Background: an optimization exercise with open tools, aiming at small area. Do not read the settings as production practice. RTL that was checked went through simulation tests only; none was proved equivalent to the original. Not every run is shown, and edits may drop behaviour that the tests do not exercise. For runs 8 to 12, only the layout was checked, not whether the RTL still works.

Fig. 1: run 1, placement density heat map
Drawn at 1.5 px/µm. 23 x 23 tiles, from dark blue (low) to red (high), 0 to 100% covered.
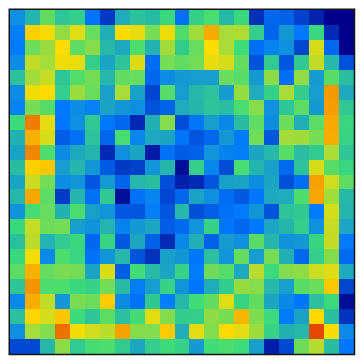
Fig. 2: run 1, the clock tree on the layout
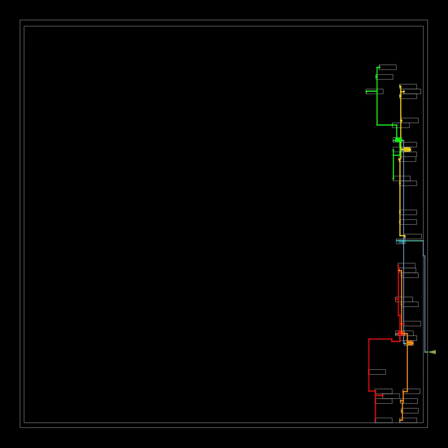
Fig. 3: run 1, signal metal coverage by tile
Drawn at 1.5 px/µm. 23 x 23 tiles, from dark blue (low) to red (high), scaled to the fullest tile. Values are wire area over tile area, all layers added.
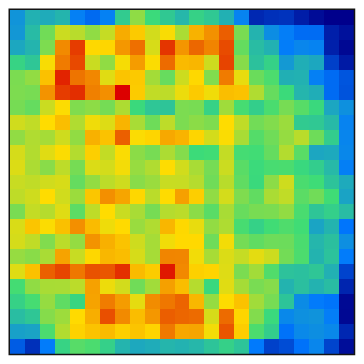
Fig. 4: run 1, the metal 3 layer
Drawn at 2 px/µm. Cells faint in the background.
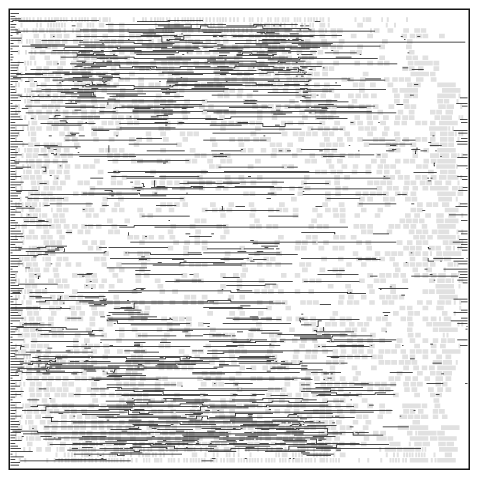
[flow/design.v]
module crc32 (
  input         crc_en,
  input [511:0] data_in,
  output [31:0] crc_out,
  input         clk,
  input         rst
);
  reg [31:0] lfsr_q;
  wire [31:0] lfsr_c;
  assign crc_out = lfsr_q;
  wire [2170:0] t;
  crc32_xor2 x0 (.a(data_in[480]), .b(lfsr_q[0]), .y(t[0]));
  crc32_xor2 x1 (.a(data_in[481]), .b(lfsr_q[1]), .y(t[1]));
  crc32_xor2 x2 (.a(data_in[482]), .b(lfsr_q[2]), .y(t[2]));
  crc32_xor2 x3 (.a(data_in[483]), .b(lfsr_q[3]), .y(t[3]));
  crc32_xor2 x4 (.a(data_in[484]), .b(lfsr_q[4]), .y(t[4]));
  crc32_xor2 x5 (.a(data_in[485]), .b(lfsr_q[5]), .y(t[5]));
  crc32_xor2 x6 (.a(data_in[486]), .b(lfsr_q[6]), .y(t[6]));
  crc32_xor2 x7 (.a(data_in[487]), .b(lfsr_q[7]), .y(t[7]));
  crc32_xor2 x8 (.a(data_in[488]), .b(lfsr_q[8]), .y(t[8]));
  crc32_xor2 x9 (.a(data_in[489]), .b(lfsr_q[9]), .y(t[9]));
  crc32_xor2 x10 (.a(data_in[490]), .b(lfsr_q[10]), .y(t[10]));
  crc32_xor2 x11 (.a(data_in[491]), .b(lfsr_q[11]), .y(t[11]));
  crc32_xor2 x12 (.a(data_in[492]), .b(lfsr_q[12]), .y(t[12]));
  crc32_xor2 x13 (.a(data_in[493]), .b(lfsr_q[13]), .y(t[13]));
  crc32_xor2 x14 (.a(data_in[494]), .b(lfsr_q[14]), .y(t[14]));
  crc32_xor2 x15 (.a(data_in[495]), .b(lfsr_q[15]), .y(t[15]));
  crc32_xor2 x16 (.a(data_in[496]), .b(lfsr_q[16]), .y(t[16]));
  crc32_xor2 x17 (.a(data_in[497]), .b(lfsr_q[17]), .y(t[17]));
  crc32_xor2 x18 (.a(data_in[498]), .b(lfsr_q[18]), .y(t[18]));
  crc32_xor2 x19 (.a(data_in[499]), .b(lfsr_q[19]), .y(t[19]));
  crc32_xor2 x20 (.a(data_in[500]), .b(lfsr_q[20]), .y(t[20]));
  crc32_xor2 x21 (.a(data_in[501]), .b(lfsr_q[21]), .y(t[21]));
  crc32_xor2 x22 (.a(data_in[502]), .b(lfsr_q[22]), .y(t[22]));
  crc32_xor2 x23 (.a(data_in[503]), .b(lfsr_q[23]), .y(t[23]));
  crc32_xor2 x24 (.a(data_in[504]), .b(lfsr_q[24]), .y(t[24]));
  crc32_xor2 x25 (.a(data_in[505]), .b(lfsr_q[25]), .y(t[25]));
  crc32_xor2 x26 (.a(data_in[506]), .b(lfsr_q[26]), .y(t[26]));
  crc32_xor2 x27 (.a(data_in[507]), .b(lfsr_q[27]), .y(t[27]));
  crc32_xor2 x28 (.a(data_in[508]), .b(lfsr_q[28]), .y(t[28]));
  crc32_xor2 x29 (.a(data_in[509]), .b(lfsr_q[29]), .y(t[29]));
  crc32_xor2 x30 (.a(data_in[510]), .b(lfsr_q[30]), .y(t[30]));
  crc32_xor2 x31 (.a(data_in[511]), .b(lfsr_q[31]), .y(t[31]));
  crc32_xor2 x32 (.a(data_in[299]), .b(data_in[83]), .y(t[32]));
  crc32_xor2 x33 (.a(data_in[10]), .b(data_in[34]), .y(t[33]));
  crc32_xor2 x34 (.a(data_in[159]), .b(data_in[415]), .y(t[34]));
  crc32_xor2 x35 (.a(data_in[274]), .b(data_in[399]), .y(t[35]));
  crc32_xor2 x36 (.a(data_in[70]), .b(data_in[467]), .y(t[36]));
  crc32_xor2 x37 (.a(data_in[112]), .b(data_in[140]), .y(t[37]));
  crc32_xor2 x38 (.a(data_in[388]), .b(data_in[140]), .y(t[38]));
  crc32_xor2 x39 (.a(data_in[192]), .b(data_in[357]), .y(t[39]));
  crc32_xor2 x40 (.a(data_in[199]), .b(t[39]), .y(t[40]));
  crc32_xor2 x41 (.a(data_in[333]), .b(data_in[417]), .y(t[41]));
  crc32_xor2 x42 (.a(data_in[109]), .b(data_in[10]), .y(t[42]));
  crc32_xor2 x43 (.a(data_in[425]), .b(t[34]), .y(t[43]));
  crc32_xor2 x44 (.a(data_in[38]), .b(data_in[333]), .y(t[44]));
  crc32_xor2 x45 (.a(data_in[455]), .b(data_in[166]), .y(t[45]));
  crc32_xor2 x46 (.a(data_in[353]), .b(data_in[455]), .y(t[46]));
  crc32_xor2 x47 (.a(data_in[172]), .b(data_in[77]), .y(t[47]));
  crc32_xor2 x48 (.a(data_in[374]), .b(data_in[389]), .y(t[48]));
  crc32_xor2 x49 (.a(data_in[435]), .b(data_in[36]), .y(t[49]));
  crc32_xor2 x50 (.a(data_in[68]), .b(t[35]), .y(t[50]));
  crc32_xor2 x51 (.a(data_in[452]), .b(t[47]), .y(t[51]));
  crc32_xor2 x52 (.a(data_in[62]), .b(data_in[76]), .y(t[52]));
  crc32_xor2 x53 (.a(data_in[342]), .b(data_in[73]), .y(t[53]));
  crc32_xor2 x54 (.a(data_in[216]), .b(data_in[68]), .y(t[54]));
  crc32_xor2 x55 (.a(data_in[435]), .b(data_in[378]), .y(t[55]));
  crc32_xor2 x56 (.a(t[54]), .b(t[55]), .y(t[56]));
  crc32_xor2 x57 (.a(data_in[273]), .b(data_in[464]), .y(t[57]));
  crc32_xor2 x58 (.a(data_in[462]), .b(data_in[232]), .y(t[58]));
  crc32_xor2 x59 (.a(data_in[17]), .b(data_in[34]), .y(t[59]));
  crc32_xor2 x60 (.a(data_in[243]), .b(data_in[106]), .y(t[60]));
  crc32_xor2 x61 (.a(data_in[459]), .b(data_in[422]), .y(t[61]));
  crc32_xor2 x62 (.a(t[27]), .b(t[61]), .y(t[62]));
  crc32_xor2 x63 (.a(data_in[96]), .b(data_in[346]), .y(t[63]));
  crc32_xor2 x64 (.a(data_in[96]), .b(data_in[172]), .y(t[64]));
  crc32_xor2 x65 (.a(data_in[238]), .b(data_in[452]), .y(t[65]));
  crc32_xor2 x66 (.a(data_in[238]), .b(data_in[367]), .y(t[66]));
  crc32_xor2 x67 (.a(data_in[469]), .b(t[66]), .y(t[67]));
  crc32_xor2 x68 (.a(data_in[382]), .b(t[11]), .y(t[68]));
  crc32_xor2 x69 (.a(data_in[464]), .b(data_in[301]), .y(t[69]));
  crc32_xor2 x70 (.a(data_in[299]), .b(t[69]), .y(t[70]));
  crc32_xor2 x71 (.a(data_in[192]), .b(t[69]), .y(t[71]));
  crc32_xor2 x72 (.a(data_in[306]), .b(data_in[425]), .y(t[72]));
  crc32_xor2 x73 (.a(data_in[102]), .b(data_in[448]), .y(t[73]));
  crc32_xor2 x74 (.a(data_in[49]), .b(data_in[389]), .y(t[74]));
  crc32_xor2 x75 (.a(data_in[71]), .b(t[0]), .y(t[75]));
  crc32_xor2 x76 (.a(t[45]), .b(t[75]), .y(t[76]));
  crc32_xor2 x77 (.a(data_in[223]), .b(data_in[140]), .y(t[77]));
  crc32_xor2 x78 (.a(data_in[171]), .b(data_in[35]), .y(t[78]));
  crc32_xor2 x79 (.a(data_in[448]), .b(t[13]), .y(t[79]));
  crc32_xor2 x80 (.a(data_in[213]), .b(data_in[166]), .y(t[80]));
  crc32_xor2 x81 (.a(data_in[121]), .b(data_in[356]), .y(t[81]));
  crc32_xor2 x82 (.a(data_in[247]), .b(t[81]), .y(t[82]));
  crc32_xor2 x83 (.a(data_in[294]), .b(data_in[98]), .y(t[83]));
  crc32_xor2 x84 (.a(data_in[316]), .b(data_in[293]), .y(t[84]));
  crc32_xor2 x85 (.a(t[83]), .b(t[84]), .y(t[85]));
  crc32_xor2 x86 (.a(data_in[140]), .b(t[10]), .y(t[86]));
  crc32_xor2 x87 (.a(data_in[157]), .b(data_in[263]), .y(t[87]));
  crc32_xor2 x88 (.a(data_in[94]), .b(data_in[294]), .y(t[88]));
  crc32_xor2 x89 (.a(data_in[123]), .b(t[34]), .y(t[89]));
  crc32_xor2 x90 (.a(data_in[412]), .b(data_in[56]), .y(t[90]));
  crc32_xor2 x91 (.a(data_in[214]), .b(data_in[167]), .y(t[91]));
  crc32_xor2 x92 (.a(data_in[311]), .b(t[59]), .y(t[92]));
  crc32_xor2 x93 (.a(data_in[251]), .b(t[2]), .y(t[93]));
  crc32_xor2 x94 (.a(data_in[0]), .b(data_in[266]), .y(t[94]));
  crc32_xor2 x95 (.a(data_in[137]), .b(data_in[435]), .y(t[95]));
  crc32_xor2 x96 (.a(data_in[252]), .b(data_in[393]), .y(t[96]));
  crc32_xor2 x97 (.a(data_in[433]), .b(data_in[268]), .y(t[97]));
  crc32_xor2 x98 (.a(t[96]), .b(t[97]), .y(t[98]));
  crc32_xor2 x99 (.a(data_in[194]), .b(data_in[296]), .y(t[99]));
  crc32_xor2 x100 (.a(data_in[249]), .b(t[99]), .y(t[100]));
  crc32_xor2 x101 (.a(data_in[51]), .b(t[77]), .y(t[101]));
  crc32_xor2 x102 (.a(data_in[173]), .b(data_in[279]), .y(t[102]));
  crc32_xor2 x103 (.a(t[32]), .b(t[102]), .y(t[103]));
  crc32_xor2 x104 (.a(data_in[347]), .b(data_in[35]), .y(t[104]));
  crc32_xor2 x105 (.a(data_in[347]), .b(data_in[243]), .y(t[105]));
  crc32_xor2 x106 (.a(data_in[280]), .b(data_in[80]), .y(t[106]));
  crc32_xor2 x107 (.a(data_in[471]), .b(data_in[274]), .y(t[107]));
  crc32_xor2 x108 (.a(data_in[471]), .b(data_in[16]), .y(t[108]));
  crc32_xor2 x109 (.a(data_in[52]), .b(data_in[280]), .y(t[109]));
  crc32_xor2 x110 (.a(data_in[283]), .b(t[109]), .y(t[110]));
  crc32_xor2 x111 (.a(data_in[7]), .b(data_in[214]), .y(t[111]));
  crc32_xor2 x112 (.a(data_in[232]), .b(data_in[3]), .y(t[112]));
  crc32_xor2 x113 (.a(t[111]), .b(t[112]), .y(t[113]));
  crc32_xor2 x114 (.a(data_in[196]), .b(data_in[296]), .y(t[114]));
  crc32_xor2 x115 (.a(data_in[474]), .b(t[114]), .y(t[115]));
  crc32_xor2 x116 (.a(data_in[5]), .b(data_in[112]), .y(t[116]));
  crc32_xor2 x117 (.a(data_in[337]), .b(data_in[135]), .y(t[117]));
  crc32_xor2 x118 (.a(data_in[53]), .b(data_in[410]), .y(t[118]));
  crc32_xor2 x119 (.a(data_in[159]), .b(t[118]), .y(t[119]));
  crc32_xor2 x120 (.a(data_in[23]), .b(data_in[460]), .y(t[120]));
  crc32_xor2 x121 (.a(data_in[74]), .b(t[2]), .y(t[121]));
  crc32_xor2 x122 (.a(data_in[2]), .b(data_in[196]), .y(t[122]));
  crc32_xor2 x123 (.a(data_in[115]), .b(data_in[249]), .y(t[123]));
  crc32_xor2 x124 (.a(t[122]), .b(t[123]), .y(t[124]));
  crc32_xor2 x125 (.a(data_in[95]), .b(t[98]), .y(t[125]));
  crc32_xor2 x126 (.a(data_in[218]), .b(data_in[173]), .y(t[126]));
  crc32_xor2 x127 (.a(data_in[294]), .b(data_in[87]), .y(t[127]));
  crc32_xor2 x128 (.a(data_in[232]), .b(data_in[293]), .y(t[128]));
  crc32_xor2 x129 (.a(t[126]), .b(t[127]), .y(t[129]));
  crc32_xor2 x130 (.a(t[128]), .b(t[129]), .y(t[130]));
  crc32_xor2 x131 (.a(data_in[39]), .b(data_in[415]), .y(t[131]));
  crc32_xor2 x132 (.a(t[58]), .b(t[131]), .y(t[132]));
  crc32_xor2 x133 (.a(data_in[464]), .b(t[4]), .y(t[133]));
  crc32_xor2 x134 (.a(data_in[456]), .b(data_in[352]), .y(t[134]));
  crc32_xor2 x135 (.a(t[13]), .b(t[134]), .y(t[135]));
  crc32_xor2 x136 (.a(data_in[84]), .b(data_in[213]), .y(t[136]));
  crc32_xor2 x137 (.a(data_in[84]), .b(data_in[25]), .y(t[137]));
  crc32_xor2 x138 (.a(data_in[343]), .b(data_in[292]), .y(t[138]));
  crc32_xor2 x139 (.a(data_in[275]), .b(data_in[205]), .y(t[139]));
  crc32_xor2 x140 (.a(data_in[179]), .b(data_in[83]), .y(t[140]));
  crc32_xor2 x141 (.a(t[139]), .b(t[140]), .y(t[141]));
  crc32_xor2 x142 (.a(data_in[275]), .b(data_in[103]), .y(t[142]));
  crc32_xor2 x143 (.a(data_in[320]), .b(data_in[389]), .y(t[143]));
  crc32_xor2 x144 (.a(t[142]), .b(t[143]), .y(t[144]));
  crc32_xor2 x145 (.a(data_in[218]), .b(data_in[17]), .y(t[145]));
  crc32_xor2 x146 (.a(t[24]), .b(t[145]), .y(t[146]));
  crc32_xor2 x147 (.a(data_in[187]), .b(data_in[53]), .y(t[147]));
  crc32_xor2 x148 (.a(data_in[334]), .b(t[147]), .y(t[148]));
  crc32_xor2 x149 (.a(data_in[348]), .b(data_in[179]), .y(t[149]));
  crc32_xor2 x150 (.a(data_in[303]), .b(data_in[444]), .y(t[150]));
  crc32_xor2 x151 (.a(data_in[142]), .b(t[104]), .y(t[151]));
  crc32_xor2 x152 (.a(data_in[142]), .b(data_in[233]), .y(t[152]));
  crc32_xor2 x153 (.a(data_in[192]), .b(t[152]), .y(t[153]));
  crc32_xor2 x154 (.a(data_in[418]), .b(data_in[173]), .y(t[154]));
  crc32_xor2 x155 (.a(t[154]), .b(t[62]), .y(t[155]));
  crc32_xor2 x156 (.a(data_in[118]), .b(data_in[127]), .y(t[156]));
  crc32_xor2 x157 (.a(data_in[77]), .b(t[156]), .y(t[157]));
  crc32_xor2 x158 (.a(data_in[118]), .b(data_in[313]), .y(t[158]));
  crc32_xor2 x159 (.a(data_in[463]), .b(data_in[410]), .y(t[159]));
  crc32_xor2 x160 (.a(data_in[3]), .b(t[159]), .y(t[160]));
  crc32_xor2 x161 (.a(data_in[71]), .b(data_in[226]), .y(t[161]));
  crc32_xor2 x162 (.a(data_in[25]), .b(data_in[290]), .y(t[162]));
  crc32_xor2 x163 (.a(t[161]), .b(t[162]), .y(t[163]));
  crc32_xor2 x164 (.a(data_in[284]), .b(data_in[170]), .y(t[164]));
  crc32_xor2 x165 (.a(data_in[344]), .b(t[164]), .y(t[165]));
  crc32_xor2 x166 (.a(data_in[260]), .b(data_in[115]), .y(t[166]));
  crc32_xor2 x167 (.a(t[166]), .b(t[40]), .y(t[167]));
  crc32_xor2 x168 (.a(data_in[236]), .b(data_in[292]), .y(t[168]));
  crc32_xor2 x169 (.a(data_in[194]), .b(t[168]), .y(t[169]));
  crc32_xor2 x170 (.a(data_in[291]), .b(t[2]), .y(t[170]));
  crc32_xor2 x171 (.a(t[124]), .b(t[170]), .y(t[171]));
  crc32_xor2 x172 (.a(data_in[337]), .b(data_in[252]), .y(t[172]));
  crc32_xor2 x173 (.a(data_in[341]), .b(data_in[143]), .y(t[173]));
  crc32_xor2 x174 (.a(t[172]), .b(t[173]), .y(t[174]));
  crc32_xor2 x175 (.a(data_in[76]), .b(t[174]), .y(t[175]));
  crc32_xor2 x176 (.a(data_in[17]), .b(t[27]), .y(t[176]));
  crc32_xor2 x177 (.a(t[174]), .b(t[71]), .y(t[177]));
  crc32_xor2 x178 (.a(t[176]), .b(t[155]), .y(t[178]));
  crc32_xor2 x179 (.a(t[177]), .b(t[178]), .y(t[179]));
  crc32_xor2 x180 (.a(data_in[317]), .b(data_in[394]), .y(t[180]));
  crc32_xor2 x181 (.a(data_in[317]), .b(data_in[38]), .y(t[181]));
  crc32_xor2 x182 (.a(data_in[82]), .b(data_in[134]), .y(t[182]));
  crc32_xor2 x183 (.a(data_in[82]), .b(data_in[325]), .y(t[183]));
  crc32_xor2 x184 (.a(data_in[5]), .b(data_in[205]), .y(t[184]));
  crc32_xor2 x185 (.a(data_in[243]), .b(data_in[445]), .y(t[185]));
  crc32_xor2 x186 (.a(t[52]), .b(t[183]), .y(t[186]));
  crc32_xor2 x187 (.a(t[184]), .b(t[185]), .y(t[187]));
  crc32_xor2 x188 (.a(t[186]), .b(t[187]), .y(t[188]));
  crc32_xor2 x189 (.a(data_in[407]), .b(data_in[414]), .y(t[189]));
  crc32_xor2 x190 (.a(data_in[127]), .b(data_in[73]), .y(t[190]));
  crc32_xor2 x191 (.a(data_in[167]), .b(t[189]), .y(t[191]));
  crc32_xor2 x192 (.a(t[190]), .b(t[191]), .y(t[192]));
  crc32_xor2 x193 (.a(data_in[24]), .b(data_in[187]), .y(t[193]));
  crc32_xor2 x194 (.a(data_in[115]), .b(t[193]), .y(t[194]));
  crc32_xor2 x195 (.a(data_in[302]), .b(data_in[103]), .y(t[195]));
  crc32_xor2 x196 (.a(data_in[62]), .b(t[195]), .y(t[196]));
  crc32_xor2 x197 (.a(data_in[302]), .b(data_in[428]), .y(t[197]));
  crc32_xor2 x198 (.a(data_in[433]), .b(data_in[454]), .y(t[198]));
  crc32_xor2 x199 (.a(data_in[87]), .b(data_in[346]), .y(t[199]));
  crc32_xor2 x200 (.a(t[80]), .b(t[197]), .y(t[200]));
  crc32_xor2 x201 (.a(t[198]), .b(t[199]), .y(t[201]));
  crc32_xor2 x202 (.a(t[200]), .b(t[201]), .y(t[202]));
  crc32_xor2 x203 (.a(data_in[284]), .b(data_in[6]), .y(t[203]));
  crc32_xor2 x204 (.a(data_in[166]), .b(t[203]), .y(t[204]));
  crc32_xor2 x205 (.a(data_in[286]), .b(data_in[77]), .y(t[205]));
  crc32_xor2 x206 (.a(data_in[372]), .b(data_in[407]), .y(t[206]));
  crc32_xor2 x207 (.a(data_in[372]), .b(data_in[459]), .y(t[207]));
  crc32_xor2 x208 (.a(data_in[148]), .b(t[192]), .y(t[208]));
  crc32_xor2 x209 (.a(data_in[50]), .b(data_in[424]), .y(t[209]));
  crc32_xor2 x210 (.a(data_in[222]), .b(data_in[205]), .y(t[210]));
  crc32_xor2 x211 (.a(t[18]), .b(t[210]), .y(t[211]));
  crc32_xor2 x212 (.a(data_in[18]), .b(data_in[104]), .y(t[212]));
  crc32_xor2 x213 (.a(data_in[18]), .b(data_in[78]), .y(t[213]));
  crc32_xor2 x214 (.a(data_in[19]), .b(data_in[425]), .y(t[214]));
  crc32_xor2 x215 (.a(data_in[434]), .b(t[160]), .y(t[215]));
  crc32_xor2 x216 (.a(data_in[197]), .b(data_in[456]), .y(t[216]));
  crc32_xor2 x217 (.a(data_in[195]), .b(t[27]), .y(t[217]));
  crc32_xor2 x218 (.a(data_in[363]), .b(data_in[56]), .y(t[218]));
  crc32_xor2 x219 (.a(t[218]), .b(t[160]), .y(t[219]));
  crc32_xor2 x220 (.a(data_in[419]), .b(data_in[38]), .y(t[220]));
  crc32_xor2 x221 (.a(data_in[40]), .b(data_in[73]), .y(t[221]));
  crc32_xor2 x222 (.a(data_in[20]), .b(data_in[412]), .y(t[222]));
  crc32_xor2 x223 (.a(t[136]), .b(t[222]), .y(t[223]));
  crc32_xor2 x224 (.a(data_in[90]), .b(data_in[444]), .y(t[224]));
  crc32_xor2 x225 (.a(data_in[145]), .b(t[30]), .y(t[225]));
  crc32_xor2 x226 (.a(t[38]), .b(t[224]), .y(t[226]));
  crc32_xor2 x227 (.a(t[225]), .b(t[226]), .y(t[227]));
  crc32_xor2 x228 (.a(t[167]), .b(t[227]), .y(t[228]));
  crc32_xor2 x229 (.a(data_in[188]), .b(data_in[23]), .y(t[229]));
  crc32_xor2 x230 (.a(data_in[123]), .b(t[30]), .y(t[230]));
  crc32_xor2 x231 (.a(t[229]), .b(t[230]), .y(t[231]));
  crc32_xor2 x232 (.a(data_in[188]), .b(data_in[374]), .y(t[232]));
  crc32_xor2 x233 (.a(t[232]), .b(t[43]), .y(t[233]));
  crc32_xor2 x234 (.a(data_in[119]), .b(data_in[228]), .y(t[234]));
  crc32_xor2 x235 (.a(data_in[273]), .b(data_in[109]), .y(t[235]));
  crc32_xor2 x236 (.a(t[234]), .b(t[235]), .y(t[236]));
  crc32_xor2 x237 (.a(data_in[29]), .b(t[153]), .y(t[237]));
  crc32_xor2 x238 (.a(t[231]), .b(t[237]), .y(t[238]));
  crc32_xor2 x239 (.a(data_in[331]), .b(data_in[95]), .y(t[239]));
  crc32_xor2 x240 (.a(data_in[189]), .b(data_in[342]), .y(t[240]));
  crc32_xor2 x241 (.a(data_in[80]), .b(t[239]), .y(t[241]));
  crc32_xor2 x242 (.a(t[240]), .b(t[241]), .y(t[242]));
  crc32_xor2 x243 (.a(data_in[331]), .b(data_in[254]), .y(t[243]));
  crc32_xor2 x244 (.a(data_in[444]), .b(data_in[333]), .y(t[244]));
  crc32_xor2 x245 (.a(t[243]), .b(t[244]), .y(t[245]));
  crc32_xor2 x246 (.a(data_in[319]), .b(t[56]), .y(t[246]));
  crc32_xor2 x247 (.a(data_in[193]), .b(data_in[400]), .y(t[247]));
  crc32_xor2 x248 (.a(data_in[193]), .b(t[205]), .y(t[248]));
  crc32_xor2 x249 (.a(data_in[116]), .b(data_in[463]), .y(t[249]));
  crc32_xor2 x250 (.a(data_in[394]), .b(t[249]), .y(t[250]));
  crc32_xor2 x251 (.a(data_in[78]), .b(t[7]), .y(t[251]));
  crc32_xor2 x252 (.a(t[17]), .b(t[251]), .y(t[252]));
  crc32_xor2 x253 (.a(t[60]), .b(t[252]), .y(t[253]));
  crc32_xor2 x254 (.a(data_in[375]), .b(t[252]), .y(t[254]));
  crc32_xor2 x255 (.a(data_in[162]), .b(data_in[454]), .y(t[255]));
  crc32_xor2 x256 (.a(t[255]), .b(t[204]), .y(t[256]));
  crc32_xor2 x257 (.a(t[135]), .b(t[256]), .y(t[257]));
  crc32_xor2 x258 (.a(t[253]), .b(t[208]), .y(t[258]));
  crc32_xor2 x259 (.a(t[257]), .b(t[258]), .y(t[259]));
  crc32_xor2 x260 (.a(data_in[328]), .b(data_in[47]), .y(t[260]));
  crc32_xor2 x261 (.a(t[216]), .b(t[260]), .y(t[261]));
  crc32_xor2 x262 (.a(t[110]), .b(t[98]), .y(t[262]));
  crc32_xor2 x263 (.a(t[261]), .b(t[262]), .y(t[263]));
  crc32_xor2 x264 (.a(data_in[274]), .b(data_in[431]), .y(t[264]));
  crc32_xor2 x265 (.a(data_in[148]), .b(t[264]), .y(t[265]));
  crc32_xor2 x266 (.a(data_in[437]), .b(data_in[125]), .y(t[266]));
  crc32_xor2 x267 (.a(t[264]), .b(t[161]), .y(t[267]));
  crc32_xor2 x268 (.a(t[104]), .b(t[266]), .y(t[268]));
  crc32_xor2 x269 (.a(t[267]), .b(t[268]), .y(t[269]));
  crc32_xor2 x270 (.a(data_in[369]), .b(t[202]), .y(t[270]));
  crc32_xor2 x271 (.a(data_in[37]), .b(data_in[85]), .y(t[271]));
  crc32_xor2 x272 (.a(t[19]), .b(t[271]), .y(t[272]));
  crc32_xor2 x273 (.a(data_in[314]), .b(data_in[260]), .y(t[273]));
  crc32_xor2 x274 (.a(data_in[314]), .b(data_in[319]), .y(t[274]));
  crc32_xor2 x275 (.a(data_in[373]), .b(data_in[245]), .y(t[275]));
  crc32_xor2 x276 (.a(t[221]), .b(t[274]), .y(t[276]));
  crc32_xor2 x277 (.a(t[275]), .b(t[276]), .y(t[277]));
  crc32_xor2 x278 (.a(data_in[132]), .b(data_in[89]), .y(t[278]));
  crc32_xor2 x279 (.a(data_in[7]), .b(t[278]), .y(t[279]));
  crc32_xor2 x280 (.a(data_in[131]), .b(data_in[444]), .y(t[280]));
  crc32_xor2 x281 (.a(data_in[119]), .b(data_in[412]), .y(t[281]));
  crc32_xor2 x282 (.a(data_in[176]), .b(t[281]), .y(t[282]));
  crc32_xor2 x283 (.a(data_in[158]), .b(t[282]), .y(t[283]));
  crc32_xor2 x284 (.a(data_in[102]), .b(data_in[341]), .y(t[284]));
  crc32_xor2 x285 (.a(t[80]), .b(t[284]), .y(t[285]));
  crc32_xor2 x286 (.a(t[282]), .b(t[245]), .y(t[286]));
  crc32_xor2 x287 (.a(t[285]), .b(t[286]), .y(t[287]));
  crc32_xor2 x288 (.a(data_in[161]), .b(t[207]), .y(t[288]));
  crc32_xor2 x289 (.a(data_in[150]), .b(t[212]), .y(t[289]));
  crc32_xor2 x290 (.a(data_in[150]), .b(data_in[408]), .y(t[290]));
  crc32_xor2 x291 (.a(data_in[287]), .b(data_in[50]), .y(t[291]));
  crc32_xor2 x292 (.a(data_in[160]), .b(data_in[109]), .y(t[292]));
  crc32_xor2 x293 (.a(t[90]), .b(t[292]), .y(t[293]));
  crc32_xor2 x294 (.a(data_in[160]), .b(t[196]), .y(t[294]));
  crc32_xor2 x295 (.a(data_in[264]), .b(data_in[128]), .y(t[295]));
  crc32_xor2 x296 (.a(data_in[326]), .b(data_in[51]), .y(t[296]));
  crc32_xor2 x297 (.a(data_in[122]), .b(data_in[103]), .y(t[297]));
  crc32_xor2 x298 (.a(t[297]), .b(t[259]), .y(t[298]));
  crc32_xor2 x299 (.a(data_in[304]), .b(data_in[418]), .y(t[299]));
  crc32_xor2 x300 (.a(data_in[170]), .b(data_in[311]), .y(t[300]));
  crc32_xor2 x301 (.a(t[299]), .b(t[300]), .y(t[301]));
  crc32_xor2 x302 (.a(data_in[304]), .b(data_in[428]), .y(t[302]));
  crc32_xor2 x303 (.a(data_in[74]), .b(t[302]), .y(t[303]));
  crc32_xor2 x304 (.a(data_in[133]), .b(t[42]), .y(t[304]));
  crc32_xor2 x305 (.a(t[32]), .b(t[304]), .y(t[305]));
  crc32_xor2 x306 (.a(data_in[65]), .b(data_in[408]), .y(t[306]));
  crc32_xor2 x307 (.a(data_in[434]), .b(data_in[219]), .y(t[307]));
  crc32_xor2 x308 (.a(t[306]), .b(t[307]), .y(t[308]));
  crc32_xor2 x309 (.a(data_in[458]), .b(data_in[19]), .y(t[309]));
  crc32_xor2 x310 (.a(data_in[356]), .b(t[309]), .y(t[310]));
  crc32_xor2 x311 (.a(data_in[88]), .b(data_in[355]), .y(t[311]));
  crc32_xor2 x312 (.a(data_in[264]), .b(data_in[419]), .y(t[312]));
  crc32_xor2 x313 (.a(data_in[348]), .b(data_in[53]), .y(t[313]));
  crc32_xor2 x314 (.a(data_in[56]), .b(t[311]), .y(t[314]));
  crc32_xor2 x315 (.a(t[312]), .b(t[313]), .y(t[315]));
  crc32_xor2 x316 (.a(t[314]), .b(t[315]), .y(t[316]));
  crc32_xor2 x317 (.a(data_in[436]), .b(data_in[175]), .y(t[317]));
  crc32_xor2 x318 (.a(t[30]), .b(t[317]), .y(t[318]));
  crc32_xor2 x319 (.a(data_in[436]), .b(data_in[225]), .y(t[319]));
  crc32_xor2 x320 (.a(data_in[409]), .b(data_in[37]), .y(t[320]));
  crc32_xor2 x321 (.a(data_in[27]), .b(data_in[308]), .y(t[321]));
  crc32_xor2 x322 (.a(t[321]), .b(t[205]), .y(t[322]));
  crc32_xor2 x323 (.a(t[236]), .b(t[93]), .y(t[323]));
  crc32_xor2 x324 (.a(t[322]), .b(t[323]), .y(t[324]));
  crc32_xor2 x325 (.a(data_in[100]), .b(data_in[375]), .y(t[325]));
  crc32_xor2 x326 (.a(data_in[100]), .b(data_in[122]), .y(t[326]));
  crc32_xor2 x327 (.a(data_in[254]), .b(t[326]), .y(t[327]));
  crc32_xor2 x328 (.a(data_in[366]), .b(data_in[404]), .y(t[328]));
  crc32_xor2 x329 (.a(data_in[89]), .b(t[328]), .y(t[329]));
  crc32_xor2 x330 (.a(data_in[28]), .b(t[180]), .y(t[330]));
  crc32_xor2 x331 (.a(t[91]), .b(t[330]), .y(t[331]));
  crc32_xor2 x332 (.a(data_in[235]), .b(data_in[325]), .y(t[332]));
  crc32_xor2 x333 (.a(t[10]), .b(t[332]), .y(t[333]));
  crc32_xor2 x334 (.a(data_in[139]), .b(data_in[197]), .y(t[334]));
  crc32_xor2 x335 (.a(data_in[342]), .b(t[334]), .y(t[335]));
  crc32_xor2 x336 (.a(data_in[139]), .b(data_in[286]), .y(t[336]));
  crc32_xor2 x337 (.a(data_in[5]), .b(t[25]), .y(t[337]));
  crc32_xor2 x338 (.a(t[336]), .b(t[337]), .y(t[338]));
  crc32_xor2 x339 (.a(data_in[300]), .b(data_in[162]), .y(t[339]));
  crc32_xor2 x340 (.a(data_in[356]), .b(t[339]), .y(t[340]));
  crc32_xor2 x341 (.a(data_in[300]), .b(data_in[403]), .y(t[341]));
  crc32_xor2 x342 (.a(data_in[428]), .b(data_in[416]), .y(t[342]));
  crc32_xor2 x343 (.a(data_in[157]), .b(data_in[316]), .y(t[343]));
  crc32_xor2 x344 (.a(t[341]), .b(t[342]), .y(t[344]));
  crc32_xor2 x345 (.a(t[343]), .b(t[344]), .y(t[345]));
  crc32_xor2 x346 (.a(data_in[116]), .b(data_in[224]), .y(t[346]));
  crc32_xor2 x347 (.a(data_in[39]), .b(data_in[239]), .y(t[347]));
  crc32_xor2 x348 (.a(data_in[365]), .b(t[347]), .y(t[348]));
  crc32_xor2 x349 (.a(data_in[158]), .b(data_in[171]), .y(t[349]));
  crc32_xor2 x350 (.a(t[347]), .b(t[295]), .y(t[350]));
  crc32_xor2 x351 (.a(t[349]), .b(t[350]), .y(t[351]));
  crc32_xor2 x352 (.a(data_in[335]), .b(data_in[400]), .y(t[352]));
  crc32_xor2 x353 (.a(data_in[220]), .b(t[346]), .y(t[353]));
  crc32_xor2 x354 (.a(t[78]), .b(t[133]), .y(t[354]));
  crc32_xor2 x355 (.a(t[353]), .b(t[354]), .y(t[355]));
  crc32_xor2 x356 (.a(t[287]), .b(t[355]), .y(t[356]));
  crc32_xor2 x357 (.a(data_in[432]), .b(data_in[21]), .y(t[357]));
  crc32_xor2 x358 (.a(data_in[353]), .b(t[357]), .y(t[358]));
  crc32_xor2 x359 (.a(data_in[9]), .b(data_in[315]), .y(t[359]));
  crc32_xor2 x360 (.a(data_in[411]), .b(data_in[291]), .y(t[360]));
  crc32_xor2 x361 (.a(t[359]), .b(t[360]), .y(t[361]));
  crc32_xor2 x362 (.a(data_in[309]), .b(data_in[70]), .y(t[362]));
  crc32_xor2 x363 (.a(data_in[385]), .b(data_in[3]), .y(t[363]));
  crc32_xor2 x364 (.a(t[363]), .b(t[310]), .y(t[364]));
  crc32_xor2 x365 (.a(data_in[147]), .b(data_in[366]), .y(t[365]));
  crc32_xor2 x366 (.a(t[365]), .b(t[253]), .y(t[366]));
  crc32_xor2 x367 (.a(data_in[256]), .b(t[305]), .y(t[367]));
  crc32_xor2 x368 (.a(data_in[206]), .b(data_in[145]), .y(t[368]));
  crc32_xor2 x369 (.a(t[368]), .b(t[329]), .y(t[369]));
  crc32_xor2 x370 (.a(t[318]), .b(t[369]), .y(t[370]));
  crc32_xor2 x371 (.a(data_in[177]), .b(data_in[180]), .y(t[371]));
  crc32_xor2 x372 (.a(data_in[24]), .b(data_in[218]), .y(t[372]));
  crc32_xor2 x373 (.a(t[371]), .b(t[372]), .y(t[373]));
  crc32_xor2 x374 (.a(data_in[370]), .b(t[117]), .y(t[374]));
  crc32_xor2 x375 (.a(t[65]), .b(t[374]), .y(t[375]));
  crc32_xor2 x376 (.a(data_in[26]), .b(t[290]), .y(t[376]));
  crc32_xor2 x377 (.a(data_in[219]), .b(data_in[104]), .y(t[377]));
  crc32_xor2 x378 (.a(data_in[190]), .b(t[16]), .y(t[378]));
  crc32_xor2 x379 (.a(t[377]), .b(t[378]), .y(t[379]));
  crc32_xor2 x380 (.a(data_in[475]), .b(t[113]), .y(t[380]));
  crc32_xor2 x381 (.a(data_in[380]), .b(t[217]), .y(t[381]));
  crc32_xor2 x382 (.a(data_in[114]), .b(data_in[36]), .y(t[382]));
  crc32_xor2 x383 (.a(t[108]), .b(t[382]), .y(t[383]));
  crc32_xor2 x384 (.a(t[68]), .b(t[383]), .y(t[384]));
  crc32_xor2 x385 (.a(data_in[244]), .b(data_in[305]), .y(t[385]));
  crc32_xor2 x386 (.a(data_in[106]), .b(t[385]), .y(t[386]));
  crc32_xor2 x387 (.a(data_in[244]), .b(data_in[217]), .y(t[387]));
  crc32_xor2 x388 (.a(data_in[404]), .b(t[387]), .y(t[388]));
  crc32_xor2 x389 (.a(data_in[161]), .b(t[387]), .y(t[389]));
  crc32_xor2 x390 (.a(t[72]), .b(t[279]), .y(t[390]));
  crc32_xor2 x391 (.a(t[389]), .b(t[175]), .y(t[391]));
  crc32_xor2 x392 (.a(t[390]), .b(t[391]), .y(t[392]));
  crc32_xor2 x393 (.a(data_in[355]), .b(data_in[402]), .y(t[393]));
  crc32_xor2 x394 (.a(t[393]), .b(t[340]), .y(t[394]));
  crc32_xor2 x395 (.a(t[115]), .b(t[394]), .y(t[395]));
  crc32_xor2 x396 (.a(data_in[250]), .b(t[194]), .y(t[396]));
  crc32_xor2 x397 (.a(t[100]), .b(t[396]), .y(t[397]));
  crc32_xor2 x398 (.a(data_in[279]), .b(data_in[430]), .y(t[398]));
  crc32_xor2 x399 (.a(t[398]), .b(t[388]), .y(t[399]));
  crc32_xor2 x400 (.a(data_in[445]), .b(data_in[190]), .y(t[400]));
  crc32_xor2 x401 (.a(t[398]), .b(t[158]), .y(t[401]));
  crc32_xor2 x402 (.a(t[400]), .b(t[401]), .y(t[402]));
  crc32_xor2 x403 (.a(data_in[8]), .b(data_in[405]), .y(t[403]));
  crc32_xor2 x404 (.a(t[403]), .b(t[358]), .y(t[404]));
  crc32_xor2 x405 (.a(data_in[423]), .b(t[308]), .y(t[405]));
  crc32_xor2 x406 (.a(t[402]), .b(t[405]), .y(t[406]));
  crc32_xor2 x407 (.a(data_in[309]), .b(data_in[128]), .y(t[407]));
  crc32_xor2 x408 (.a(data_in[433]), .b(data_in[182]), .y(t[408]));
  crc32_xor2 x409 (.a(t[407]), .b(t[408]), .y(t[409]));
  crc32_xor2 x410 (.a(t[90]), .b(t[409]), .y(t[410]));
  crc32_xor2 x411 (.a(t[409]), .b(t[381]), .y(t[411]));
  crc32_xor2 x412 (.a(data_in[248]), .b(data_in[71]), .y(t[412]));
  crc32_xor2 x413 (.a(t[412]), .b(t[410]), .y(t[413]));
  crc32_xor2 x414 (.a(data_in[153]), .b(data_in[63]), .y(t[414]));
  crc32_xor2 x415 (.a(data_in[246]), .b(data_in[266]), .y(t[415]));
  crc32_xor2 x416 (.a(data_in[190]), .b(t[415]), .y(t[416]));
  crc32_xor2 x417 (.a(data_in[66]), .b(t[301]), .y(t[417]));
  crc32_xor2 x418 (.a(data_in[66]), .b(data_in[59]), .y(t[418]));
  crc32_xor2 x419 (.a(data_in[223]), .b(data_in[212]), .y(t[419]));
  crc32_xor2 x420 (.a(t[418]), .b(t[419]), .y(t[420]));
  crc32_xor2 x421 (.a(data_in[174]), .b(data_in[335]), .y(t[421]));
  crc32_xor2 x422 (.a(data_in[236]), .b(data_in[279]), .y(t[422]));
  crc32_xor2 x423 (.a(t[421]), .b(t[422]), .y(t[423]));
  crc32_xor2 x424 (.a(data_in[285]), .b(data_in[63]), .y(t[424]));
  crc32_xor2 x425 (.a(data_in[285]), .b(data_in[90]), .y(t[425]));
  crc32_xor2 x426 (.a(data_in[22]), .b(data_in[7]), .y(t[426]));
  crc32_xor2 x427 (.a(data_in[22]), .b(t[179]), .y(t[427]));
  crc32_xor2 x428 (.a(data_in[28]), .b(data_in[247]), .y(t[428]));
  crc32_xor2 x429 (.a(data_in[138]), .b(t[428]), .y(t[429]));
  crc32_xor2 x430 (.a(data_in[132]), .b(t[24]), .y(t[430]));
  crc32_xor2 x431 (.a(t[429]), .b(t[430]), .y(t[431]));
  crc32_xor2 x432 (.a(data_in[189]), .b(data_in[290]), .y(t[432]));
  crc32_xor2 x433 (.a(data_in[443]), .b(t[247]), .y(t[433]));
  crc32_xor2 x434 (.a(t[63]), .b(t[432]), .y(t[434]));
  crc32_xor2 x435 (.a(t[433]), .b(t[434]), .y(t[435]));
  crc32_xor2 x436 (.a(data_in[223]), .b(t[13]), .y(t[436]));
  crc32_xor2 x437 (.a(t[436]), .b(t[435]), .y(t[437]));
  crc32_xor2 x438 (.a(data_in[215]), .b(t[220]), .y(t[438]));
  crc32_xor2 x439 (.a(t[438]), .b(t[435]), .y(t[439]));
  crc32_xor2 x440 (.a(data_in[329]), .b(data_in[174]), .y(t[440]));
  crc32_xor2 x441 (.a(data_in[98]), .b(t[440]), .y(t[441]));
  crc32_xor2 x442 (.a(data_in[329]), .b(data_in[365]), .y(t[442]));
  crc32_xor2 x443 (.a(data_in[266]), .b(t[442]), .y(t[443]));
  crc32_xor2 x444 (.a(data_in[204]), .b(data_in[363]), .y(t[444]));
  crc32_xor2 x445 (.a(data_in[50]), .b(t[31]), .y(t[445]));
  crc32_xor2 x446 (.a(t[30]), .b(t[444]), .y(t[446]));
  crc32_xor2 x447 (.a(t[445]), .b(t[446]), .y(t[447]));
  crc32_xor2 x448 (.a(data_in[120]), .b(data_in[87]), .y(t[448]));
  crc32_xor2 x449 (.a(data_in[359]), .b(t[448]), .y(t[449]));
  crc32_xor2 x450 (.a(data_in[395]), .b(t[182]), .y(t[450]));
  crc32_xor2 x451 (.a(data_in[395]), .b(t[316]), .y(t[451]));
  crc32_xor2 x452 (.a(data_in[183]), .b(data_in[256]), .y(t[452]));
  crc32_xor2 x453 (.a(data_in[183]), .b(data_in[352]), .y(t[453]));
  crc32_xor2 x454 (.a(t[453]), .b(t[420]), .y(t[454]));
  crc32_xor2 x455 (.a(data_in[81]), .b(data_in[394]), .y(t[455]));
  crc32_xor2 x456 (.a(data_in[472]), .b(data_in[305]), .y(t[456]));
  crc32_xor2 x457 (.a(data_in[472]), .b(data_in[216]), .y(t[457]));
  crc32_xor2 x458 (.a(data_in[246]), .b(data_in[15]), .y(t[458]));
  crc32_xor2 x459 (.a(t[458]), .b(t[94]), .y(t[459]));
  crc32_xor2 x460 (.a(data_in[422]), .b(data_in[14]), .y(t[460]));
  crc32_xor2 x461 (.a(data_in[170]), .b(data_in[36]), .y(t[461]));
  crc32_xor2 x462 (.a(data_in[10]), .b(t[460]), .y(t[462]));
  crc32_xor2 x463 (.a(t[461]), .b(t[462]), .y(t[463]));
  crc32_xor2 x464 (.a(data_in[315]), .b(t[460]), .y(t[464]));
  crc32_xor2 x465 (.a(data_in[220]), .b(data_in[29]), .y(t[465]));
  crc32_xor2 x466 (.a(data_in[85]), .b(t[8]), .y(t[466]));
  crc32_xor2 x467 (.a(t[465]), .b(t[466]), .y(t[467]));
  crc32_xor2 x468 (.a(data_in[414]), .b(t[8]), .y(t[468]));
  crc32_xor2 x469 (.a(t[456]), .b(t[335]), .y(t[469]));
  crc32_xor2 x470 (.a(t[468]), .b(t[469]), .y(t[470]));
  crc32_xor2 x471 (.a(data_in[380]), .b(t[3]), .y(t[471]));
  crc32_xor2 x472 (.a(t[41]), .b(t[471]), .y(t[472]));
  crc32_xor2 x473 (.a(data_in[282]), .b(data_in[452]), .y(t[473]));
  crc32_xor2 x474 (.a(t[473]), .b(t[373]), .y(t[474]));
  crc32_xor2 x475 (.a(data_in[271]), .b(data_in[49]), .y(t[475]));
  crc32_xor2 x476 (.a(data_in[93]), .b(data_in[58]), .y(t[476]));
  crc32_xor2 x477 (.a(data_in[376]), .b(t[476]), .y(t[477]));
  crc32_xor2 x478 (.a(data_in[418]), .b(data_in[283]), .y(t[478]));
  crc32_xor2 x479 (.a(data_in[367]), .b(data_in[12]), .y(t[479]));
  crc32_xor2 x480 (.a(t[478]), .b(t[479]), .y(t[480]));
  crc32_xor2 x481 (.a(t[426]), .b(t[480]), .y(t[481]));
  crc32_xor2 x482 (.a(t[320]), .b(t[480]), .y(t[482]));
  crc32_xor2 x483 (.a(t[464]), .b(t[79]), .y(t[483]));
  crc32_xor2 x484 (.a(t[482]), .b(t[483]), .y(t[484]));
  crc32_xor2 x485 (.a(data_in[149]), .b(data_in[174]), .y(t[485]));
  crc32_xor2 x486 (.a(t[485]), .b(t[370]), .y(t[486]));
  crc32_xor2 x487 (.a(data_in[113]), .b(t[138]), .y(t[487]));
  crc32_xor2 x488 (.a(t[196]), .b(t[487]), .y(t[488]));
  crc32_xor2 x489 (.a(data_in[220]), .b(data_in[168]), .y(t[489]));
  crc32_xor2 x490 (.a(t[489]), .b(t[346]), .y(t[490]));
  crc32_xor2 x491 (.a(t[490]), .b(t[404]), .y(t[491]));
  crc32_xor2 x492 (.a(t[489]), .b(t[151]), .y(t[492]));
  crc32_xor2 x493 (.a(data_in[144]), .b(t[213]), .y(t[493]));
  crc32_xor2 x494 (.a(t[303]), .b(t[493]), .y(t[494]));
  crc32_xor2 x495 (.a(data_in[240]), .b(data_in[94]), .y(t[495]));
  crc32_xor2 x496 (.a(data_in[240]), .b(data_in[215]), .y(t[496]));
  crc32_xor2 x497 (.a(data_in[397]), .b(data_in[367]), .y(t[497]));
  crc32_xor2 x498 (.a(t[393]), .b(t[497]), .y(t[498]));
  crc32_xor2 x499 (.a(t[498]), .b(t[246]), .y(t[499]));
  crc32_xor2 x500 (.a(t[499]), .b(t[298]), .y(t[500]));
  crc32_xor2 x501 (.a(data_in[318]), .b(data_in[397]), .y(t[501]));
  crc32_xor2 x502 (.a(data_in[432]), .b(t[501]), .y(t[502]));
  crc32_xor2 x503 (.a(data_in[318]), .b(data_in[282]), .y(t[503]));
  crc32_xor2 x504 (.a(data_in[40]), .b(data_in[311]), .y(t[504]));
  crc32_xor2 x505 (.a(t[503]), .b(t[504]), .y(t[505]));
  crc32_xor2 x506 (.a(data_in[200]), .b(data_in[475]), .y(t[506]));
  crc32_xor2 x507 (.a(data_in[200]), .b(data_in[437]), .y(t[507]));
  crc32_xor2 x508 (.a(data_in[383]), .b(t[507]), .y(t[508]));
  crc32_xor2 x509 (.a(data_in[271]), .b(data_in[20]), .y(t[509]));
  crc32_xor2 x510 (.a(data_in[291]), .b(data_in[62]), .y(t[510]));
  crc32_xor2 x511 (.a(t[15]), .b(t[509]), .y(t[511]));
  crc32_xor2 x512 (.a(t[510]), .b(t[511]), .y(t[512]));
  crc32_xor2 x513 (.a(data_in[151]), .b(data_in[413]), .y(t[513]));
  crc32_xor2 x514 (.a(data_in[417]), .b(t[36]), .y(t[514]));
  crc32_xor2 x515 (.a(t[513]), .b(t[514]), .y(t[515]));
  crc32_xor2 x516 (.a(t[294]), .b(t[515]), .y(t[516]));
  crc32_xor2 x517 (.a(data_in[437]), .b(t[6]), .y(t[517]));
  crc32_xor2 x518 (.a(t[73]), .b(t[40]), .y(t[518]));
  crc32_xor2 x519 (.a(t[517]), .b(t[518]), .y(t[519]));
  crc32_xor2 x520 (.a(data_in[156]), .b(data_in[416]), .y(t[520]));
  crc32_xor2 x521 (.a(data_in[60]), .b(data_in[64]), .y(t[521]));
  crc32_xor2 x522 (.a(data_in[159]), .b(data_in[449]), .y(t[522]));
  crc32_xor2 x523 (.a(t[522]), .b(t[361]), .y(t[523]));
  crc32_xor2 x524 (.a(t[272]), .b(t[523]), .y(t[524]));
  crc32_xor2 x525 (.a(data_in[290]), .b(t[31]), .y(t[525]));
  crc32_xor2 x526 (.a(t[115]), .b(t[525]), .y(t[526]));
  crc32_xor2 x527 (.a(t[364]), .b(t[526]), .y(t[527]));
  crc32_xor2 x528 (.a(t[524]), .b(t[527]), .y(t[528]));
  crc32_xor2 x529 (.a(data_in[426]), .b(data_in[247]), .y(t[529]));
  crc32_xor2 x530 (.a(t[4]), .b(t[106]), .y(t[530]));
  crc32_xor2 x531 (.a(t[35]), .b(t[529]), .y(t[531]));
  crc32_xor2 x532 (.a(t[272]), .b(t[530]), .y(t[532]));
  crc32_xor2 x533 (.a(t[531]), .b(t[410]), .y(t[533]));
  crc32_xor2 x534 (.a(t[532]), .b(t[533]), .y(t[534]));
  crc32_xor2 x535 (.a(t[370]), .b(t[534]), .y(t[535]));
  crc32_xor2 x536 (.a(t[528]), .b(t[535]), .y(t[536]));
  crc32_xor2 x537 (.a(t[88]), .b(t[534]), .y(t[537]));
  crc32_xor2 x538 (.a(data_in[387]), .b(data_in[423]), .y(t[538]));
  crc32_xor2 x539 (.a(data_in[341]), .b(t[538]), .y(t[539]));
  crc32_xor2 x540 (.a(data_in[387]), .b(data_in[455]), .y(t[540]));
  crc32_xor2 x541 (.a(t[107]), .b(t[540]), .y(t[541]));
  crc32_xor2 x542 (.a(t[541]), .b(t[338]), .y(t[542]));
  crc32_xor2 x543 (.a(data_in[79]), .b(data_in[388]), .y(t[543]));
  crc32_xor2 x544 (.a(t[506]), .b(t[18]), .y(t[544]));
  crc32_xor2 x545 (.a(t[543]), .b(t[327]), .y(t[545]));
  crc32_xor2 x546 (.a(t[544]), .b(t[242]), .y(t[546]));
  crc32_xor2 x547 (.a(t[545]), .b(t[546]), .y(t[547]));
  crc32_xor2 x548 (.a(data_in[392]), .b(data_in[207]), .y(t[548]));
  crc32_xor2 x549 (.a(data_in[250]), .b(data_in[88]), .y(t[549]));
  crc32_xor2 x550 (.a(data_in[407]), .b(t[548]), .y(t[550]));
  crc32_xor2 x551 (.a(t[549]), .b(t[550]), .y(t[551]));
  crc32_xor2 x552 (.a(data_in[392]), .b(data_in[405]), .y(t[552]));
  crc32_xor2 x553 (.a(t[3]), .b(t[552]), .y(t[553]));
  crc32_xor2 x554 (.a(data_in[297]), .b(t[395]), .y(t[554]));
  crc32_xor2 x555 (.a(data_in[13]), .b(data_in[404]), .y(t[555]));
  crc32_xor2 x556 (.a(data_in[393]), .b(data_in[137]), .y(t[556]));
  crc32_xor2 x557 (.a(t[555]), .b(t[556]), .y(t[557]));
  crc32_xor2 x558 (.a(data_in[13]), .b(data_in[316]), .y(t[558]));
  crc32_xor2 x559 (.a(data_in[358]), .b(data_in[16]), .y(t[559]));
  crc32_xor2 x560 (.a(t[65]), .b(t[559]), .y(t[560]));
  crc32_xor2 x561 (.a(t[553]), .b(t[508]), .y(t[561]));
  crc32_xor2 x562 (.a(t[560]), .b(t[561]), .y(t[562]));
  crc32_xor2 x563 (.a(data_in[307]), .b(data_in[78]), .y(t[563]));
  crc32_xor2 x564 (.a(t[273]), .b(t[216]), .y(t[564]));
  crc32_xor2 x565 (.a(t[57]), .b(t[563]), .y(t[565]));
  crc32_xor2 x566 (.a(t[250]), .b(t[564]), .y(t[566]));
  crc32_xor2 x567 (.a(t[565]), .b(t[566]), .y(t[567]));
  crc32_xor2 x568 (.a(data_in[312]), .b(data_in[297]), .y(t[568]));
  crc32_xor2 x569 (.a(data_in[287]), .b(t[568]), .y(t[569]));
  crc32_xor2 x570 (.a(data_in[312]), .b(data_in[247]), .y(t[570]));
  crc32_xor2 x571 (.a(t[31]), .b(t[570]), .y(t[571]));
  crc32_xor2 x572 (.a(data_in[339]), .b(data_in[58]), .y(t[572]));
  crc32_xor2 x573 (.a(data_in[457]), .b(data_in[462]), .y(t[573]));
  crc32_xor2 x574 (.a(t[573]), .b(t[443]), .y(t[574]));
  crc32_xor2 x575 (.a(t[574]), .b(t[491]), .y(t[575]));
  crc32_xor2 x576 (.a(t[413]), .b(t[575]), .y(t[576]));
  crc32_xor2 x577 (.a(data_in[457]), .b(data_in[334]), .y(t[577]));
  crc32_xor2 x578 (.a(data_in[346]), .b(t[577]), .y(t[578]));
  crc32_xor2 x579 (.a(data_in[136]), .b(data_in[385]), .y(t[579]));
  crc32_xor2 x580 (.a(data_in[441]), .b(data_in[433]), .y(t[580]));
  crc32_xor2 x581 (.a(t[520]), .b(t[580]), .y(t[581]));
  crc32_xor2 x582 (.a(t[581]), .b(t[338]), .y(t[582]));
  crc32_xor2 x583 (.a(data_in[441]), .b(data_in[428]), .y(t[583]));
  crc32_xor2 x584 (.a(data_in[476]), .b(t[108]), .y(t[584]));
  crc32_xor2 x585 (.a(data_in[470]), .b(t[452]), .y(t[585]));
  crc32_xor2 x586 (.a(t[425]), .b(t[414]), .y(t[586]));
  crc32_xor2 x587 (.a(t[296]), .b(t[295]), .y(t[587]));
  crc32_xor2 x588 (.a(t[181]), .b(t[49]), .y(t[588]));
  crc32_xor2 x589 (.a(t[449]), .b(t[585]), .y(t[589]));
  crc32_xor2 x590 (.a(t[586]), .b(t[587]), .y(t[590]));
  crc32_xor2 x591 (.a(t[588]), .b(t[589]), .y(t[591]));
  crc32_xor2 x592 (.a(t[590]), .b(t[591]), .y(t[592]));
  crc32_xor2 x593 (.a(data_in[107]), .b(t[120]), .y(t[593]));
  crc32_xor2 x594 (.a(data_in[178]), .b(t[593]), .y(t[594]));
  crc32_xor2 x595 (.a(t[420]), .b(t[133]), .y(t[595]));
  crc32_xor2 x596 (.a(t[594]), .b(t[595]), .y(t[596]));
  crc32_xor2 x597 (.a(data_in[409]), .b(data_in[263]), .y(t[597]));
  crc32_xor2 x598 (.a(data_in[466]), .b(t[21]), .y(t[598]));
  crc32_xor2 x599 (.a(t[597]), .b(t[598]), .y(t[599]));
  crc32_xor2 x600 (.a(t[319]), .b(t[599]), .y(t[600]));
  crc32_xor2 x601 (.a(t[324]), .b(t[600]), .y(t[601]));
  crc32_xor2 x602 (.a(data_in[215]), .b(data_in[328]), .y(t[602]));
  crc32_xor2 x603 (.a(t[602]), .b(t[599]), .y(t[603]));
  crc32_xor2 x604 (.a(data_in[461]), .b(t[455]), .y(t[604]));
  crc32_xor2 x605 (.a(data_in[91]), .b(t[456]), .y(t[605]));
  crc32_xor2 x606 (.a(t[71]), .b(t[605]), .y(t[606]));
  crc32_xor2 x607 (.a(data_in[163]), .b(data_in[60]), .y(t[607]));
  crc32_xor2 x608 (.a(data_in[98]), .b(t[28]), .y(t[608]));
  crc32_xor2 x609 (.a(t[604]), .b(t[608]), .y(t[609]));
  crc32_xor2 x610 (.a(t[19]), .b(t[29]), .y(t[610]));
  crc32_xor2 x611 (.a(data_in[179]), .b(t[610]), .y(t[611]));
  crc32_xor2 x612 (.a(data_in[476]), .b(data_in[204]), .y(t[612]));
  crc32_xor2 x613 (.a(data_in[114]), .b(data_in[119]), .y(t[613]));
  crc32_xor2 x614 (.a(t[116]), .b(t[612]), .y(t[614]));
  crc32_xor2 x615 (.a(t[613]), .b(t[610]), .y(t[615]));
  crc32_xor2 x616 (.a(t[578]), .b(t[614]), .y(t[616]));
  crc32_xor2 x617 (.a(t[615]), .b(t[616]), .y(t[617]));
  crc32_xor2 x618 (.a(data_in[470]), .b(data_in[259]), .y(t[618]));
  crc32_xor2 x619 (.a(t[618]), .b(t[496]), .y(t[619]));
  crc32_xor2 x620 (.a(t[505]), .b(t[619]), .y(t[620]));
  crc32_xor2 x621 (.a(t[606]), .b(t[620]), .y(t[621]));
  crc32_xor2 x622 (.a(data_in[206]), .b(t[618]), .y(t[622]));
  crc32_xor2 x623 (.a(data_in[191]), .b(data_in[227]), .y(t[623]));
  crc32_xor2 x624 (.a(data_in[429]), .b(t[623]), .y(t[624]));
  crc32_xor2 x625 (.a(data_in[58]), .b(data_in[194]), .y(t[625]));
  crc32_xor2 x626 (.a(data_in[242]), .b(t[625]), .y(t[626]));
  crc32_xor2 x627 (.a(data_in[166]), .b(t[626]), .y(t[627]));
  crc32_xor2 x628 (.a(data_in[354]), .b(data_in[219]), .y(t[628]));
  crc32_xor2 x629 (.a(t[628]), .b(t[626]), .y(t[629]));
  crc32_xor2 x630 (.a(data_in[330]), .b(data_in[422]), .y(t[630]));
  crc32_xor2 x631 (.a(t[630]), .b(t[171]), .y(t[631]));
  crc32_xor2 x632 (.a(t[451]), .b(t[631]), .y(t[632]));
  crc32_xor2 x633 (.a(data_in[47]), .b(data_in[155]), .y(t[633]));
  crc32_xor2 x634 (.a(data_in[382]), .b(t[633]), .y(t[634]));
  crc32_xor2 x635 (.a(t[495]), .b(t[634]), .y(t[635]));
  crc32_xor2 x636 (.a(data_in[64]), .b(data_in[292]), .y(t[636]));
  crc32_xor2 x637 (.a(t[636]), .b(t[635]), .y(t[637]));
  crc32_xor2 x638 (.a(data_in[379]), .b(data_in[163]), .y(t[638]));
  crc32_xor2 x639 (.a(data_in[137]), .b(t[638]), .y(t[639]));
  crc32_xor2 x640 (.a(data_in[420]), .b(data_in[461]), .y(t[640]));
  crc32_xor2 x641 (.a(data_in[339]), .b(data_in[288]), .y(t[641]));
  crc32_xor2 x642 (.a(t[640]), .b(t[641]), .y(t[642]));
  crc32_xor2 x643 (.a(data_in[113]), .b(data_in[203]), .y(t[643]));
  crc32_xor2 x644 (.a(data_in[437]), .b(t[643]), .y(t[644]));
  crc32_xor2 x645 (.a(data_in[40]), .b(t[644]), .y(t[645]));
  crc32_xor2 x646 (.a(t[153]), .b(t[645]), .y(t[646]));
  crc32_xor2 x647 (.a(data_in[27]), .b(t[646]), .y(t[647]));
  crc32_xor2 x648 (.a(t[637]), .b(t[647]), .y(t[648]));
  crc32_xor2 x649 (.a(data_in[248]), .b(data_in[146]), .y(t[649]));
  crc32_xor2 x650 (.a(t[649]), .b(t[547]), .y(t[650]));
  crc32_xor2 x651 (.a(t[366]), .b(t[650]), .y(t[651]));
  crc32_xor2 x652 (.a(data_in[293]), .b(t[649]), .y(t[652]));
  crc32_xor2 x653 (.a(t[583]), .b(t[652]), .y(t[653]));
  crc32_xor2 x654 (.a(t[188]), .b(t[653]), .y(t[654]));
  crc32_xor2 x655 (.a(data_in[97]), .b(data_in[446]), .y(t[655]));
  crc32_xor2 x656 (.a(data_in[147]), .b(t[655]), .y(t[656]));
  crc32_xor2 x657 (.a(data_in[97]), .b(data_in[8]), .y(t[657]));
  crc32_xor2 x658 (.a(t[150]), .b(t[52]), .y(t[658]));
  crc32_xor2 x659 (.a(t[657]), .b(t[658]), .y(t[659]));
  crc32_xor2 x660 (.a(t[659]), .b(t[484]), .y(t[660]));
  crc32_xor2 x661 (.a(data_in[129]), .b(data_in[41]), .y(t[661]));
  crc32_xor2 x662 (.a(data_in[306]), .b(t[661]), .y(t[662]));
  crc32_xor2 x663 (.a(t[661]), .b(t[592]), .y(t[663]));
  crc32_xor2 x664 (.a(data_in[258]), .b(data_in[196]), .y(t[664]));
  crc32_xor2 x665 (.a(t[664]), .b(t[454]), .y(t[665]));
  crc32_xor2 x666 (.a(data_in[9]), .b(data_in[427]), .y(t[666]));
  crc32_xor2 x667 (.a(t[643]), .b(t[666]), .y(t[667]));
  crc32_xor2 x668 (.a(t[667]), .b(t[567]), .y(t[668]));
  crc32_xor2 x669 (.a(t[542]), .b(t[668]), .y(t[669]));
  crc32_xor2 x670 (.a(t[579]), .b(t[325]), .y(t[670]));
  crc32_xor2 x671 (.a(t[72]), .b(t[670]), .y(t[671]));
  crc32_xor2 x672 (.a(t[269]), .b(t[671]), .y(t[672]));
  crc32_xor2 x673 (.a(t[672]), .b(t[669]), .y(t[673]));
  crc32_xor2 x674 (.a(data_in[195]), .b(t[669]), .y(t[674]));
  crc32_xor2 x675 (.a(data_in[25]), .b(data_in[45]), .y(t[675]));
  crc32_xor2 x676 (.a(t[675]), .b(t[169]), .y(t[676]));
  crc32_xor2 x677 (.a(data_in[479]), .b(t[101]), .y(t[677]));
  crc32_xor2 x678 (.a(t[676]), .b(t[677]), .y(t[678]));
  crc32_xor2 x679 (.a(t[678]), .b(t[660]), .y(t[679]));
  crc32_xor2 x680 (.a(t[35]), .b(t[624]), .y(t[680]));
  crc32_xor2 x681 (.a(t[494]), .b(t[680]), .y(t[681]));
  crc32_xor2 x682 (.a(t[287]), .b(t[681]), .y(t[682]));
  crc32_xor2 x683 (.a(t[682]), .b(t[679]), .y(t[683]));
  crc32_xor2 x684 (.a(data_in[362]), .b(data_in[297]), .y(t[684]));
  crc32_xor2 x685 (.a(t[684]), .b(t[144]), .y(t[685]));
  crc32_xor2 x686 (.a(t[56]), .b(t[463]), .y(t[686]));
  crc32_xor2 x687 (.a(t[685]), .b(t[686]), .y(t[687]));
  crc32_xor2 x688 (.a(data_in[366]), .b(data_in[59]), .y(t[688]));
  crc32_xor2 x689 (.a(data_in[64]), .b(data_in[186]), .y(t[689]));
  crc32_xor2 x690 (.a(t[688]), .b(t[689]), .y(t[690]));
  crc32_xor2 x691 (.a(data_in[115]), .b(t[690]), .y(t[691]));
  crc32_xor2 x692 (.a(data_in[106]), .b(t[291]), .y(t[692]));
  crc32_xor2 x693 (.a(t[21]), .b(t[137]), .y(t[693]));
  crc32_xor2 x694 (.a(t[692]), .b(t[693]), .y(t[694]));
  crc32_xor2 x695 (.a(t[691]), .b(t[694]), .y(t[695]));
  crc32_xor2 x696 (.a(data_in[114]), .b(data_in[235]), .y(t[696]));
  crc32_xor2 x697 (.a(data_in[458]), .b(data_in[396]), .y(t[697]));
  crc32_xor2 x698 (.a(t[696]), .b(t[697]), .y(t[698]));
  crc32_xor2 x699 (.a(t[572]), .b(t[180]), .y(t[699]));
  crc32_xor2 x700 (.a(t[698]), .b(t[699]), .y(t[700]));
  crc32_xor2 x701 (.a(t[691]), .b(t[676]), .y(t[701]));
  crc32_xor2 x702 (.a(t[700]), .b(t[701]), .y(t[702]));
  crc32_xor2 x703 (.a(t[502]), .b(t[702]), .y(t[703]));
  crc32_xor2 x704 (.a(t[340]), .b(t[702]), .y(t[704]));
  crc32_xor2 x705 (.a(data_in[351]), .b(data_in[414]), .y(t[705]));
  crc32_xor2 x706 (.a(t[521]), .b(t[705]), .y(t[706]));
  crc32_xor2 x707 (.a(data_in[351]), .b(t[642]), .y(t[707]));
  crc32_xor2 x708 (.a(t[557]), .b(t[707]), .y(t[708]));
  crc32_xor2 x709 (.a(data_in[295]), .b(data_in[271]), .y(t[709]));
  crc32_xor2 x710 (.a(t[424]), .b(t[39]), .y(t[710]));
  crc32_xor2 x711 (.a(t[709]), .b(t[710]), .y(t[711]));
  crc32_xor2 x712 (.a(data_in[48]), .b(t[0]), .y(t[712]));
  crc32_xor2 x713 (.a(t[712]), .b(t[488]), .y(t[713]));
  crc32_xor2 x714 (.a(t[567]), .b(t[713]), .y(t[714]));
  crc32_xor2 x715 (.a(data_in[408]), .b(t[714]), .y(t[715]));
  crc32_xor2 x716 (.a(t[486]), .b(t[715]), .y(t[716]));
  crc32_xor2 x717 (.a(data_in[21]), .b(t[288]), .y(t[717]));
  crc32_xor2 x718 (.a(t[717]), .b(t[654]), .y(t[718]));
  crc32_xor2 x719 (.a(t[714]), .b(t[718]), .y(t[719]));
  crc32_xor2 x720 (.a(data_in[69]), .b(data_in[207]), .y(t[720]));
  crc32_xor2 x721 (.a(data_in[365]), .b(t[720]), .y(t[721]));
  crc32_xor2 x722 (.a(data_in[69]), .b(data_in[286]), .y(t[722]));
  crc32_xor2 x723 (.a(data_in[87]), .b(t[722]), .y(t[723]));
  crc32_xor2 x724 (.a(data_in[111]), .b(t[506]), .y(t[724]));
  crc32_xor2 x725 (.a(t[724]), .b(t[364]), .y(t[725]));
  crc32_xor2 x726 (.a(data_in[320]), .b(t[149]), .y(t[726]));
  crc32_xor2 x727 (.a(t[724]), .b(t[726]), .y(t[727]));
  crc32_xor2 x728 (.a(t[727]), .b(t[592]), .y(t[728]));
  crc32_xor2 x729 (.a(data_in[201]), .b(data_in[151]), .y(t[729]));
  crc32_xor2 x730 (.a(data_in[144]), .b(data_in[315]), .y(t[730]));
  crc32_xor2 x731 (.a(data_in[52]), .b(t[7]), .y(t[731]));
  crc32_xor2 x732 (.a(t[729]), .b(t[730]), .y(t[732]));
  crc32_xor2 x733 (.a(t[731]), .b(t[732]), .y(t[733]));
  crc32_xor2 x734 (.a(data_in[201]), .b(data_in[175]), .y(t[734]));
  crc32_xor2 x735 (.a(data_in[415]), .b(t[734]), .y(t[735]));
  crc32_xor2 x736 (.a(t[639]), .b(t[165]), .y(t[736]));
  crc32_xor2 x737 (.a(t[82]), .b(t[735]), .y(t[737]));
  crc32_xor2 x738 (.a(t[736]), .b(t[737]), .y(t[738]));
  crc32_xor2 x739 (.a(data_in[30]), .b(data_in[420]), .y(t[739]));
  crc32_xor2 x740 (.a(data_in[136]), .b(data_in[94]), .y(t[740]));
  crc32_xor2 x741 (.a(t[739]), .b(t[740]), .y(t[741]));
  crc32_xor2 x742 (.a(data_in[30]), .b(data_in[91]), .y(t[742]));
  crc32_xor2 x743 (.a(t[321]), .b(t[742]), .y(t[743]));
  crc32_xor2 x744 (.a(data_in[295]), .b(data_in[98]), .y(t[744]));
  crc32_xor2 x745 (.a(data_in[345]), .b(t[744]), .y(t[745]));
  crc32_xor2 x746 (.a(t[48]), .b(t[745]), .y(t[746]));
  crc32_xor2 x747 (.a(t[231]), .b(t[746]), .y(t[747]));
  crc32_xor2 x748 (.a(data_in[474]), .b(t[214]), .y(t[748]));
  crc32_xor2 x749 (.a(t[745]), .b(t[748]), .y(t[749]));
  crc32_xor2 x750 (.a(t[472]), .b(t[749]), .y(t[750]));
  crc32_xor2 x751 (.a(data_in[86]), .b(data_in[358]), .y(t[751]));
  crc32_xor2 x752 (.a(data_in[379]), .b(data_in[178]), .y(t[752]));
  crc32_xor2 x753 (.a(data_in[319]), .b(t[12]), .y(t[753]));
  crc32_xor2 x754 (.a(t[752]), .b(t[753]), .y(t[754]));
  crc32_xor2 x755 (.a(t[424]), .b(t[754]), .y(t[755]));
  crc32_xor2 x756 (.a(data_in[397]), .b(data_in[189]), .y(t[756]));
  crc32_xor2 x757 (.a(t[756]), .b(t[754]), .y(t[757]));
  crc32_xor2 x758 (.a(t[130]), .b(t[757]), .y(t[758]));
  crc32_xor2 x759 (.a(data_in[92]), .b(t[138]), .y(t[759]));
  crc32_xor2 x760 (.a(data_in[92]), .b(t[553]), .y(t[760]));
  crc32_xor2 x761 (.a(t[124]), .b(t[51]), .y(t[761]));
  crc32_xor2 x762 (.a(t[760]), .b(t[761]), .y(t[762]));
  crc32_xor2 x763 (.a(data_in[202]), .b(t[427]), .y(t[763]));
  crc32_xor2 x764 (.a(data_in[361]), .b(data_in[148]), .y(t[764]));
  crc32_xor2 x765 (.a(data_in[16]), .b(t[764]), .y(t[765]));
  crc32_xor2 x766 (.a(data_in[361]), .b(data_in[9]), .y(t[766]));
  crc32_xor2 x767 (.a(data_in[326]), .b(data_in[479]), .y(t[767]));
  crc32_xor2 x768 (.a(t[766]), .b(t[767]), .y(t[768]));
  crc32_xor2 x769 (.a(t[146]), .b(t[768]), .y(t[769]));
  crc32_xor2 x770 (.a(data_in[1]), .b(data_in[401]), .y(t[770]));
  crc32_xor2 x771 (.a(data_in[156]), .b(data_in[8]), .y(t[771]));
  crc32_xor2 x772 (.a(t[28]), .b(t[770]), .y(t[772]));
  crc32_xor2 x773 (.a(t[771]), .b(t[772]), .y(t[773]));
  crc32_xor2 x774 (.a(data_in[1]), .b(t[38]), .y(t[774]));
  crc32_xor2 x775 (.a(t[774]), .b(t[356]), .y(t[775]));
  crc32_xor2 x776 (.a(data_in[180]), .b(data_in[434]), .y(t[776]));
  crc32_xor2 x777 (.a(data_in[124]), .b(data_in[299]), .y(t[777]));
  crc32_xor2 x778 (.a(data_in[199]), .b(data_in[141]), .y(t[778]));
  crc32_xor2 x779 (.a(t[776]), .b(t[777]), .y(t[779]));
  crc32_xor2 x780 (.a(t[778]), .b(t[318]), .y(t[780]));
  crc32_xor2 x781 (.a(t[779]), .b(t[780]), .y(t[781]));
  crc32_xor2 x782 (.a(data_in[235]), .b(data_in[162]), .y(t[782]));
  crc32_xor2 x783 (.a(t[782]), .b(t[781]), .y(t[783]));
  crc32_xor2 x784 (.a(t[582]), .b(t[783]), .y(t[784]));
  crc32_xor2 x785 (.a(data_in[123]), .b(t[94]), .y(t[785]));
  crc32_xor2 x786 (.a(t[785]), .b(t[784]), .y(t[786]));
  crc32_xor2 x787 (.a(data_in[403]), .b(t[786]), .y(t[787]));
  crc32_xor2 x788 (.a(data_in[269]), .b(data_in[85]), .y(t[788]));
  crc32_xor2 x789 (.a(t[788]), .b(t[769]), .y(t[789]));
  crc32_xor2 x790 (.a(t[629]), .b(t[789]), .y(t[790]));
  crc32_xor2 x791 (.a(data_in[67]), .b(data_in[423]), .y(t[791]));
  crc32_xor2 x792 (.a(data_in[131]), .b(data_in[313]), .y(t[792]));
  crc32_xor2 x793 (.a(t[791]), .b(t[792]), .y(t[793]));
  crc32_xor2 x794 (.a(data_in[67]), .b(data_in[370]), .y(t[794]));
  crc32_xor2 x795 (.a(data_in[305]), .b(t[794]), .y(t[795]));
  crc32_xor2 x796 (.a(data_in[398]), .b(data_in[191]), .y(t[796]));
  crc32_xor2 x797 (.a(data_in[398]), .b(t[19]), .y(t[797]));
  crc32_xor2 x798 (.a(data_in[222]), .b(data_in[364]), .y(t[798]));
  crc32_xor2 x799 (.a(t[521]), .b(t[798]), .y(t[799]));
  crc32_xor2 x800 (.a(t[698]), .b(t[799]), .y(t[800]));
  crc32_xor2 x801 (.a(t[475]), .b(t[135]), .y(t[801]));
  crc32_xor2 x802 (.a(t[800]), .b(t[801]), .y(t[802]));
  crc32_xor2 x803 (.a(t[802]), .b(t[687]), .y(t[803]));
  crc32_xor2 x804 (.a(t[547]), .b(t[803]), .y(t[804]));
  crc32_xor2 x805 (.a(t[578]), .b(t[361]), .y(t[805]));
  crc32_xor2 x806 (.a(t[800]), .b(t[805]), .y(t[806]));
  crc32_xor2 x807 (.a(t[738]), .b(t[806]), .y(t[807]));
  crc32_xor2 x808 (.a(data_in[453]), .b(data_in[74]), .y(t[808]));
  crc32_xor2 x809 (.a(data_in[245]), .b(t[808]), .y(t[809]));
  crc32_xor2 x810 (.a(data_in[310]), .b(data_in[227]), .y(t[810]));
  crc32_xor2 x811 (.a(t[209]), .b(t[810]), .y(t[811]));
  crc32_xor2 x812 (.a(t[811]), .b(t[379]), .y(t[812]));
  crc32_xor2 x813 (.a(data_in[324]), .b(t[376]), .y(t[813]));
  crc32_xor2 x814 (.a(t[217]), .b(t[813]), .y(t[814]));
  crc32_xor2 x815 (.a(t[781]), .b(t[814]), .y(t[815]));
  crc32_xor2 x816 (.a(data_in[340]), .b(t[4]), .y(t[816]));
  crc32_xor2 x817 (.a(t[816]), .b(t[119]), .y(t[817]));
  crc32_xor2 x818 (.a(t[816]), .b(t[373]), .y(t[818]));
  crc32_xor2 x819 (.a(t[818]), .b(t[562]), .y(t[819]));
  crc32_xor2 x820 (.a(data_in[296]), .b(t[379]), .y(t[820]));
  crc32_xor2 x821 (.a(t[820]), .b(t[819]), .y(t[821]));
  crc32_xor2 x822 (.a(data_in[323]), .b(t[558]), .y(t[822]));
  crc32_xor2 x823 (.a(t[795]), .b(t[477]), .y(t[823]));
  crc32_xor2 x824 (.a(t[822]), .b(t[823]), .y(t[824]));
  crc32_xor2 x825 (.a(data_in[153]), .b(data_in[197]), .y(t[825]));
  crc32_xor2 x826 (.a(t[9]), .b(t[455]), .y(t[826]));
  crc32_xor2 x827 (.a(t[825]), .b(t[826]), .y(t[827]));
  crc32_xor2 x828 (.a(t[827]), .b(t[725]), .y(t[828]));
  crc32_xor2 x829 (.a(t[828]), .b(t[536]), .y(t[829]));
  crc32_xor2 x830 (.a(data_in[277]), .b(data_in[324]), .y(t[830]));
  crc32_xor2 x831 (.a(data_in[48]), .b(t[6]), .y(t[831]));
  crc32_xor2 x832 (.a(t[830]), .b(t[831]), .y(t[832]));
  crc32_xor2 x833 (.a(data_in[277]), .b(data_in[283]), .y(t[833]));
  crc32_xor2 x834 (.a(t[833]), .b(t[223]), .y(t[834]));
  crc32_xor2 x835 (.a(t[404]), .b(t[834]), .y(t[835]));
  crc32_xor2 x836 (.a(t[747]), .b(t[835]), .y(t[836]));
  crc32_xor2 x837 (.a(data_in[265]), .b(t[15]), .y(t[837]));
  crc32_xor2 x838 (.a(data_in[265]), .b(data_in[310]), .y(t[838]));
  crc32_xor2 x839 (.a(data_in[51]), .b(t[838]), .y(t[839]));
  crc32_xor2 x840 (.a(data_in[477]), .b(data_in[355]), .y(t[840]));
  crc32_xor2 x841 (.a(data_in[448]), .b(t[840]), .y(t[841]));
  crc32_xor2 x842 (.a(t[837]), .b(t[841]), .y(t[842]));
  crc32_xor2 x843 (.a(data_in[192]), .b(t[348]), .y(t[843]));
  crc32_xor2 x844 (.a(t[842]), .b(t[843]), .y(t[844]));
  crc32_xor2 x845 (.a(t[665]), .b(t[844]), .y(t[845]));
  crc32_xor2 x846 (.a(data_in[336]), .b(data_in[460]), .y(t[846]));
  crc32_xor2 x847 (.a(data_in[336]), .b(data_in[270]), .y(t[847]));
  crc32_xor2 x848 (.a(data_in[91]), .b(data_in[34]), .y(t[848]));
  crc32_xor2 x849 (.a(t[847]), .b(t[9]), .y(t[849]));
  crc32_xor2 x850 (.a(t[848]), .b(t[849]), .y(t[850]));
  crc32_xor2 x851 (.a(data_in[453]), .b(data_in[202]), .y(t[851]));
  crc32_xor2 x852 (.a(data_in[204]), .b(t[847]), .y(t[852]));
  crc32_xor2 x853 (.a(t[28]), .b(t[851]), .y(t[853]));
  crc32_xor2 x854 (.a(t[852]), .b(t[853]), .y(t[854]));
  crc32_xor2 x855 (.a(data_in[391]), .b(t[21]), .y(t[855]));
  crc32_xor2 x856 (.a(t[502]), .b(t[855]), .y(t[856]));
  crc32_xor2 x857 (.a(t[856]), .b(t[654]), .y(t[857]));
  crc32_xor2 x858 (.a(t[33]), .b(t[411]), .y(t[858]));
  crc32_xor2 x859 (.a(t[857]), .b(t[790]), .y(t[859]));
  crc32_xor2 x860 (.a(t[858]), .b(t[859]), .y(t[860]));
  crc32_xor2 x861 (.a(t[220]), .b(t[367]), .y(t[861]));
  crc32_xor2 x862 (.a(t[861]), .b(t[860]), .y(t[862]));
  crc32_xor2 x863 (.a(data_in[101]), .b(data_in[325]), .y(t[863]));
  crc32_xor2 x864 (.a(data_in[416]), .b(t[863]), .y(t[864]));
  crc32_xor2 x865 (.a(t[864]), .b(t[603]), .y(t[865]));
  crc32_xor2 x866 (.a(data_in[210]), .b(data_in[79]), .y(t[866]));
  crc32_xor2 x867 (.a(t[866]), .b(t[248]), .y(t[867]));
  crc32_xor2 x868 (.a(t[155]), .b(t[867]), .y(t[868]));
  crc32_xor2 x869 (.a(data_in[31]), .b(data_in[52]), .y(t[869]));
  crc32_xor2 x870 (.a(t[869]), .b(t[557]), .y(t[870]));
  crc32_xor2 x871 (.a(data_in[128]), .b(t[346]), .y(t[871]));
  crc32_xor2 x872 (.a(t[871]), .b(t[870]), .y(t[872]));
  crc32_xor2 x873 (.a(t[171]), .b(t[872]), .y(t[873]));
  crc32_xor2 x874 (.a(t[254]), .b(t[873]), .y(t[874]));
  crc32_xor2 x875 (.a(data_in[468]), .b(t[206]), .y(t[875]));
  crc32_xor2 x876 (.a(t[58]), .b(t[441]), .y(t[876]));
  crc32_xor2 x877 (.a(t[875]), .b(t[876]), .y(t[877]));
  crc32_xor2 x878 (.a(data_in[344]), .b(data_in[125]), .y(t[878]));
  crc32_xor2 x879 (.a(t[878]), .b(t[877]), .y(t[879]));
  crc32_xor2 x880 (.a(data_in[268]), .b(t[877]), .y(t[880]));
  crc32_xor2 x881 (.a(data_in[152]), .b(data_in[354]), .y(t[881]));
  crc32_xor2 x882 (.a(data_in[152]), .b(data_in[107]), .y(t[882]));
  crc32_xor2 x883 (.a(data_in[175]), .b(data_in[417]), .y(t[883]));
  crc32_xor2 x884 (.a(t[882]), .b(t[883]), .y(t[884]));
  crc32_xor2 x885 (.a(data_in[31]), .b(data_in[426]), .y(t[885]));
  crc32_xor2 x886 (.a(data_in[321]), .b(t[885]), .y(t[886]));
  crc32_xor2 x887 (.a(t[886]), .b(t[505]), .y(t[887]));
  crc32_xor2 x888 (.a(t[887]), .b(t[439]), .y(t[888]));
  crc32_xor2 x889 (.a(t[888]), .b(t[673]), .y(t[889]));
  crc32_xor2 x890 (.a(data_in[35]), .b(t[393]), .y(t[890]));
  crc32_xor2 x891 (.a(t[662]), .b(t[890]), .y(t[891]));
  crc32_xor2 x892 (.a(t[769]), .b(t[891]), .y(t[892]));
  crc32_xor2 x893 (.a(t[892]), .b(t[889]), .y(t[893]));
  crc32_xor2 x894 (.a(data_in[324]), .b(data_in[26]), .y(t[894]));
  crc32_xor2 x895 (.a(data_in[409]), .b(data_in[61]), .y(t[895]));
  crc32_xor2 x896 (.a(t[894]), .b(t[895]), .y(t[896]));
  crc32_xor2 x897 (.a(t[759]), .b(t[539]), .y(t[897]));
  crc32_xor2 x898 (.a(t[896]), .b(t[897]), .y(t[898]));
  crc32_xor2 x899 (.a(t[132]), .b(t[887]), .y(t[899]));
  crc32_xor2 x900 (.a(t[898]), .b(t[747]), .y(t[900]));
  crc32_xor2 x901 (.a(t[899]), .b(t[900]), .y(t[901]));
  crc32_xor2 x902 (.a(data_in[172]), .b(t[817]), .y(t[902]));
  crc32_xor2 x903 (.a(t[902]), .b(t[857]), .y(t[903]));
  crc32_xor2 x904 (.a(t[356]), .b(t[901]), .y(t[904]));
  crc32_xor2 x905 (.a(t[903]), .b(t[904]), .y(t[905]));
  crc32_xor2 x906 (.a(data_in[327]), .b(t[141]), .y(t[906]));
  crc32_xor2 x907 (.a(t[850]), .b(t[906]), .y(t[907]));
  crc32_xor2 x908 (.a(data_in[327]), .b(data_in[210]), .y(t[908]));
  crc32_xor2 x909 (.a(data_in[401]), .b(data_in[330]), .y(t[909]));
  crc32_xor2 x910 (.a(data_in[81]), .b(t[908]), .y(t[910]));
  crc32_xor2 x911 (.a(t[909]), .b(t[910]), .y(t[911]));
  crc32_xor2 x912 (.a(data_in[368]), .b(t[738]), .y(t[912]));
  crc32_xor2 x913 (.a(t[603]), .b(t[912]), .y(t[913]));
  crc32_xor2 x914 (.a(data_in[57]), .b(data_in[85]), .y(t[914]));
  crc32_xor2 x915 (.a(data_in[222]), .b(t[914]), .y(t[915]));
  crc32_xor2 x916 (.a(t[915]), .b(t[571]), .y(t[916]));
  crc32_xor2 x917 (.a(data_in[462]), .b(t[5]), .y(t[917]));
  crc32_xor2 x918 (.a(t[273]), .b(t[917]), .y(t[918]));
  crc32_xor2 x919 (.a(t[911]), .b(t[918]), .y(t[919]));
  crc32_xor2 x920 (.a(data_in[355]), .b(data_in[383]), .y(t[920]));
  crc32_xor2 x921 (.a(t[203]), .b(t[920]), .y(t[921]));
  crc32_xor2 x922 (.a(t[917]), .b(t[921]), .y(t[922]));
  crc32_xor2 x923 (.a(t[922]), .b(t[601]), .y(t[923]));
  crc32_xor2 x924 (.a(data_in[377]), .b(t[447]), .y(t[924]));
  crc32_xor2 x925 (.a(t[877]), .b(t[924]), .y(t[925]));
  crc32_xor2 x926 (.a(t[16]), .b(t[450]), .y(t[926]));
  crc32_xor2 x927 (.a(t[926]), .b(t[925]), .y(t[927]));
  crc32_xor2 x928 (.a(t[250]), .b(t[919]), .y(t[928]));
  crc32_xor2 x929 (.a(t[928]), .b(t[927]), .y(t[929]));
  crc32_xor2 x930 (.a(t[259]), .b(t[929]), .y(t[930]));
  crc32_xor2 x931 (.a(data_in[410]), .b(t[2]), .y(t[931]));
  crc32_xor2 x932 (.a(t[931]), .b(t[827]), .y(t[932]));
  crc32_xor2 x933 (.a(t[283]), .b(t[932]), .y(t[933]));
  crc32_xor2 x934 (.a(t[933]), .b(t[927]), .y(t[934]));
  crc32_xor2 x935 (.a(data_in[421]), .b(data_in[227]), .y(t[935]));
  crc32_xor2 x936 (.a(data_in[421]), .b(data_in[343]), .y(t[936]));
  crc32_xor2 x937 (.a(data_in[479]), .b(t[936]), .y(t[937]));
  crc32_xor2 x938 (.a(t[89]), .b(t[937]), .y(t[938]));
  crc32_xor2 x939 (.a(t[76]), .b(t[938]), .y(t[939]));
  crc32_xor2 x940 (.a(t[939]), .b(t[860]), .y(t[940]));
  crc32_xor2 x941 (.a(t[930]), .b(t[940]), .y(t[941]));
  crc32_xor2 x942 (.a(data_in[269]), .b(data_in[121]), .y(t[942]));
  crc32_xor2 x943 (.a(data_in[429]), .b(data_in[99]), .y(t[943]));
  crc32_xor2 x944 (.a(t[942]), .b(t[943]), .y(t[944]));
  crc32_xor2 x945 (.a(data_in[129]), .b(data_in[348]), .y(t[945]));
  crc32_xor2 x946 (.a(data_in[251]), .b(t[935]), .y(t[946]));
  crc32_xor2 x947 (.a(t[751]), .b(t[78]), .y(t[947]));
  crc32_xor2 x948 (.a(t[945]), .b(t[944]), .y(t[948]));
  crc32_xor2 x949 (.a(t[946]), .b(t[947]), .y(t[949]));
  crc32_xor2 x950 (.a(t[948]), .b(t[949]), .y(t[950]));
  crc32_xor2 x951 (.a(data_in[170]), .b(data_in[39]), .y(t[951]));
  crc32_xor2 x952 (.a(t[42]), .b(t[951]), .y(t[952]));
  crc32_xor2 x953 (.a(t[952]), .b(t[950]), .y(t[953]));
  crc32_xor2 x954 (.a(t[758]), .b(t[953]), .y(t[954]));
  crc32_xor2 x955 (.a(t[845]), .b(t[954]), .y(t[955]));
  crc32_xor2 x956 (.a(t[763]), .b(t[955]), .y(t[956]));
  crc32_xor2 x957 (.a(data_in[253]), .b(data_in[75]), .y(t[957]));
  crc32_xor2 x958 (.a(data_in[207]), .b(data_in[178]), .y(t[958]));
  crc32_xor2 x959 (.a(data_in[93]), .b(data_in[410]), .y(t[959]));
  crc32_xor2 x960 (.a(data_in[54]), .b(t[957]), .y(t[960]));
  crc32_xor2 x961 (.a(t[958]), .b(t[959]), .y(t[961]));
  crc32_xor2 x962 (.a(t[960]), .b(t[961]), .y(t[962]));
  crc32_xor2 x963 (.a(data_in[368]), .b(t[962]), .y(t[963]));
  crc32_xor2 x964 (.a(data_in[363]), .b(data_in[2]), .y(t[964]));
  crc32_xor2 x965 (.a(t[6]), .b(t[964]), .y(t[965]));
  crc32_xor2 x966 (.a(t[965]), .b(t[962]), .y(t[966]));
  crc32_xor2 x967 (.a(data_in[101]), .b(data_in[131]), .y(t[967]));
  crc32_xor2 x968 (.a(data_in[445]), .b(t[24]), .y(t[968]));
  crc32_xor2 x969 (.a(t[23]), .b(t[967]), .y(t[969]));
  crc32_xor2 x970 (.a(t[968]), .b(t[969]), .y(t[970]));
  crc32_xor2 x971 (.a(data_in[75]), .b(data_in[415]), .y(t[971]));
  crc32_xor2 x972 (.a(t[971]), .b(t[970]), .y(t[972]));
  crc32_xor2 x973 (.a(t[919]), .b(t[972]), .y(t[973]));
  crc32_xor2 x974 (.a(data_in[3]), .b(t[74]), .y(t[974]));
  crc32_xor2 x975 (.a(t[974]), .b(t[973]), .y(t[975]));
  crc32_xor2 x976 (.a(data_in[330]), .b(t[836]), .y(t[976]));
  crc32_xor2 x977 (.a(t[975]), .b(t[976]), .y(t[977]));
  crc32_xor2 x978 (.a(data_in[408]), .b(data_in[44]), .y(t[978]));
  crc32_xor2 x979 (.a(t[978]), .b(t[793]), .y(t[979]));
  crc32_xor2 x980 (.a(data_in[122]), .b(t[979]), .y(t[980]));
  crc32_xor2 x981 (.a(t[950]), .b(t[907]), .y(t[981]));
  crc32_xor2 x982 (.a(t[980]), .b(t[981]), .y(t[982]));
  crc32_xor2 x983 (.a(t[915]), .b(t[277]), .y(t[983]));
  crc32_xor2 x984 (.a(t[188]), .b(t[983]), .y(t[984]));
  crc32_xor2 x985 (.a(t[984]), .b(t[982]), .y(t[985]));
  crc32_xor2 x986 (.a(data_in[253]), .b(data_in[405]), .y(t[986]));
  crc32_xor2 x987 (.a(data_in[280]), .b(data_in[352]), .y(t[987]));
  crc32_xor2 x988 (.a(t[7]), .b(t[986]), .y(t[988]));
  crc32_xor2 x989 (.a(t[987]), .b(t[593]), .y(t[989]));
  crc32_xor2 x990 (.a(t[988]), .b(t[472]), .y(t[990]));
  crc32_xor2 x991 (.a(t[989]), .b(t[990]), .y(t[991]));
  crc32_xor2 x992 (.a(t[991]), .b(t[975]), .y(t[992]));
  crc32_xor2 x993 (.a(t[985]), .b(t[992]), .y(t[993]));
  crc32_xor2 x994 (.a(data_in[68]), .b(data_in[349]), .y(t[994]));
  crc32_xor2 x995 (.a(t[247]), .b(t[994]), .y(t[995]));
  crc32_xor2 x996 (.a(t[995]), .b(t[842]), .y(t[996]));
  crc32_xor2 x997 (.a(t[966]), .b(t[996]), .y(t[997]));
  crc32_xor2 x998 (.a(t[51]), .b(t[997]), .y(t[998]));
  crc32_xor2 x999 (.a(t[775]), .b(t[998]), .y(t[999]));
  crc32_xor2 x1000 (.a(t[305]), .b(t[679]), .y(t[1000]));
  crc32_xor2 x1001 (.a(t[999]), .b(t[1000]), .y(t[1001]));
  crc32_xor2 x1002 (.a(data_in[231]), .b(t[85]), .y(t[1002]));
  crc32_xor2 x1003 (.a(t[3]), .b(t[1002]), .y(t[1003]));
  crc32_xor2 x1004 (.a(data_in[376]), .b(data_in[245]), .y(t[1004]));
  crc32_xor2 x1005 (.a(t[209]), .b(t[7]), .y(t[1005]));
  crc32_xor2 x1006 (.a(t[1004]), .b(t[797]), .y(t[1006]));
  crc32_xor2 x1007 (.a(t[1005]), .b(t[1002]), .y(t[1007]));
  crc32_xor2 x1008 (.a(t[635]), .b(t[1006]), .y(t[1008]));
  crc32_xor2 x1009 (.a(t[1007]), .b(t[1008]), .y(t[1009]));
  crc32_xor2 x1010 (.a(data_in[475]), .b(t[457]), .y(t[1010]));
  crc32_xor2 x1011 (.a(t[1010]), .b(t[609]), .y(t[1011]));
  crc32_xor2 x1012 (.a(t[1003]), .b(t[1011]), .y(t[1012]));
  crc32_xor2 x1013 (.a(data_in[376]), .b(data_in[337]), .y(t[1013]));
  crc32_xor2 x1014 (.a(data_in[130]), .b(t[1013]), .y(t[1014]));
  crc32_xor2 x1015 (.a(t[884]), .b(t[1014]), .y(t[1015]));
  crc32_xor2 x1016 (.a(t[512]), .b(t[1015]), .y(t[1016]));
  crc32_xor2 x1017 (.a(data_in[250]), .b(t[458]), .y(t[1017]));
  crc32_xor2 x1018 (.a(t[346]), .b(t[1017]), .y(t[1018]));
  crc32_xor2 x1019 (.a(t[1018]), .b(t[1016]), .y(t[1019]));
  crc32_xor2 x1020 (.a(t[708]), .b(t[238]), .y(t[1020]));
  crc32_xor2 x1021 (.a(t[1019]), .b(t[1020]), .y(t[1021]));
  crc32_xor2 x1022 (.a(t[995]), .b(t[121]), .y(t[1022]));
  crc32_xor2 x1023 (.a(t[67]), .b(t[1022]), .y(t[1023]));
  crc32_xor2 x1024 (.a(t[1023]), .b(t[1021]), .y(t[1024]));
  crc32_xor2 x1025 (.a(data_in[460]), .b(t[148]), .y(t[1025]));
  crc32_xor2 x1026 (.a(t[1025]), .b(t[1024]), .y(t[1026]));
  crc32_xor2 x1027 (.a(data_in[338]), .b(data_in[202]), .y(t[1027]));
  crc32_xor2 x1028 (.a(data_in[380]), .b(t[1027]), .y(t[1028]));
  crc32_xor2 x1029 (.a(data_in[60]), .b(data_in[356]), .y(t[1029]));
  crc32_xor2 x1030 (.a(t[1029]), .b(t[1028]), .y(t[1030]));
  crc32_xor2 x1031 (.a(t[1030]), .b(t[406]), .y(t[1031]));
  crc32_xor2 x1032 (.a(t[1031]), .b(t[576]), .y(t[1032]));
  crc32_xor2 x1033 (.a(data_in[57]), .b(data_in[158]), .y(t[1033]));
  crc32_xor2 x1034 (.a(data_in[249]), .b(data_in[473]), .y(t[1034]));
  crc32_xor2 x1035 (.a(t[1033]), .b(t[1034]), .y(t[1035]));
  crc32_xor2 x1036 (.a(data_in[359]), .b(t[1035]), .y(t[1036]));
  crc32_xor2 x1037 (.a(t[101]), .b(t[1036]), .y(t[1037]));
  crc32_xor2 x1038 (.a(data_in[334]), .b(t[979]), .y(t[1038]));
  crc32_xor2 x1039 (.a(t[1037]), .b(t[1038]), .y(t[1039]));
  crc32_xor2 x1040 (.a(data_in[83]), .b(t[144]), .y(t[1040]));
  crc32_xor2 x1041 (.a(t[86]), .b(t[1040]), .y(t[1041]));
  crc32_xor2 x1042 (.a(t[1037]), .b(t[868]), .y(t[1042]));
  crc32_xor2 x1043 (.a(t[1041]), .b(t[1042]), .y(t[1043]));
  crc32_xor2 x1044 (.a(data_in[111]), .b(data_in[446]), .y(t[1044]));
  crc32_xor2 x1045 (.a(data_in[385]), .b(data_in[406]), .y(t[1045]));
  crc32_xor2 x1046 (.a(t[1044]), .b(t[1045]), .y(t[1046]));
  crc32_xor2 x1047 (.a(data_in[432]), .b(data_in[145]), .y(t[1047]));
  crc32_xor2 x1048 (.a(t[1047]), .b(t[1046]), .y(t[1048]));
  crc32_xor2 x1049 (.a(t[467]), .b(t[1048]), .y(t[1049]));
  crc32_xor2 x1050 (.a(t[46]), .b(t[1046]), .y(t[1050]));
  crc32_xor2 x1051 (.a(t[1035]), .b(t[1028]), .y(t[1051]));
  crc32_xor2 x1052 (.a(t[1050]), .b(t[1051]), .y(t[1052]));
  crc32_xor2 x1053 (.a(data_in[258]), .b(data_in[79]), .y(t[1053]));
  crc32_xor2 x1054 (.a(data_in[328]), .b(data_in[381]), .y(t[1054]));
  crc32_xor2 x1055 (.a(t[16]), .b(t[1053]), .y(t[1055]));
  crc32_xor2 x1056 (.a(t[1054]), .b(t[1055]), .y(t[1056]));
  crc32_xor2 x1057 (.a(data_in[134]), .b(data_in[388]), .y(t[1057]));
  crc32_xor2 x1058 (.a(t[213]), .b(t[1057]), .y(t[1058]));
  crc32_xor2 x1059 (.a(t[1058]), .b(t[1056]), .y(t[1059]));
  crc32_xor2 x1060 (.a(t[233]), .b(t[1059]), .y(t[1060]));
  crc32_xor2 x1061 (.a(t[695]), .b(t[807]), .y(t[1061]));
  crc32_xor2 x1062 (.a(t[1060]), .b(t[1061]), .y(t[1062]));
  crc32_xor2 x1063 (.a(t[310]), .b(t[1062]), .y(t[1063]));
  crc32_xor2 x1064 (.a(data_in[390]), .b(t[329]), .y(t[1064]));
  crc32_xor2 x1065 (.a(data_in[21]), .b(data_in[190]), .y(t[1065]));
  crc32_xor2 x1066 (.a(t[362]), .b(t[1065]), .y(t[1066]));
  crc32_xor2 x1067 (.a(t[1066]), .b(t[1064]), .y(t[1067]));
  crc32_xor2 x1068 (.a(t[611]), .b(t[755]), .y(t[1068]));
  crc32_xor2 x1069 (.a(t[1067]), .b(t[1068]), .y(t[1069]));
  crc32_xor2 x1070 (.a(data_in[378]), .b(t[1069]), .y(t[1070]));
  crc32_xor2 x1071 (.a(data_in[208]), .b(data_in[37]), .y(t[1071]));
  crc32_xor2 x1072 (.a(t[161]), .b(t[1071]), .y(t[1072]));
  crc32_xor2 x1073 (.a(t[1072]), .b(t[1064]), .y(t[1073]));
  crc32_xor2 x1074 (.a(t[1056]), .b(t[1052]), .y(t[1074]));
  crc32_xor2 x1075 (.a(t[898]), .b(t[1073]), .y(t[1075]));
  crc32_xor2 x1076 (.a(t[1074]), .b(t[1075]), .y(t[1076]));
  crc32_xor2 x1077 (.a(data_in[21]), .b(t[53]), .y(t[1077]));
  crc32_xor2 x1078 (.a(t[1077]), .b(t[439]), .y(t[1078]));
  crc32_xor2 x1079 (.a(t[1078]), .b(t[1076]), .y(t[1079]));
  crc32_xor2 x1080 (.a(data_in[208]), .b(data_in[207]), .y(t[1080]));
  crc32_xor2 x1081 (.a(data_in[154]), .b(t[1080]), .y(t[1081]));
  crc32_xor2 x1082 (.a(data_in[323]), .b(t[1081]), .y(t[1082]));
  crc32_xor2 x1083 (.a(t[832]), .b(t[1082]), .y(t[1083]));
  crc32_xor2 x1084 (.a(data_in[73]), .b(t[1081]), .y(t[1084]));
  crc32_xor2 x1085 (.a(t[146]), .b(t[1084]), .y(t[1085]));
  crc32_xor2 x1086 (.a(data_in[438]), .b(t[441]), .y(t[1086]));
  crc32_xor2 x1087 (.a(t[375]), .b(t[1086]), .y(t[1087]));
  crc32_xor2 x1088 (.a(data_in[156]), .b(data_in[29]), .y(t[1088]));
  crc32_xor2 x1089 (.a(t[1088]), .b(t[1087]), .y(t[1089]));
  crc32_xor2 x1090 (.a(t[179]), .b(t[1089]), .y(t[1090]));
  crc32_xor2 x1091 (.a(t[743]), .b(t[82]), .y(t[1091]));
  crc32_xor2 x1092 (.a(t[384]), .b(t[1091]), .y(t[1092]));
  crc32_xor2 x1093 (.a(t[1092]), .b(t[1009]), .y(t[1093]));
  crc32_xor2 x1094 (.a(t[1090]), .b(t[1093]), .y(t[1094]));
  crc32_xor2 x1095 (.a(data_in[102]), .b(t[352]), .y(t[1095]));
  crc32_xor2 x1096 (.a(t[149]), .b(t[95]), .y(t[1096]));
  crc32_xor2 x1097 (.a(t[723]), .b(t[1095]), .y(t[1097]));
  crc32_xor2 x1098 (.a(t[1096]), .b(t[1097]), .y(t[1098]));
  crc32_xor2 x1099 (.a(t[1098]), .b(t[1090]), .y(t[1099]));
  crc32_xor2 x1100 (.a(data_in[439]), .b(t[629]), .y(t[1100]));
  crc32_xor2 x1101 (.a(t[1059]), .b(t[1100]), .y(t[1101]));
  crc32_xor2 x1102 (.a(data_in[215]), .b(t[87]), .y(t[1102]));
  crc32_xor2 x1103 (.a(t[25]), .b(t[1102]), .y(t[1103]));
  crc32_xor2 x1104 (.a(t[1103]), .b(t[238]), .y(t[1104]));
  crc32_xor2 x1105 (.a(t[1101]), .b(t[554]), .y(t[1105]));
  crc32_xor2 x1106 (.a(t[1104]), .b(t[1105]), .y(t[1106]));
  crc32_xor2 x1107 (.a(data_in[175]), .b(data_in[128]), .y(t[1107]));
  crc32_xor2 x1108 (.a(data_in[400]), .b(t[1107]), .y(t[1108]));
  crc32_xor2 x1109 (.a(t[1108]), .b(t[1106]), .y(t[1109]));
  crc32_xor2 x1110 (.a(t[1109]), .b(t[1026]), .y(t[1110]));
  crc32_xor2 x1111 (.a(data_in[354]), .b(data_in[64]), .y(t[1111]));
  crc32_xor2 x1112 (.a(data_in[198]), .b(t[27]), .y(t[1112]));
  crc32_xor2 x1113 (.a(t[11]), .b(t[1111]), .y(t[1113]));
  crc32_xor2 x1114 (.a(t[1112]), .b(t[1113]), .y(t[1114]));
  crc32_xor2 x1115 (.a(t[832]), .b(t[1114]), .y(t[1115]));
  crc32_xor2 x1116 (.a(data_in[368]), .b(data_in[133]), .y(t[1116]));
  crc32_xor2 x1117 (.a(data_in[214]), .b(t[31]), .y(t[1117]));
  crc32_xor2 x1118 (.a(t[1116]), .b(t[1117]), .y(t[1118]));
  crc32_xor2 x1119 (.a(t[1118]), .b(t[1115]), .y(t[1119]));
  crc32_xor2 x1120 (.a(t[617]), .b(t[1119]), .y(t[1120]));
  crc32_xor2 x1121 (.a(t[228]), .b(t[1120]), .y(t[1121]));
  crc32_xor2 x1122 (.a(data_in[405]), .b(data_in[469]), .y(t[1122]));
  crc32_xor2 x1123 (.a(data_in[276]), .b(t[136]), .y(t[1123]));
  crc32_xor2 x1124 (.a(t[106]), .b(t[1122]), .y(t[1124]));
  crc32_xor2 x1125 (.a(t[569]), .b(t[1123]), .y(t[1125]));
  crc32_xor2 x1126 (.a(t[1124]), .b(t[1125]), .y(t[1126]));
  crc32_xor2 x1127 (.a(t[105]), .b(t[388]), .y(t[1127]));
  crc32_xor2 x1128 (.a(t[1127]), .b(t[1126]), .y(t[1128]));
  crc32_xor2 x1129 (.a(t[1049]), .b(t[263]), .y(t[1129]));
  crc32_xor2 x1130 (.a(t[1128]), .b(t[1129]), .y(t[1130]));
  crc32_xor2 x1131 (.a(data_in[334]), .b(t[1126]), .y(t[1131]));
  crc32_xor2 x1132 (.a(t[437]), .b(t[1101]), .y(t[1132]));
  crc32_xor2 x1133 (.a(t[1131]), .b(t[1132]), .y(t[1133]));
  crc32_xor2 x1134 (.a(data_in[232]), .b(data_in[417]), .y(t[1134]));
  crc32_xor2 x1135 (.a(t[120]), .b(t[95]), .y(t[1135]));
  crc32_xor2 x1136 (.a(t[1134]), .b(t[1135]), .y(t[1136]));
  crc32_xor2 x1137 (.a(t[1136]), .b(t[1133]), .y(t[1137]));
  crc32_xor2 x1138 (.a(t[1094]), .b(t[1070]), .y(t[1138]));
  crc32_xor2 x1139 (.a(t[1137]), .b(t[1138]), .y(t[1139]));
  crc32_xor2 x1140 (.a(data_in[281]), .b(data_in[316]), .y(t[1140]));
  crc32_xor2 x1141 (.a(t[1140]), .b(t[423]), .y(t[1141]));
  crc32_xor2 x1142 (.a(t[283]), .b(t[242]), .y(t[1142]));
  crc32_xor2 x1143 (.a(t[1141]), .b(t[1142]), .y(t[1143]));
  crc32_xor2 x1144 (.a(t[1085]), .b(t[1143]), .y(t[1144]));
  crc32_xor2 x1145 (.a(data_in[63]), .b(t[1143]), .y(t[1145]));
  crc32_xor2 x1146 (.a(data_in[262]), .b(data_in[284]), .y(t[1146]));
  crc32_xor2 x1147 (.a(t[1146]), .b(t[604]), .y(t[1147]));
  crc32_xor2 x1148 (.a(t[93]), .b(t[1147]), .y(t[1148]));
  crc32_xor2 x1149 (.a(data_in[325]), .b(t[14]), .y(t[1149]));
  crc32_xor2 x1150 (.a(t[662]), .b(t[1149]), .y(t[1150]));
  crc32_xor2 x1151 (.a(data_in[448]), .b(t[158]), .y(t[1151]));
  crc32_xor2 x1152 (.a(t[1151]), .b(t[1150]), .y(t[1152]));
  crc32_xor2 x1153 (.a(data_in[225]), .b(t[656]), .y(t[1153]));
  crc32_xor2 x1154 (.a(t[1153]), .b(t[1152]), .y(t[1154]));
  crc32_xor2 x1155 (.a(t[1154]), .b(t[1120]), .y(t[1155]));
  crc32_xor2 x1156 (.a(data_in[230]), .b(data_in[27]), .y(t[1156]));
  crc32_xor2 x1157 (.a(data_in[127]), .b(data_in[378]), .y(t[1157]));
  crc32_xor2 x1158 (.a(t[457]), .b(t[1156]), .y(t[1158]));
  crc32_xor2 x1159 (.a(t[1157]), .b(t[204]), .y(t[1159]));
  crc32_xor2 x1160 (.a(t[1158]), .b(t[1159]), .y(t[1160]));
  crc32_xor2 x1161 (.a(t[1150]), .b(t[1160]), .y(t[1161]));
  crc32_xor2 x1162 (.a(data_in[163]), .b(data_in[107]), .y(t[1162]));
  crc32_xor2 x1163 (.a(t[1162]), .b(t[1161]), .y(t[1163]));
  crc32_xor2 x1164 (.a(t[1039]), .b(t[1130]), .y(t[1164]));
  crc32_xor2 x1165 (.a(t[1163]), .b(t[1164]), .y(t[1165]));
  crc32_xor2 x1166 (.a(data_in[11]), .b(t[325]), .y(t[1166]));
  crc32_xor2 x1167 (.a(t[74]), .b(t[1166]), .y(t[1167]));
  crc32_xor2 x1168 (.a(data_in[149]), .b(data_in[287]), .y(t[1168]));
  crc32_xor2 x1169 (.a(data_in[58]), .b(t[1168]), .y(t[1169]));
  crc32_xor2 x1170 (.a(t[1169]), .b(t[1167]), .y(t[1170]));
  crc32_xor2 x1171 (.a(t[708]), .b(t[1170]), .y(t[1171]));
  crc32_xor2 x1172 (.a(t[925]), .b(t[1171]), .y(t[1172]));
  crc32_xor2 x1173 (.a(t[1167]), .b(t[437]), .y(t[1173]));
  crc32_xor2 x1174 (.a(t[819]), .b(t[1173]), .y(t[1174]));
  crc32_xor2 x1175 (.a(data_in[233]), .b(t[1172]), .y(t[1175]));
  crc32_xor2 x1176 (.a(data_in[262]), .b(data_in[178]), .y(t[1176]));
  crc32_xor2 x1177 (.a(data_in[164]), .b(t[1176]), .y(t[1177]));
  crc32_xor2 x1178 (.a(data_in[467]), .b(t[1177]), .y(t[1178]));
  crc32_xor2 x1179 (.a(t[265]), .b(t[850]), .y(t[1179]));
  crc32_xor2 x1180 (.a(t[1178]), .b(t[395]), .y(t[1180]));
  crc32_xor2 x1181 (.a(t[1179]), .b(t[1180]), .y(t[1181]));
  crc32_xor2 x1182 (.a(t[303]), .b(t[1181]), .y(t[1182]));
  crc32_xor2 x1183 (.a(data_in[25]), .b(data_in[124]), .y(t[1183]));
  crc32_xor2 x1184 (.a(t[221]), .b(t[1183]), .y(t[1184]));
  crc32_xor2 x1185 (.a(t[1184]), .b(t[1174]), .y(t[1185]));
  crc32_xor2 x1186 (.a(t[1182]), .b(t[673]), .y(t[1186]));
  crc32_xor2 x1187 (.a(t[1185]), .b(t[1186]), .y(t[1187]));
  crc32_xor2 x1188 (.a(data_in[26]), .b(data_in[125]), .y(t[1188]));
  crc32_xor2 x1189 (.a(data_in[383]), .b(data_in[350]), .y(t[1189]));
  crc32_xor2 x1190 (.a(t[881]), .b(t[495]), .y(t[1190]));
  crc32_xor2 x1191 (.a(t[1188]), .b(t[1189]), .y(t[1191]));
  crc32_xor2 x1192 (.a(t[423]), .b(t[1190]), .y(t[1192]));
  crc32_xor2 x1193 (.a(t[1191]), .b(t[1192]), .y(t[1193]));
  crc32_xor2 x1194 (.a(data_in[258]), .b(data_in[303]), .y(t[1194]));
  crc32_xor2 x1195 (.a(t[1194]), .b(t[345]), .y(t[1195]));
  crc32_xor2 x1196 (.a(t[1193]), .b(t[1195]), .y(t[1196]));
  crc32_xor2 x1197 (.a(data_in[76]), .b(t[1196]), .y(t[1197]));
  crc32_xor2 x1198 (.a(t[1181]), .b(t[1197]), .y(t[1198]));
  crc32_xor2 x1199 (.a(data_in[461]), .b(t[1198]), .y(t[1199]));
  crc32_xor2 x1200 (.a(data_in[362]), .b(data_in[476]), .y(t[1200]));
  crc32_xor2 x1201 (.a(data_in[149]), .b(data_in[479]), .y(t[1201]));
  crc32_xor2 x1202 (.a(data_in[110]), .b(t[14]), .y(t[1202]));
  crc32_xor2 x1203 (.a(t[1200]), .b(t[1201]), .y(t[1203]));
  crc32_xor2 x1204 (.a(t[1202]), .b(t[1203]), .y(t[1204]));
  crc32_xor2 x1205 (.a(data_in[167]), .b(t[1204]), .y(t[1205]));
  crc32_xor2 x1206 (.a(t[150]), .b(t[1205]), .y(t[1206]));
  crc32_xor2 x1207 (.a(t[1206]), .b(t[1144]), .y(t[1207]));
  crc32_xor2 x1208 (.a(data_in[34]), .b(t[280]), .y(t[1208]));
  crc32_xor2 x1209 (.a(t[22]), .b(t[1208]), .y(t[1209]));
  crc32_xor2 x1210 (.a(t[1204]), .b(t[1209]), .y(t[1210]));
  crc32_xor2 x1211 (.a(data_in[90]), .b(t[796]), .y(t[1211]));
  crc32_xor2 x1212 (.a(t[1211]), .b(t[1210]), .y(t[1212]));
  crc32_xor2 x1213 (.a(data_in[219]), .b(data_in[305]), .y(t[1213]));
  crc32_xor2 x1214 (.a(data_in[293]), .b(t[1213]), .y(t[1214]));
  crc32_xor2 x1215 (.a(t[1214]), .b(t[1210]), .y(t[1215]));
  crc32_xor2 x1216 (.a(t[762]), .b(t[865]), .y(t[1216]));
  crc32_xor2 x1217 (.a(t[1215]), .b(t[1130]), .y(t[1217]));
  crc32_xor2 x1218 (.a(t[1216]), .b(t[1217]), .y(t[1218]));
  crc32_xor2 x1219 (.a(data_in[447]), .b(data_in[367]), .y(t[1219]));
  crc32_xor2 x1220 (.a(data_in[447]), .b(data_in[230]), .y(t[1220]));
  crc32_xor2 x1221 (.a(data_in[338]), .b(t[1220]), .y(t[1221]));
  crc32_xor2 x1222 (.a(data_in[303]), .b(data_in[332]), .y(t[1222]));
  crc32_xor2 x1223 (.a(data_in[404]), .b(t[1222]), .y(t[1223]));
  crc32_xor2 x1224 (.a(t[1223]), .b(t[431]), .y(t[1224]));
  crc32_xor2 x1225 (.a(t[1193]), .b(t[1224]), .y(t[1225]));
  crc32_xor2 x1226 (.a(data_in[295]), .b(t[331]), .y(t[1226]));
  crc32_xor2 x1227 (.a(t[175]), .b(t[1226]), .y(t[1227]));
  crc32_xor2 x1228 (.a(t[1225]), .b(t[973]), .y(t[1228]));
  crc32_xor2 x1229 (.a(t[1227]), .b(t[1228]), .y(t[1229]));
  crc32_xor2 x1230 (.a(data_in[470]), .b(data_in[236]), .y(t[1230]));
  crc32_xor2 x1231 (.a(data_in[393]), .b(t[1230]), .y(t[1231]));
  crc32_xor2 x1232 (.a(t[1231]), .b(t[725]), .y(t[1232]));
  crc32_xor2 x1233 (.a(t[1225]), .b(t[1232]), .y(t[1233]));
  crc32_xor2 x1234 (.a(data_in[353]), .b(data_in[267]), .y(t[1234]));
  crc32_xor2 x1235 (.a(t[1234]), .b(t[1177]), .y(t[1235]));
  crc32_xor2 x1236 (.a(t[656]), .b(t[169]), .y(t[1236]));
  crc32_xor2 x1237 (.a(t[1235]), .b(t[1236]), .y(t[1237]));
  crc32_xor2 x1238 (.a(data_in[424]), .b(data_in[16]), .y(t[1238]));
  crc32_xor2 x1239 (.a(t[1238]), .b(t[539]), .y(t[1239]));
  crc32_xor2 x1240 (.a(t[151]), .b(t[431]), .y(t[1240]));
  crc32_xor2 x1241 (.a(t[1239]), .b(t[1237]), .y(t[1241]));
  crc32_xor2 x1242 (.a(t[963]), .b(t[1240]), .y(t[1242]));
  crc32_xor2 x1243 (.a(t[1241]), .b(t[1242]), .y(t[1243]));
  crc32_xor2 x1244 (.a(t[352]), .b(t[181]), .y(t[1244]));
  crc32_xor2 x1245 (.a(t[1244]), .b(t[1237]), .y(t[1245]));
  crc32_xor2 x1246 (.a(t[1003]), .b(t[815]), .y(t[1246]));
  crc32_xor2 x1247 (.a(t[1245]), .b(t[1246]), .y(t[1247]));
  crc32_xor2 x1248 (.a(t[367]), .b(t[1247]), .y(t[1248]));
  crc32_xor2 x1249 (.a(data_in[165]), .b(data_in[288]), .y(t[1249]));
  crc32_xor2 x1250 (.a(t[18]), .b(t[1249]), .y(t[1250]));
  crc32_xor2 x1251 (.a(t[1250]), .b(t[1144]), .y(t[1251]));
  crc32_xor2 x1252 (.a(t[1251]), .b(t[298]), .y(t[1252]));
  crc32_xor2 x1253 (.a(data_in[360]), .b(t[1222]), .y(t[1253]));
  crc32_xor2 x1254 (.a(t[426]), .b(t[63]), .y(t[1254]));
  crc32_xor2 x1255 (.a(t[25]), .b(t[1253]), .y(t[1255]));
  crc32_xor2 x1256 (.a(t[1254]), .b(t[1255]), .y(t[1256]));
  crc32_xor2 x1257 (.a(data_in[127]), .b(t[1256]), .y(t[1257]));
  crc32_xor2 x1258 (.a(data_in[256]), .b(data_in[251]), .y(t[1258]));
  crc32_xor2 x1259 (.a(t[1258]), .b(t[1257]), .y(t[1259]));
  crc32_xor2 x1260 (.a(t[1243]), .b(t[1259]), .y(t[1260]));
  crc32_xor2 x1261 (.a(data_in[262]), .b(data_in[369]), .y(t[1261]));
  crc32_xor2 x1262 (.a(data_in[290]), .b(t[1261]), .y(t[1262]));
  crc32_xor2 x1263 (.a(t[765]), .b(t[1262]), .y(t[1263]));
  crc32_xor2 x1264 (.a(t[1263]), .b(t[1260]), .y(t[1264]));
  crc32_xor2 x1265 (.a(data_in[241]), .b(t[854]), .y(t[1265]));
  crc32_xor2 x1266 (.a(data_in[320]), .b(t[92]), .y(t[1266]));
  crc32_xor2 x1267 (.a(t[512]), .b(t[1266]), .y(t[1267]));
  crc32_xor2 x1268 (.a(t[1265]), .b(t[1267]), .y(t[1268]));
  crc32_xor2 x1269 (.a(t[1250]), .b(t[1268]), .y(t[1269]));
  crc32_xor2 x1270 (.a(data_in[429]), .b(t[137]), .y(t[1270]));
  crc32_xor2 x1271 (.a(t[1270]), .b(t[1269]), .y(t[1271]));
  crc32_xor2 x1272 (.a(t[1260]), .b(t[716]), .y(t[1272]));
  crc32_xor2 x1273 (.a(t[1271]), .b(t[905]), .y(t[1273]));
  crc32_xor2 x1274 (.a(t[1272]), .b(t[1273]), .y(t[1274]));
  crc32_xor2 x1275 (.a(data_in[65]), .b(data_in[133]), .y(t[1275]));
  crc32_xor2 x1276 (.a(data_in[169]), .b(t[1275]), .y(t[1276]));
  crc32_xor2 x1277 (.a(data_in[136]), .b(t[1276]), .y(t[1277]));
  crc32_xor2 x1278 (.a(t[795]), .b(t[1277]), .y(t[1278]));
  crc32_xor2 x1279 (.a(t[812]), .b(t[397]), .y(t[1279]));
  crc32_xor2 x1280 (.a(t[1278]), .b(t[486]), .y(t[1280]));
  crc32_xor2 x1281 (.a(t[1279]), .b(t[1280]), .y(t[1281]));
  crc32_xor2 x1282 (.a(t[89]), .b(t[865]), .y(t[1282]));
  crc32_xor2 x1283 (.a(t[1282]), .b(t[1281]), .y(t[1283]));
  crc32_xor2 x1284 (.a(t[1094]), .b(t[1283]), .y(t[1284]));
  crc32_xor2 x1285 (.a(data_in[151]), .b(t[26]), .y(t[1285]));
  crc32_xor2 x1286 (.a(data_in[414]), .b(t[1285]), .y(t[1286]));
  crc32_xor2 x1287 (.a(t[1286]), .b(t[1265]), .y(t[1287]));
  crc32_xor2 x1288 (.a(data_in[373]), .b(t[721]), .y(t[1288]));
  crc32_xor2 x1289 (.a(t[1288]), .b(t[868]), .y(t[1289]));
  crc32_xor2 x1290 (.a(t[1287]), .b(t[1289]), .y(t[1290]));
  crc32_xor2 x1291 (.a(t[280]), .b(t[1287]), .y(t[1291]));
  crc32_xor2 x1292 (.a(t[1196]), .b(t[632]), .y(t[1292]));
  crc32_xor2 x1293 (.a(t[1291]), .b(t[1292]), .y(t[1293]));
  crc32_xor2 x1294 (.a(t[288]), .b(t[492]), .y(t[1294]));
  crc32_xor2 x1295 (.a(t[1294]), .b(t[1290]), .y(t[1295]));
  crc32_xor2 x1296 (.a(data_in[72]), .b(t[957]), .y(t[1296]));
  crc32_xor2 x1297 (.a(t[1296]), .b(t[488]), .y(t[1297]));
  crc32_xor2 x1298 (.a(data_in[2]), .b(data_in[35]), .y(t[1298]));
  crc32_xor2 x1299 (.a(t[1298]), .b(t[130]), .y(t[1299]));
  crc32_xor2 x1300 (.a(t[1297]), .b(t[397]), .y(t[1300]));
  crc32_xor2 x1301 (.a(t[1299]), .b(t[1300]), .y(t[1301]));
  crc32_xor2 x1302 (.a(data_in[384]), .b(t[1221]), .y(t[1302]));
  crc32_xor2 x1303 (.a(t[690]), .b(t[1302]), .y(t[1303]));
  crc32_xor2 x1304 (.a(data_in[344]), .b(t[459]), .y(t[1304]));
  crc32_xor2 x1305 (.a(t[1304]), .b(t[1303]), .y(t[1305]));
  crc32_xor2 x1306 (.a(t[470]), .b(t[1305]), .y(t[1306]));
  crc32_xor2 x1307 (.a(data_in[233]), .b(t[1083]), .y(t[1307]));
  crc32_xor2 x1308 (.a(t[1307]), .b(t[1306]), .y(t[1308]));
  crc32_xor2 x1309 (.a(t[804]), .b(t[1308]), .y(t[1309]));
  crc32_xor2 x1310 (.a(t[348]), .b(t[1309]), .y(t[1310]));
  crc32_xor2 x1311 (.a(data_in[195]), .b(data_in[288]), .y(t[1311]));
  crc32_xor2 x1312 (.a(data_in[184]), .b(t[1311]), .y(t[1312]));
  crc32_xor2 x1313 (.a(t[1312]), .b(t[1016]), .y(t[1313]));
  crc32_xor2 x1314 (.a(data_in[116]), .b(t[1297]), .y(t[1314]));
  crc32_xor2 x1315 (.a(t[1313]), .b(t[1314]), .y(t[1315]));
  crc32_xor2 x1316 (.a(t[110]), .b(t[103]), .y(t[1316]));
  crc32_xor2 x1317 (.a(t[215]), .b(t[1316]), .y(t[1317]));
  crc32_xor2 x1318 (.a(t[1317]), .b(t[1315]), .y(t[1318]));
  crc32_xor2 x1319 (.a(t[763]), .b(t[1318]), .y(t[1319]));
  crc32_xor2 x1320 (.a(t[905]), .b(t[1319]), .y(t[1320]));
  crc32_xor2 x1321 (.a(data_in[261]), .b(t[607]), .y(t[1321]));
  crc32_xor2 x1322 (.a(t[1276]), .b(t[721]), .y(t[1322]));
  crc32_xor2 x1323 (.a(t[1321]), .b(t[1322]), .y(t[1323]));
  crc32_xor2 x1324 (.a(t[520]), .b(t[1323]), .y(t[1324]));
  crc32_xor2 x1325 (.a(t[491]), .b(t[1324]), .y(t[1325]));
  crc32_xor2 x1326 (.a(t[639]), .b(t[1325]), .y(t[1326]));
  crc32_xor2 x1327 (.a(data_in[362]), .b(t[1326]), .y(t[1327]));
  crc32_xor2 x1328 (.a(data_in[322]), .b(t[582]), .y(t[1328]));
  crc32_xor2 x1329 (.a(t[1328]), .b(t[1243]), .y(t[1329]));
  crc32_xor2 x1330 (.a(t[1325]), .b(t[1329]), .y(t[1330]));
  crc32_xor2 x1331 (.a(data_in[206]), .b(data_in[47]), .y(t[1331]));
  crc32_xor2 x1332 (.a(data_in[469]), .b(t[207]), .y(t[1332]));
  crc32_xor2 x1333 (.a(t[1331]), .b(t[1332]), .y(t[1333]));
  crc32_xor2 x1334 (.a(t[1333]), .b(t[1043]), .y(t[1334]));
  crc32_xor2 x1335 (.a(t[1182]), .b(t[1334]), .y(t[1335]));
  crc32_xor2 x1336 (.a(t[1330]), .b(t[1335]), .y(t[1336]));
  crc32_xor2 x1337 (.a(data_in[478]), .b(data_in[212]), .y(t[1337]));
  crc32_xor2 x1338 (.a(t[1337]), .b(t[331]), .y(t[1338]));
  crc32_xor2 x1339 (.a(data_in[104]), .b(t[1338]), .y(t[1339]));
  crc32_xor2 x1340 (.a(data_in[359]), .b(data_in[469]), .y(t[1340]));
  crc32_xor2 x1341 (.a(t[1340]), .b(t[103]), .y(t[1341]));
  crc32_xor2 x1342 (.a(t[1341]), .b(t[406]), .y(t[1342]));
  crc32_xor2 x1343 (.a(t[1339]), .b(t[1342]), .y(t[1343]));
  crc32_xor2 x1344 (.a(t[1343]), .b(t[1309]), .y(t[1344]));
  crc32_xor2 x1345 (.a(data_in[307]), .b(data_in[93]), .y(t[1345]));
  crc32_xor2 x1346 (.a(data_in[225]), .b(data_in[459]), .y(t[1346]));
  crc32_xor2 x1347 (.a(data_in[108]), .b(t[1345]), .y(t[1347]));
  crc32_xor2 x1348 (.a(t[1346]), .b(t[1347]), .y(t[1348]));
  crc32_xor2 x1349 (.a(t[733]), .b(t[1348]), .y(t[1349]));
  crc32_xor2 x1350 (.a(data_in[112]), .b(t[1221]), .y(t[1350]));
  crc32_xor2 x1351 (.a(t[293]), .b(t[474]), .y(t[1351]));
  crc32_xor2 x1352 (.a(t[417]), .b(t[1350]), .y(t[1352]));
  crc32_xor2 x1353 (.a(t[1349]), .b(t[1256]), .y(t[1353]));
  crc32_xor2 x1354 (.a(t[1351]), .b(t[1352]), .y(t[1354]));
  crc32_xor2 x1355 (.a(t[1353]), .b(t[1354]), .y(t[1355]));
  crc32_xor2 x1356 (.a(data_in[210]), .b(t[141]), .y(t[1356]));
  crc32_xor2 x1357 (.a(t[1356]), .b(t[392]), .y(t[1357]));
  crc32_xor2 x1358 (.a(t[1355]), .b(t[1357]), .y(t[1358]));
  crc32_xor2 x1359 (.a(data_in[263]), .b(t[202]), .y(t[1359]));
  crc32_xor2 x1360 (.a(t[1359]), .b(t[1355]), .y(t[1360]));
  crc32_xor2 x1361 (.a(t[663]), .b(t[1360]), .y(t[1361]));
  crc32_xor2 x1362 (.a(data_in[463]), .b(data_in[386]), .y(t[1362]));
  crc32_xor2 x1363 (.a(t[41]), .b(t[1362]), .y(t[1363]));
  crc32_xor2 x1364 (.a(t[1285]), .b(t[741]), .y(t[1364]));
  crc32_xor2 x1365 (.a(t[1363]), .b(t[1364]), .y(t[1365]));
  crc32_xor2 x1366 (.a(data_in[315]), .b(t[279]), .y(t[1366]));
  crc32_xor2 x1367 (.a(t[1366]), .b(t[1365]), .y(t[1367]));
  crc32_xor2 x1368 (.a(t[617]), .b(t[1367]), .y(t[1368]));
  crc32_xor2 x1369 (.a(data_in[269]), .b(data_in[120]), .y(t[1369]));
  crc32_xor2 x1370 (.a(t[77]), .b(t[1369]), .y(t[1370]));
  crc32_xor2 x1371 (.a(t[333]), .b(t[1370]), .y(t[1371]));
  crc32_xor2 x1372 (.a(t[1371]), .b(t[1338]), .y(t[1372]));
  crc32_xor2 x1373 (.a(t[1372]), .b(t[1368]), .y(t[1373]));
  crc32_xor2 x1374 (.a(t[463]), .b(t[1268]), .y(t[1374]));
  crc32_xor2 x1375 (.a(t[1374]), .b(t[1373]), .y(t[1375]));
  crc32_xor2 x1376 (.a(data_in[147]), .b(data_in[252]), .y(t[1376]));
  crc32_xor2 x1377 (.a(data_in[185]), .b(t[1376]), .y(t[1377]));
  crc32_xor2 x1378 (.a(t[1377]), .b(t[447]), .y(t[1378]));
  crc32_xor2 x1379 (.a(t[223]), .b(t[1378]), .y(t[1379]));
  crc32_xor2 x1380 (.a(t[1349]), .b(t[1379]), .y(t[1380]));
  crc32_xor2 x1381 (.a(t[516]), .b(t[1380]), .y(t[1381]));
  crc32_xor2 x1382 (.a(data_in[124]), .b(t[425]), .y(t[1382]));
  crc32_xor2 x1383 (.a(t[1382]), .b(t[1381]), .y(t[1383]));
  crc32_xor2 x1384 (.a(data_in[88]), .b(data_in[124]), .y(t[1384]));
  crc32_xor2 x1385 (.a(data_in[63]), .b(data_in[33]), .y(t[1385]));
  crc32_xor2 x1386 (.a(t[1384]), .b(t[1385]), .y(t[1386]));
  crc32_xor2 x1387 (.a(t[1386]), .b(t[970]), .y(t[1387]));
  crc32_xor2 x1388 (.a(t[1387]), .b(t[966]), .y(t[1388]));
  crc32_xor2 x1389 (.a(t[1388]), .b(t[663]), .y(t[1389]));
  crc32_xor2 x1390 (.a(t[1172]), .b(t[1389]), .y(t[1390]));
  crc32_xor2 x1391 (.a(data_in[373]), .b(t[68]), .y(t[1391]));
  crc32_xor2 x1392 (.a(t[1391]), .b(t[1148]), .y(t[1392]));
  crc32_xor2 x1393 (.a(t[1392]), .b(t[1390]), .y(t[1393]));
  crc32_xor2 x1394 (.a(data_in[221]), .b(t[793]), .y(t[1394]));
  crc32_xor2 x1395 (.a(data_in[86]), .b(data_in[424]), .y(t[1395]));
  crc32_xor2 x1396 (.a(t[107]), .b(t[1395]), .y(t[1396]));
  crc32_xor2 x1397 (.a(t[1396]), .b(t[1394]), .y(t[1397]));
  crc32_xor2 x1398 (.a(t[163]), .b(t[1397]), .y(t[1398]));
  crc32_xor2 x1399 (.a(t[1398]), .b(t[1021]), .y(t[1399]));
  crc32_xor2 x1400 (.a(t[982]), .b(t[1399]), .y(t[1400]));
  crc32_xor2 x1401 (.a(t[621]), .b(t[1400]), .y(t[1401]));
  crc32_xor2 x1402 (.a(data_in[43]), .b(t[1313]), .y(t[1402]));
  crc32_xor2 x1403 (.a(t[687]), .b(t[1368]), .y(t[1403]));
  crc32_xor2 x1404 (.a(t[901]), .b(t[1402]), .y(t[1404]));
  crc32_xor2 x1405 (.a(t[1403]), .b(t[1404]), .y(t[1405]));
  crc32_xor2 x1406 (.a(data_in[296]), .b(t[494]), .y(t[1406]));
  crc32_xor2 x1407 (.a(t[316]), .b(t[1406]), .y(t[1407]));
  crc32_xor2 x1408 (.a(t[1407]), .b(t[1380]), .y(t[1408]));
  crc32_xor2 x1409 (.a(t[1174]), .b(t[703]), .y(t[1409]));
  crc32_xor2 x1410 (.a(t[1106]), .b(t[1408]), .y(t[1410]));
  crc32_xor2 x1411 (.a(t[1409]), .b(t[1405]), .y(t[1411]));
  crc32_xor2 x1412 (.a(t[1410]), .b(t[1411]), .y(t[1412]));
  crc32_xor2 x1413 (.a(data_in[24]), .b(data_in[145]), .y(t[1413]));
  crc32_xor2 x1414 (.a(data_in[56]), .b(t[64]), .y(t[1414]));
  crc32_xor2 x1415 (.a(t[33]), .b(t[1413]), .y(t[1415]));
  crc32_xor2 x1416 (.a(t[1414]), .b(t[1415]), .y(t[1416]));
  crc32_xor2 x1417 (.a(t[1416]), .b(t[824]), .y(t[1417]));
  crc32_xor2 x1418 (.a(t[695]), .b(t[1161]), .y(t[1418]));
  crc32_xor2 x1419 (.a(t[1417]), .b(t[1418]), .y(t[1419]));
  crc32_xor2 x1420 (.a(t[786]), .b(t[1419]), .y(t[1420]));
  crc32_xor2 x1421 (.a(t[1420]), .b(t[1412]), .y(t[1421]));
  crc32_xor2 x1422 (.a(data_in[322]), .b(data_in[281]), .y(t[1422]));
  crc32_xor2 x1423 (.a(data_in[32]), .b(t[1422]), .y(t[1423]));
  crc32_xor2 x1424 (.a(data_in[264]), .b(data_in[23]), .y(t[1424]));
  crc32_xor2 x1425 (.a(data_in[254]), .b(t[116]), .y(t[1425]));
  crc32_xor2 x1426 (.a(t[1424]), .b(t[1423]), .y(t[1426]));
  crc32_xor2 x1427 (.a(t[70]), .b(t[1425]), .y(t[1427]));
  crc32_xor2 x1428 (.a(t[402]), .b(t[1426]), .y(t[1428]));
  crc32_xor2 x1429 (.a(t[1427]), .b(t[1387]), .y(t[1429]));
  crc32_xor2 x1430 (.a(t[1428]), .b(t[1429]), .y(t[1430]));
  crc32_xor2 x1431 (.a(data_in[43]), .b(data_in[379]), .y(t[1431]));
  crc32_xor2 x1432 (.a(t[1431]), .b(t[293]), .y(t[1432]));
  crc32_xor2 x1433 (.a(t[1432]), .b(t[413]), .y(t[1433]));
  crc32_xor2 x1434 (.a(t[1433]), .b(t[1430]), .y(t[1434]));
  crc32_xor2 x1435 (.a(t[1339]), .b(t[1430]), .y(t[1435]));
  crc32_xor2 x1436 (.a(data_in[282]), .b(data_in[474]), .y(t[1436]));
  crc32_xor2 x1437 (.a(t[1436]), .b(t[915]), .y(t[1437]));
  crc32_xor2 x1438 (.a(t[1437]), .b(t[1434]), .y(t[1438]));
  crc32_xor2 x1439 (.a(t[1175]), .b(t[1400]), .y(t[1439]));
  crc32_xor2 x1440 (.a(t[1264]), .b(t[1438]), .y(t[1440]));
  crc32_xor2 x1441 (.a(t[1439]), .b(t[1440]), .y(t[1441]));
  crc32_xor2 x1442 (.a(data_in[177]), .b(data_in[228]), .y(t[1442]));
  crc32_xor2 x1443 (.a(data_in[4]), .b(t[1442]), .y(t[1443]));
  crc32_xor2 x1444 (.a(t[765]), .b(t[211]), .y(t[1444]));
  crc32_xor2 x1445 (.a(t[1443]), .b(t[1444]), .y(t[1445]));
  crc32_xor2 x1446 (.a(data_in[121]), .b(t[839]), .y(t[1446]));
  crc32_xor2 x1447 (.a(t[1446]), .b(t[1445]), .y(t[1447]));
  crc32_xor2 x1448 (.a(data_in[344]), .b(t[854]), .y(t[1448]));
  crc32_xor2 x1449 (.a(t[627]), .b(t[1445]), .y(t[1449]));
  crc32_xor2 x1450 (.a(t[1448]), .b(t[1449]), .y(t[1450]));
  crc32_xor2 x1451 (.a(t[246]), .b(t[1447]), .y(t[1451]));
  crc32_xor2 x1452 (.a(t[1451]), .b(t[1229]), .y(t[1452]));
  crc32_xor2 x1453 (.a(data_in[55]), .b(t[1394]), .y(t[1453]));
  crc32_xor2 x1454 (.a(t[1378]), .b(t[1453]), .y(t[1454]));
  crc32_xor2 x1455 (.a(t[607]), .b(t[416]), .y(t[1455]));
  crc32_xor2 x1456 (.a(t[1455]), .b(t[270]), .y(t[1456]));
  crc32_xor2 x1457 (.a(t[1454]), .b(t[1447]), .y(t[1457]));
  crc32_xor2 x1458 (.a(t[1456]), .b(t[1076]), .y(t[1458]));
  crc32_xor2 x1459 (.a(t[1457]), .b(t[1458]), .y(t[1459]));
  crc32_xor2 x1460 (.a(data_in[135]), .b(t[291]), .y(t[1460]));
  crc32_xor2 x1461 (.a(t[1460]), .b(t[399]), .y(t[1461]));
  crc32_xor2 x1462 (.a(t[1461]), .b(t[1329]), .y(t[1462]));
  crc32_xor2 x1463 (.a(t[536]), .b(t[1459]), .y(t[1463]));
  crc32_xor2 x1464 (.a(t[1462]), .b(t[1463]), .y(t[1464]));
  crc32_xor2 x1465 (.a(t[815]), .b(t[913]), .y(t[1465]));
  crc32_xor2 x1466 (.a(t[1465]), .b(t[1459]), .y(t[1466]));
  crc32_xor2 x1467 (.a(data_in[49]), .b(data_in[442]), .y(t[1467]));
  crc32_xor2 x1468 (.a(t[1467]), .b(t[289]), .y(t[1468]));
  crc32_xor2 x1469 (.a(t[70]), .b(t[1468]), .y(t[1469]));
  crc32_xor2 x1470 (.a(t[1303]), .b(t[824]), .y(t[1470]));
  crc32_xor2 x1471 (.a(t[1469]), .b(t[1470]), .y(t[1471]));
  crc32_xor2 x1472 (.a(data_in[274]), .b(t[743]), .y(t[1472]));
  crc32_xor2 x1473 (.a(t[1472]), .b(t[1087]), .y(t[1473]));
  crc32_xor2 x1474 (.a(t[1473]), .b(t[1471]), .y(t[1474]));
  crc32_xor2 x1475 (.a(t[319]), .b(t[301]), .y(t[1475]));
  crc32_xor2 x1476 (.a(t[1475]), .b(t[1471]), .y(t[1476]));
  crc32_xor2 x1477 (.a(data_in[389]), .b(t[1474]), .y(t[1477]));
  crc32_xor2 x1478 (.a(data_in[401]), .b(data_in[213]), .y(t[1478]));
  crc32_xor2 x1479 (.a(data_in[268]), .b(t[1478]), .y(t[1479]));
  crc32_xor2 x1480 (.a(t[1479]), .b(t[351]), .y(t[1480]));
  crc32_xor2 x1481 (.a(t[1480]), .b(t[1476]), .y(t[1481]));
  crc32_xor2 x1482 (.a(data_in[477]), .b(data_in[120]), .y(t[1482]));
  crc32_xor2 x1483 (.a(data_in[424]), .b(data_in[42]), .y(t[1483]));
  crc32_xor2 x1484 (.a(t[1482]), .b(t[1483]), .y(t[1484]));
  crc32_xor2 x1485 (.a(data_in[369]), .b(t[1484]), .y(t[1485]));
  crc32_xor2 x1486 (.a(t[450]), .b(t[911]), .y(t[1486]));
  crc32_xor2 x1487 (.a(t[1485]), .b(t[1115]), .y(t[1487]));
  crc32_xor2 x1488 (.a(t[1486]), .b(t[1487]), .y(t[1488]));
  crc32_xor2 x1489 (.a(data_in[28]), .b(t[1488]), .y(t[1489]));
  crc32_xor2 x1490 (.a(data_in[222]), .b(t[1488]), .y(t[1490]));
  crc32_xor2 x1491 (.a(t[1076]), .b(t[1489]), .y(t[1491]));
  crc32_xor2 x1492 (.a(data_in[326]), .b(data_in[135]), .y(t[1492]));
  crc32_xor2 x1493 (.a(data_in[313]), .b(data_in[126]), .y(t[1493]));
  crc32_xor2 x1494 (.a(t[1492]), .b(t[1493]), .y(t[1494]));
  crc32_xor2 x1495 (.a(t[1484]), .b(t[809]), .y(t[1495]));
  crc32_xor2 x1496 (.a(t[1494]), .b(t[1495]), .y(t[1496]));
  crc32_xor2 x1497 (.a(t[39]), .b(t[265]), .y(t[1497]));
  crc32_xor2 x1498 (.a(t[627]), .b(t[1497]), .y(t[1498]));
  crc32_xor2 x1499 (.a(t[1496]), .b(t[1498]), .y(t[1499]));
  crc32_xor2 x1500 (.a(data_in[113]), .b(t[0]), .y(t[1500]));
  crc32_xor2 x1501 (.a(t[67]), .b(t[1500]), .y(t[1501]));
  crc32_xor2 x1502 (.a(t[215]), .b(t[1501]), .y(t[1502]));
  crc32_xor2 x1503 (.a(t[1496]), .b(t[1502]), .y(t[1503]));
  crc32_xor2 x1504 (.a(t[632]), .b(t[1503]), .y(t[1504]));
  crc32_xor2 x1505 (.a(t[913]), .b(t[1504]), .y(t[1505]));
  crc32_xor2 x1506 (.a(data_in[400]), .b(t[583]), .y(t[1506]));
  crc32_xor2 x1507 (.a(t[416]), .b(t[1506]), .y(t[1507]));
  crc32_xor2 x1508 (.a(t[1507]), .b(t[1499]), .y(t[1508]));
  crc32_xor2 x1509 (.a(data_in[0]), .b(t[113]), .y(t[1509]));
  crc32_xor2 x1510 (.a(t[1509]), .b(t[1505]), .y(t[1510]));
  crc32_xor2 x1511 (.a(t[985]), .b(t[1510]), .y(t[1511]));
  crc32_xor2 x1512 (.a(t[1511]), .b(t[1464]), .y(t[1512]));
  crc32_xor2 x1513 (.a(data_in[257]), .b(t[622]), .y(t[1513]));
  crc32_xor2 x1514 (.a(t[1513]), .b(t[1323]), .y(t[1514]));
  crc32_xor2 x1515 (.a(t[812]), .b(t[1514]), .y(t[1515]));
  crc32_xor2 x1516 (.a(data_in[101]), .b(data_in[335]), .y(t[1516]));
  crc32_xor2 x1517 (.a(data_in[104]), .b(t[1516]), .y(t[1517]));
  crc32_xor2 x1518 (.a(t[163]), .b(t[1517]), .y(t[1518]));
  crc32_xor2 x1519 (.a(t[609]), .b(t[1518]), .y(t[1519]));
  crc32_xor2 x1520 (.a(t[1519]), .b(t[1515]), .y(t[1520]));
  crc32_xor2 x1521 (.a(data_in[370]), .b(t[706]), .y(t[1521]));
  crc32_xor2 x1522 (.a(t[827]), .b(t[1521]), .y(t[1522]));
  crc32_xor2 x1523 (.a(t[963]), .b(t[1522]), .y(t[1523]));
  crc32_xor2 x1524 (.a(t[1523]), .b(t[1520]), .y(t[1524]));
  crc32_xor2 x1525 (.a(t[879]), .b(t[1476]), .y(t[1525]));
  crc32_xor2 x1526 (.a(t[1524]), .b(t[1525]), .y(t[1526]));
  crc32_xor2 x1527 (.a(data_in[229]), .b(t[584]), .y(t[1527]));
  crc32_xor2 x1528 (.a(t[881]), .b(t[148]), .y(t[1528]));
  crc32_xor2 x1529 (.a(t[1527]), .b(t[1528]), .y(t[1529]));
  crc32_xor2 x1530 (.a(data_in[199]), .b(t[1527]), .y(t[1530]));
  crc32_xor2 x1531 (.a(data_in[103]), .b(t[481]), .y(t[1531]));
  crc32_xor2 x1532 (.a(t[1529]), .b(t[1531]), .y(t[1532]));
  crc32_xor2 x1533 (.a(t[1532]), .b(t[1121]), .y(t[1533]));
  crc32_xor2 x1534 (.a(data_in[144]), .b(data_in[117]), .y(t[1534]));
  crc32_xor2 x1535 (.a(t[0]), .b(t[1534]), .y(t[1535]));
  crc32_xor2 x1536 (.a(data_in[246]), .b(t[1535]), .y(t[1536]));
  crc32_xor2 x1537 (.a(t[1536]), .b(t[1083]), .y(t[1537]));
  crc32_xor2 x1538 (.a(t[1535]), .b(t[750]), .y(t[1538]));
  crc32_xor2 x1539 (.a(data_in[177]), .b(data_in[394]), .y(t[1539]));
  crc32_xor2 x1540 (.a(t[1539]), .b(t[551]), .y(t[1540]));
  crc32_xor2 x1541 (.a(t[1540]), .b(t[1537]), .y(t[1541]));
  crc32_xor2 x1542 (.a(t[1541]), .b(t[1358]), .y(t[1542]));
  crc32_xor2 x1543 (.a(data_in[89]), .b(data_in[80]), .y(t[1543]));
  crc32_xor2 x1544 (.a(t[1543]), .b(t[233]), .y(t[1544]));
  crc32_xor2 x1545 (.a(t[665]), .b(t[1544]), .y(t[1545]));
  crc32_xor2 x1546 (.a(t[1538]), .b(t[1545]), .y(t[1546]));
  crc32_xor2 x1547 (.a(t[1546]), .b(t[1505]), .y(t[1547]));
  crc32_xor2 x1548 (.a(data_in[229]), .b(data_in[323]), .y(t[1548]));
  crc32_xor2 x1549 (.a(data_in[129]), .b(data_in[59]), .y(t[1549]));
  crc32_xor2 x1550 (.a(data_in[411]), .b(data_in[161]), .y(t[1550]));
  crc32_xor2 x1551 (.a(data_in[278]), .b(t[1548]), .y(t[1551]));
  crc32_xor2 x1552 (.a(t[1549]), .b(t[1550]), .y(t[1552]));
  crc32_xor2 x1553 (.a(t[1551]), .b(t[1552]), .y(t[1553]));
  crc32_xor2 x1554 (.a(t[386]), .b(t[1553]), .y(t[1554]));
  crc32_xor2 x1555 (.a(t[1554]), .b(t[1538]), .y(t[1555]));
  crc32_xor2 x1556 (.a(data_in[454]), .b(data_in[460]), .y(t[1556]));
  crc32_xor2 x1557 (.a(t[1556]), .b(t[1555]), .y(t[1557]));
  crc32_xor2 x1558 (.a(t[1290]), .b(t[537]), .y(t[1558]));
  crc32_xor2 x1559 (.a(t[1557]), .b(t[1558]), .y(t[1559]));
  crc32_xor2 x1560 (.a(data_in[55]), .b(data_in[153]), .y(t[1560]));
  crc32_xor2 x1561 (.a(data_in[354]), .b(data_in[209]), .y(t[1561]));
  crc32_xor2 x1562 (.a(t[633]), .b(t[1560]), .y(t[1562]));
  crc32_xor2 x1563 (.a(t[1561]), .b(t[1562]), .y(t[1563]));
  crc32_xor2 x1564 (.a(data_in[106]), .b(t[723]), .y(t[1564]));
  crc32_xor2 x1565 (.a(t[1563]), .b(t[1564]), .y(t[1565]));
  crc32_xor2 x1566 (.a(t[1160]), .b(t[1565]), .y(t[1566]));
  crc32_xor2 x1567 (.a(t[1566]), .b(t[1515]), .y(t[1567]));
  crc32_xor2 x1568 (.a(t[562]), .b(t[1567]), .y(t[1568]));
  crc32_xor2 x1569 (.a(t[1218]), .b(t[1568]), .y(t[1569]));
  crc32_xor2 x1570 (.a(data_in[167]), .b(t[1567]), .y(t[1570]));
  crc32_xor2 x1571 (.a(t[254]), .b(t[1450]), .y(t[1571]));
  crc32_xor2 x1572 (.a(t[728]), .b(t[1571]), .y(t[1572]));
  crc32_xor2 x1573 (.a(t[1572]), .b(t[1569]), .y(t[1573]));
  crc32_xor2 x1574 (.a(data_in[46]), .b(t[362]), .y(t[1574]));
  crc32_xor2 x1575 (.a(t[73]), .b(t[1574]), .y(t[1575]));
  crc32_xor2 x1576 (.a(t[817]), .b(t[773]), .y(t[1576]));
  crc32_xor2 x1577 (.a(t[1575]), .b(t[1576]), .y(t[1577]));
  crc32_xor2 x1578 (.a(t[49]), .b(t[1049]), .y(t[1578]));
  crc32_xor2 x1579 (.a(t[1577]), .b(t[1499]), .y(t[1579]));
  crc32_xor2 x1580 (.a(t[1578]), .b(t[1579]), .y(t[1580]));
  crc32_xor2 x1581 (.a(data_in[95]), .b(t[1580]), .y(t[1581]));
  crc32_xor2 x1582 (.a(t[1133]), .b(t[1581]), .y(t[1582]));
  crc32_xor2 x1583 (.a(t[429]), .b(t[132]), .y(t[1583]));
  crc32_xor2 x1584 (.a(t[1583]), .b(t[1580]), .y(t[1584]));
  crc32_xor2 x1585 (.a(data_in[478]), .b(data_in[75]), .y(t[1585]));
  crc32_xor2 x1586 (.a(data_in[86]), .b(data_in[413]), .y(t[1586]));
  crc32_xor2 x1587 (.a(data_in[273]), .b(data_in[211]), .y(t[1587]));
  crc32_xor2 x1588 (.a(t[10]), .b(t[1585]), .y(t[1588]));
  crc32_xor2 x1589 (.a(t[1586]), .b(t[1587]), .y(t[1589]));
  crc32_xor2 x1590 (.a(t[1588]), .b(t[1589]), .y(t[1590]));
  crc32_xor2 x1591 (.a(t[212]), .b(t[194]), .y(t[1591]));
  crc32_xor2 x1592 (.a(t[1590]), .b(t[1553]), .y(t[1592]));
  crc32_xor2 x1593 (.a(t[1591]), .b(t[1592]), .y(t[1593]));
  crc32_xor2 x1594 (.a(data_in[199]), .b(t[37]), .y(t[1594]));
  crc32_xor2 x1595 (.a(t[1594]), .b(t[1593]), .y(t[1595]));
  crc32_xor2 x1596 (.a(t[1577]), .b(t[1595]), .y(t[1596]));
  crc32_xor2 x1597 (.a(t[87]), .b(t[481]), .y(t[1597]));
  crc32_xor2 x1598 (.a(t[907]), .b(t[1597]), .y(t[1598]));
  crc32_xor2 x1599 (.a(t[1598]), .b(t[576]), .y(t[1599]));
  crc32_xor2 x1600 (.a(t[1596]), .b(t[1599]), .y(t[1600]));
  crc32_xor2 x1601 (.a(t[414]), .b(t[53]), .y(t[1601]));
  crc32_xor2 x1602 (.a(t[1601]), .b(t[1152]), .y(t[1602]));
  crc32_xor2 x1603 (.a(t[1602]), .b(t[1315]), .y(t[1603]));
  crc32_xor2 x1604 (.a(t[1596]), .b(t[1293]), .y(t[1604]));
  crc32_xor2 x1605 (.a(t[1603]), .b(t[1604]), .y(t[1605]));
  crc32_xor2 x1606 (.a(data_in[373]), .b(data_in[80]), .y(t[1606]));
  crc32_xor2 x1607 (.a(data_in[341]), .b(data_in[371]), .y(t[1607]));
  crc32_xor2 x1608 (.a(t[1606]), .b(t[1607]), .y(t[1608]));
  crc32_xor2 x1609 (.a(t[1608]), .b(t[1563]), .y(t[1609]));
  crc32_xor2 x1610 (.a(t[733]), .b(t[345]), .y(t[1610]));
  crc32_xor2 x1611 (.a(t[1609]), .b(t[1610]), .y(t[1611]));
  crc32_xor2 x1612 (.a(t[60]), .b(t[459]), .y(t[1612]));
  crc32_xor2 x1613 (.a(t[1612]), .b(t[1611]), .y(t[1613]));
  crc32_xor2 x1614 (.a(t[1212]), .b(t[1613]), .y(t[1614]));
  crc32_xor2 x1615 (.a(t[208]), .b(t[1614]), .y(t[1615]));
  crc32_xor2 x1616 (.a(t[508]), .b(t[1435]), .y(t[1616]));
  crc32_xor2 x1617 (.a(t[1155]), .b(t[1615]), .y(t[1617]));
  crc32_xor2 x1618 (.a(t[1616]), .b(t[1310]), .y(t[1618]));
  crc32_xor2 x1619 (.a(t[1617]), .b(t[1618]), .y(t[1619]));
  crc32_xor2 x1620 (.a(t[1615]), .b(t[1248]), .y(t[1620]));
  crc32_xor2 x1621 (.a(data_in[446]), .b(data_in[268]), .y(t[1621]));
  crc32_xor2 x1622 (.a(data_in[105]), .b(t[1621]), .y(t[1622]));
  crc32_xor2 x1623 (.a(t[1312]), .b(t[569]), .y(t[1623]));
  crc32_xor2 x1624 (.a(t[1622]), .b(t[1623]), .y(t[1624]));
  crc32_xor2 x1625 (.a(data_in[416]), .b(t[475]), .y(t[1625]));
  crc32_xor2 x1626 (.a(t[667]), .b(t[1625]), .y(t[1626]));
  crc32_xor2 x1627 (.a(t[1590]), .b(t[399]), .y(t[1627]));
  crc32_xor2 x1628 (.a(t[1626]), .b(t[1624]), .y(t[1628]));
  crc32_xor2 x1629 (.a(t[1627]), .b(t[1628]), .y(t[1629]));
  crc32_xor2 x1630 (.a(t[516]), .b(t[1629]), .y(t[1630]));
  crc32_xor2 x1631 (.a(t[1306]), .b(t[1630]), .y(t[1631]));
  crc32_xor2 x1632 (.a(data_in[263]), .b(data_in[249]), .y(t[1632]));
  crc32_xor2 x1633 (.a(t[1632]), .b(t[528]), .y(t[1633]));
  crc32_xor2 x1634 (.a(t[1629]), .b(t[427]), .y(t[1634]));
  crc32_xor2 x1635 (.a(t[1633]), .b(t[1634]), .y(t[1635]));
  crc32_xor2 x1636 (.a(t[935]), .b(t[837]), .y(t[1636]));
  crc32_xor2 x1637 (.a(t[870]), .b(t[1636]), .y(t[1637]));
  crc32_xor2 x1638 (.a(t[1637]), .b(t[1614]), .y(t[1638]));
  crc32_xor2 x1639 (.a(t[716]), .b(t[1631]), .y(t[1639]));
  crc32_xor2 x1640 (.a(t[1638]), .b(t[1639]), .y(t[1640]));
  crc32_xor2 x1641 (.a(t[542]), .b(t[845]), .y(t[1641]));
  crc32_xor2 x1642 (.a(t[821]), .b(t[1641]), .y(t[1642]));
  crc32_xor2 x1643 (.a(t[1642]), .b(t[1635]), .y(t[1643]));
  crc32_xor2 x1644 (.a(data_in[248]), .b(data_in[465]), .y(t[1644]));
  crc32_xor2 x1645 (.a(data_in[132]), .b(data_in[375]), .y(t[1645]));
  crc32_xor2 x1646 (.a(t[1644]), .b(t[1645]), .y(t[1646]));
  crc32_xor2 x1647 (.a(t[1644]), .b(t[214]), .y(t[1647]));
  crc32_xor2 x1648 (.a(t[1647]), .b(t[492]), .y(t[1648]));
  crc32_xor2 x1649 (.a(t[872]), .b(t[519]), .y(t[1649]));
  crc32_xor2 x1650 (.a(t[1648]), .b(t[1649]), .y(t[1650]));
  crc32_xor2 x1651 (.a(t[1145]), .b(t[1650]), .y(t[1651]));
  crc32_xor2 x1652 (.a(t[1651]), .b(t[1635]), .y(t[1652]));
  crc32_xor2 x1653 (.a(t[1401]), .b(t[1652]), .y(t[1653]));
  crc32_xor2 x1654 (.a(data_in[27]), .b(data_in[306]), .y(t[1654]));
  crc32_xor2 x1655 (.a(t[1654]), .b(t[1647]), .y(t[1655]));
  crc32_xor2 x1656 (.a(t[192]), .b(t[1655]), .y(t[1656]));
  crc32_xor2 x1657 (.a(t[1656]), .b(t[1569]), .y(t[1657]));
  crc32_xor2 x1658 (.a(data_in[298]), .b(t[796]), .y(t[1658]));
  crc32_xor2 x1659 (.a(t[1423]), .b(t[944]), .y(t[1659]));
  crc32_xor2 x1660 (.a(t[886]), .b(t[443]), .y(t[1660]));
  crc32_xor2 x1661 (.a(t[85]), .b(t[1658]), .y(t[1661]));
  crc32_xor2 x1662 (.a(t[773]), .b(t[551]), .y(t[1662]));
  crc32_xor2 x1663 (.a(t[1659]), .b(t[1660]), .y(t[1663]));
  crc32_xor2 x1664 (.a(t[1661]), .b(t[1662]), .y(t[1664]));
  crc32_xor2 x1665 (.a(t[1663]), .b(t[1664]), .y(t[1665]));
  crc32_xor2 x1666 (.a(t[846]), .b(t[644]), .y(t[1666]));
  crc32_xor2 x1667 (.a(t[1666]), .b(t[1665]), .y(t[1667]));
  crc32_xor2 x1668 (.a(t[248]), .b(t[1667]), .y(t[1668]));
  crc32_xor2 x1669 (.a(data_in[81]), .b(t[333]), .y(t[1669]));
  crc32_xor2 x1670 (.a(t[1669]), .b(t[1039]), .y(t[1670]));
  crc32_xor2 x1671 (.a(t[1670]), .b(t[1667]), .y(t[1671]));
  crc32_xor2 x1672 (.a(data_in[180]), .b(data_in[20]), .y(t[1672]));
  crc32_xor2 x1673 (.a(t[203]), .b(t[1672]), .y(t[1673]));
  crc32_xor2 x1674 (.a(t[1673]), .b(t[1530]), .y(t[1674]));
  crc32_xor2 x1675 (.a(t[451]), .b(t[1674]), .y(t[1675]));
  crc32_xor2 x1676 (.a(t[1675]), .b(t[1668]), .y(t[1676]));
  crc32_xor2 x1677 (.a(data_in[456]), .b(t[381]), .y(t[1677]));
  crc32_xor2 x1678 (.a(t[1677]), .b(t[1155]), .y(t[1678]));
  crc32_xor2 x1679 (.a(t[1668]), .b(t[1678]), .y(t[1679]));
  crc32_xor2 x1680 (.a(data_in[352]), .b(t[20]), .y(t[1680]));
  crc32_xor2 x1681 (.a(t[809]), .b(t[1680]), .y(t[1681]));
  crc32_xor2 x1682 (.a(t[1681]), .b(t[1365]), .y(t[1682]));
  crc32_xor2 x1683 (.a(data_in[187]), .b(t[1682]), .y(t[1683]));
  crc32_xor2 x1684 (.a(t[784]), .b(t[1683]), .y(t[1684]));
  crc32_xor2 x1685 (.a(data_in[419]), .b(data_in[260]), .y(t[1685]));
  crc32_xor2 x1686 (.a(t[1685]), .b(t[524]), .y(t[1686]));
  crc32_xor2 x1687 (.a(t[1686]), .b(t[1684]), .y(t[1687]));
  crc32_xor2 x1688 (.a(data_in[429]), .b(t[392]), .y(t[1688]));
  crc32_xor2 x1689 (.a(t[1688]), .b(t[1684]), .y(t[1689]));
  crc32_xor2 x1690 (.a(t[674]), .b(t[1687]), .y(t[1690]));
  crc32_xor2 x1691 (.a(t[1165]), .b(t[1690]), .y(t[1691]));
  crc32_xor2 x1692 (.a(data_in[255]), .b(t[236]), .y(t[1692]));
  crc32_xor2 x1693 (.a(data_in[255]), .b(t[1611]), .y(t[1693]));
  crc32_xor2 x1694 (.a(t[1593]), .b(t[1693]), .y(t[1694]));
  crc32_xor2 x1695 (.a(data_in[228]), .b(data_in[70]), .y(t[1695]));
  crc32_xor2 x1696 (.a(t[182]), .b(t[1695]), .y(t[1696]));
  crc32_xor2 x1697 (.a(t[622]), .b(t[1696]), .y(t[1697]));
  crc32_xor2 x1698 (.a(t[1697]), .b(t[601]), .y(t[1698]));
  crc32_xor2 x1699 (.a(t[1698]), .b(t[1694]), .y(t[1699]));
  crc32_xor2 x1700 (.a(t[1405]), .b(t[1699]), .y(t[1700]));
  crc32_xor2 x1701 (.a(data_in[378]), .b(t[558]), .y(t[1701]));
  crc32_xor2 x1702 (.a(t[496]), .b(t[1701]), .y(t[1702]));
  crc32_xor2 x1703 (.a(t[1702]), .b(t[1148]), .y(t[1703]));
  crc32_xor2 x1704 (.a(t[1703]), .b(t[1700]), .y(t[1704]));
  crc32_xor2 x1705 (.a(data_in[165]), .b(data_in[365]), .y(t[1705]));
  crc32_xor2 x1706 (.a(data_in[272]), .b(t[1705]), .y(t[1706]));
  crc32_xor2 x1707 (.a(data_in[262]), .b(data_in[446]), .y(t[1707]));
  crc32_xor2 x1708 (.a(t[1707]), .b(t[1706]), .y(t[1708]));
  crc32_xor2 x1709 (.a(t[1708]), .b(t[1694]), .y(t[1709]));
  crc32_xor2 x1710 (.a(data_in[129]), .b(data_in[376]), .y(t[1710]));
  crc32_xor2 x1711 (.a(t[1219]), .b(t[1710]), .y(t[1711]));
  crc32_xor2 x1712 (.a(t[1706]), .b(t[386]), .y(t[1712]));
  crc32_xor2 x1713 (.a(t[1711]), .b(t[1712]), .y(t[1713]));
  crc32_xor2 x1714 (.a(t[1713]), .b(t[1520]), .y(t[1714]));
  crc32_xor2 x1715 (.a(t[884]), .b(t[606]), .y(t[1715]));
  crc32_xor2 x1716 (.a(t[1715]), .b(t[1450]), .y(t[1716]));
  crc32_xor2 x1717 (.a(t[1716]), .b(t[1709]), .y(t[1717]));
  crc32_xor2 x1718 (.a(t[1714]), .b(t[1671]), .y(t[1718]));
  crc32_xor2 x1719 (.a(t[1600]), .b(t[1718]), .y(t[1719]));
  crc32_xor2 x1720 (.a(data_in[454]), .b(t[57]), .y(t[1720]));
  crc32_xor2 x1721 (.a(t[624]), .b(t[62]), .y(t[1721]));
  crc32_xor2 x1722 (.a(t[1720]), .b(t[277]), .y(t[1722]));
  crc32_xor2 x1723 (.a(t[1721]), .b(t[1722]), .y(t[1723]));
  crc32_xor2 x1724 (.a(t[1723]), .b(t[1714]), .y(t[1724]));
  crc32_xor2 x1725 (.a(data_in[205]), .b(data_in[289]), .y(t[1725]));
  crc32_xor2 x1726 (.a(t[1725]), .b(t[1624]), .y(t[1726]));
  crc32_xor2 x1727 (.a(data_in[401]), .b(data_in[266]), .y(t[1727]));
  crc32_xor2 x1728 (.a(t[19]), .b(t[1727]), .y(t[1728]));
  crc32_xor2 x1729 (.a(t[1728]), .b(t[1397]), .y(t[1729]));
  crc32_xor2 x1730 (.a(t[1726]), .b(t[1212]), .y(t[1730]));
  crc32_xor2 x1731 (.a(t[1729]), .b(t[1730]), .y(t[1731]));
  crc32_xor2 x1732 (.a(t[452]), .b(t[711]), .y(t[1732]));
  crc32_xor2 x1733 (.a(t[470]), .b(t[1732]), .y(t[1733]));
  crc32_xor2 x1734 (.a(t[1733]), .b(t[1731]), .y(t[1734]));
  crc32_xor2 x1735 (.a(data_in[233]), .b(t[206]), .y(t[1735]));
  crc32_xor2 x1736 (.a(t[839]), .b(t[1735]), .y(t[1736]));
  crc32_xor2 x1737 (.a(t[1736]), .b(t[1731]), .y(t[1737]));
  crc32_xor2 x1738 (.a(t[1474]), .b(t[1737]), .y(t[1738]));
  crc32_xor2 x1739 (.a(t[1646]), .b(t[1205]), .y(t[1739]));
  crc32_xor2 x1740 (.a(t[1739]), .b(t[1489]), .y(t[1740]));
  crc32_xor2 x1741 (.a(t[1198]), .b(t[977]), .y(t[1741]));
  crc32_xor2 x1742 (.a(t[1734]), .b(t[1740]), .y(t[1742]));
  crc32_xor2 x1743 (.a(t[1741]), .b(t[1742]), .y(t[1743]));
  crc32_xor2 x1744 (.a(data_in[19]), .b(t[11]), .y(t[1744]));
  crc32_xor2 x1745 (.a(t[797]), .b(t[1744]), .y(t[1745]));
  crc32_xor2 x1746 (.a(t[1745]), .b(t[1734]), .y(t[1746]));
  crc32_xor2 x1747 (.a(data_in[383]), .b(data_in[237]), .y(t[1747]));
  crc32_xor2 x1748 (.a(t[1747]), .b(t[1692]), .y(t[1748]));
  crc32_xor2 x1749 (.a(t[1748]), .b(t[758]), .y(t[1749]));
  crc32_xor2 x1750 (.a(t[296]), .b(t[64]), .y(t[1750]));
  crc32_xor2 x1751 (.a(t[1750]), .b(t[1749]), .y(t[1751]));
  crc32_xor2 x1752 (.a(data_in[413]), .b(t[46]), .y(t[1752]));
  crc32_xor2 x1753 (.a(t[1752]), .b(t[1749]), .y(t[1753]));
  crc32_xor2 x1754 (.a(t[464]), .b(t[76]), .y(t[1754]));
  crc32_xor2 x1755 (.a(t[1754]), .b(t[1301]), .y(t[1755]));
  crc32_xor2 x1756 (.a(t[1751]), .b(t[1755]), .y(t[1756]));
  crc32_xor2 x1757 (.a(data_in[216]), .b(t[467]), .y(t[1757]));
  crc32_xor2 x1758 (.a(t[269]), .b(t[270]), .y(t[1758]));
  crc32_xor2 x1759 (.a(t[1757]), .b(t[1758]), .y(t[1759]));
  crc32_xor2 x1760 (.a(t[1508]), .b(t[954]), .y(t[1760]));
  crc32_xor2 x1761 (.a(t[1759]), .b(t[1753]), .y(t[1761]));
  crc32_xor2 x1762 (.a(t[1251]), .b(t[1760]), .y(t[1762]));
  crc32_xor2 x1763 (.a(t[1687]), .b(t[1542]), .y(t[1763]));
  crc32_xor2 x1764 (.a(t[1761]), .b(t[1762]), .y(t[1764]));
  crc32_xor2 x1765 (.a(t[1738]), .b(t[1763]), .y(t[1765]));
  crc32_xor2 x1766 (.a(t[1764]), .b(t[1765]), .y(t[1766]));
  crc32_xor2 x1767 (.a(data_in[283]), .b(t[245]), .y(t[1767]));
  crc32_xor2 x1768 (.a(t[219]), .b(t[1767]), .y(t[1768]));
  crc32_xor2 x1769 (.a(t[1768]), .b(t[660]), .y(t[1769]));
  crc32_xor2 x1770 (.a(t[1769]), .b(t[1753]), .y(t[1770]));
  crc32_xor2 x1771 (.a(t[1373]), .b(t[1079]), .y(t[1771]));
  crc32_xor2 x1772 (.a(t[1770]), .b(t[1771]), .y(t[1772]));
  crc32_xor2 x1773 (.a(data_in[403]), .b(data_in[382]), .y(t[1773]));
  crc32_xor2 x1774 (.a(data_in[445]), .b(data_in[440]), .y(t[1774]));
  crc32_xor2 x1775 (.a(t[1773]), .b(t[1774]), .y(t[1775]));
  crc32_xor2 x1776 (.a(t[1775]), .b(t[997]), .y(t[1776]));
  crc32_xor2 x1777 (.a(data_in[179]), .b(t[1775]), .y(t[1777]));
  crc32_xor2 x1778 (.a(t[1777]), .b(t[1529]), .y(t[1778]));
  crc32_xor2 x1779 (.a(t[1778]), .b(t[1389]), .y(t[1779]));
  crc32_xor2 x1780 (.a(t[1776]), .b(t[1247]), .y(t[1780]));
  crc32_xor2 x1781 (.a(data_in[358]), .b(t[21]), .y(t[1781]));
  crc32_xor2 x1782 (.a(t[1781]), .b(t[1776]), .y(t[1782]));
  crc32_xor2 x1783 (.a(t[1782]), .b(t[1700]), .y(t[1783]));
  crc32_xor2 x1784 (.a(data_in[135]), .b(t[36]), .y(t[1784]));
  crc32_xor2 x1785 (.a(t[706]), .b(t[1784]), .y(t[1785]));
  crc32_xor2 x1786 (.a(t[1785]), .b(t[683]), .y(t[1786]));
  crc32_xor2 x1787 (.a(t[1779]), .b(t[1756]), .y(t[1787]));
  crc32_xor2 x1788 (.a(t[889]), .b(t[1786]), .y(t[1788]));
  crc32_xor2 x1789 (.a(t[1717]), .b(t[1787]), .y(t[1789]));
  crc32_xor2 x1790 (.a(t[1788]), .b(t[1789]), .y(t[1790]));
  crc32_xor2 x1791 (.a(t[1358]), .b(t[1779]), .y(t[1791]));
  crc32_xor2 x1792 (.a(data_in[181]), .b(t[1219]), .y(t[1792]));
  crc32_xor2 x1793 (.a(t[289]), .b(t[157]), .y(t[1793]));
  crc32_xor2 x1794 (.a(t[1792]), .b(t[1692]), .y(t[1794]));
  crc32_xor2 x1795 (.a(t[1793]), .b(t[1794]), .y(t[1795]));
  crc32_xor2 x1796 (.a(t[1795]), .b(t[1665]), .y(t[1796]));
  crc32_xor2 x1797 (.a(t[308]), .b(t[1537]), .y(t[1797]));
  crc32_xor2 x1798 (.a(t[1454]), .b(t[1797]), .y(t[1798]));
  crc32_xor2 x1799 (.a(t[1796]), .b(t[1798]), .y(t[1799]));
  crc32_xor2 x1800 (.a(data_in[310]), .b(data_in[458]), .y(t[1800]));
  crc32_xor2 x1801 (.a(t[1800]), .b(t[50]), .y(t[1801]));
  crc32_xor2 x1802 (.a(t[474]), .b(t[1801]), .y(t[1802]));
  crc32_xor2 x1803 (.a(t[1802]), .b(t[1796]), .y(t[1803]));
  crc32_xor2 x1804 (.a(t[804]), .b(t[1803]), .y(t[1804]));
  crc32_xor2 x1805 (.a(t[1229]), .b(t[1799]), .y(t[1805]));
  crc32_xor2 x1806 (.a(t[1709]), .b(t[1805]), .y(t[1806]));
  crc32_xor2 x1807 (.a(data_in[467]), .b(t[646]), .y(t[1807]));
  crc32_xor2 x1808 (.a(t[1807]), .b(t[1780]), .y(t[1808]));
  crc32_xor2 x1809 (.a(t[1804]), .b(t[1582]), .y(t[1809]));
  crc32_xor2 x1810 (.a(t[1808]), .b(t[1640]), .y(t[1810]));
  crc32_xor2 x1811 (.a(t[1809]), .b(t[1810]), .y(t[1811]));
  crc32_xor2 x1812 (.a(data_in[450]), .b(t[572]), .y(t[1812]));
  crc32_xor2 x1813 (.a(t[1812]), .b(t[477]), .y(t[1813]));
  crc32_xor2 x1814 (.a(t[157]), .b(t[100]), .y(t[1814]));
  crc32_xor2 x1815 (.a(t[1813]), .b(t[1814]), .y(t[1815]));
  crc32_xor2 x1816 (.a(t[678]), .b(t[1815]), .y(t[1816]));
  crc32_xor2 x1817 (.a(data_in[411]), .b(data_in[134]), .y(t[1817]));
  crc32_xor2 x1818 (.a(t[1817]), .b(t[1812]), .y(t[1818]));
  crc32_xor2 x1819 (.a(t[1818]), .b(t[1269]), .y(t[1819]));
  crc32_xor2 x1820 (.a(t[1819]), .b(t[1631]), .y(t[1820]));
  crc32_xor2 x1821 (.a(data_in[228]), .b(data_in[464]), .y(t[1821]));
  crc32_xor2 x1822 (.a(t[1821]), .b(t[50]), .y(t[1822]));
  crc32_xor2 x1823 (.a(t[1822]), .b(t[1816]), .y(t[1823]));
  crc32_xor2 x1824 (.a(t[1823]), .b(t[1281]), .y(t[1824]));
  crc32_xor2 x1825 (.a(t[1542]), .b(t[1375]), .y(t[1825]));
  crc32_xor2 x1826 (.a(t[1330]), .b(t[1824]), .y(t[1826]));
  crc32_xor2 x1827 (.a(t[1825]), .b(t[1826]), .y(t[1827]));
  crc32_xor2 x1828 (.a(data_in[453]), .b(t[1820]), .y(t[1828]));
  crc32_xor2 x1829 (.a(data_in[474]), .b(t[611]), .y(t[1829]));
  crc32_xor2 x1830 (.a(t[1530]), .b(t[1829]), .y(t[1830]));
  crc32_xor2 x1831 (.a(t[1009]), .b(t[1830]), .y(t[1831]));
  crc32_xor2 x1832 (.a(t[1831]), .b(t[1547]), .y(t[1832]));
  crc32_xor2 x1833 (.a(t[1026]), .b(t[1820]), .y(t[1833]));
  crc32_xor2 x1834 (.a(t[1832]), .b(t[1833]), .y(t[1834]));
  crc32_xor2 x1835 (.a(data_in[234]), .b(t[320]), .y(t[1835]));
  crc32_xor2 x1836 (.a(t[1835]), .b(t[263]), .y(t[1836]));
  crc32_xor2 x1837 (.a(t[1836]), .b(t[1682]), .y(t[1837]));
  crc32_xor2 x1838 (.a(t[1257]), .b(t[1069]), .y(t[1838]));
  crc32_xor2 x1839 (.a(t[1837]), .b(t[1838]), .y(t[1839]));
  crc32_xor2 x1840 (.a(data_in[191]), .b(data_in[245]), .y(t[1840]));
  crc32_xor2 x1841 (.a(t[105]), .b(t[1840]), .y(t[1841]));
  crc32_xor2 x1842 (.a(t[759]), .b(t[1841]), .y(t[1842]));
  crc32_xor2 x1843 (.a(t[1842]), .b(t[1381]), .y(t[1843]));
  crc32_xor2 x1844 (.a(t[651]), .b(t[1839]), .y(t[1844]));
  crc32_xor2 x1845 (.a(t[1843]), .b(t[1844]), .y(t[1845]));
  crc32_xor2 x1846 (.a(data_in[420]), .b(t[1204]), .y(t[1846]));
  crc32_xor2 x1847 (.a(t[1846]), .b(t[1839]), .y(t[1847]));
  crc32_xor2 x1848 (.a(t[15]), .b(t[48]), .y(t[1848]));
  crc32_xor2 x1849 (.a(t[1848]), .b(t[711]), .y(t[1849]));
  crc32_xor2 x1850 (.a(t[1849]), .b(t[1012]), .y(t[1850]));
  crc32_xor2 x1851 (.a(t[703]), .b(t[1850]), .y(t[1851]));
  crc32_xor2 x1852 (.a(t[1851]), .b(t[1845]), .y(t[1852]));
  crc32_xor2 x1853 (.a(t[571]), .b(t[429]), .y(t[1853]));
  crc32_xor2 x1854 (.a(t[121]), .b(t[1853]), .y(t[1854]));
  crc32_xor2 x1855 (.a(t[1854]), .b(t[807]), .y(t[1855]));
  crc32_xor2 x1856 (.a(t[537]), .b(t[1855]), .y(t[1856]));
  crc32_xor2 x1857 (.a(t[1435]), .b(t[1293]), .y(t[1857]));
  crc32_xor2 x1858 (.a(t[1856]), .b(t[1780]), .y(t[1858]));
  crc32_xor2 x1859 (.a(t[1857]), .b(t[1738]), .y(t[1859]));
  crc32_xor2 x1860 (.a(t[1858]), .b(t[1845]), .y(t[1860]));
  crc32_xor2 x1861 (.a(t[1859]), .b(t[1860]), .y(t[1861]));
  crc32_xor2 x1862 (.a(t[228]), .b(t[1600]), .y(t[1862]));
  crc32_xor2 x1863 (.a(t[1524]), .b(t[1847]), .y(t[1863]));
  crc32_xor2 x1864 (.a(t[1862]), .b(t[1863]), .y(t[1864]));
  crc32_xor2 x1865 (.a(data_in[403]), .b(t[846]), .y(t[1865]));
  crc32_xor2 x1866 (.a(t[1]), .b(t[1865]), .y(t[1866]));
  crc32_xor2 x1867 (.a(t[856]), .b(t[1866]), .y(t[1867]));
  crc32_xor2 x1868 (.a(t[1867]), .b(t[1836]), .y(t[1868]));
  crc32_xor2 x1869 (.a(t[327]), .b(t[1867]), .y(t[1869]));
  crc32_xor2 x1870 (.a(t[621]), .b(t[554]), .y(t[1870]));
  crc32_xor2 x1871 (.a(t[1869]), .b(t[1870]), .y(t[1871]));
  crc32_xor2 x1872 (.a(data_in[411]), .b(data_in[320]), .y(t[1872]));
  crc32_xor2 x1873 (.a(t[1872]), .b(t[1868]), .y(t[1873]));
  crc32_xor2 x1874 (.a(data_in[343]), .b(t[1646]), .y(t[1874]));
  crc32_xor2 x1875 (.a(t[1874]), .b(t[1868]), .y(t[1875]));
  crc32_xor2 x1876 (.a(t[1434]), .b(t[1875]), .y(t[1876]));
  crc32_xor2 x1877 (.a(t[11]), .b(t[211]), .y(t[1877]));
  crc32_xor2 x1878 (.a(t[1877]), .b(t[1871]), .y(t[1878]));
  crc32_xor2 x1879 (.a(t[1878]), .b(t[1804]), .y(t[1879]));
  crc32_xor2 x1880 (.a(t[1717]), .b(t[1879]), .y(t[1880]));
  crc32_xor2 x1881 (.a(data_in[279]), .b(t[321]), .y(t[1881]));
  crc32_xor2 x1882 (.a(t[1646]), .b(t[358]), .y(t[1882]));
  crc32_xor2 x1883 (.a(t[1881]), .b(t[1882]), .y(t[1883]));
  crc32_xor2 x1884 (.a(t[411]), .b(t[1883]), .y(t[1884]));
  crc32_xor2 x1885 (.a(t[1884]), .b(t[1555]), .y(t[1885]));
  crc32_xor2 x1886 (.a(t[1301]), .b(t[1871]), .y(t[1886]));
  crc32_xor2 x1887 (.a(t[1326]), .b(t[1885]), .y(t[1887]));
  crc32_xor2 x1888 (.a(t[1886]), .b(t[1887]), .y(t[1888]));
  crc32_xor2 x1889 (.a(t[1310]), .b(t[1888]), .y(t[1889]));
  crc32_xor2 x1890 (.a(data_in[254]), .b(data_in[393]), .y(t[1890]));
  crc32_xor2 x1891 (.a(data_in[77]), .b(t[1890]), .y(t[1891]));
  crc32_xor2 x1892 (.a(t[1891]), .b(t[519]), .y(t[1892]));
  crc32_xor2 x1893 (.a(t[1816]), .b(t[1892]), .y(t[1893]));
  crc32_xor2 x1894 (.a(t[704]), .b(t[1893]), .y(t[1894]));
  crc32_xor2 x1895 (.a(t[1873]), .b(t[1894]), .y(t[1895]));
  crc32_xor2 x1896 (.a(t[1756]), .b(t[1689]), .y(t[1896]));
  crc32_xor2 x1897 (.a(t[1671]), .b(t[1895]), .y(t[1897]));
  crc32_xor2 x1898 (.a(t[1896]), .b(t[1897]), .y(t[1898]));
  crc32_xor2 x1899 (.a(data_in[451]), .b(t[324]), .y(t[1899]));
  crc32_xor2 x1900 (.a(data_in[225]), .b(data_in[78]), .y(t[1900]));
  crc32_xor2 x1901 (.a(t[1900]), .b(t[1276]), .y(t[1901]));
  crc32_xor2 x1902 (.a(t[417]), .b(t[1901]), .y(t[1902]));
  crc32_xor2 x1903 (.a(t[1902]), .b(t[1899]), .y(t[1903]));
  crc32_xor2 x1904 (.a(t[1726]), .b(t[1903]), .y(t[1904]));
  crc32_xor2 x1905 (.a(data_in[374]), .b(t[44]), .y(t[1905]));
  crc32_xor2 x1906 (.a(t[335]), .b(t[1905]), .y(t[1906]));
  crc32_xor2 x1907 (.a(t[1906]), .b(t[1899]), .y(t[1907]));
  crc32_xor2 x1908 (.a(t[1907]), .b(t[1799]), .y(t[1908]));
  crc32_xor2 x1909 (.a(data_in[339]), .b(t[25]), .y(t[1909]));
  crc32_xor2 x1910 (.a(t[376]), .b(t[86]), .y(t[1910]));
  crc32_xor2 x1911 (.a(t[1909]), .b(t[380]), .y(t[1911]));
  crc32_xor2 x1912 (.a(t[1910]), .b(t[1911]), .y(t[1912]));
  crc32_xor2 x1913 (.a(t[1912]), .b(t[1904]), .y(t[1913]));
  crc32_xor2 x1914 (.a(t[1751]), .b(t[1913]), .y(t[1914]));
  crc32_xor2 x1915 (.a(t[91]), .b(t[879]), .y(t[1915]));
  crc32_xor2 x1916 (.a(t[1915]), .b(t[1904]), .y(t[1916]));
  crc32_xor2 x1917 (.a(t[1873]), .b(t[1490]), .y(t[1917]));
  crc32_xor2 x1918 (.a(t[1916]), .b(t[1917]), .y(t[1918]));
  crc32_xor2 x1919 (.a(t[1582]), .b(t[1918]), .y(t[1919]));
  crc32_xor2 x1920 (.a(t[1806]), .b(t[1919]), .y(t[1920]));
  crc32_xor2 x1921 (.a(t[59]), .b(t[165]), .y(t[1921]));
  crc32_xor2 x1922 (.a(t[1921]), .b(t[719]), .y(t[1922]));
  crc32_xor2 x1923 (.a(t[1490]), .b(t[1062]), .y(t[1923]));
  crc32_xor2 x1924 (.a(t[1922]), .b(t[862]), .y(t[1924]));
  crc32_xor2 x1925 (.a(t[500]), .b(t[1923]), .y(t[1925]));
  crc32_xor2 x1926 (.a(t[1908]), .b(t[1924]), .y(t[1926]));
  crc32_xor2 x1927 (.a(t[1925]), .b(t[1926]), .y(t[1927]));
  crc32_xor2 x1928 (.a(t[1876]), .b(t[1452]), .y(t[1928]));
  crc32_xor2 x1929 (.a(t[1361]), .b(t[1908]), .y(t[1929]));
  crc32_xor2 x1930 (.a(t[1928]), .b(t[1929]), .y(t[1930]));
  crc32_xor2 x1931 (.a(data_in[157]), .b(t[1816]), .y(t[1931]));
  crc32_xor2 x1932 (.a(t[1931]), .b(t[1295]), .y(t[1932]));
  crc32_xor2 x1933 (.a(t[1876]), .b(t[1584]), .y(t[1933]));
  crc32_xor2 x1934 (.a(t[1570]), .b(t[500]), .y(t[1934]));
  crc32_xor2 x1935 (.a(t[1932]), .b(t[1914]), .y(t[1935]));
  crc32_xor2 x1936 (.a(t[1933]), .b(t[1934]), .y(t[1936]));
  crc32_xor2 x1937 (.a(t[1935]), .b(t[1936]), .y(t[1937]));
  crc32_xor2 x1938 (.a(data_in[0]), .b(data_in[346]), .y(t[1938]));
  crc32_xor2 x1939 (.a(t[1938]), .b(t[454]), .y(t[1939]));
  crc32_xor2 x1940 (.a(t[1939]), .b(t[1233]), .y(t[1940]));
  crc32_xor2 x1941 (.a(t[1940]), .b(t[1063]), .y(t[1941]));
  crc32_xor2 x1942 (.a(t[1914]), .b(t[1941]), .y(t[1942]));
  crc32_xor2 x1943 (.a(t[1315]), .b(t[1032]), .y(t[1943]));
  crc32_xor2 x1944 (.a(t[1199]), .b(t[1109]), .y(t[1944]));
  crc32_xor2 x1945 (.a(t[829]), .b(t[1943]), .y(t[1945]));
  crc32_xor2 x1946 (.a(t[1847]), .b(t[1944]), .y(t[1946]));
  crc32_xor2 x1947 (.a(t[1945]), .b(t[1441]), .y(t[1947]));
  crc32_xor2 x1948 (.a(t[1946]), .b(t[1920]), .y(t[1948]));
  crc32_xor2 x1949 (.a(t[1947]), .b(t[1948]), .y(t[1949]));
  crc32_xor2 x1950 (.a(data_in[253]), .b(t[92]), .y(t[1950]));
  crc32_xor2 x1951 (.a(t[1950]), .b(t[1070]), .y(t[1951]));
  crc32_xor2 x1952 (.a(t[1689]), .b(t[1584]), .y(t[1952]));
  crc32_xor2 x1953 (.a(t[1951]), .b(t[1526]), .y(t[1953]));
  crc32_xor2 x1954 (.a(t[1952]), .b(t[1827]), .y(t[1954]));
  crc32_xor2 x1955 (.a(t[1704]), .b(t[1953]), .y(t[1955]));
  crc32_xor2 x1956 (.a(t[1880]), .b(t[1954]), .y(t[1956]));
  crc32_xor2 x1957 (.a(t[1955]), .b(t[1956]), .y(t[1957]));
  crc32_xor2 x1958 (.a(t[1327]), .b(t[1743]), .y(t[1958]));
  crc32_xor2 x1959 (.a(t[1691]), .b(t[1640]), .y(t[1959]));
  crc32_xor2 x1960 (.a(t[1852]), .b(t[1958]), .y(t[1960]));
  crc32_xor2 x1961 (.a(t[1959]), .b(t[1960]), .y(t[1961]));
  crc32_xor2 x1962 (.a(t[37]), .b(t[119]), .y(t[1962]));
  crc32_xor2 x1963 (.a(t[1962]), .b(t[1281]), .y(t[1963]));
  crc32_xor2 x1964 (.a(t[930]), .b(t[1963]), .y(t[1964]));
  crc32_xor2 x1965 (.a(t[1964]), .b(t[1783]), .y(t[1965]));
  crc32_xor2 x1966 (.a(t[1719]), .b(t[1619]), .y(t[1966]));
  crc32_xor2 x1967 (.a(t[1965]), .b(t[1966]), .y(t[1967]));
  crc32_xor2 x1968 (.a(t[741]), .b(t[1233]), .y(t[1968]));
  crc32_xor2 x1969 (.a(t[648]), .b(t[651]), .y(t[1969]));
  crc32_xor2 x1970 (.a(t[1968]), .b(t[1969]), .y(t[1970]));
  crc32_xor2 x1971 (.a(t[1970]), .b(t[1743]), .y(t[1971]));
  crc32_xor2 x1972 (.a(t[1412]), .b(t[1880]), .y(t[1972]));
  crc32_xor2 x1973 (.a(t[1971]), .b(t[1972]), .y(t[1973]));
  crc32_xor2 x1974 (.a(t[458]), .b(t[375]), .y(t[1974]));
  crc32_xor2 x1975 (.a(t[637]), .b(t[1974]), .y(t[1975]));
  crc32_xor2 x1976 (.a(t[1012]), .b(t[1975]), .y(t[1976]));
  crc32_xor2 x1977 (.a(t[923]), .b(t[1976]), .y(t[1977]));
  crc32_xor2 x1978 (.a(t[1977]), .b(t[787]), .y(t[1978]));
  crc32_xor2 x1979 (.a(t[1401]), .b(t[893]), .y(t[1979]));
  crc32_xor2 x1980 (.a(t[1978]), .b(t[1464]), .y(t[1980]));
  crc32_xor2 x1981 (.a(t[1979]), .b(t[1766]), .y(t[1981]));
  crc32_xor2 x1982 (.a(t[1980]), .b(t[1981]), .y(t[1982]));
  crc32_xor2 x1983 (.a(data_in[65]), .b(t[167]), .y(t[1983]));
  crc32_xor2 x1984 (.a(t[755]), .b(t[1983]), .y(t[1984]));
  crc32_xor2 x1985 (.a(t[836]), .b(t[1984]), .y(t[1985]));
  crc32_xor2 x1986 (.a(t[1508]), .b(t[1985]), .y(t[1986]));
  crc32_xor2 x1987 (.a(t[1986]), .b(t[1559]), .y(t[1987]));
  crc32_xor2 x1988 (.a(t[1491]), .b(t[1390]), .y(t[1988]));
  crc32_xor2 x1989 (.a(t[1199]), .b(t[1526]), .y(t[1989]));
  crc32_xor2 x1990 (.a(t[1987]), .b(t[1988]), .y(t[1990]));
  crc32_xor2 x1991 (.a(t[1653]), .b(t[1989]), .y(t[1991]));
  crc32_xor2 x1992 (.a(t[1990]), .b(t[1991]), .y(t[1992]));
  crc32_xor2 x1993 (.a(data_in[467]), .b(t[449]), .y(t[1993]));
  crc32_xor2 x1994 (.a(t[294]), .b(t[1993]), .y(t[1994]));
  crc32_xor2 x1995 (.a(t[1085]), .b(t[596]), .y(t[1995]));
  crc32_xor2 x1996 (.a(t[1994]), .b(t[1995]), .y(t[1996]));
  crc32_xor2 x1997 (.a(t[1996]), .b(t[1559]), .y(t[1997]));
  crc32_xor2 x1998 (.a(t[1746]), .b(t[1336]), .y(t[1998]));
  crc32_xor2 x1999 (.a(t[1997]), .b(t[1806]), .y(t[1999]));
  crc32_xor2 x2000 (.a(t[1783]), .b(t[1998]), .y(t[2000]));
  crc32_xor2 x2001 (.a(t[1999]), .b(t[2000]), .y(t[2001]));
  crc32_xor2 x2002 (.a(t[1207]), .b(t[934]), .y(t[2002]));
  crc32_xor2 x2003 (.a(t[2002]), .b(t[1676]), .y(t[2003]));
  crc32_xor2 x2004 (.a(t[1889]), .b(t[2003]), .y(t[2004]));
  crc32_xor2 x2005 (.a(t[2004]), .b(t[1811]), .y(t[2005]));
  crc32_xor2 x2006 (.a(data_in[309]), .b(t[934]), .y(t[2006]));
  crc32_xor2 x2007 (.a(t[1570]), .b(t[1533]), .y(t[2007]));
  crc32_xor2 x2008 (.a(t[1477]), .b(t[993]), .y(t[2008]));
  crc32_xor2 x2009 (.a(t[862]), .b(t[2006]), .y(t[2009]));
  crc32_xor2 x2010 (.a(t[1643]), .b(t[2007]), .y(t[2010]));
  crc32_xor2 x2011 (.a(t[2008]), .b(t[2009]), .y(t[2011]));
  crc32_xor2 x2012 (.a(t[2010]), .b(t[2011]), .y(t[2012]));
  crc32_xor2 x2013 (.a(t[1421]), .b(t[2012]), .y(t[2013]));
  crc32_xor2 x2014 (.a(t[45]), .b(t[596]), .y(t[2014]));
  crc32_xor2 x2015 (.a(t[2014]), .b(t[1121]), .y(t[2015]));
  crc32_xor2 x2016 (.a(t[905]), .b(t[2015]), .y(t[2016]));
  crc32_xor2 x2017 (.a(t[2016]), .b(t[1766]), .y(t[2017]));
  crc32_xor2 x2018 (.a(t[1274]), .b(t[1852]), .y(t[2018]));
  crc32_xor2 x2019 (.a(t[1790]), .b(t[2018]), .y(t[2019]));
  crc32_xor2 x2020 (.a(t[79]), .b(t[43]), .y(t[2020]));
  crc32_xor2 x2021 (.a(t[2020]), .b(t[1207]), .y(t[2021]));
  crc32_xor2 x2022 (.a(t[1099]), .b(t[977]), .y(t[2022]));
  crc32_xor2 x2023 (.a(t[2021]), .b(t[2022]), .y(t[2023]));
  crc32_xor2 x2024 (.a(t[1187]), .b(t[1110]), .y(t[2024]));
  crc32_xor2 x2025 (.a(t[2023]), .b(t[2024]), .y(t[2025]));
  crc32_xor2 x2026 (.a(t[2025]), .b(t[1861]), .y(t[2026]));
  crc32_xor2 x2027 (.a(data_in[359]), .b(t[762]), .y(t[2027]));
  crc32_xor2 x2028 (.a(t[750]), .b(t[845]), .y(t[2028]));
  crc32_xor2 x2029 (.a(t[2027]), .b(t[719]), .y(t[2029]));
  crc32_xor2 x2030 (.a(t[2028]), .b(t[1024]), .y(t[2030]));
  crc32_xor2 x2031 (.a(t[2029]), .b(t[1477]), .y(t[2031]));
  crc32_xor2 x2032 (.a(t[1375]), .b(t[1252]), .y(t[2032]));
  crc32_xor2 x2033 (.a(t[2030]), .b(t[2031]), .y(t[2033]));
  crc32_xor2 x2034 (.a(t[2032]), .b(t[2033]), .y(t[2034]));
  crc32_xor2 x2035 (.a(t[1920]), .b(t[2034]), .y(t[2035]));
  crc32_xor2 x2036 (.a(t[1052]), .b(t[956]), .y(t[2036]));
  crc32_xor2 x2037 (.a(t[1676]), .b(t[2036]), .y(t[2037]));
  crc32_xor2 x2038 (.a(t[1827]), .b(t[2037]), .y(t[2038]));
  crc32_xor2 x2039 (.a(t[2038]), .b(t[1861]), .y(t[2039]));
  crc32_xor2 x2040 (.a(data_in[212]), .b(t[366]), .y(t[2040]));
  crc32_xor2 x2041 (.a(t[2040]), .b(t[956]), .y(t[2041]));
  crc32_xor2 x2042 (.a(t[1772]), .b(t[2041]), .y(t[2042]));
  crc32_xor2 x2043 (.a(t[2042]), .b(t[1512]), .y(t[2043]));
  crc32_xor2 x2044 (.a(t[1811]), .b(t[2043]), .y(t[2044]));
  crc32_xor2 x2045 (.a(data_in[134]), .b(t[1043]), .y(t[2045]));
  crc32_xor2 x2046 (.a(t[728]), .b(t[2045]), .y(t[2046]));
  crc32_xor2 x2047 (.a(t[1361]), .b(t[2046]), .y(t[2047]));
  crc32_xor2 x2048 (.a(t[1139]), .b(t[2047]), .y(t[2048]));
  crc32_xor2 x2049 (.a(t[1653]), .b(t[2048]), .y(t[2049]));
  crc32_xor2 x2050 (.a(t[1790]), .b(t[2049]), .y(t[2050]));
  crc32_xor2 x2051 (.a(t[637]), .b(t[674]), .y(t[2051]));
  crc32_xor2 x2052 (.a(t[1533]), .b(t[1063]), .y(t[2052]));
  crc32_xor2 x2053 (.a(t[2051]), .b(t[1772]), .y(t[2053]));
  crc32_xor2 x2054 (.a(t[1139]), .b(t[2052]), .y(t[2054]));
  crc32_xor2 x2055 (.a(t[1573]), .b(t[1441]), .y(t[2055]));
  crc32_xor2 x2056 (.a(t[2053]), .b(t[2054]), .y(t[2056]));
  crc32_xor2 x2057 (.a(t[2055]), .b(t[2056]), .y(t[2057]));
  crc32_xor2 x2058 (.a(data_in[189]), .b(data_in[413]), .y(t[2058]));
  crc32_xor2 x2059 (.a(t[2058]), .b(t[125]), .y(t[2059]));
  crc32_xor2 x2060 (.a(t[2059]), .b(t[923]), .y(t[2060]));
  crc32_xor2 x2061 (.a(t[2060]), .b(t[1336]), .y(t[2061]));
  crc32_xor2 x2062 (.a(t[1320]), .b(t[1284]), .y(t[2062]));
  crc32_xor2 x2063 (.a(t[1704]), .b(t[1657]), .y(t[2063]));
  crc32_xor2 x2064 (.a(t[2061]), .b(t[2062]), .y(t[2064]));
  crc32_xor2 x2065 (.a(t[1927]), .b(t[2063]), .y(t[2065]));
  crc32_xor2 x2066 (.a(t[2064]), .b(t[2065]), .y(t[2066]));
  crc32_xor2 x2067 (.a(t[751]), .b(t[584]), .y(t[2067]));
  crc32_xor2 x2068 (.a(t[2067]), .b(t[874]), .y(t[2068]));
  crc32_xor2 x2069 (.a(t[2068]), .b(t[1383]), .y(t[2069]));
  crc32_xor2 x2070 (.a(t[1679]), .b(t[1466]), .y(t[2070]));
  crc32_xor2 x2071 (.a(t[2069]), .b(t[1828]), .y(t[2071]));
  crc32_xor2 x2072 (.a(t[2070]), .b(t[1927]), .y(t[2072]));
  crc32_xor2 x2073 (.a(t[1864]), .b(t[2071]), .y(t[2073]));
  crc32_xor2 x2074 (.a(t[2072]), .b(t[2073]), .y(t[2074]));
  crc32_xor2 x2075 (.a(t[683]), .b(t[1264]), .y(t[2075]));
  crc32_xor2 x2076 (.a(t[993]), .b(t[2075]), .y(t[2076]));
  crc32_xor2 x2077 (.a(t[1828]), .b(t[2076]), .y(t[2077]));
  crc32_xor2 x2078 (.a(t[1930]), .b(t[2077]), .y(t[2078]));
  crc32_xor2 x2079 (.a(data_in[288]), .b(data_in[171]), .y(t[2079]));
  crc32_xor2 x2080 (.a(t[35]), .b(t[2079]), .y(t[2080]));
  crc32_xor2 x2081 (.a(t[2080]), .b(t[1295]), .y(t[2081]));
  crc32_xor2 x2082 (.a(t[1248]), .b(t[2081]), .y(t[2082]));
  crc32_xor2 x2083 (.a(t[893]), .b(t[2082]), .y(t[2083]));
  crc32_xor2 x2084 (.a(t[2083]), .b(t[1834]), .y(t[2084]));
  crc32_xor2 x2085 (.a(t[1619]), .b(t[2084]), .y(t[2085]));
  crc32_xor2 x2086 (.a(t[648]), .b(t[1121]), .y(t[2086]));
  crc32_xor2 x2087 (.a(t[1079]), .b(t[1481]), .y(t[2087]));
  crc32_xor2 x2088 (.a(t[1218]), .b(t[2086]), .y(t[2088]));
  crc32_xor2 x2089 (.a(t[1187]), .b(t[2087]), .y(t[2089]));
  crc32_xor2 x2090 (.a(t[2088]), .b(t[1719]), .y(t[2090]));
  crc32_xor2 x2091 (.a(t[2089]), .b(t[1930]), .y(t[2091]));
  crc32_xor2 x2092 (.a(t[2090]), .b(t[2091]), .y(t[2092]));
  crc32_xor2 x2093 (.a(t[290]), .b(t[44]), .y(t[2093]));
  crc32_xor2 x2094 (.a(t[2093]), .b(t[484]), .y(t[2094]));
  crc32_xor2 x2095 (.a(t[2094]), .b(t[1175]), .y(t[2095]));
  crc32_xor2 x2096 (.a(t[1024]), .b(t[2095]), .y(t[2096]));
  crc32_xor2 x2097 (.a(t[1466]), .b(t[1344]), .y(t[2097]));
  crc32_xor2 x2098 (.a(t[2096]), .b(t[1274]), .y(t[2098]));
  crc32_xor2 x2099 (.a(t[2097]), .b(t[1937]), .y(t[2099]));
  crc32_xor2 x2100 (.a(t[2098]), .b(t[2099]), .y(t[2100]));
  crc32_xor2 x2101 (.a(data_in[227]), .b(data_in[313]), .y(t[2101]));
  crc32_xor2 x2102 (.a(t[2101]), .b(t[916]), .y(t[2102]));
  crc32_xor2 x2103 (.a(t[125]), .b(t[2102]), .y(t[2103]));
  crc32_xor2 x2104 (.a(t[2103]), .b(t[775]), .y(t[2104]));
  crc32_xor2 x2105 (.a(t[1070]), .b(t[2104]), .y(t[2105]));
  crc32_xor2 x2106 (.a(t[2105]), .b(t[1791]), .y(t[2106]));
  crc32_xor2 x2107 (.a(t[1620]), .b(t[2106]), .y(t[2107]));
  crc32_xor2 x2108 (.a(t[1937]), .b(t[2107]), .y(t[2108]));
  crc32_xor2 x2109 (.a(t[790]), .b(t[999]), .y(t[2109]));
  crc32_xor2 x2110 (.a(t[1327]), .b(t[1252]), .y(t[2110]));
  crc32_xor2 x2111 (.a(t[2109]), .b(t[1746]), .y(t[2111]));
  crc32_xor2 x2112 (.a(t[1724]), .b(t[1320]), .y(t[2112]));
  crc32_xor2 x2113 (.a(t[2110]), .b(t[1573]), .y(t[2113]));
  crc32_xor2 x2114 (.a(t[2111]), .b(t[2112]), .y(t[2114]));
  crc32_xor2 x2115 (.a(t[1834]), .b(t[1421]), .y(t[2115]));
  crc32_xor2 x2116 (.a(t[2113]), .b(t[2114]), .y(t[2116]));
  crc32_xor2 x2117 (.a(t[2115]), .b(t[2116]), .y(t[2117]));
  crc32_xor2 x2118 (.a(data_in[59]), .b(t[579]), .y(t[2118]));
  crc32_xor2 x2119 (.a(t[2118]), .b(t[1099]), .y(t[2119]));
  crc32_xor2 x2120 (.a(t[1032]), .b(t[1481]), .y(t[2120]));
  crc32_xor2 x2121 (.a(t[2119]), .b(t[1605]), .y(t[2121]));
  crc32_xor2 x2122 (.a(t[941]), .b(t[2120]), .y(t[2122]));
  crc32_xor2 x2123 (.a(t[2121]), .b(t[2122]), .y(t[2123]));
  crc32_xor2 x2124 (.a(t[1512]), .b(t[2123]), .y(t[2124]));
  crc32_xor2 x2125 (.a(data_in[307]), .b(t[219]), .y(t[2125]));
  crc32_xor2 x2126 (.a(t[2125]), .b(t[874]), .y(t[2126]));
  crc32_xor2 x2127 (.a(t[821]), .b(t[2126]), .y(t[2127]));
  crc32_xor2 x2128 (.a(t[1452]), .b(t[1001]), .y(t[2128]));
  crc32_xor2 x2129 (.a(t[2127]), .b(t[1605]), .y(t[2129]));
  crc32_xor2 x2130 (.a(t[1393]), .b(t[2128]), .y(t[2130]));
  crc32_xor2 x2131 (.a(t[1889]), .b(t[1691]), .y(t[2131]));
  crc32_xor2 x2132 (.a(t[2129]), .b(t[2130]), .y(t[2132]));
  crc32_xor2 x2133 (.a(t[2131]), .b(t[2132]), .y(t[2133]));
  crc32_xor2 x2134 (.a(data_in[212]), .b(data_in[36]), .y(t[2134]));
  crc32_xor2 x2135 (.a(t[88]), .b(t[2134]), .y(t[2135]));
  crc32_xor2 x2136 (.a(t[2135]), .b(t[880]), .y(t[2136]));
  crc32_xor2 x2137 (.a(t[704]), .b(t[2136]), .y(t[2137]));
  crc32_xor2 x2138 (.a(t[2137]), .b(t[1791]), .y(t[2138]));
  crc32_xor2 x2139 (.a(t[1724]), .b(t[1679]), .y(t[2139]));
  crc32_xor2 x2140 (.a(t[1643]), .b(t[1344]), .y(t[2140]));
  crc32_xor2 x2141 (.a(t[1942]), .b(t[2138]), .y(t[2141]));
  crc32_xor2 x2142 (.a(t[2139]), .b(t[2140]), .y(t[2142]));
  crc32_xor2 x2143 (.a(t[2141]), .b(t[2142]), .y(t[2143]));
  crc32_xor2 x2144 (.a(data_in[375]), .b(t[384]), .y(t[2144]));
  crc32_xor2 x2145 (.a(t[351]), .b(t[2144]), .y(t[2145]));
  crc32_xor2 x2146 (.a(t[2145]), .b(t[1383]), .y(t[2146]));
  crc32_xor2 x2147 (.a(t[1620]), .b(t[1110]), .y(t[2147]));
  crc32_xor2 x2148 (.a(t[941]), .b(t[2146]), .y(t[2148]));
  crc32_xor2 x2149 (.a(t[1898]), .b(t[2147]), .y(t[2149]));
  crc32_xor2 x2150 (.a(t[2148]), .b(t[2149]), .y(t[2150]));
  crc32_xor2 x2151 (.a(data_in[83]), .b(t[117]), .y(t[2151]));
  crc32_xor2 x2152 (.a(t[47]), .b(t[2151]), .y(t[2152]));
  crc32_xor2 x2153 (.a(t[916]), .b(t[2152]), .y(t[2153]));
  crc32_xor2 x2154 (.a(t[2153]), .b(t[1301]), .y(t[2154]));
  crc32_xor2 x2155 (.a(t[2154]), .b(t[1165]), .y(t[2155]));
  crc32_xor2 x2156 (.a(t[1393]), .b(t[1284]), .y(t[2156]));
  crc32_xor2 x2157 (.a(t[2155]), .b(t[1942]), .y(t[2157]));
  crc32_xor2 x2158 (.a(t[2156]), .b(t[1864]), .y(t[2158]));
  crc32_xor2 x2159 (.a(t[2157]), .b(t[2158]), .y(t[2159]));
  crc32_xor2 x2160 (.a(data_in[125]), .b(t[642]), .y(t[2160]));
  crc32_xor2 x2161 (.a(t[380]), .b(t[2160]), .y(t[2161]));
  crc32_xor2 x2162 (.a(t[2161]), .b(t[880]), .y(t[2162]));
  crc32_xor2 x2163 (.a(t[1145]), .b(t[2162]), .y(t[2163]));
  crc32_xor2 x2164 (.a(t[2163]), .b(t[1547]), .y(t[2164]));
  crc32_xor2 x2165 (.a(t[1491]), .b(t[1001]), .y(t[2165]));
  crc32_xor2 x2166 (.a(t[829]), .b(t[787]), .y(t[2166]));
  crc32_xor2 x2167 (.a(t[2164]), .b(t[2165]), .y(t[2167]));
  crc32_xor2 x2168 (.a(t[2166]), .b(t[1898]), .y(t[2168]));
  crc32_xor2 x2169 (.a(t[1657]), .b(t[2167]), .y(t[2169]));
  crc32_xor2 x2170 (.a(t[2168]), .b(t[2169]), .y(t[2170]));
  assign lfsr_c[0] = t[2170];
  assign lfsr_c[1] = t[2159];
  assign lfsr_c[2] = t[2150];
  assign lfsr_c[3] = t[2143];
  assign lfsr_c[4] = t[2133];
  assign lfsr_c[5] = t[2124];
  assign lfsr_c[6] = t[2117];
  assign lfsr_c[7] = t[2108];
  assign lfsr_c[8] = t[2100];
  assign lfsr_c[9] = t[2092];
  assign lfsr_c[10] = t[2085];
  assign lfsr_c[11] = t[2078];
  assign lfsr_c[12] = t[2074];
  assign lfsr_c[13] = t[2066];
  assign lfsr_c[14] = t[2057];
  assign lfsr_c[15] = t[2050];
  assign lfsr_c[16] = t[2044];
  assign lfsr_c[17] = t[2039];
  assign lfsr_c[18] = t[2035];
  assign lfsr_c[19] = t[2026];
  assign lfsr_c[20] = t[2019];
  assign lfsr_c[21] = t[2017];
  assign lfsr_c[22] = t[2013];
  assign lfsr_c[23] = t[2005];
  assign lfsr_c[24] = t[2001];
  assign lfsr_c[25] = t[1992];
  assign lfsr_c[26] = t[1982];
  assign lfsr_c[27] = t[1973];
  assign lfsr_c[28] = t[1967];
  assign lfsr_c[29] = t[1961];
  assign lfsr_c[30] = t[1957];
  assign lfsr_c[31] = t[1949];
  always @(posedge clk, posedge rst) begin
    if(rst) begin
      lfsr_q <= {32{1'b1}};
    end
    else begin
      lfsr_q <= crc_en ? lfsr_c : lfsr_q;
    end
  end
endmodule  
module crc32_xor2 (
  input  a,
  input  b,
  output y
);
  assign y = a ^ b;
endmodule
[flow/flow/run.sh]
#!/bin/bash
set -euo pipefail
export BUFFER_PORTS_ARGS="-buffer_cell sky130_fd_sc_hd__buf_1"
R=orfs/results/sky130hd/crc32/base
bash standard.sh synth > standard_synth.log 2>&1
sed -i -E 's/sky130_fd_sc_hd__mux2_(2|4|8) /sky130_fd_sc_hd__mux2_1 /' $R/1_2_yosys.v
rm -f $R/1_synth.odb $R/1_synth.sdc
bash standard.sh finish > standard_finish.log 2>&1
[flow/standard.sh]
#!/bin/bash
# synth_recipe.tcl (not shown) runs the flow's synth.tcl, then flattens the netlist and writes it again
# the make line also repeats each setting of config.mk as NAME=value (left out here)
make -C /OpenROAD-flow-scripts/flow DESIGN_CONFIG=/design/flow/config.mk WORK_HOME=/design/flow/orfs CLKGATE_MAP_FILE= SYNTH_SCRIPT=/design/flow/synth_recipe.tcl "${@:-finish}"
[flow/config.mk]
export PLATFORM = sky130hd
export DESIGN_NAME = crc32
export DESIGN_NICKNAME = crc32
export VERILOG_FILES = /design/flow/design.v
export SDC_FILE = /design/flow/constraint.sdc
export NUM_CORES = 4
export LEC_CHECK = 0
export CAP_MARGIN = 20
export CORE_MARGIN = 2
export CORE_UTILIZATION = 40
export CTS_BUF_LIST = sky130_fd_sc_hd__clkbuf_8
export GPL_ROUTABILITY_DRIVEN = 1
export GPL_TIMING_DRIVEN = 0
export SLEW_MARGIN = 20
export SYNTH_HIERARCHICAL = 1
export SYNTH_MINIMUM_KEEP_SIZE = 0
[flow/constraint.sdc]
create_clock -name core_clock -period 8.0 [get_ports {clk}]
set_input_delay 1.6000 -clock core_clock [delete_from_list [all_inputs] [get_ports {clk}]]
set_output_delay 1.6000 -clock core_clock [all_outputs]
set_load 0.01 [all_outputs]
==> results.py, run 1 <==
metrics = {
    "setup_path": {
        "cp.buffers_inverters": 1,
        "reg2regPathDepth": 14,
        "cp-start-kind": "primary input",
        "worstPathCellList": "buf_1 -> xor2_1 -> xor2_1 -> xor2_1 -> xor2_1 -> xor2_1 -> xor2_1 -> xor2_1 -> xor2_1 -> xor2_1 -> xor2_1 -> xor2_1 -> xor2_1 -> xor2_1 -> mux2_1",
        "timing.rr.end": "lfsr_q[9]",
        "cpMostUsedCell": "xor2_1",
        "crit_family": "XOR/XNOR gates",
    },
    "layout": {
        "num-fill-cells": 5216,
        "dominant-cell-class": "multi-input gates",
        "largest_reg_flops": 32,
        "final_common_cell": "xor2_1",
        "syn_to_final_growth_pct": 15.4,
        "num-nonclk-buffers": 552,
        "inverters": 1,
        "bufAreaShareNonClock_pct": 9.20,
        "clk_share_pct": 0.412,
    },
    "floorplanning": {
        "taps": 672,
        "core_area_um2": 50100,
        "die_w_um": 229,
    },
    "yosys": {
        "netlist_area_um2": 20300,
        "netlist_top_cells_area": "xor2_1 (93%), dfstp_2 (4.1%), mux2_4 (2.2%)",
        "yosys-stat-area_um2": 20400,
        "async_reset_ff_share_pct": 100,
        "yosysTopAreaCellShare_pct": 93.2,
        "synth_warnings": 7,
        "synth_top_family_by_area": "XOR/XNOR gates",
        "ys_types": 7,
        "synthAdderAreaFrac_pct": 0,
        "yosys_register_bits": 32,
        "synth_compound_area_share_pct": 0,
        "yosysTopAreaCell": "xor2_1",
        "muxShareOfSynthArea_pct": 2.32,
    },
    "sta": {
        "final.setup.tns_ns": 0,
        "tightest_slew_ns": 1.38,
        "fmax_mhz": 130,
        "setup-violations-final": 0,
    },
    "route": {
        "wl_met2_um": 61000,
        "via_per_inst": 5.61,
        "wl_met3_um": 17100,
        "drt_iter0_drc": 3132,
    },
    "global_routing": {
        "grtUsageTotal_pct": 55.9,
        "grt_use_met3_pct": 16.9,
    },
    "placement": {
        "gp_congestion": 1.19,
    },
    "outcome": {
        "status": "timing/DRC/antenna clean",
    },
}
Notes on Fig. 1 above:
tiles over 75% full: 5.3%
emptiest ninth of the die: center
fullest tile: 92%
nearly empty tiles: 0.80%

Notes on Fig. 2 above:
FFs & Latches: 32
CTS H-tree depth: 2
CTS buffer count: 5
CTS Sinks: 32

Notes on Fig. 3 above:
mean over tiles: 0.52
fullest tile: 0.89
tiles over half the peak: 71%
emptiest ninth of the die: upper right
nearly empty tiles: 0.90%
WL final: 152000 µm
Vias: 19440
routed length per placed instance: 43.9 µm

Notes on Fig. 4 above:
nets with wire on the layer: 790
longest straight run: 179 µm

## run 1: metrics by stage
step,hold slack [ns],setup WS [ns],instance area [µm²],cells,util [%]
after floorplan,0.659,3.22,20300,2240,-
after global placement,0.642,0.0849,23200,3457,46.3
after detailed placement,0.650,0.515,23300,3460,46.5
after CTS,0.660,0.818,23400,3467,46.7
after global routing,0.669,0.669,23400,3467,46.8
final,0.660,0.288,23400,3468,46.8
## run 1: how the worst max path moves through the flow
| stage | to | depth (start not counted) |
|---|---|---|
| finish | lfsr_q[30] | 15 |
| global route | lfsr_q[15] | 14 |
| CTS | lfsr_q[30] | 15 |
| detailed placement | lfsr_q[30] | 15 |
| global placement | lfsr_q[9] | 14 |
| floorplan | lfsr_q[30] | 14 |
## run 1: Yosys stat by module (local to each module, per instance)
module	times used	flip-flops and latches	cell area, µm²	cells
crc32	1	32	1390	69
crc32_xor2	2171	0	8.76	1
Fig. 5: run 1, floorplan with the power grid
Drawn at 1.5 px/µm. Pins as bars on the die edge.
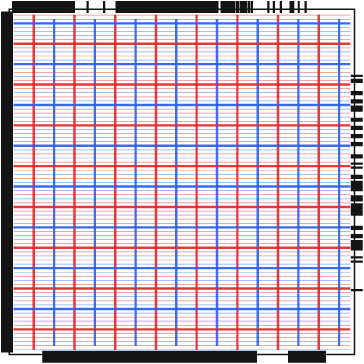

==> run 1 -> run 2 <==
--- a/flow/config.mk
+++ b/flow/config.mk
@@ -7,7 +7,7 @@
 export LEC_CHECK = 0
 export CAP_MARGIN = 20
 export CORE_MARGIN = 2
-export CORE_UTILIZATION = 40
+export CORE_UTILIZATION = 25
 export CTS_BUF_LIST = sky130_fd_sc_hd__clkbuf_8
 export GPL_ROUTABILITY_DRIVEN = 1
 export GPL_TIMING_DRIVEN = 0
Fig. 6: run 2, floorplan with the power grid
Drawn at 1 px/µm. Pins as bars on the die edge.
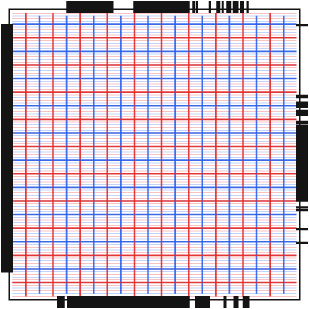
legend:
  VDD:
    color: blue
  VSS:
    color: red
signal pins: 547
met1 rails: 105

==> run 2 against run 1 <==
Still clean. First-iteration DRC count is 31% lower. Worst hold slack worse by 0.0051 ns. Final area is 2.7% higher. Synthesized cell count stayed put. Global-route usage is 15 points lower. Fmax is 3.0% higher.
==> results.py, run 2 <==
metrics = {
    "outcome": {
        "status": "timing/DRC/antenna clean",
    },
    "layout": {
        "num-fill-cells": 8936,
        "design_area_um2": 24100,
        "largest_reg_flops": 32,
    },
    "floorplanning": {
        "core_area_um2": 80400,
        "die_w_um": 289,
    },
    "setup_path": {
        "cpMostUsedCell": "xor2_1",
        "worstPathCellList": "buf_1 -> xor2_1 -> xor2_1 -> xor2_1 -> xor2_1 -> xor2_1 -> xor2_1 -> xor2_1 -> xor2_1 -> xor2_1 -> xor2_1 -> xor2_1 -> xor2_1 -> xor2_1 -> mux2_1",
        "timing.rr.end": "lfsr_q[13]",
        "cp.buffers_inverters": 1,
    },
    "route": {
        "drt_iter0_drc": 2147,
        "wl_met3_um": 12600,
        "wl_met2_um": 76300,
        "wire_per_inst_um": 45.7,
        "num_vias": 18626,
    },
    "sta": {
        "final.setup.tns_ns": 0,
    },
    "yosys": {
        "yosys-stat-area_um2": 20400,
        "netlist_top_cells_area": "xor2_1 (93%), dfstp_2 (4.1%), mux2_4 (2.2%)",
        "yosysTopAreaCellShare_pct": 93.2,
        "async_reset_ff_share_pct": 100,
        "ys_types": 7,
    },
    "placement": {
        "dp_cells": 3851,
    },
    "clock_tree": {
        "cts_made_buffers": 5,
    },
}
Fig. 7: run 2, signal metal coverage by tile
Drawn at 1 px/µm. 29 x 29 tiles, from dark blue (low) to red (high), scaled to the fullest tile. Values are wire area over tile area, all layers added.
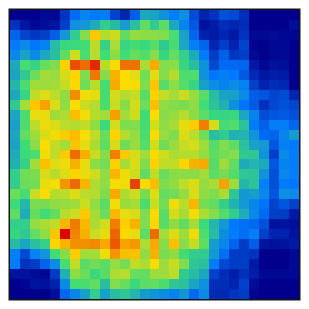
fullest tile: 0.80
tiles over half the peak: 52%
nearly empty tiles: 7.3%
mean over tiles: 0.36

-- run 2: cell count changes in the layout (fill, tap and decap cells not counted), sizes merged --
cell,delta
inv,+2
diode,+2
clkbuf,-1
buf,+3
-- run 2: area by class of cell --
cell class / instances / share of cell area [%]
Multi-Input combinational cell: 2203 / 81.4
Timing Repair Buffer: 551 / 8.91
Tap cell: 1060 / 5.51
Sequential cell: 32 / 3.50
Clock buffer: 6 / 0.343
Buffer: 4 / 0.297
Clock inverter: 2 / 0.0312
Antenna cell: 3 / 0.0312
Inverter: 1 / 0.0156
-- run 2: cell families after synthesis --
group / Yosys count
multiplexers: 32
buffers and inverters: 5
flip-flops: 32
XOR/XNOR: 2171
-- run 2: worst min path at each step --
stage	start	end	slack [ns]	cells past startpoint
after floorplan	lfsr_q[0]	lfsr_q[0]	0.66	1
after global placement	lfsr_q[12]	lfsr_q[12]	0.64	1
after detailed placement	lfsr_q[13]	lfsr_q[13]	0.65	1
after CTS	lfsr_q[13]	lfsr_q[13]	0.66	1
after global routing	lfsr_q[17]	lfsr_q[17]	0.67	1
final	lfsr_q[29]	lfsr_q[29]	0.65	1
Fig. 8: run 2, the metal 3 layer
Drawn at 2 px/µm. Cells faint in the background.
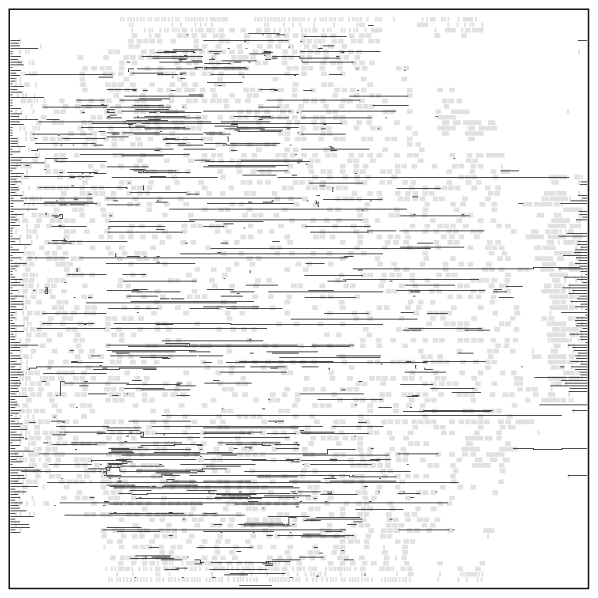

==> run 2 -> run 3 <==
--- a/flow/config.mk
+++ b/flow/config.mk
@@ -7,7 +7,7 @@
 export LEC_CHECK = 0
 export CAP_MARGIN = 20
 export CORE_MARGIN = 2
-export CORE_UTILIZATION = 25
+export CORE_UTILIZATION = 30
 export CTS_BUF_LIST = sky130_fd_sc_hd__clkbuf_8
 export GPL_ROUTABILITY_DRIVEN = 1
 export GPL_TIMING_DRIVEN = 0
Fig. 9: run 3, the metal 3 layer
Drawn at 2 px/µm. Cells faint in the background.
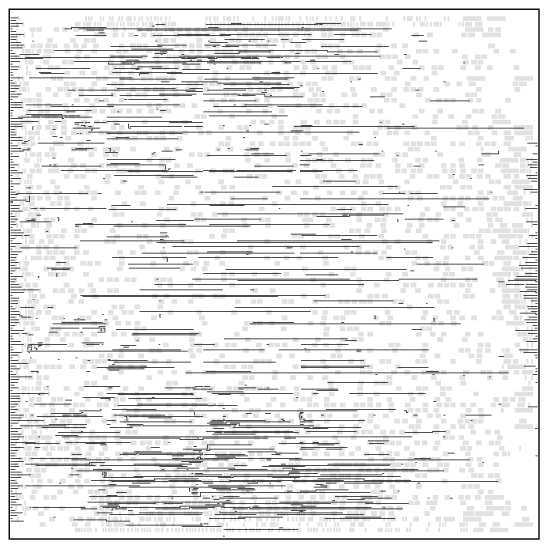
longest straight run: 184 µm
nets with wire on the layer: 710
share of all routed wire: 8.2%
wire length on this layer: 14200 µm
Vias: 18822
WL final: 174000 µm
met3 Track Usage GR: 9.00%

Fig. 10: run 3, the clock tree on the layout
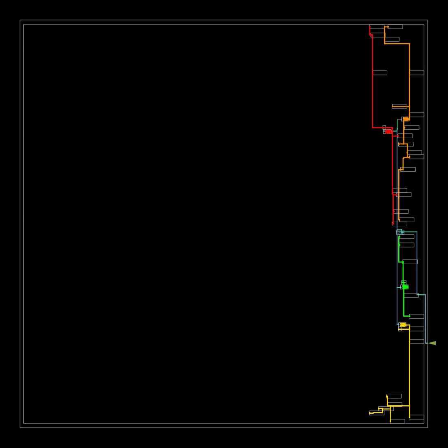
clock root cell: clkbuf_8

==> run 3 against run 2 <==
Synthesized area stayed put. Global-route usage is 7.1 points higher. Critical path depth is 1 lower. First-iteration DRC count is 7.3% higher. Critical path type unchanged.
==> results.py, run 3 <==
metrics = {
    "yosys": {
        "muxShareOfSynthArea_pct": 2.32,
        "synth_top_family_by_area": "XOR/XNOR gates",
        "netlist_top_cells_area": "xor2_1 (93%), dfstp_2 (4.1%), mux2_4 (2.2%)",
        "synth_compound_area_share_pct": 0,
        "yosysTopAreaCell": "xor2_1",
        "yosys-stat-area_um2": 20400,
        "netlist_area_um2": 20300,
        "synth_warnings": 7,
    },
    "global_routing": {
        "grtUsageTotal_pct": 48.2,
    },
    "setup_path": {
        "worstPathCellList": "buf_1 -> xor2_1 -> xor2_1 -> xor2_1 -> xor2_1 -> xor2_1 -> xor2_1 -> xor2_1 -> xor2_1 -> xor2_1 -> xor2_1 -> xor2_1 -> xor2_1 -> mux2_1",
        "reg2regPathDepth": 14,
        "cp.buffers_inverters": 1,
    },
    "route": {
        "via_per_inst": 5.12,
        "wl_met3_um": 14200,
        "wl_met2_um": 74400,
    },
    "hold_path": {
        "hold_depth": 1,
    },
    "layout": {
        "final_common_cell": "xor2_1",
        "design_area_um2": 23800,
        "layoutNonFillerInstCount": 3674,
        "fin_util_pct": 35.5,
    },
    "floorplanning": {
        "die_w_um": 264,
        "core_area_um2": 67000,
    },
    "clock_tree": {
        "cts_made_buffers": 5,
        "clock_sinks": 32,
    },
    "placement": {
        "place_area_um2": 23700,
        "gp_congestion": 1.11,
    },
    "sta": {
        "setup_ws_ns": 0.396,
        "fmax_mhz": 132,
    },
    "outcome": {
        "status": "timing/DRC/antenna clean",
    },
}
## run 3: cell counts after synthesis
No cell type changed its count.
## run 3: final cells by class
type                    count  area (µm²)  area share (%)
repair buffers            552        2130            8.95
clock buffers               5        68.8           0.289
clock inverters             3        18.8          0.0788
inverters                   1        3.75          0.0158
diodes                      1        2.50          0.0105
well taps                 873        1090            4.59
flip-flops and latches     32         841            3.53
plain buffers               4        71.3           0.299
multi-input cells        2203       19600            82.2
## run 3: cell families (layout without fill, tap and decap cells)
logic type             after synthesis  count (layout)
multiplexers                        32              32
buffers and inverters                5             565
XOR/XNOR                          2171            2171
other                                0               1
flip-flops                          32              32
## run 3: worst paths after layout
| check | startpoint | endpoint | slack [ns] |
|---|---|---|---|
| worst max-delay path | data_in[178] | lfsr_q[1] | 0.40 |
| worst min-delay path | lfsr_q[9] | lfsr_q[9] | 0.66 |
| min in group asynchronous | rst | lfsr_q[4] | 1.74 |
| max in group asynchronous | rst | lfsr_q[15] | 6.17 |
| worst min register to register | lfsr_q[9] | lfsr_q[9] | 0.66 |
| worst max register to register | lfsr_q[7] | lfsr_q[31] | 1.42 |
Fig. 11: run 3, floorplan with the power grid
Drawn at 1.5 px/µm. Pins as bars on the die edge.
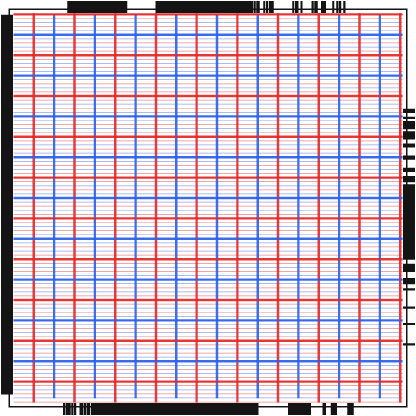

--- run 4: outline of the changes from run 3 ---
flow/design.v: 2230 -> 2204 lines; modules unchanged: 1
  crc32: edited, 2223 -> 2197 lines
--- a/flow/config.mk
+++ b/flow/config.mk
@@ -8,5 +8,5 @@
 export CAP_MARGIN = 20
 export CORE_MARGIN = 2
-export CORE_UTILIZATION = 30
+export CORE_UTILIZATION = 50
 export CTS_BUF_LIST = sky130_fd_sc_hd__clkbuf_8
 export GPL_ROUTABILITY_DRIVEN = 1
Fig. 12: run 4, floorplan with the power grid
Drawn at 2 px/µm. Pins as bars on the die edge.
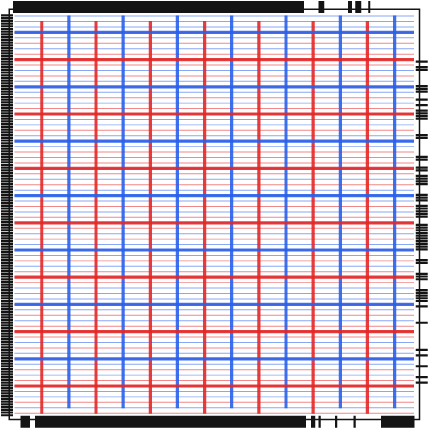
legend:
  VSS:
    color: red
  VDD:
    color: blue
signal pins: 547
met4 straps: 14
met1 rails: 74

==> run 4 against run 3 <==
Critical path type unchanged. Synthesized cell count shrank 1.2%. Die area decreased by 40%. Final cell count fell by 10%.
==> results.py, run 4 <==
metrics = {
    "outcome": {
        "status": "timing/DRC/antenna clean",
    },
    "yosys": {
        "async_reset_ff_share_pct": 100,
        "ys_types": 7,
        "synth_warnings": 7,
        "yosys_register_bits": 32,
    },
    "layout": {
        "multi_input_area_share_pct": 83.6,
        "ff_latch_area_um2": 841,
        "final_common_cell": "xor2_1",
        "num-fill-cells": 3821,
        "dominant-cell-class": "multi-input gates",
        "seq_area_share_pct": 3.66,
        "num-nonclk-buffers": 550,
        "bufAreaShareNonClock_pct": 9.29,
        "seq_cell_count": 32,
        "syn_to_final_growth_pct": 14.4,
    },
    "setup_path": {
        "cpMostUsedCell": "xor2_1",
    },
    "clock_tree": {
        "clockRootBuffer": "clkbuf_8",
    },
    "sta": {
        "fmax_mhz": 134,
        "hold_ws_ns": 0.656,
        "final.setup.tns_ns": 0,
    },
    "route": {
        "via_per_inst": 6.19,
        "num_vias": 20394,
        "wl_um": 139000,
    },
    "floorplanning": {
        "taps": 525,
    },
    "global_routing": {
        "grtUsageTotal_pct": 65.0,
    },
}
Fig. 13: run 4, placement density heat map
Drawn at 2 px/µm. 20 x 20 tiles, from dark blue (low) to red (high), 0 to 100% covered.
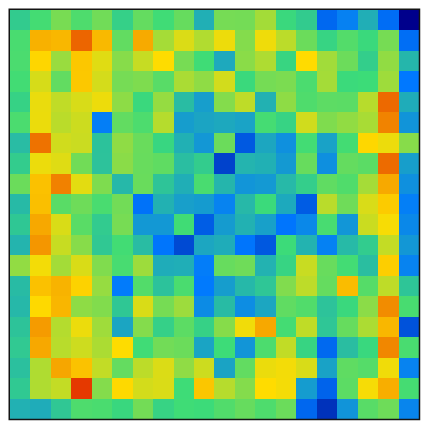
fullest tile: 94%
nearly empty tiles: 0.30%
tiles over 75% full: 10%
emptiest ninth of the die: center
Initial Util: 50.6%
Core Footprint: 39600 µm²
Finished Core Util: 57.9%

## run 4: per-stage QoR
stage	worst slack (ns)	cell area, µm²
3_3_place_gp	0.478	22800
3_5_place_dp	0.776	22800
4_1_cts	1.08	22900
5_1_grt	0.797	23000
2_1_floorplan	3.15	20100
6_report	0.555	23000
## run 4: critical path, delay by kind of cell
family | cells | cell delay [ns]
xor+xnor | 13 | 5.63
mux | 1 | 0.31
buf+inv | 1 | 0.11
## run 4: routing by layer
metal,vias up,wire length (µm),GRT usage (%)
met5,-,68,2.50
met4,6,18200,64.5
met3,936,22000,36.0
met2,2285,52900,89.2
met1,9369,45400,68.6
li1,7798,-,-
## run 4: path summary, 6_finish.rpt
check / from / endpoint / slack (ns) / cells past startpoint
worst max-delay path: data_in[510] / lfsr_q[16] / 0.56 / 15
min in group asynchronous: rst / lfsr_q[2] / 1.76 / 2
worst min register to register: lfsr_q[12] / lfsr_q[12] / 0.66 / 1
worst min-delay path: lfsr_q[12] / lfsr_q[12] / 0.66 / 1
worst max register to register: lfsr_q[30] / lfsr_q[16] / 1.43 / 14
max in group asynchronous: rst / lfsr_q[18] / 6.18 / 2
==> run 4 -> run 5 <==
--- a/flow/flow/run.sh
+++ b/flow/flow/run.sh
@@ -1,6 +1,7 @@
 #!/bin/bash
 set -euo pipefail
 export BUFFER_PORTS_ARGS="-buffer_cell sky130_fd_sc_hd__buf_1"
+export GPL_KEEP_OVERFLOW=0
 R=orfs/results/sky130hd/crc32/base
 bash standard.sh synth > standard_synth.log 2>&1
 sed -i -E 's/sky130_fd_sc_hd__mux2_(2|4|8) /sky130_fd_sc_hd__mux2_1 /' $R/1_2_yosys.v
--- a/flow/config.mk
+++ b/flow/config.mk
@@ -10,7 +10,6 @@
 export CORE_UTILIZATION = 50
 export CTS_BUF_LIST = sky130_fd_sc_hd__clkbuf_8
 export GPL_ROUTABILITY_DRIVEN = 1
-export GPL_TIMING_DRIVEN = 0
 export SLEW_MARGIN = 20
 export SYNTH_HIERARCHICAL = 1
 export SYNTH_MINIMUM_KEEP_SIZE = 0
==> run 5 against run 4 <==
The flow now stops in 5_1_grt. Synthesized cell count unchanged. Synthesized area stayed put.
==> results.py, run 5 <==
metrics = {
    "outcome": {
        "status": "aborted with a tool error",
        "stop_stage": "5_1_grt",
        "toolErrorMsg": "[ERROR GRT-0116] Global routing finished with congestion. Check the congestion regions in the DRC Viewer.",
    },
    "clock_tree": {
        "clock_sinks": 32,
        "h-tree-depth": 2,
        "cts_resized": 0,
        "clockBufferDepth": 2,
        "cts_made_buffers": 5,
        "postCtsHoldBufs": 0,
        "clockRootBuffer": "clkbuf_8",
        "post-cts-setup-buffers": 0,
    },
    "yosys": {
        "syn-num-nets": 2729,
        "yosysTopAreaCellShare_pct": 93.1,
        "yosysTopAreaCell": "xor2_1",
        "yosys.cell_count.top_type": "xor2_1",
        "synthFlopType": "dfstp_2",
        "yosys-stat-area_um2": 20200,
        "ys_types": 7,
        "netlist_top_cells_area": "xor2_1 (93%), dfstp_2 (4.2%), mux2_4 (2.2%)",
        "synth_edf_count": 0,
        "seq_area_frac_synth_pct": 4.17,
        "netlist_area_um2": 20100,
        "syn_inst": 2214,
        "synth_area_per_cell_um2": 9.06,
        "synth_commonest_cells": "xor2_1 (2145), dfstp_2 (32), mux2_4 (30)",
        "async_reset_ff_share_pct": 100,
        "yosys_register_bits": 32,
        "synth_warnings": 7,
    },
    "floorplanning": {
        "die_w_um": 204,
        "initial_utilization_pct": 50.6,
        "ioPinCount": 547,
        "die_h_um": 204,
        "row_count": 73,
    },
    "placement": {
        "dp_cells": 3284,
        "place_area_um2": 22800,
        "portBuffers": 546,
        "gp_congestion": 1.31,
        "dp_hpwl_um": 127000,
        "dp_slack_ns": 1.01,
    },
    "global_routing": {
        "grt_max_degree": 33,
    },
}
## run 5: cell counts after synthesis
Identical to the previous run, type by type.
## run 5: per-module statistics from Yosys, one instance, submodules excluded
module / area, µm² / cells inside / times used / flops+latches
crc32: 1390 / 69 / 1 / 32
crc32_xor2: 8.76 / 1 / 2145 / 0
## run 5: worst max-delay path by stage
stage                             from         end  slack, ns  cells past startpoint
after global placement    data_in[510]  lfsr_q[23]       0.24                     14
after floorplan           data_in[487]   lfsr_q[8]       3.15                     14
after CTS                 data_in[428]  lfsr_q[31]       1.34                     15
after detailed placement  data_in[428]  lfsr_q[31]       1.01                     15
## run 5: logic make-up after synthesis
kind of cell | synth area share [%]
DFF | 4.17
xor gates and xnor gates | 93.1
muxes | 2.34
buffers and inverters | 0.372
==> run 5 -> run 6 <==
--- a/flow/config.mk
+++ b/flow/config.mk
@@ -7,7 +7,7 @@
 export LEC_CHECK = 0
 export CAP_MARGIN = 20
 export CORE_MARGIN = 2
-export CORE_UTILIZATION = 50
+export CORE_UTILIZATION = 40
 export CTS_BUF_LIST = sky130_fd_sc_hd__clkbuf_8
 export GPL_ROUTABILITY_DRIVEN = 1
 export SLEW_MARGIN = 20
Fig. 14: run 6, the clock tree on the layout
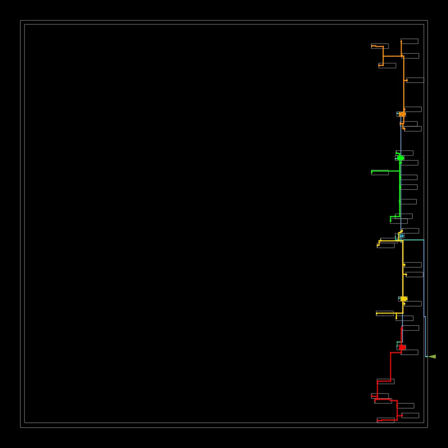

==> run 6 against run 5 <==
Now clean on timing, DRC and antenna. Synthesized cell count unchanged. Synthesized area unchanged.
==> results.py, run 6 <==
metrics = {
    "clock_tree": {
        "post-cts-setup-buffers": 0,
        "cts_made_buffers": 5,
        "clock_sinks": 32,
        "h-tree-depth": 2,
        "clockBufferDepth": 2,
    },
    "floorplanning": {
        "die_w_um": 228,
        "core_area_um2": 49900,
        "initial_utilization_pct": 40.2,
        "row_count": 82,
    },
    "layout": {
        "syn_to_final_growth_pct": 15.0,
        "num-nonclk-buffers": 550,
        "bufAreaShareNonClock_pct": 9.13,
        "multi_input_area_share_pct": 83.3,
        "design_area_um2": 23100,
        "layoutNonFillerInstCount": 3437,
        "clock_buffers": 5,
        "seq_area_share_pct": 3.65,
        "seq_cell_count": 32,
        "clk_share_pct": 0.298,
    },
    "route": {
        "via_per_inst": 5.75,
        "wl_um": 154000,
        "drt_iter0_drc": 3003,
        "wire_per_inst_um": 44.9,
    },
    "placement": {
        "dp_cells": 3432,
        "place_area_um2": 23000,
    },
    "yosys": {
        "synth_commonest_cells": "xor2_1 (2145), dfstp_2 (32), mux2_4 (30)",
        "synth_warnings": 7,
        "syn_inst": 2214,
        "yosys_register_bits": 32,
        "seq_area_frac_synth_pct": 4.17,
        "yosysTopAreaCell": "xor2_1",
        "yosysTopAreaCellShare_pct": 93.1,
    },
    "setup_path": {
        "worstPathCellList": "buf_1 -> xor2_1 -> xor2_1 -> xor2_1 -> xor2_1 -> xor2_1 -> xor2_1 -> xor2_1 -> xor2_1 -> xor2_1 -> xor2_1 -> xor2_1 -> xor2_1 -> mux2_1",
    },
    "outcome": {
        "status": "timing/DRC/antenna clean",
    },
    "sta": {
        "tightest_slew_ns": 1.37,
    },
    "global_routing": {
        "grtUsageTotal_pct": 57.1,
    },
}
Fig. 15: run 6, signal metal coverage by tile
Drawn at 1.5 px/µm. 23 x 23 tiles, from dark blue (low) to red (high), scaled to the fullest tile. Values are wire area over tile area, all layers added.
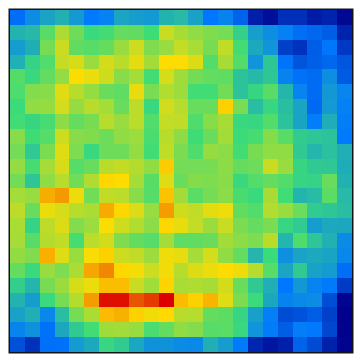
nearly empty tiles: 0.90%
fullest tile: 1.1
tiles over half the peak: 62%
mean over tiles: 0.55

-- run 6: logic make-up (layout without fill, tap and decap cells) --
logic type / count (synthesis) / after routing / synth area share [%]
muxes: 32 / 32 / 2.34
DFF: 32 / 32 / 4.17
buffers and inverters: 5 / 556 / 0.372
xor gates and xnor gates: 2145 / 2145 / 93.1
-- run 6: worst paths after layout --
kind                               from         end  slack, ns  cells after the start
min in group asynchronous           rst  lfsr_q[23]       1.76                      2
hold / removal                lfsr_q[8]   lfsr_q[8]       0.66                      1
setup / recovery           data_in[284]   lfsr_q[8]       0.37                     14
setup reg to reg              lfsr_q[2]  lfsr_q[22]       1.41                     12
max in group asynchronous           rst   lfsr_q[9]       6.18                      2
hold reg to reg               lfsr_q[8]   lfsr_q[8]       0.66                      1
-- run 6: per-layer routing --
metal	share of wire [%]	up-vias	GRT usage [%]
met1	35	9446	63.3
met2	40	1905	82.4
li1	-	7786	-
met5	0.087	-	1.65
met4	12	4	55.8
met3	13	621	22.1
-- run 6: per-module statistics from Yosys (local to each module, per instance) --
module	cells	flops+latches	area, µm²	copies in the design
crc32	69	32	1390	1
crc32_xor2	1	0	8.76	2145
Fig. 16: run 6, placement density heat map
Drawn at 1.5 px/µm. 23 x 23 tiles, from dark blue (low) to red (high), 0 to 100% covered.
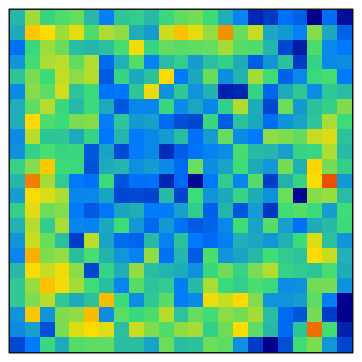

==> run 6 -> run 7 <==
==> flow/flow/run.sh (replaced) <==
#!/bin/bash
set -euo pipefail
export BUFFER_PORTS_ARGS="-buffer_cell sky130_fd_sc_hd__buf_1"
R=orfs/results/sky130hd/crc32/base
bash standard.sh synth > standard_synth.log 2>&1
sed -i -E 's/sky130_fd_sc_hd__mux2_(2|4|8) /sky130_fd_sc_hd__mux2_1 /' $R/1_2_yosys.v
rm -f $R/1_synth.odb $R/1_synth.sdc
bash standard.sh finish > standard_finish.log 2>&1
--- a/flow/config.mk
+++ b/flow/config.mk
@@ -10,6 +10,7 @@
 export CORE_UTILIZATION = 40
 export CTS_BUF_LIST = sky130_fd_sc_hd__clkbuf_8
 export GPL_ROUTABILITY_DRIVEN = 1
+export GPL_TIMING_DRIVEN = 0
 export SLEW_MARGIN = 20
 export SYNTH_HIERARCHICAL = 1
 export SYNTH_MINIMUM_KEEP_SIZE = 0
Fig. 17: run 7, placement density heat map
Drawn at 1.5 px/µm. 23 x 23 tiles, from dark blue (low) to red (high), 0 to 100% covered.
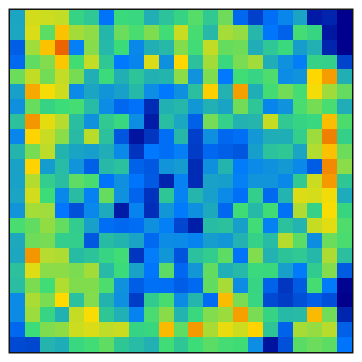
mean over tiles: 43%
fullest tile: 89%
nearly empty tiles: 0.90%
emptiest ninth of the die: center
tiles over 75% full: 4.9%
Finished Core Util: 46.4%
Core Footprint: 49900 µm²
Initial Util: 40.2%

Fig. 18: run 7, the metal 3 layer
Drawn at 2 px/µm. Cells faint in the background.
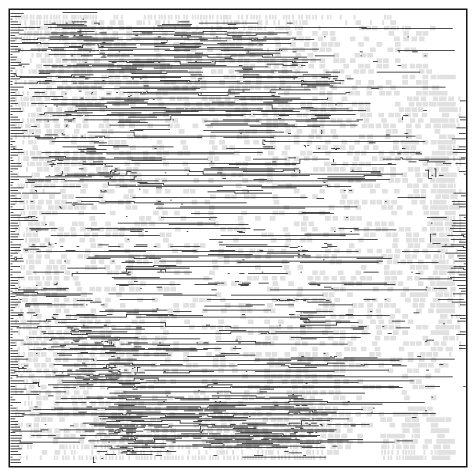
longest straight run: 182 µm
wire length on this layer: 19300 µm
main direction: horizontal
nets with wire on the layer: 793

==> run 7 against run 6 <==
The layout now fails its checks (setup timing). Final area is 0.27% higher. Flip-flop and latch count unchanged. Non-clock buffer count up 1. Via count shrank 2.3%. Synthesized cell count stayed put. Register-to-register slack worse by 0.86 ns. Routed wire length is 1.2% lower. Critical path depth grew 1. Fmax fell by 7.9%. Global-route usage is 0.70 points lower. Utilization grew 0.13 points. Critical endpoint is now lfsr_q[26].
==> results.py, run 7 <==
metrics = {
    "yosys": {
        "synth_area_per_cell_um2": 9.06,
        "syn-num-nets": 2729,
        "netlist_top_cells_area": "xor2_1 (93%), dfstp_2 (4.2%), mux2_4 (2.2%)",
        "synthAdderAreaFrac_pct": 0,
        "synth_top_family_by_area": "XOR/XNOR gates",
        "syn_inst": 2214,
        "async_reset_ff_share_pct": 100,
        "yosys.area_share.simple_pct": 0,
        "yosys_register_bits": 32,
        "muxShareOfSynthArea_pct": 2.34,
    },
    "hold_path": {
        "hold_end": "lfsr_q[8]",
        "hold_depth": 1,
        "min_from": "lfsr_q[8]",
    },
    "setup_path": {
        "cpMostUsedCell": "xor2_1",
        "worstPathCellList": "buf_1 -> xor2_1 -> xor2_1 -> xor2_1 -> xor2_2 -> xor2_1 -> xor2_1 -> xor2_1 -> xor2_1 -> xor2_1 -> xor2_1 -> xor2_1 -> xor2_1 -> xor2_1 -> mux2_1",
        "crit_family": "XOR/XNOR gates",
        "reg2regPathDepth": 14,
    },
    "clock_tree": {
        "clock_sinks": 32,
        "cts_made_buffers": 5,
    },
    "layout": {
        "multi_input_cells": 2177,
        "seq_area_share_pct": 3.64,
        "design_area_um2": 23100,
        "largest_reg_flops": 32,
        "multi_input_area_um2": 19200,
        "bufAreaShareNonClock_pct": 9.26,
        "seq_cell_count": 32,
        "syn_to_final_growth_pct": 15.3,
    },
    "outcome": {
        "so_faults": "setup timing",
        "status": "finished with violations",
    },
    "floorplanning": {
        "taps": 672,
        "ioPinCount": 547,
    },
    "sta": {
        "fmax_mhz": 121,
        "hold_ws_ns": 0.656,
        "setup-violations-final": 3,
        "tightest_slew_ns": 1.42,
        "setup_ws_ns": -0.293,
    },
    "placement": {
        "gp_congestion": 1.21,
    },
    "global_routing": {
        "grtUsageTotal_pct": 56.4,
    },
    "route": {
        "drt_iter0_drc": 2848,
        "wire_per_inst_um": 44.3,
    },
}
==> run 7: cell types whose count changed in the layout (fill, tap and decap cells not counted) <==
cell	previous run	this run
buf_12	1	3
clkbuf_2	0	1
clkbuf_8	5	7
buf_2	2	0
==> run 7: how the worst max path moves through the flow <==
stage / slack (ns) / to / depth (start not counted) / startpoint
after global placement: -0.32 / lfsr_q[16] / 15 / data_in[510]
after CTS: 0.58 / lfsr_q[16] / 16 / data_in[510]
after floorplan: 3.15 / lfsr_q[8] / 14 / data_in[487]
final: -0.29 / lfsr_q[26] / 15 / data_in[491]
after global routing: 0.16 / lfsr_q[26] / 15 / data_in[491]
after detailed placement: 0.30 / lfsr_q[16] / 16 / data_in[510]
==> run 7: metal layers <==
layer  GRT usage (%)  routed length (µm)
met1            63.3               54400
met2            79.5               59500
met3            22.1               19300
met4            56.8               19200
met5               0                   0
==> run 7: kinds of logic after synthesis <==
kind of cell,after synthesis
flops,32
xor+xnor,2145
mux,32
buf+inv,5
Fig. 19: run 7, signal metal coverage by tile
Drawn at 1.5 px/µm. 23 x 23 tiles, from dark blue (low) to red (high), scaled to the fullest tile. Values are wire area over tile area, all layers added.
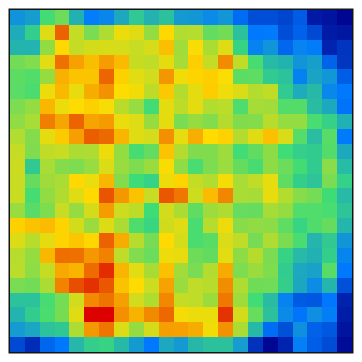

--- run 8: outline of the changes from run 7 ---
flow/design.v: 2204 -> 53 lines; modules unchanged: 0
  crc32: edited, 2197 -> 53 lines
  removed: crc32_xor2
==> flow/run.sh (new file) <==
#!/bin/bash
# synth_recipe.tcl (not shown) runs the flow's synth.tcl, then flattens the netlist and writes it again
# the make line also repeats each setting of config.mk as NAME=value (left out here)
make -C /OpenROAD-flow-scripts/flow DESIGN_CONFIG=/design/flow/config.mk WORK_HOME=/design/flow/orfs CLKGATE_MAP_FILE= SYNTH_SCRIPT=/design/flow/synth_recipe.tcl finish
==> flow/config.mk (replaced) <==
export PLATFORM = sky130hd
export DESIGN_NAME = crc32
export DESIGN_NICKNAME = crc32
export VERILOG_FILES = /design/flow/design.v
export SDC_FILE = /design/flow/constraint.sdc
export NUM_CORES = 4
export LEC_CHECK = 0
export CAP_MARGIN = 45
export CORE_MARGIN = 2
export CORE_UTILIZATION = 25
export GPL_ROUTABILITY_DRIVEN = 1
export SLEW_MARGIN = 45
removed: flow/flow/run.sh
removed: flow/standard.sh
Fig. 20: run 8, signal metal coverage by tile
Drawn at 1 px/µm. 21 x 21 tiles, from dark blue (low) to red (high), scaled to the fullest tile. Values are wire area over tile area, all layers added.
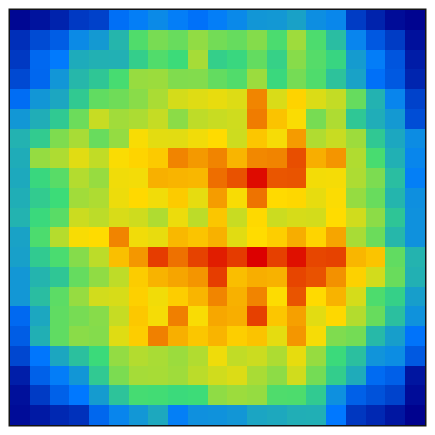
fullest tile: 1.2
mean over tiles: 0.66
tiles over half the peak: 62%
Vias: 45977
WL final: 555000 µm
routed length per placed instance: 79.4 µm

Fig. 21: run 8, the clock tree on the layout
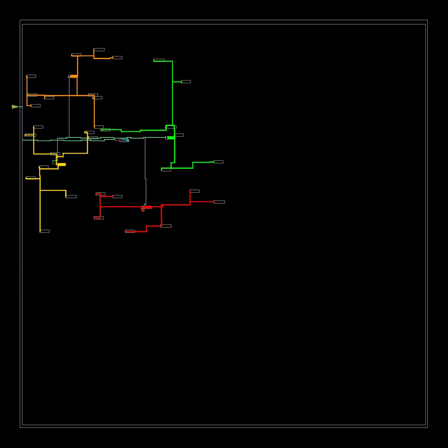
clock root cell: clkbuf_16

==> run 8 against run 7 <==
Now clean on timing, DRC and antenna. Die area rose to 3.3 times the previous value. Routed wire length rose to 3.6 times the previous value. Via count up 140%. Largest cell class unchanged. Highest routed layer is now met5.
==> results.py, run 8 <==
metrics = {
    "outcome": {
        "status": "timing/DRC/antenna clean",
    },
    "floorplanning": {
        "die_w_um": 415,
        "ioPinCount": 547,
        "row_count": 150,
    },
    "yosys": {
        "yosysTopAreaCell": "xnor2_1",
        "syn-num-nets": 4671,
        "ys_types": 21,
        "synthFlopType": "dfstp_2",
        "yosys.area_share.simple_pct": 0.133,
    },
    "clock_tree": {
        "h-tree-depth": 2,
    },
    "setup_path": {
        "reg2reg_from": "lfsr_q[11]",
        "cp-endpoint": "lfsr_q[21]",
        "rrSetupSlack_ns": 2.93,
        "cpMostUsedCell": "xnor3_1",
        "reg2regPathDepth": 9,
        "cp-start-kind": "primary input",
        "crit_family": "XOR/XNOR gates",
        "critPathLaunch": "data_in[126]",
    },
    "layout": {
        "layoutNonFillerInstCount": 6993,
        "largest_reg_flops": 32,
        "final_common_cell": "xnor2_1",
    },
    "sta": {
        "final.setup.tns_ns": 0,
    },
    "placement": {
        "place_area_um2": 53400,
    },
    "route": {
        "drt_iter0_drc": 10121,
    },
    "global_routing": {
        "grtUsageTotal_pct": 62.2,
    },
}
run 8: cell type report:
| type | count | area, µm² |
|---|---|---|
| flip-flops and latches | 32 | 863 |
| multi-input cells | 3624 | 41600 |
| repair buffers | 1066 | 8620 |
| well taps | 2204 | 2760 |
| diodes | 55 | 138 |
| inverters | 4 | 15.0 |
| fillers | 17316 | 113000 |
| clock buffers | 6 | 129 |
| clock inverters | 2 | 35.0 |
run 8: metal layers:
metal	GRT usage (%)	share of wire, %	vias to the layer above
met1	62.7	33	23067
met4	62.0	13	67
met2	77.2	35	6556
met5	19.2	0.80	-
li1	-	-	13837
met3	47.4	17	2450
run 8: stage by stage:
step                util (%)  hold slack, ns
finish                  32.3           0.526
global route            32.2           0.551
CTS                     32.0           0.527
detailed placement      31.9           0.513
global placement        31.2           0.510
floorplan                  -           0.505
Fig. 22: run 8, placement density heat map
Drawn at 1 px/µm. 21 x 21 tiles, from dark blue (low) to red (high), 0 to 100% covered.
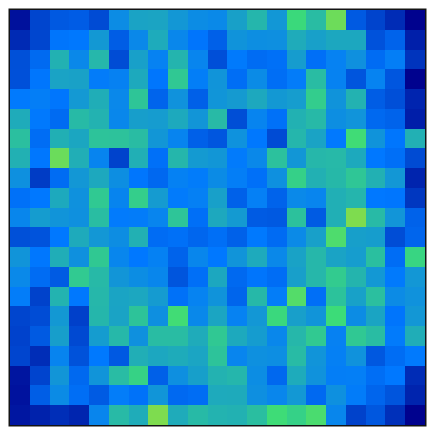

## Run 9: large edit since run 8, in outline
flow/design.v: 53 -> 2945 lines; modules unchanged: 0
  crc32: edited, 53 -> 2938 lines
  crc32_xor2: new, 7 lines
==> module crc32_xor2 as of run 9 <==
module crc32_xor2 (
  input  a,
  input  b,
  output y
);
  assign y = a ^ b;
endmodule
--- a/flow/config.mk
+++ b/flow/config.mk
@@ -6,7 +6,9 @@
 export NUM_CORES = 4
 export LEC_CHECK = 0
-export CAP_MARGIN = 45
+export CAP_MARGIN = 20
 export CORE_MARGIN = 2
-export CORE_UTILIZATION = 25
+export CORE_UTILIZATION = 20
 export GPL_ROUTABILITY_DRIVEN = 1
-export SLEW_MARGIN = 45
+export SLEW_MARGIN = 20
+export SYNTH_HIERARCHICAL = 1
+export SYNTH_MINIMUM_KEEP_SIZE = 0
Fig. 23: run 9, placement density heat map
Drawn at 1 px/µm. 37 x 37 tiles, from dark blue (low) to red (high), 0 to 100% covered.
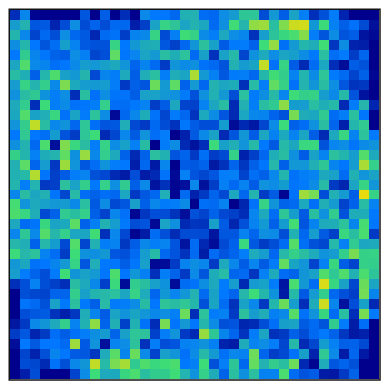
mean over tiles: 28%
nearly empty tiles: 3.7%
emptiest ninth of the die: center
fullest tile: 72%

==> run 9 against run 8 <==
Fmax decreased by 9.5%. Clock skew increased by 0.0068 ns. Clock-buffer cell count increased by 1. Synthesized area decreased by 37%. Setup slack got worse by 0.68 ns. Register-to-register slack got worse by 0.74 ns. Largest cell class unchanged.
==> results.py, run 9 <==
metrics = {
    "outcome": {
        "status": "timing/DRC/antenna clean",
    },
    "placement": {
        "dp_cells": 5943,
        "gp_congestion": 1.18,
        "portBuffers": 546,
    },
    "yosys": {
        "syn-num-nets": 3470,
        "yosys.cell_count.top_type": "xor2_1",
        "synth_area_per_cell_um2": 9.02,
        "netlist_top_cells_area": "xor2_1 (95%), dfstp_2 (3.2%), mux2_4 (1.7%)",
        "async_reset_ff_share_pct": 100,
        "yosysTopAreaCellShare_pct": 94.8,
        "seq_area_frac_synth_pct": 3.15,
    },
    "route": {
        "wl_met2_um": 137000,
        "m1WireLength_um": 147000,
        "highest_layer": "met5",
        "via_per_inst": 4.96,
        "drt_iter0_drc": 4996,
    },
    "setup_path": {
        "rrSetupSlack_ns": 2.19,
        "crit_family": "XOR/XNOR gates",
        "crit_cells": 18,
        "timing.rr.end": "lfsr_q[12]",
        "worstPathCellList": "clkdlybuf4s50_1 -> xor2_1 -> xor2_1 -> xor2_1 -> xor2_1 -> buf_4 -> xor2_1 -> xor2_1 -> xor2_1 -> xor2_1 -> xor2_1 -> buf_4 -> xor2_1 -> xor2_1 -> xor2_1 -> xor2_1 -> xor2_1 -> mux2_4",
        "cp-endpoint": "lfsr_q[18]",
        "reg2regPathDepth": 14,
    },
    "floorplanning": {
        "core_area_um2": 132000,
        "ioPinCount": 547,
        "die_h_um": 369,
        "die_w_um": 369,
        "row_count": 133,
    },
    "clock_tree": {
        "post-cts-setup-buffers": 0,
        "clockRootBuffer": "clkbuf_16",
        "clock_sinks": 32,
        "clockBufferDepth": 2,
        "postCtsHoldBufs": 0,
        "cts_made_buffers": 5,
    },
    "layout": {
        "layoutNonFillerInstCount": 5961,
        "final_common_cell": "xor2_1",
        "design_area_um2": 40100,
    },
    "global_routing": {
        "grt_max_degree": 33,
        "grtUsageMet2_pct": 69.6,
    },
    "hold_path": {
        "hold_depth": 1,
        "hold_end": "lfsr_q[12]",
    },
    "sta": {
        "fmax_mhz": 139,
        "hold_ws_ns": 0.645,
        "setup-violations-final": 0,
    },
}
Fig. 24: run 9, the metal 3 layer
Drawn at 1.5 px/µm. Cells faint in the background.
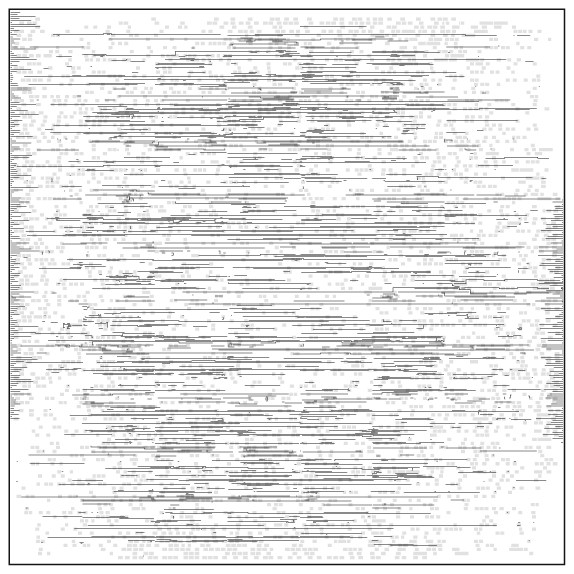
wire length on this layer: 32.3 mm
longest straight run: 277 µm
WL final: 353000 µm
met3 Track Usage GR: 13.6%

-- run 9: cell types whose count changed in the layout (fill, tap and decap cells not counted), moves of 13 or more --
cell,previous run,this run
mux2_2,15,2
buf_4,534,689
nor2_1,15,0
diode_2,55,10
xnor3_1,520,0
xnor2_4,30,0
xor2_2,28,61
xor2_1,467,2824
clkdlybuf4s50_1,353,545
a21oi_1,15,0
xnor2_1,2309,0
mux2_4,0,30
buf_2,162,1
xnor2_2,188,0
-- run 9: final cells by class --
type	count	area [µm²]
Inverter	1	3.75
Clock inverter	1	30.0
Antenna cell	10	25.0
Timing Repair Buffer	1237	10700
Tap cell	1755	2200
Clock buffer	7	153
Sequential cell	32	841
Multi-Input combinational cell	2918	26200
Fill cell	14250	91800
-- run 9: cells by family (layout without fill, tap and decap cells) --
logic type	count (synthesis)	after routing	synth area share [%]
other	0	10	0
muxes	32	32	1.77
DFF	32	32	3.15
buffers and inverters	5	1246	0.282
xor gates and xnor gates	2886	2886	94.8
==> run 9 -> run 10 <==
--- a/flow/config.mk
+++ b/flow/config.mk
@@ -7,7 +7,7 @@
 export LEC_CHECK = 0
 export CAP_MARGIN = 20
 export CORE_MARGIN = 2
-export CORE_UTILIZATION = 20
+export CORE_UTILIZATION = 40
 export GPL_ROUTABILITY_DRIVEN = 1
 export SLEW_MARGIN = 20
 export SYNTH_HIERARCHICAL = 1
==> run 10 against run 9 <==
The run now fails in 5_1_grt. Synthesized area is the same. Synthesized cell count did not move.
==> results.py, run 10 <==
metrics = {
    "yosys": {
        "synth_warnings": 7,
        "netlist_top_cells_area": "xor2_1 (95%), dfstp_2 (3.2%), mux2_4 (1.7%)",
        "syn-num-nets": 3470,
        "netlist_area_um2": 26700,
        "synth_edf_count": 0,
        "synth_area_per_cell_um2": 9.02,
        "yosysTopAreaCellShare_pct": 94.8,
        "synthFlopType": "dfstp_2",
        "yosysTopAreaCell": "xor2_1",
        "yosys.cell_count.top_type": "xor2_1",
        "ys_types": 7,
        "syn_inst": 2955,
        "seq_area_frac_synth_pct": 3.15,
        "yosys_register_bits": 32,
        "async_reset_ff_share_pct": 100,
        "synth_commonest_cells": "xor2_1 (2886), dfstp_2 (32), mux2_4 (30)",
    },
    "clock_tree": {
        "clock_sinks": 32,
        "postCtsHoldBufs": 0,
        "h-tree-depth": 2,
        "cts_made_buffers": 5,
        "clockRootBuffer": "clkbuf_16",
        "post-cts-setup-buffers": 0,
        "clockBufferDepth": 2,
        "cts_resized": 1,
    },
    "floorplanning": {
        "die_w_um": 262,
        "initial_utilization_pct": 40.5,
        "die_h_um": 262,
        "ioPinCount": 547,
        "row_count": 94,
    },
    "placement": {
        "dp_hpwl_um": 225000,
        "gp_congestion": 1.41,
        "dp_slack_ns": -0.335,
        "portBuffers": 546,
    },
    "outcome": {
        "toolErrorMsg": "[ERROR GRT-0116] Global routing finished with congestion. Check the congestion regions in the DRC Viewer.",
        "stop_stage": "5_1_grt",
        "status": "aborted with a tool error",
    },
    "global_routing": {
        "grt_max_degree": 33,
    },
}
run 10: cell counts after synthesis:
Identical to the previous run, type by type.
run 10: worst min-delay path by stage:
stage                          start          to  slack [ns]  cells past startpoint
after global placement    lfsr_q[12]  lfsr_q[12]        0.62                      1
after CTS                 lfsr_q[12]  lfsr_q[12]        0.64                      1
after detailed placement  lfsr_q[12]  lfsr_q[12]        0.62                      1
after floorplan           lfsr_q[11]  lfsr_q[11]        0.64                      1
run 10: through the flow:
stage | utilization, % | instances | cell area, µm²
after CTS | 53.4 | 4609 | 35200
after detailed placement | 53.1 | 4601 | 35000
after floorplan | - | 2955 | 26700
after global placement | 53.1 | 4601 | 35000
run 10: cell families after synthesis:
| logic type | count (synthesis) | synth area share (%) |
|---|---|---|
| buf+inv | 5 | 0.282 |
| mux | 32 | 1.77 |
| xor+xnor | 2886 | 94.8 |
| flops | 32 | 3.15 |
==> run 10 -> run 11 <==
--- a/flow/config.mk
+++ b/flow/config.mk
@@ -7,7 +7,7 @@
 export LEC_CHECK = 0
 export CAP_MARGIN = 20
 export CORE_MARGIN = 2
-export CORE_UTILIZATION = 40
+export CORE_UTILIZATION = 28
 export GPL_ROUTABILITY_DRIVEN = 1
 export SLEW_MARGIN = 20
 export SYNTH_HIERARCHICAL = 1
Fig. 25: run 11, floorplan with the power grid
Drawn at 1 px/µm. Pins as bars on the die edge.
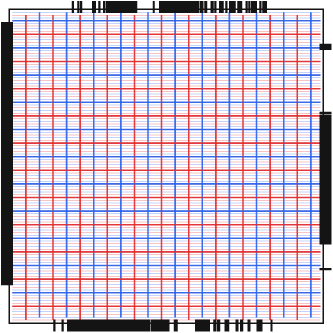
legend:
  VSS:
    color: red
  VDD:
    color: blue
signal pins: 547
met4 straps: 22

Fig. 26: run 11, the metal 3 layer
Drawn at 2 px/µm. Cells faint in the background.
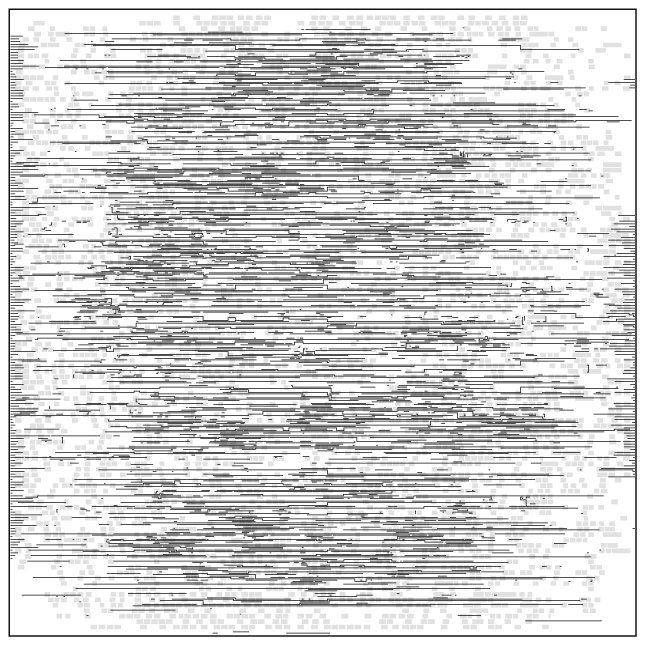
longest straight run: 243 µm
nets with wire on the layer: 1313
share of all routed wire: 15%
main direction: horizontal
wire length on this layer: 44.5 mm
WL final: 295000 µm
met3 Track Usage GR: 33.3%

==> run 11 against run 10 <==
Now fails the layout checks on setup timing. Synthesized cell count unchanged. Synthesized area unchanged.
==> results.py, run 11 <==
metrics = {
    "route": {
        "drt_iter0_drc": 4974,
        "num_vias": 29677,
    },
    "setup_path": {
        "reg2regPathDepth": 15,
        "crit_family": "XOR/XNOR gates",
        "cp.buffers_inverters": 1,
        "rrSetupSlack_ns": 1.01,
    },
    "global_routing": {
        "grtUsageTotal_pct": 58.3,
        "grt_max_degree": 33,
    },
    "floorplanning": {
        "initial_utilization_pct": 28.1,
    },
    "layout": {
        "layoutNonFillerInstCount": 5233,
        "largest_reg_flops": 32,
    },
    "placement": {
        "gp_congestion": 1.28,
        "dp_hpwl_um": 269000,
    },
    "yosys": {
        "yosysTopAreaCellShare_pct": 94.8,
        "syn_inst": 2955,
        "synth_top_family_by_area": "XOR/XNOR gates",
        "ys_types": 7,
        "synthAdderAreaFrac_pct": 0,
        "netlist_top_cells_area": "xor2_1 (95%), dfstp_2 (3.2%), mux2_4 (1.7%)",
        "async_reset_ff_share_pct": 100,
        "synthFlopType": "dfstp_2",
        "synth_area_per_cell_um2": 9.02,
        "yosys_register_bits": 32,
    },
    "sta": {
        "fmax_mhz": 122,
        "setup_ws_ns": -0.186,
        "setup-violations-final": 2,
        "final.setup.tns_ns": -0.289,
    },
    "outcome": {
        "status": "finished with violations",
        "so_faults": "setup timing",
    },
    "clock_tree": {
        "postCtsHoldBufs": 0,
        "clockBufferDepth": 2,
        "cts_made_buffers": 5,
        "post-cts-setup-buffers": 0,
    },
    "hold_path": {
        "hold_depth": 1,
        "min_from": "lfsr_q[11]",
    },
}
==> run 11: cell counts after synthesis <==
No cell type changed its count.
==> run 11: through the flow <==
step | utilization, % | setup slack (ns) | hold WS, ns | cell area, µm²
finish | 39.6 | -0.186 | 0.637 | 37500
global route | 39.6 | 0.214 | 0.651 | 37500
CTS | 39.6 | 0.396 | 0.639 | 37500
detailed placement | 39.4 | 0.0958 | 0.628 | 37300
global placement | 39.4 | -0.0682 | 0.630 | 37300
floorplan | - | 2.75 | 0.637 | 26700
==> run 11: per-layer routing <==
metal	GRT usage, %	wire, µm	up-vias
met1	63.7	105000	14277
met4	58.2	37000	6
met5	0.145	43	-
met3	33.3	44500	1135
met2	76.5	108000	3338
li1	-	-	10921
==> run 11: modules after synthesis, one instance, submodules excluded <==
module / cell area [µm²] / cells inside / flops+latches
crc32_xor2: 8.76 / 1 / 0
crc32: 1390 / 69 / 32
==> run 11: area by class of cell <==
cell class	count	area, µm²
antenna	9	22.5
clock buffer	6	129
clock inverter	1	5.00
fill	9858	57200
inverter	1	3.75
multi-input combinational	2918	26000
sequential	32	841
tap	1265	1580
timing repair buffer	1001	8900
==> run 11 -> run 12 <==
==> flow/config.mk (replaced) <==
export PLATFORM = sky130hd
export DESIGN_NAME = crc32
export DESIGN_NICKNAME = crc32
export VERILOG_FILES = /design/flow/design.v
export SDC_FILE = /design/flow/constraint.sdc
export NUM_CORES = 4
export LEC_CHECK = 0
export CAP_MARGIN = 0
export CORE_MARGIN = 2
export CORE_UTILIZATION = 60
export GPL_ROUTABILITY_DRIVEN = 1
export SLEW_MARGIN = 0
export SYNTH_HIERARCHICAL = 1
export SYNTH_MINIMUM_KEEP_SIZE = 0
==> run 12 against run 11 <==
The run now fails in 5_1_grt. Synthesized cell count unchanged. Synthesized area unchanged.
==> results.py, run 12 <==
metrics = {
    "clock_tree": {
        "post-cts-setup-buffers": 0,
        "cts_resized": 0,
        "cts_made_buffers": 5,
        "clockBufferDepth": 2,
        "h-tree-depth": 2,
        "clockRootBuffer": "clkbuf_16",
        "clock_sinks": 32,
        "postCtsHoldBufs": 0,
    },
    "yosys": {
        "seq_area_frac_synth_pct": 3.15,
        "syn_inst": 2955,
        "async_reset_ff_share_pct": 100,
        "syn-num-nets": 3470,
        "synth_area_per_cell_um2": 9.02,
        "synth_edf_count": 0,
        "yosys.cell_count.top_type": "xor2_1",
        "yosys_register_bits": 32,
        "netlist_area_um2": 26700,
        "synth_warnings": 7,
        "netlist_top_cells_area": "xor2_1 (95%), dfstp_2 (3.2%), mux2_4 (1.7%)",
        "ys_types": 7,
        "synthFlopType": "dfstp_2",
        "synth_commonest_cells": "xor2_1 (2886), dfstp_2 (32), mux2_4 (30)",
        "yosysTopAreaCellShare_pct": 94.8,
        "yosysTopAreaCell": "xor2_1",
    },
    "outcome": {
        "toolErrorMsg": "[ERROR GRT-0116] Global routing finished with congestion. Check the congestion regions in the DRC Viewer.",
        "stop_stage": "5_1_grt",
        "status": "aborted with a tool error",
    },
    "placement": {
        "portBuffers": 546,
        "gp_congestion": 1.79,
        "dp_hpwl_um": 176000,
        "dp_slack_ns": 0.197,
        "place_area_um2": 33600,
        "dp_cells": 4193,
    },
    "global_routing": {
        "grt_max_degree": 33,
    },
    "floorplanning": {
        "die_w_um": 215,
        "die_h_um": 215,
        "ioPinCount": 547,
        "initial_utilization_pct": 60.6,
        "row_count": 77,
    },
}
run 12: cell counts after synthesis:
No cell type changed its count.
run 12: Yosys stat by module, one instance, submodules excluded:
module	cell area (µm²)	copies in the design	cells inside
crc32_xor2	8.76	2886	1
crc32	1390	1	69
run 12: cell families after synthesis:
kind of cell | share of synthesized area (%)
XOR/XNOR | 94.8
buffers and inverters | 0.282
flip-flops | 3.15
multiplexers | 1.77
run 12: worst max path at each step:
| stage | from | to | cells after the start | slack [ns] |
|---|---|---|---|---|
| 4_1_cts | data_in[186] | lfsr_q[5] | 18 | 0.45 |
| 3_5_place_dp | data_in[186] | lfsr_q[5] | 18 | 0.20 |
| 3_3_place_gp | data_in[186] | lfsr_q[5] | 18 | 0.28 |
| 2_1_floorplan | data_in[186] | lfsr_q[26] | 16 | 2.75 |
==> run 13: too many edits to list; what changed since run 12 <==
flow/design.v: 2945 -> 2196 lines; modules unchanged: 1
  crc32: edited, 2938 -> 2189 lines
==> flow/flow/run.sh (new file) <==
#!/bin/bash
set -euo pipefail
export BUFFER_PORTS_ARGS="-buffer_cell sky130_fd_sc_hd__buf_1"
export GPL_KEEP_OVERFLOW=0
R=orfs/results/sky130hd/crc32/base
bash standard.sh synth > standard_synth.log 2>&1
sed -i -E 's/sky130_fd_sc_hd__mux2_(2|4|8) /sky130_fd_sc_hd__mux2_1 /' $R/1_2_yosys.v
rm -f $R/1_synth.odb $R/1_synth.sdc
bash standard.sh finish > standard_finish.log 2>&1
==> flow/standard.sh (new file) <==
#!/bin/bash
# synth_recipe.tcl (not shown) runs the flow's synth.tcl, then flattens the netlist and writes it again
# the make line also repeats each setting of config.mk as NAME=value (left out here)
make -C /OpenROAD-flow-scripts/flow DESIGN_CONFIG=/design/flow/config.mk WORK_HOME=/design/flow/orfs CLKGATE_MAP_FILE= SYNTH_SCRIPT=/design/flow/synth_recipe.tcl "${@:-finish}"
--- a/flow/config.mk
+++ b/flow/config.mk
@@ -6,9 +6,10 @@
 export NUM_CORES = 4
 export LEC_CHECK = 0
-export CAP_MARGIN = 0
+export CAP_MARGIN = 20
 export CORE_MARGIN = 2
-export CORE_UTILIZATION = 60
+export CORE_UTILIZATION = 40
+export CTS_BUF_LIST = sky130_fd_sc_hd__clkbuf_8
 export GPL_ROUTABILITY_DRIVEN = 1
-export SLEW_MARGIN = 0
+export SLEW_MARGIN = 20
 export SYNTH_HIERARCHICAL = 1
 export SYNTH_MINIMUM_KEEP_SIZE = 0
removed: flow/run.sh
Fig. 27: run 13, floorplan with the power grid
Drawn at 1.5 px/µm. Pins as bars on the die edge.
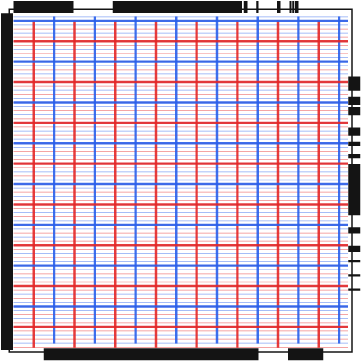
legend:
  VDD:
    color: blue
  VSS:
    color: red
signal pins: 547
met4 straps: 16
met1 rails: 82
rows: 81
met5 straps: 16
chip width: 228 µm
Core Footprint: 49200 µm²

Fig. 28: run 13, signal metal coverage by tile
Drawn at 1.5 px/µm. 23 x 23 tiles, from dark blue (low) to red (high), scaled to the fullest tile. Values are wire area over tile area, all layers added.
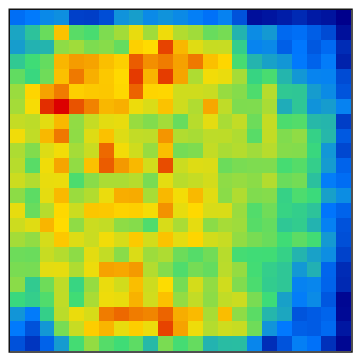
nearly empty tiles: 0.80%
fullest tile: 0.96
mean over tiles: 0.54
tiles over half the peak: 70%
Total GRT Usage: 57.0%
WL final: 151000 µm

==> run 13 against run 12 <==
The run now finishes clean. Synthesized cell count down 25%. Synthesized area fell by 25%.
==> results.py, run 13 <==
metrics = {
    "yosys": {
        "synth_warnings": 7,
        "yosys.cell_count.top_type": "xor2_1",
        "yosys-stat-area_um2": 20100,
        "syn-num-nets": 2721,
        "netlist_area_um2": 20000,
        "async_reset_ff_share_pct": 100,
        "synth_area_per_cell_um2": 9.06,
        "synth_commonest_cells": "xor2_1 (2137), dfstp_2 (32), mux2_4 (30)",
        "yosys_register_bits": 32,
        "seq_area_frac_synth_pct": 4.18,
        "netlist_top_cells_area": "xor2_1 (93%), dfstp_2 (4.2%), mux2_4 (2.2%)",
        "synth_edf_count": 0,
        "ys_types": 7,
        "synthFlopType": "dfstp_2",
        "syn_inst": 2206,
    },
    "route": {
        "num_vias": 19639,
        "wl_met3_um": 18300,
        "highest_layer": "met4",
        "wire_per_inst_um": 44.3,
        "wl_met2_um": 60500,
    },
    "placement": {
        "gp_congestion": 1.22,
        "dp_hpwl_um": 139000,
        "place_area_um2": 22900,
        "portBuffers": 546,
    },
    "floorplanning": {
        "row_count": 81,
    },
    "clock_tree": {
        "clockRootBuffer": "clkbuf_8",
        "clockBufferDepth": 2,
        "postCtsHoldBufs": 0,
        "cts_resized": 0,
    },
    "setup_path": {
        "critPathLaunch": "data_in[493]",
        "cp-start-kind": "primary input",
        "reg2regPathDepth": 14,
        "rrSetupSlack_ns": 1.06,
        "cpMostUsedCell": "xor2_1",
        "worstPathCellList": "buf_1 -> xor2_1 -> xor2_1 -> xor2_1 -> xor2_1 -> xor2_1 -> xor2_1 -> xor2_1 -> xor2_1 -> xor2_1 -> xor2_1 -> xor2_1 -> xor2_1 -> xor2_1 -> mux2_1",
        "reg2reg_from": "lfsr_q[13]",
        "cp-endpoint": "lfsr_q[12]",
        "timing.rr.end": "lfsr_q[12]",
    },
    "layout": {
        "syn_to_final_growth_pct": 15.0,
        "antenna_cells": 0,
        "layoutNonFillerInstCount": 3420,
        "num-fill-cells": 5020,
        "final_common_cell": "xor2_1",
        "largest_reg_flops": 32,
        "design_area_um2": 23000,
    },
    "sta": {
        "setup_ws_ns": 0.212,
        "final.setup.tns_ns": 0,
        "hold_ws_ns": 0.657,
        "setup-violations-final": 0,
        "tightest_slew_ns": 1.41,
        "fmax_mhz": 128,
    },
    "outcome": {
        "status": "timing/DRC/antenna clean",
    },
    "global_routing": {
        "grt_use_met3_pct": 20.7,
        "grt_max_degree": 33,
    },
}
## run 13: changes by cell type after synthesis
cell	before	now
xor2_1	2886	2137
## run 13: cell families after synthesis
kind of cell	Yosys count	share of synthesized area [%]
xor gates and xnor gates	2137	93.1
muxes	32	2.35
DFF	32	4.18
buffers and inverters	5	0.373
## run 13: final cells by class
cell class / instances / area [µm²] / area share (%)
multi-input cells: 2169 / 19200 / 83.4
repair buffers: 547 / 2070 / 9.01
inverters: 1 / 3.75 / 0.0163
clock buffers: 5 / 68.8 / 0.299
well taps: 664 / 831 / 3.61
flip-flops and latches: 32 / 841 / 3.66
clock inverters: 2 / 8.76 / 0.0381
## run 13: modules after synthesis (local to each module, per instance)
| module | cells | flip-flops and latches |
|---|---|---|
| crc32 | 69 | 32 |
| crc32_xor2 | 1 | 0 |
## run 13: critical path, delay by kind of cell
| family | cells | cell delay (ns) |
|---|---|---|
| xor+xnor | 13 | 6.10 |
| buf+inv | 1 | 0.08 |
| mux | 1 | 0.23 |

-- what the ideal ports hide --
How much do the figures lean on ideal ports? The routed layouts below were timed once more, with nothing changed but the port constraints.
Step 1 sets driving cells, clkbuf_16 on the clock port and buf_2 on the other inputs (assumed; they add their load-dependent delay and slew).
Step 2 moves the port delays by t, midway between the first and last clock arrival at a register: inputs arrive t later, outputs are due t later. That takes back most of the time a late clock gives input paths.
Slacks: no drivers / after step 1 / after step 2; pairs: no drivers / after step 1.
run | t, ns | slack for setup (ns) | latest minus earliest clock arrival (ns) | slew at the worst register clock pin (ns) | pins driven straight from the clock port
run 1 | 0.329 | 0.288 / 0.294 / -0.035 | 0.010 / 0.010 | 0.08 / 0.08 | 1
run 2 | 0.330 | 0.511 / 0.523 / 0.193 | 0.008 / 0.008 | 0.07 / 0.07 | 1
run 3 | 0.340 | 0.396 / 0.391 / 0.051 | 0.022 / 0.022 | 0.09 / 0.09 | 1
run 4 | 0.336 | 0.555 / 0.567 / 0.231 | 0.012 / 0.012 | 0.08 / 0.08 | 1
run 6 | 0.329 | 0.366 / 0.376 / 0.047 | 0.005 / 0.005 | 0.07 / 0.07 | 1
run 7 | 0.329 | -0.293 / -0.292 / -0.621 | 0.014 / 0.015 | 0.08 / 0.08 | 1
run 8 | 0.398 | 1.480 / 1.508 / 1.110 | 0.017 / 0.016 | 0.09 / 0.09 | 1
run 9 | 0.408 | 0.795 / 0.826 / 0.418 | 0.024 / 0.024 | 0.10 / 0.10 | 1
run 11 | 0.370 | -0.186 / -0.178 / -0.548 | 0.011 / 0.010 | 0.07 / 0.07 | 1
run 13 | 0.331 | 0.212 / 0.219 / -0.112 | 0.012 / 0.012 | 0.08 / 0.08 | 1
Met with ideal ports but missed after step 2: setup timing in run 1 and run 13. For run 9, which loses most, drivers alone change the setup slack by +0.031 ns; drivers and shift together by -0.377 ns.
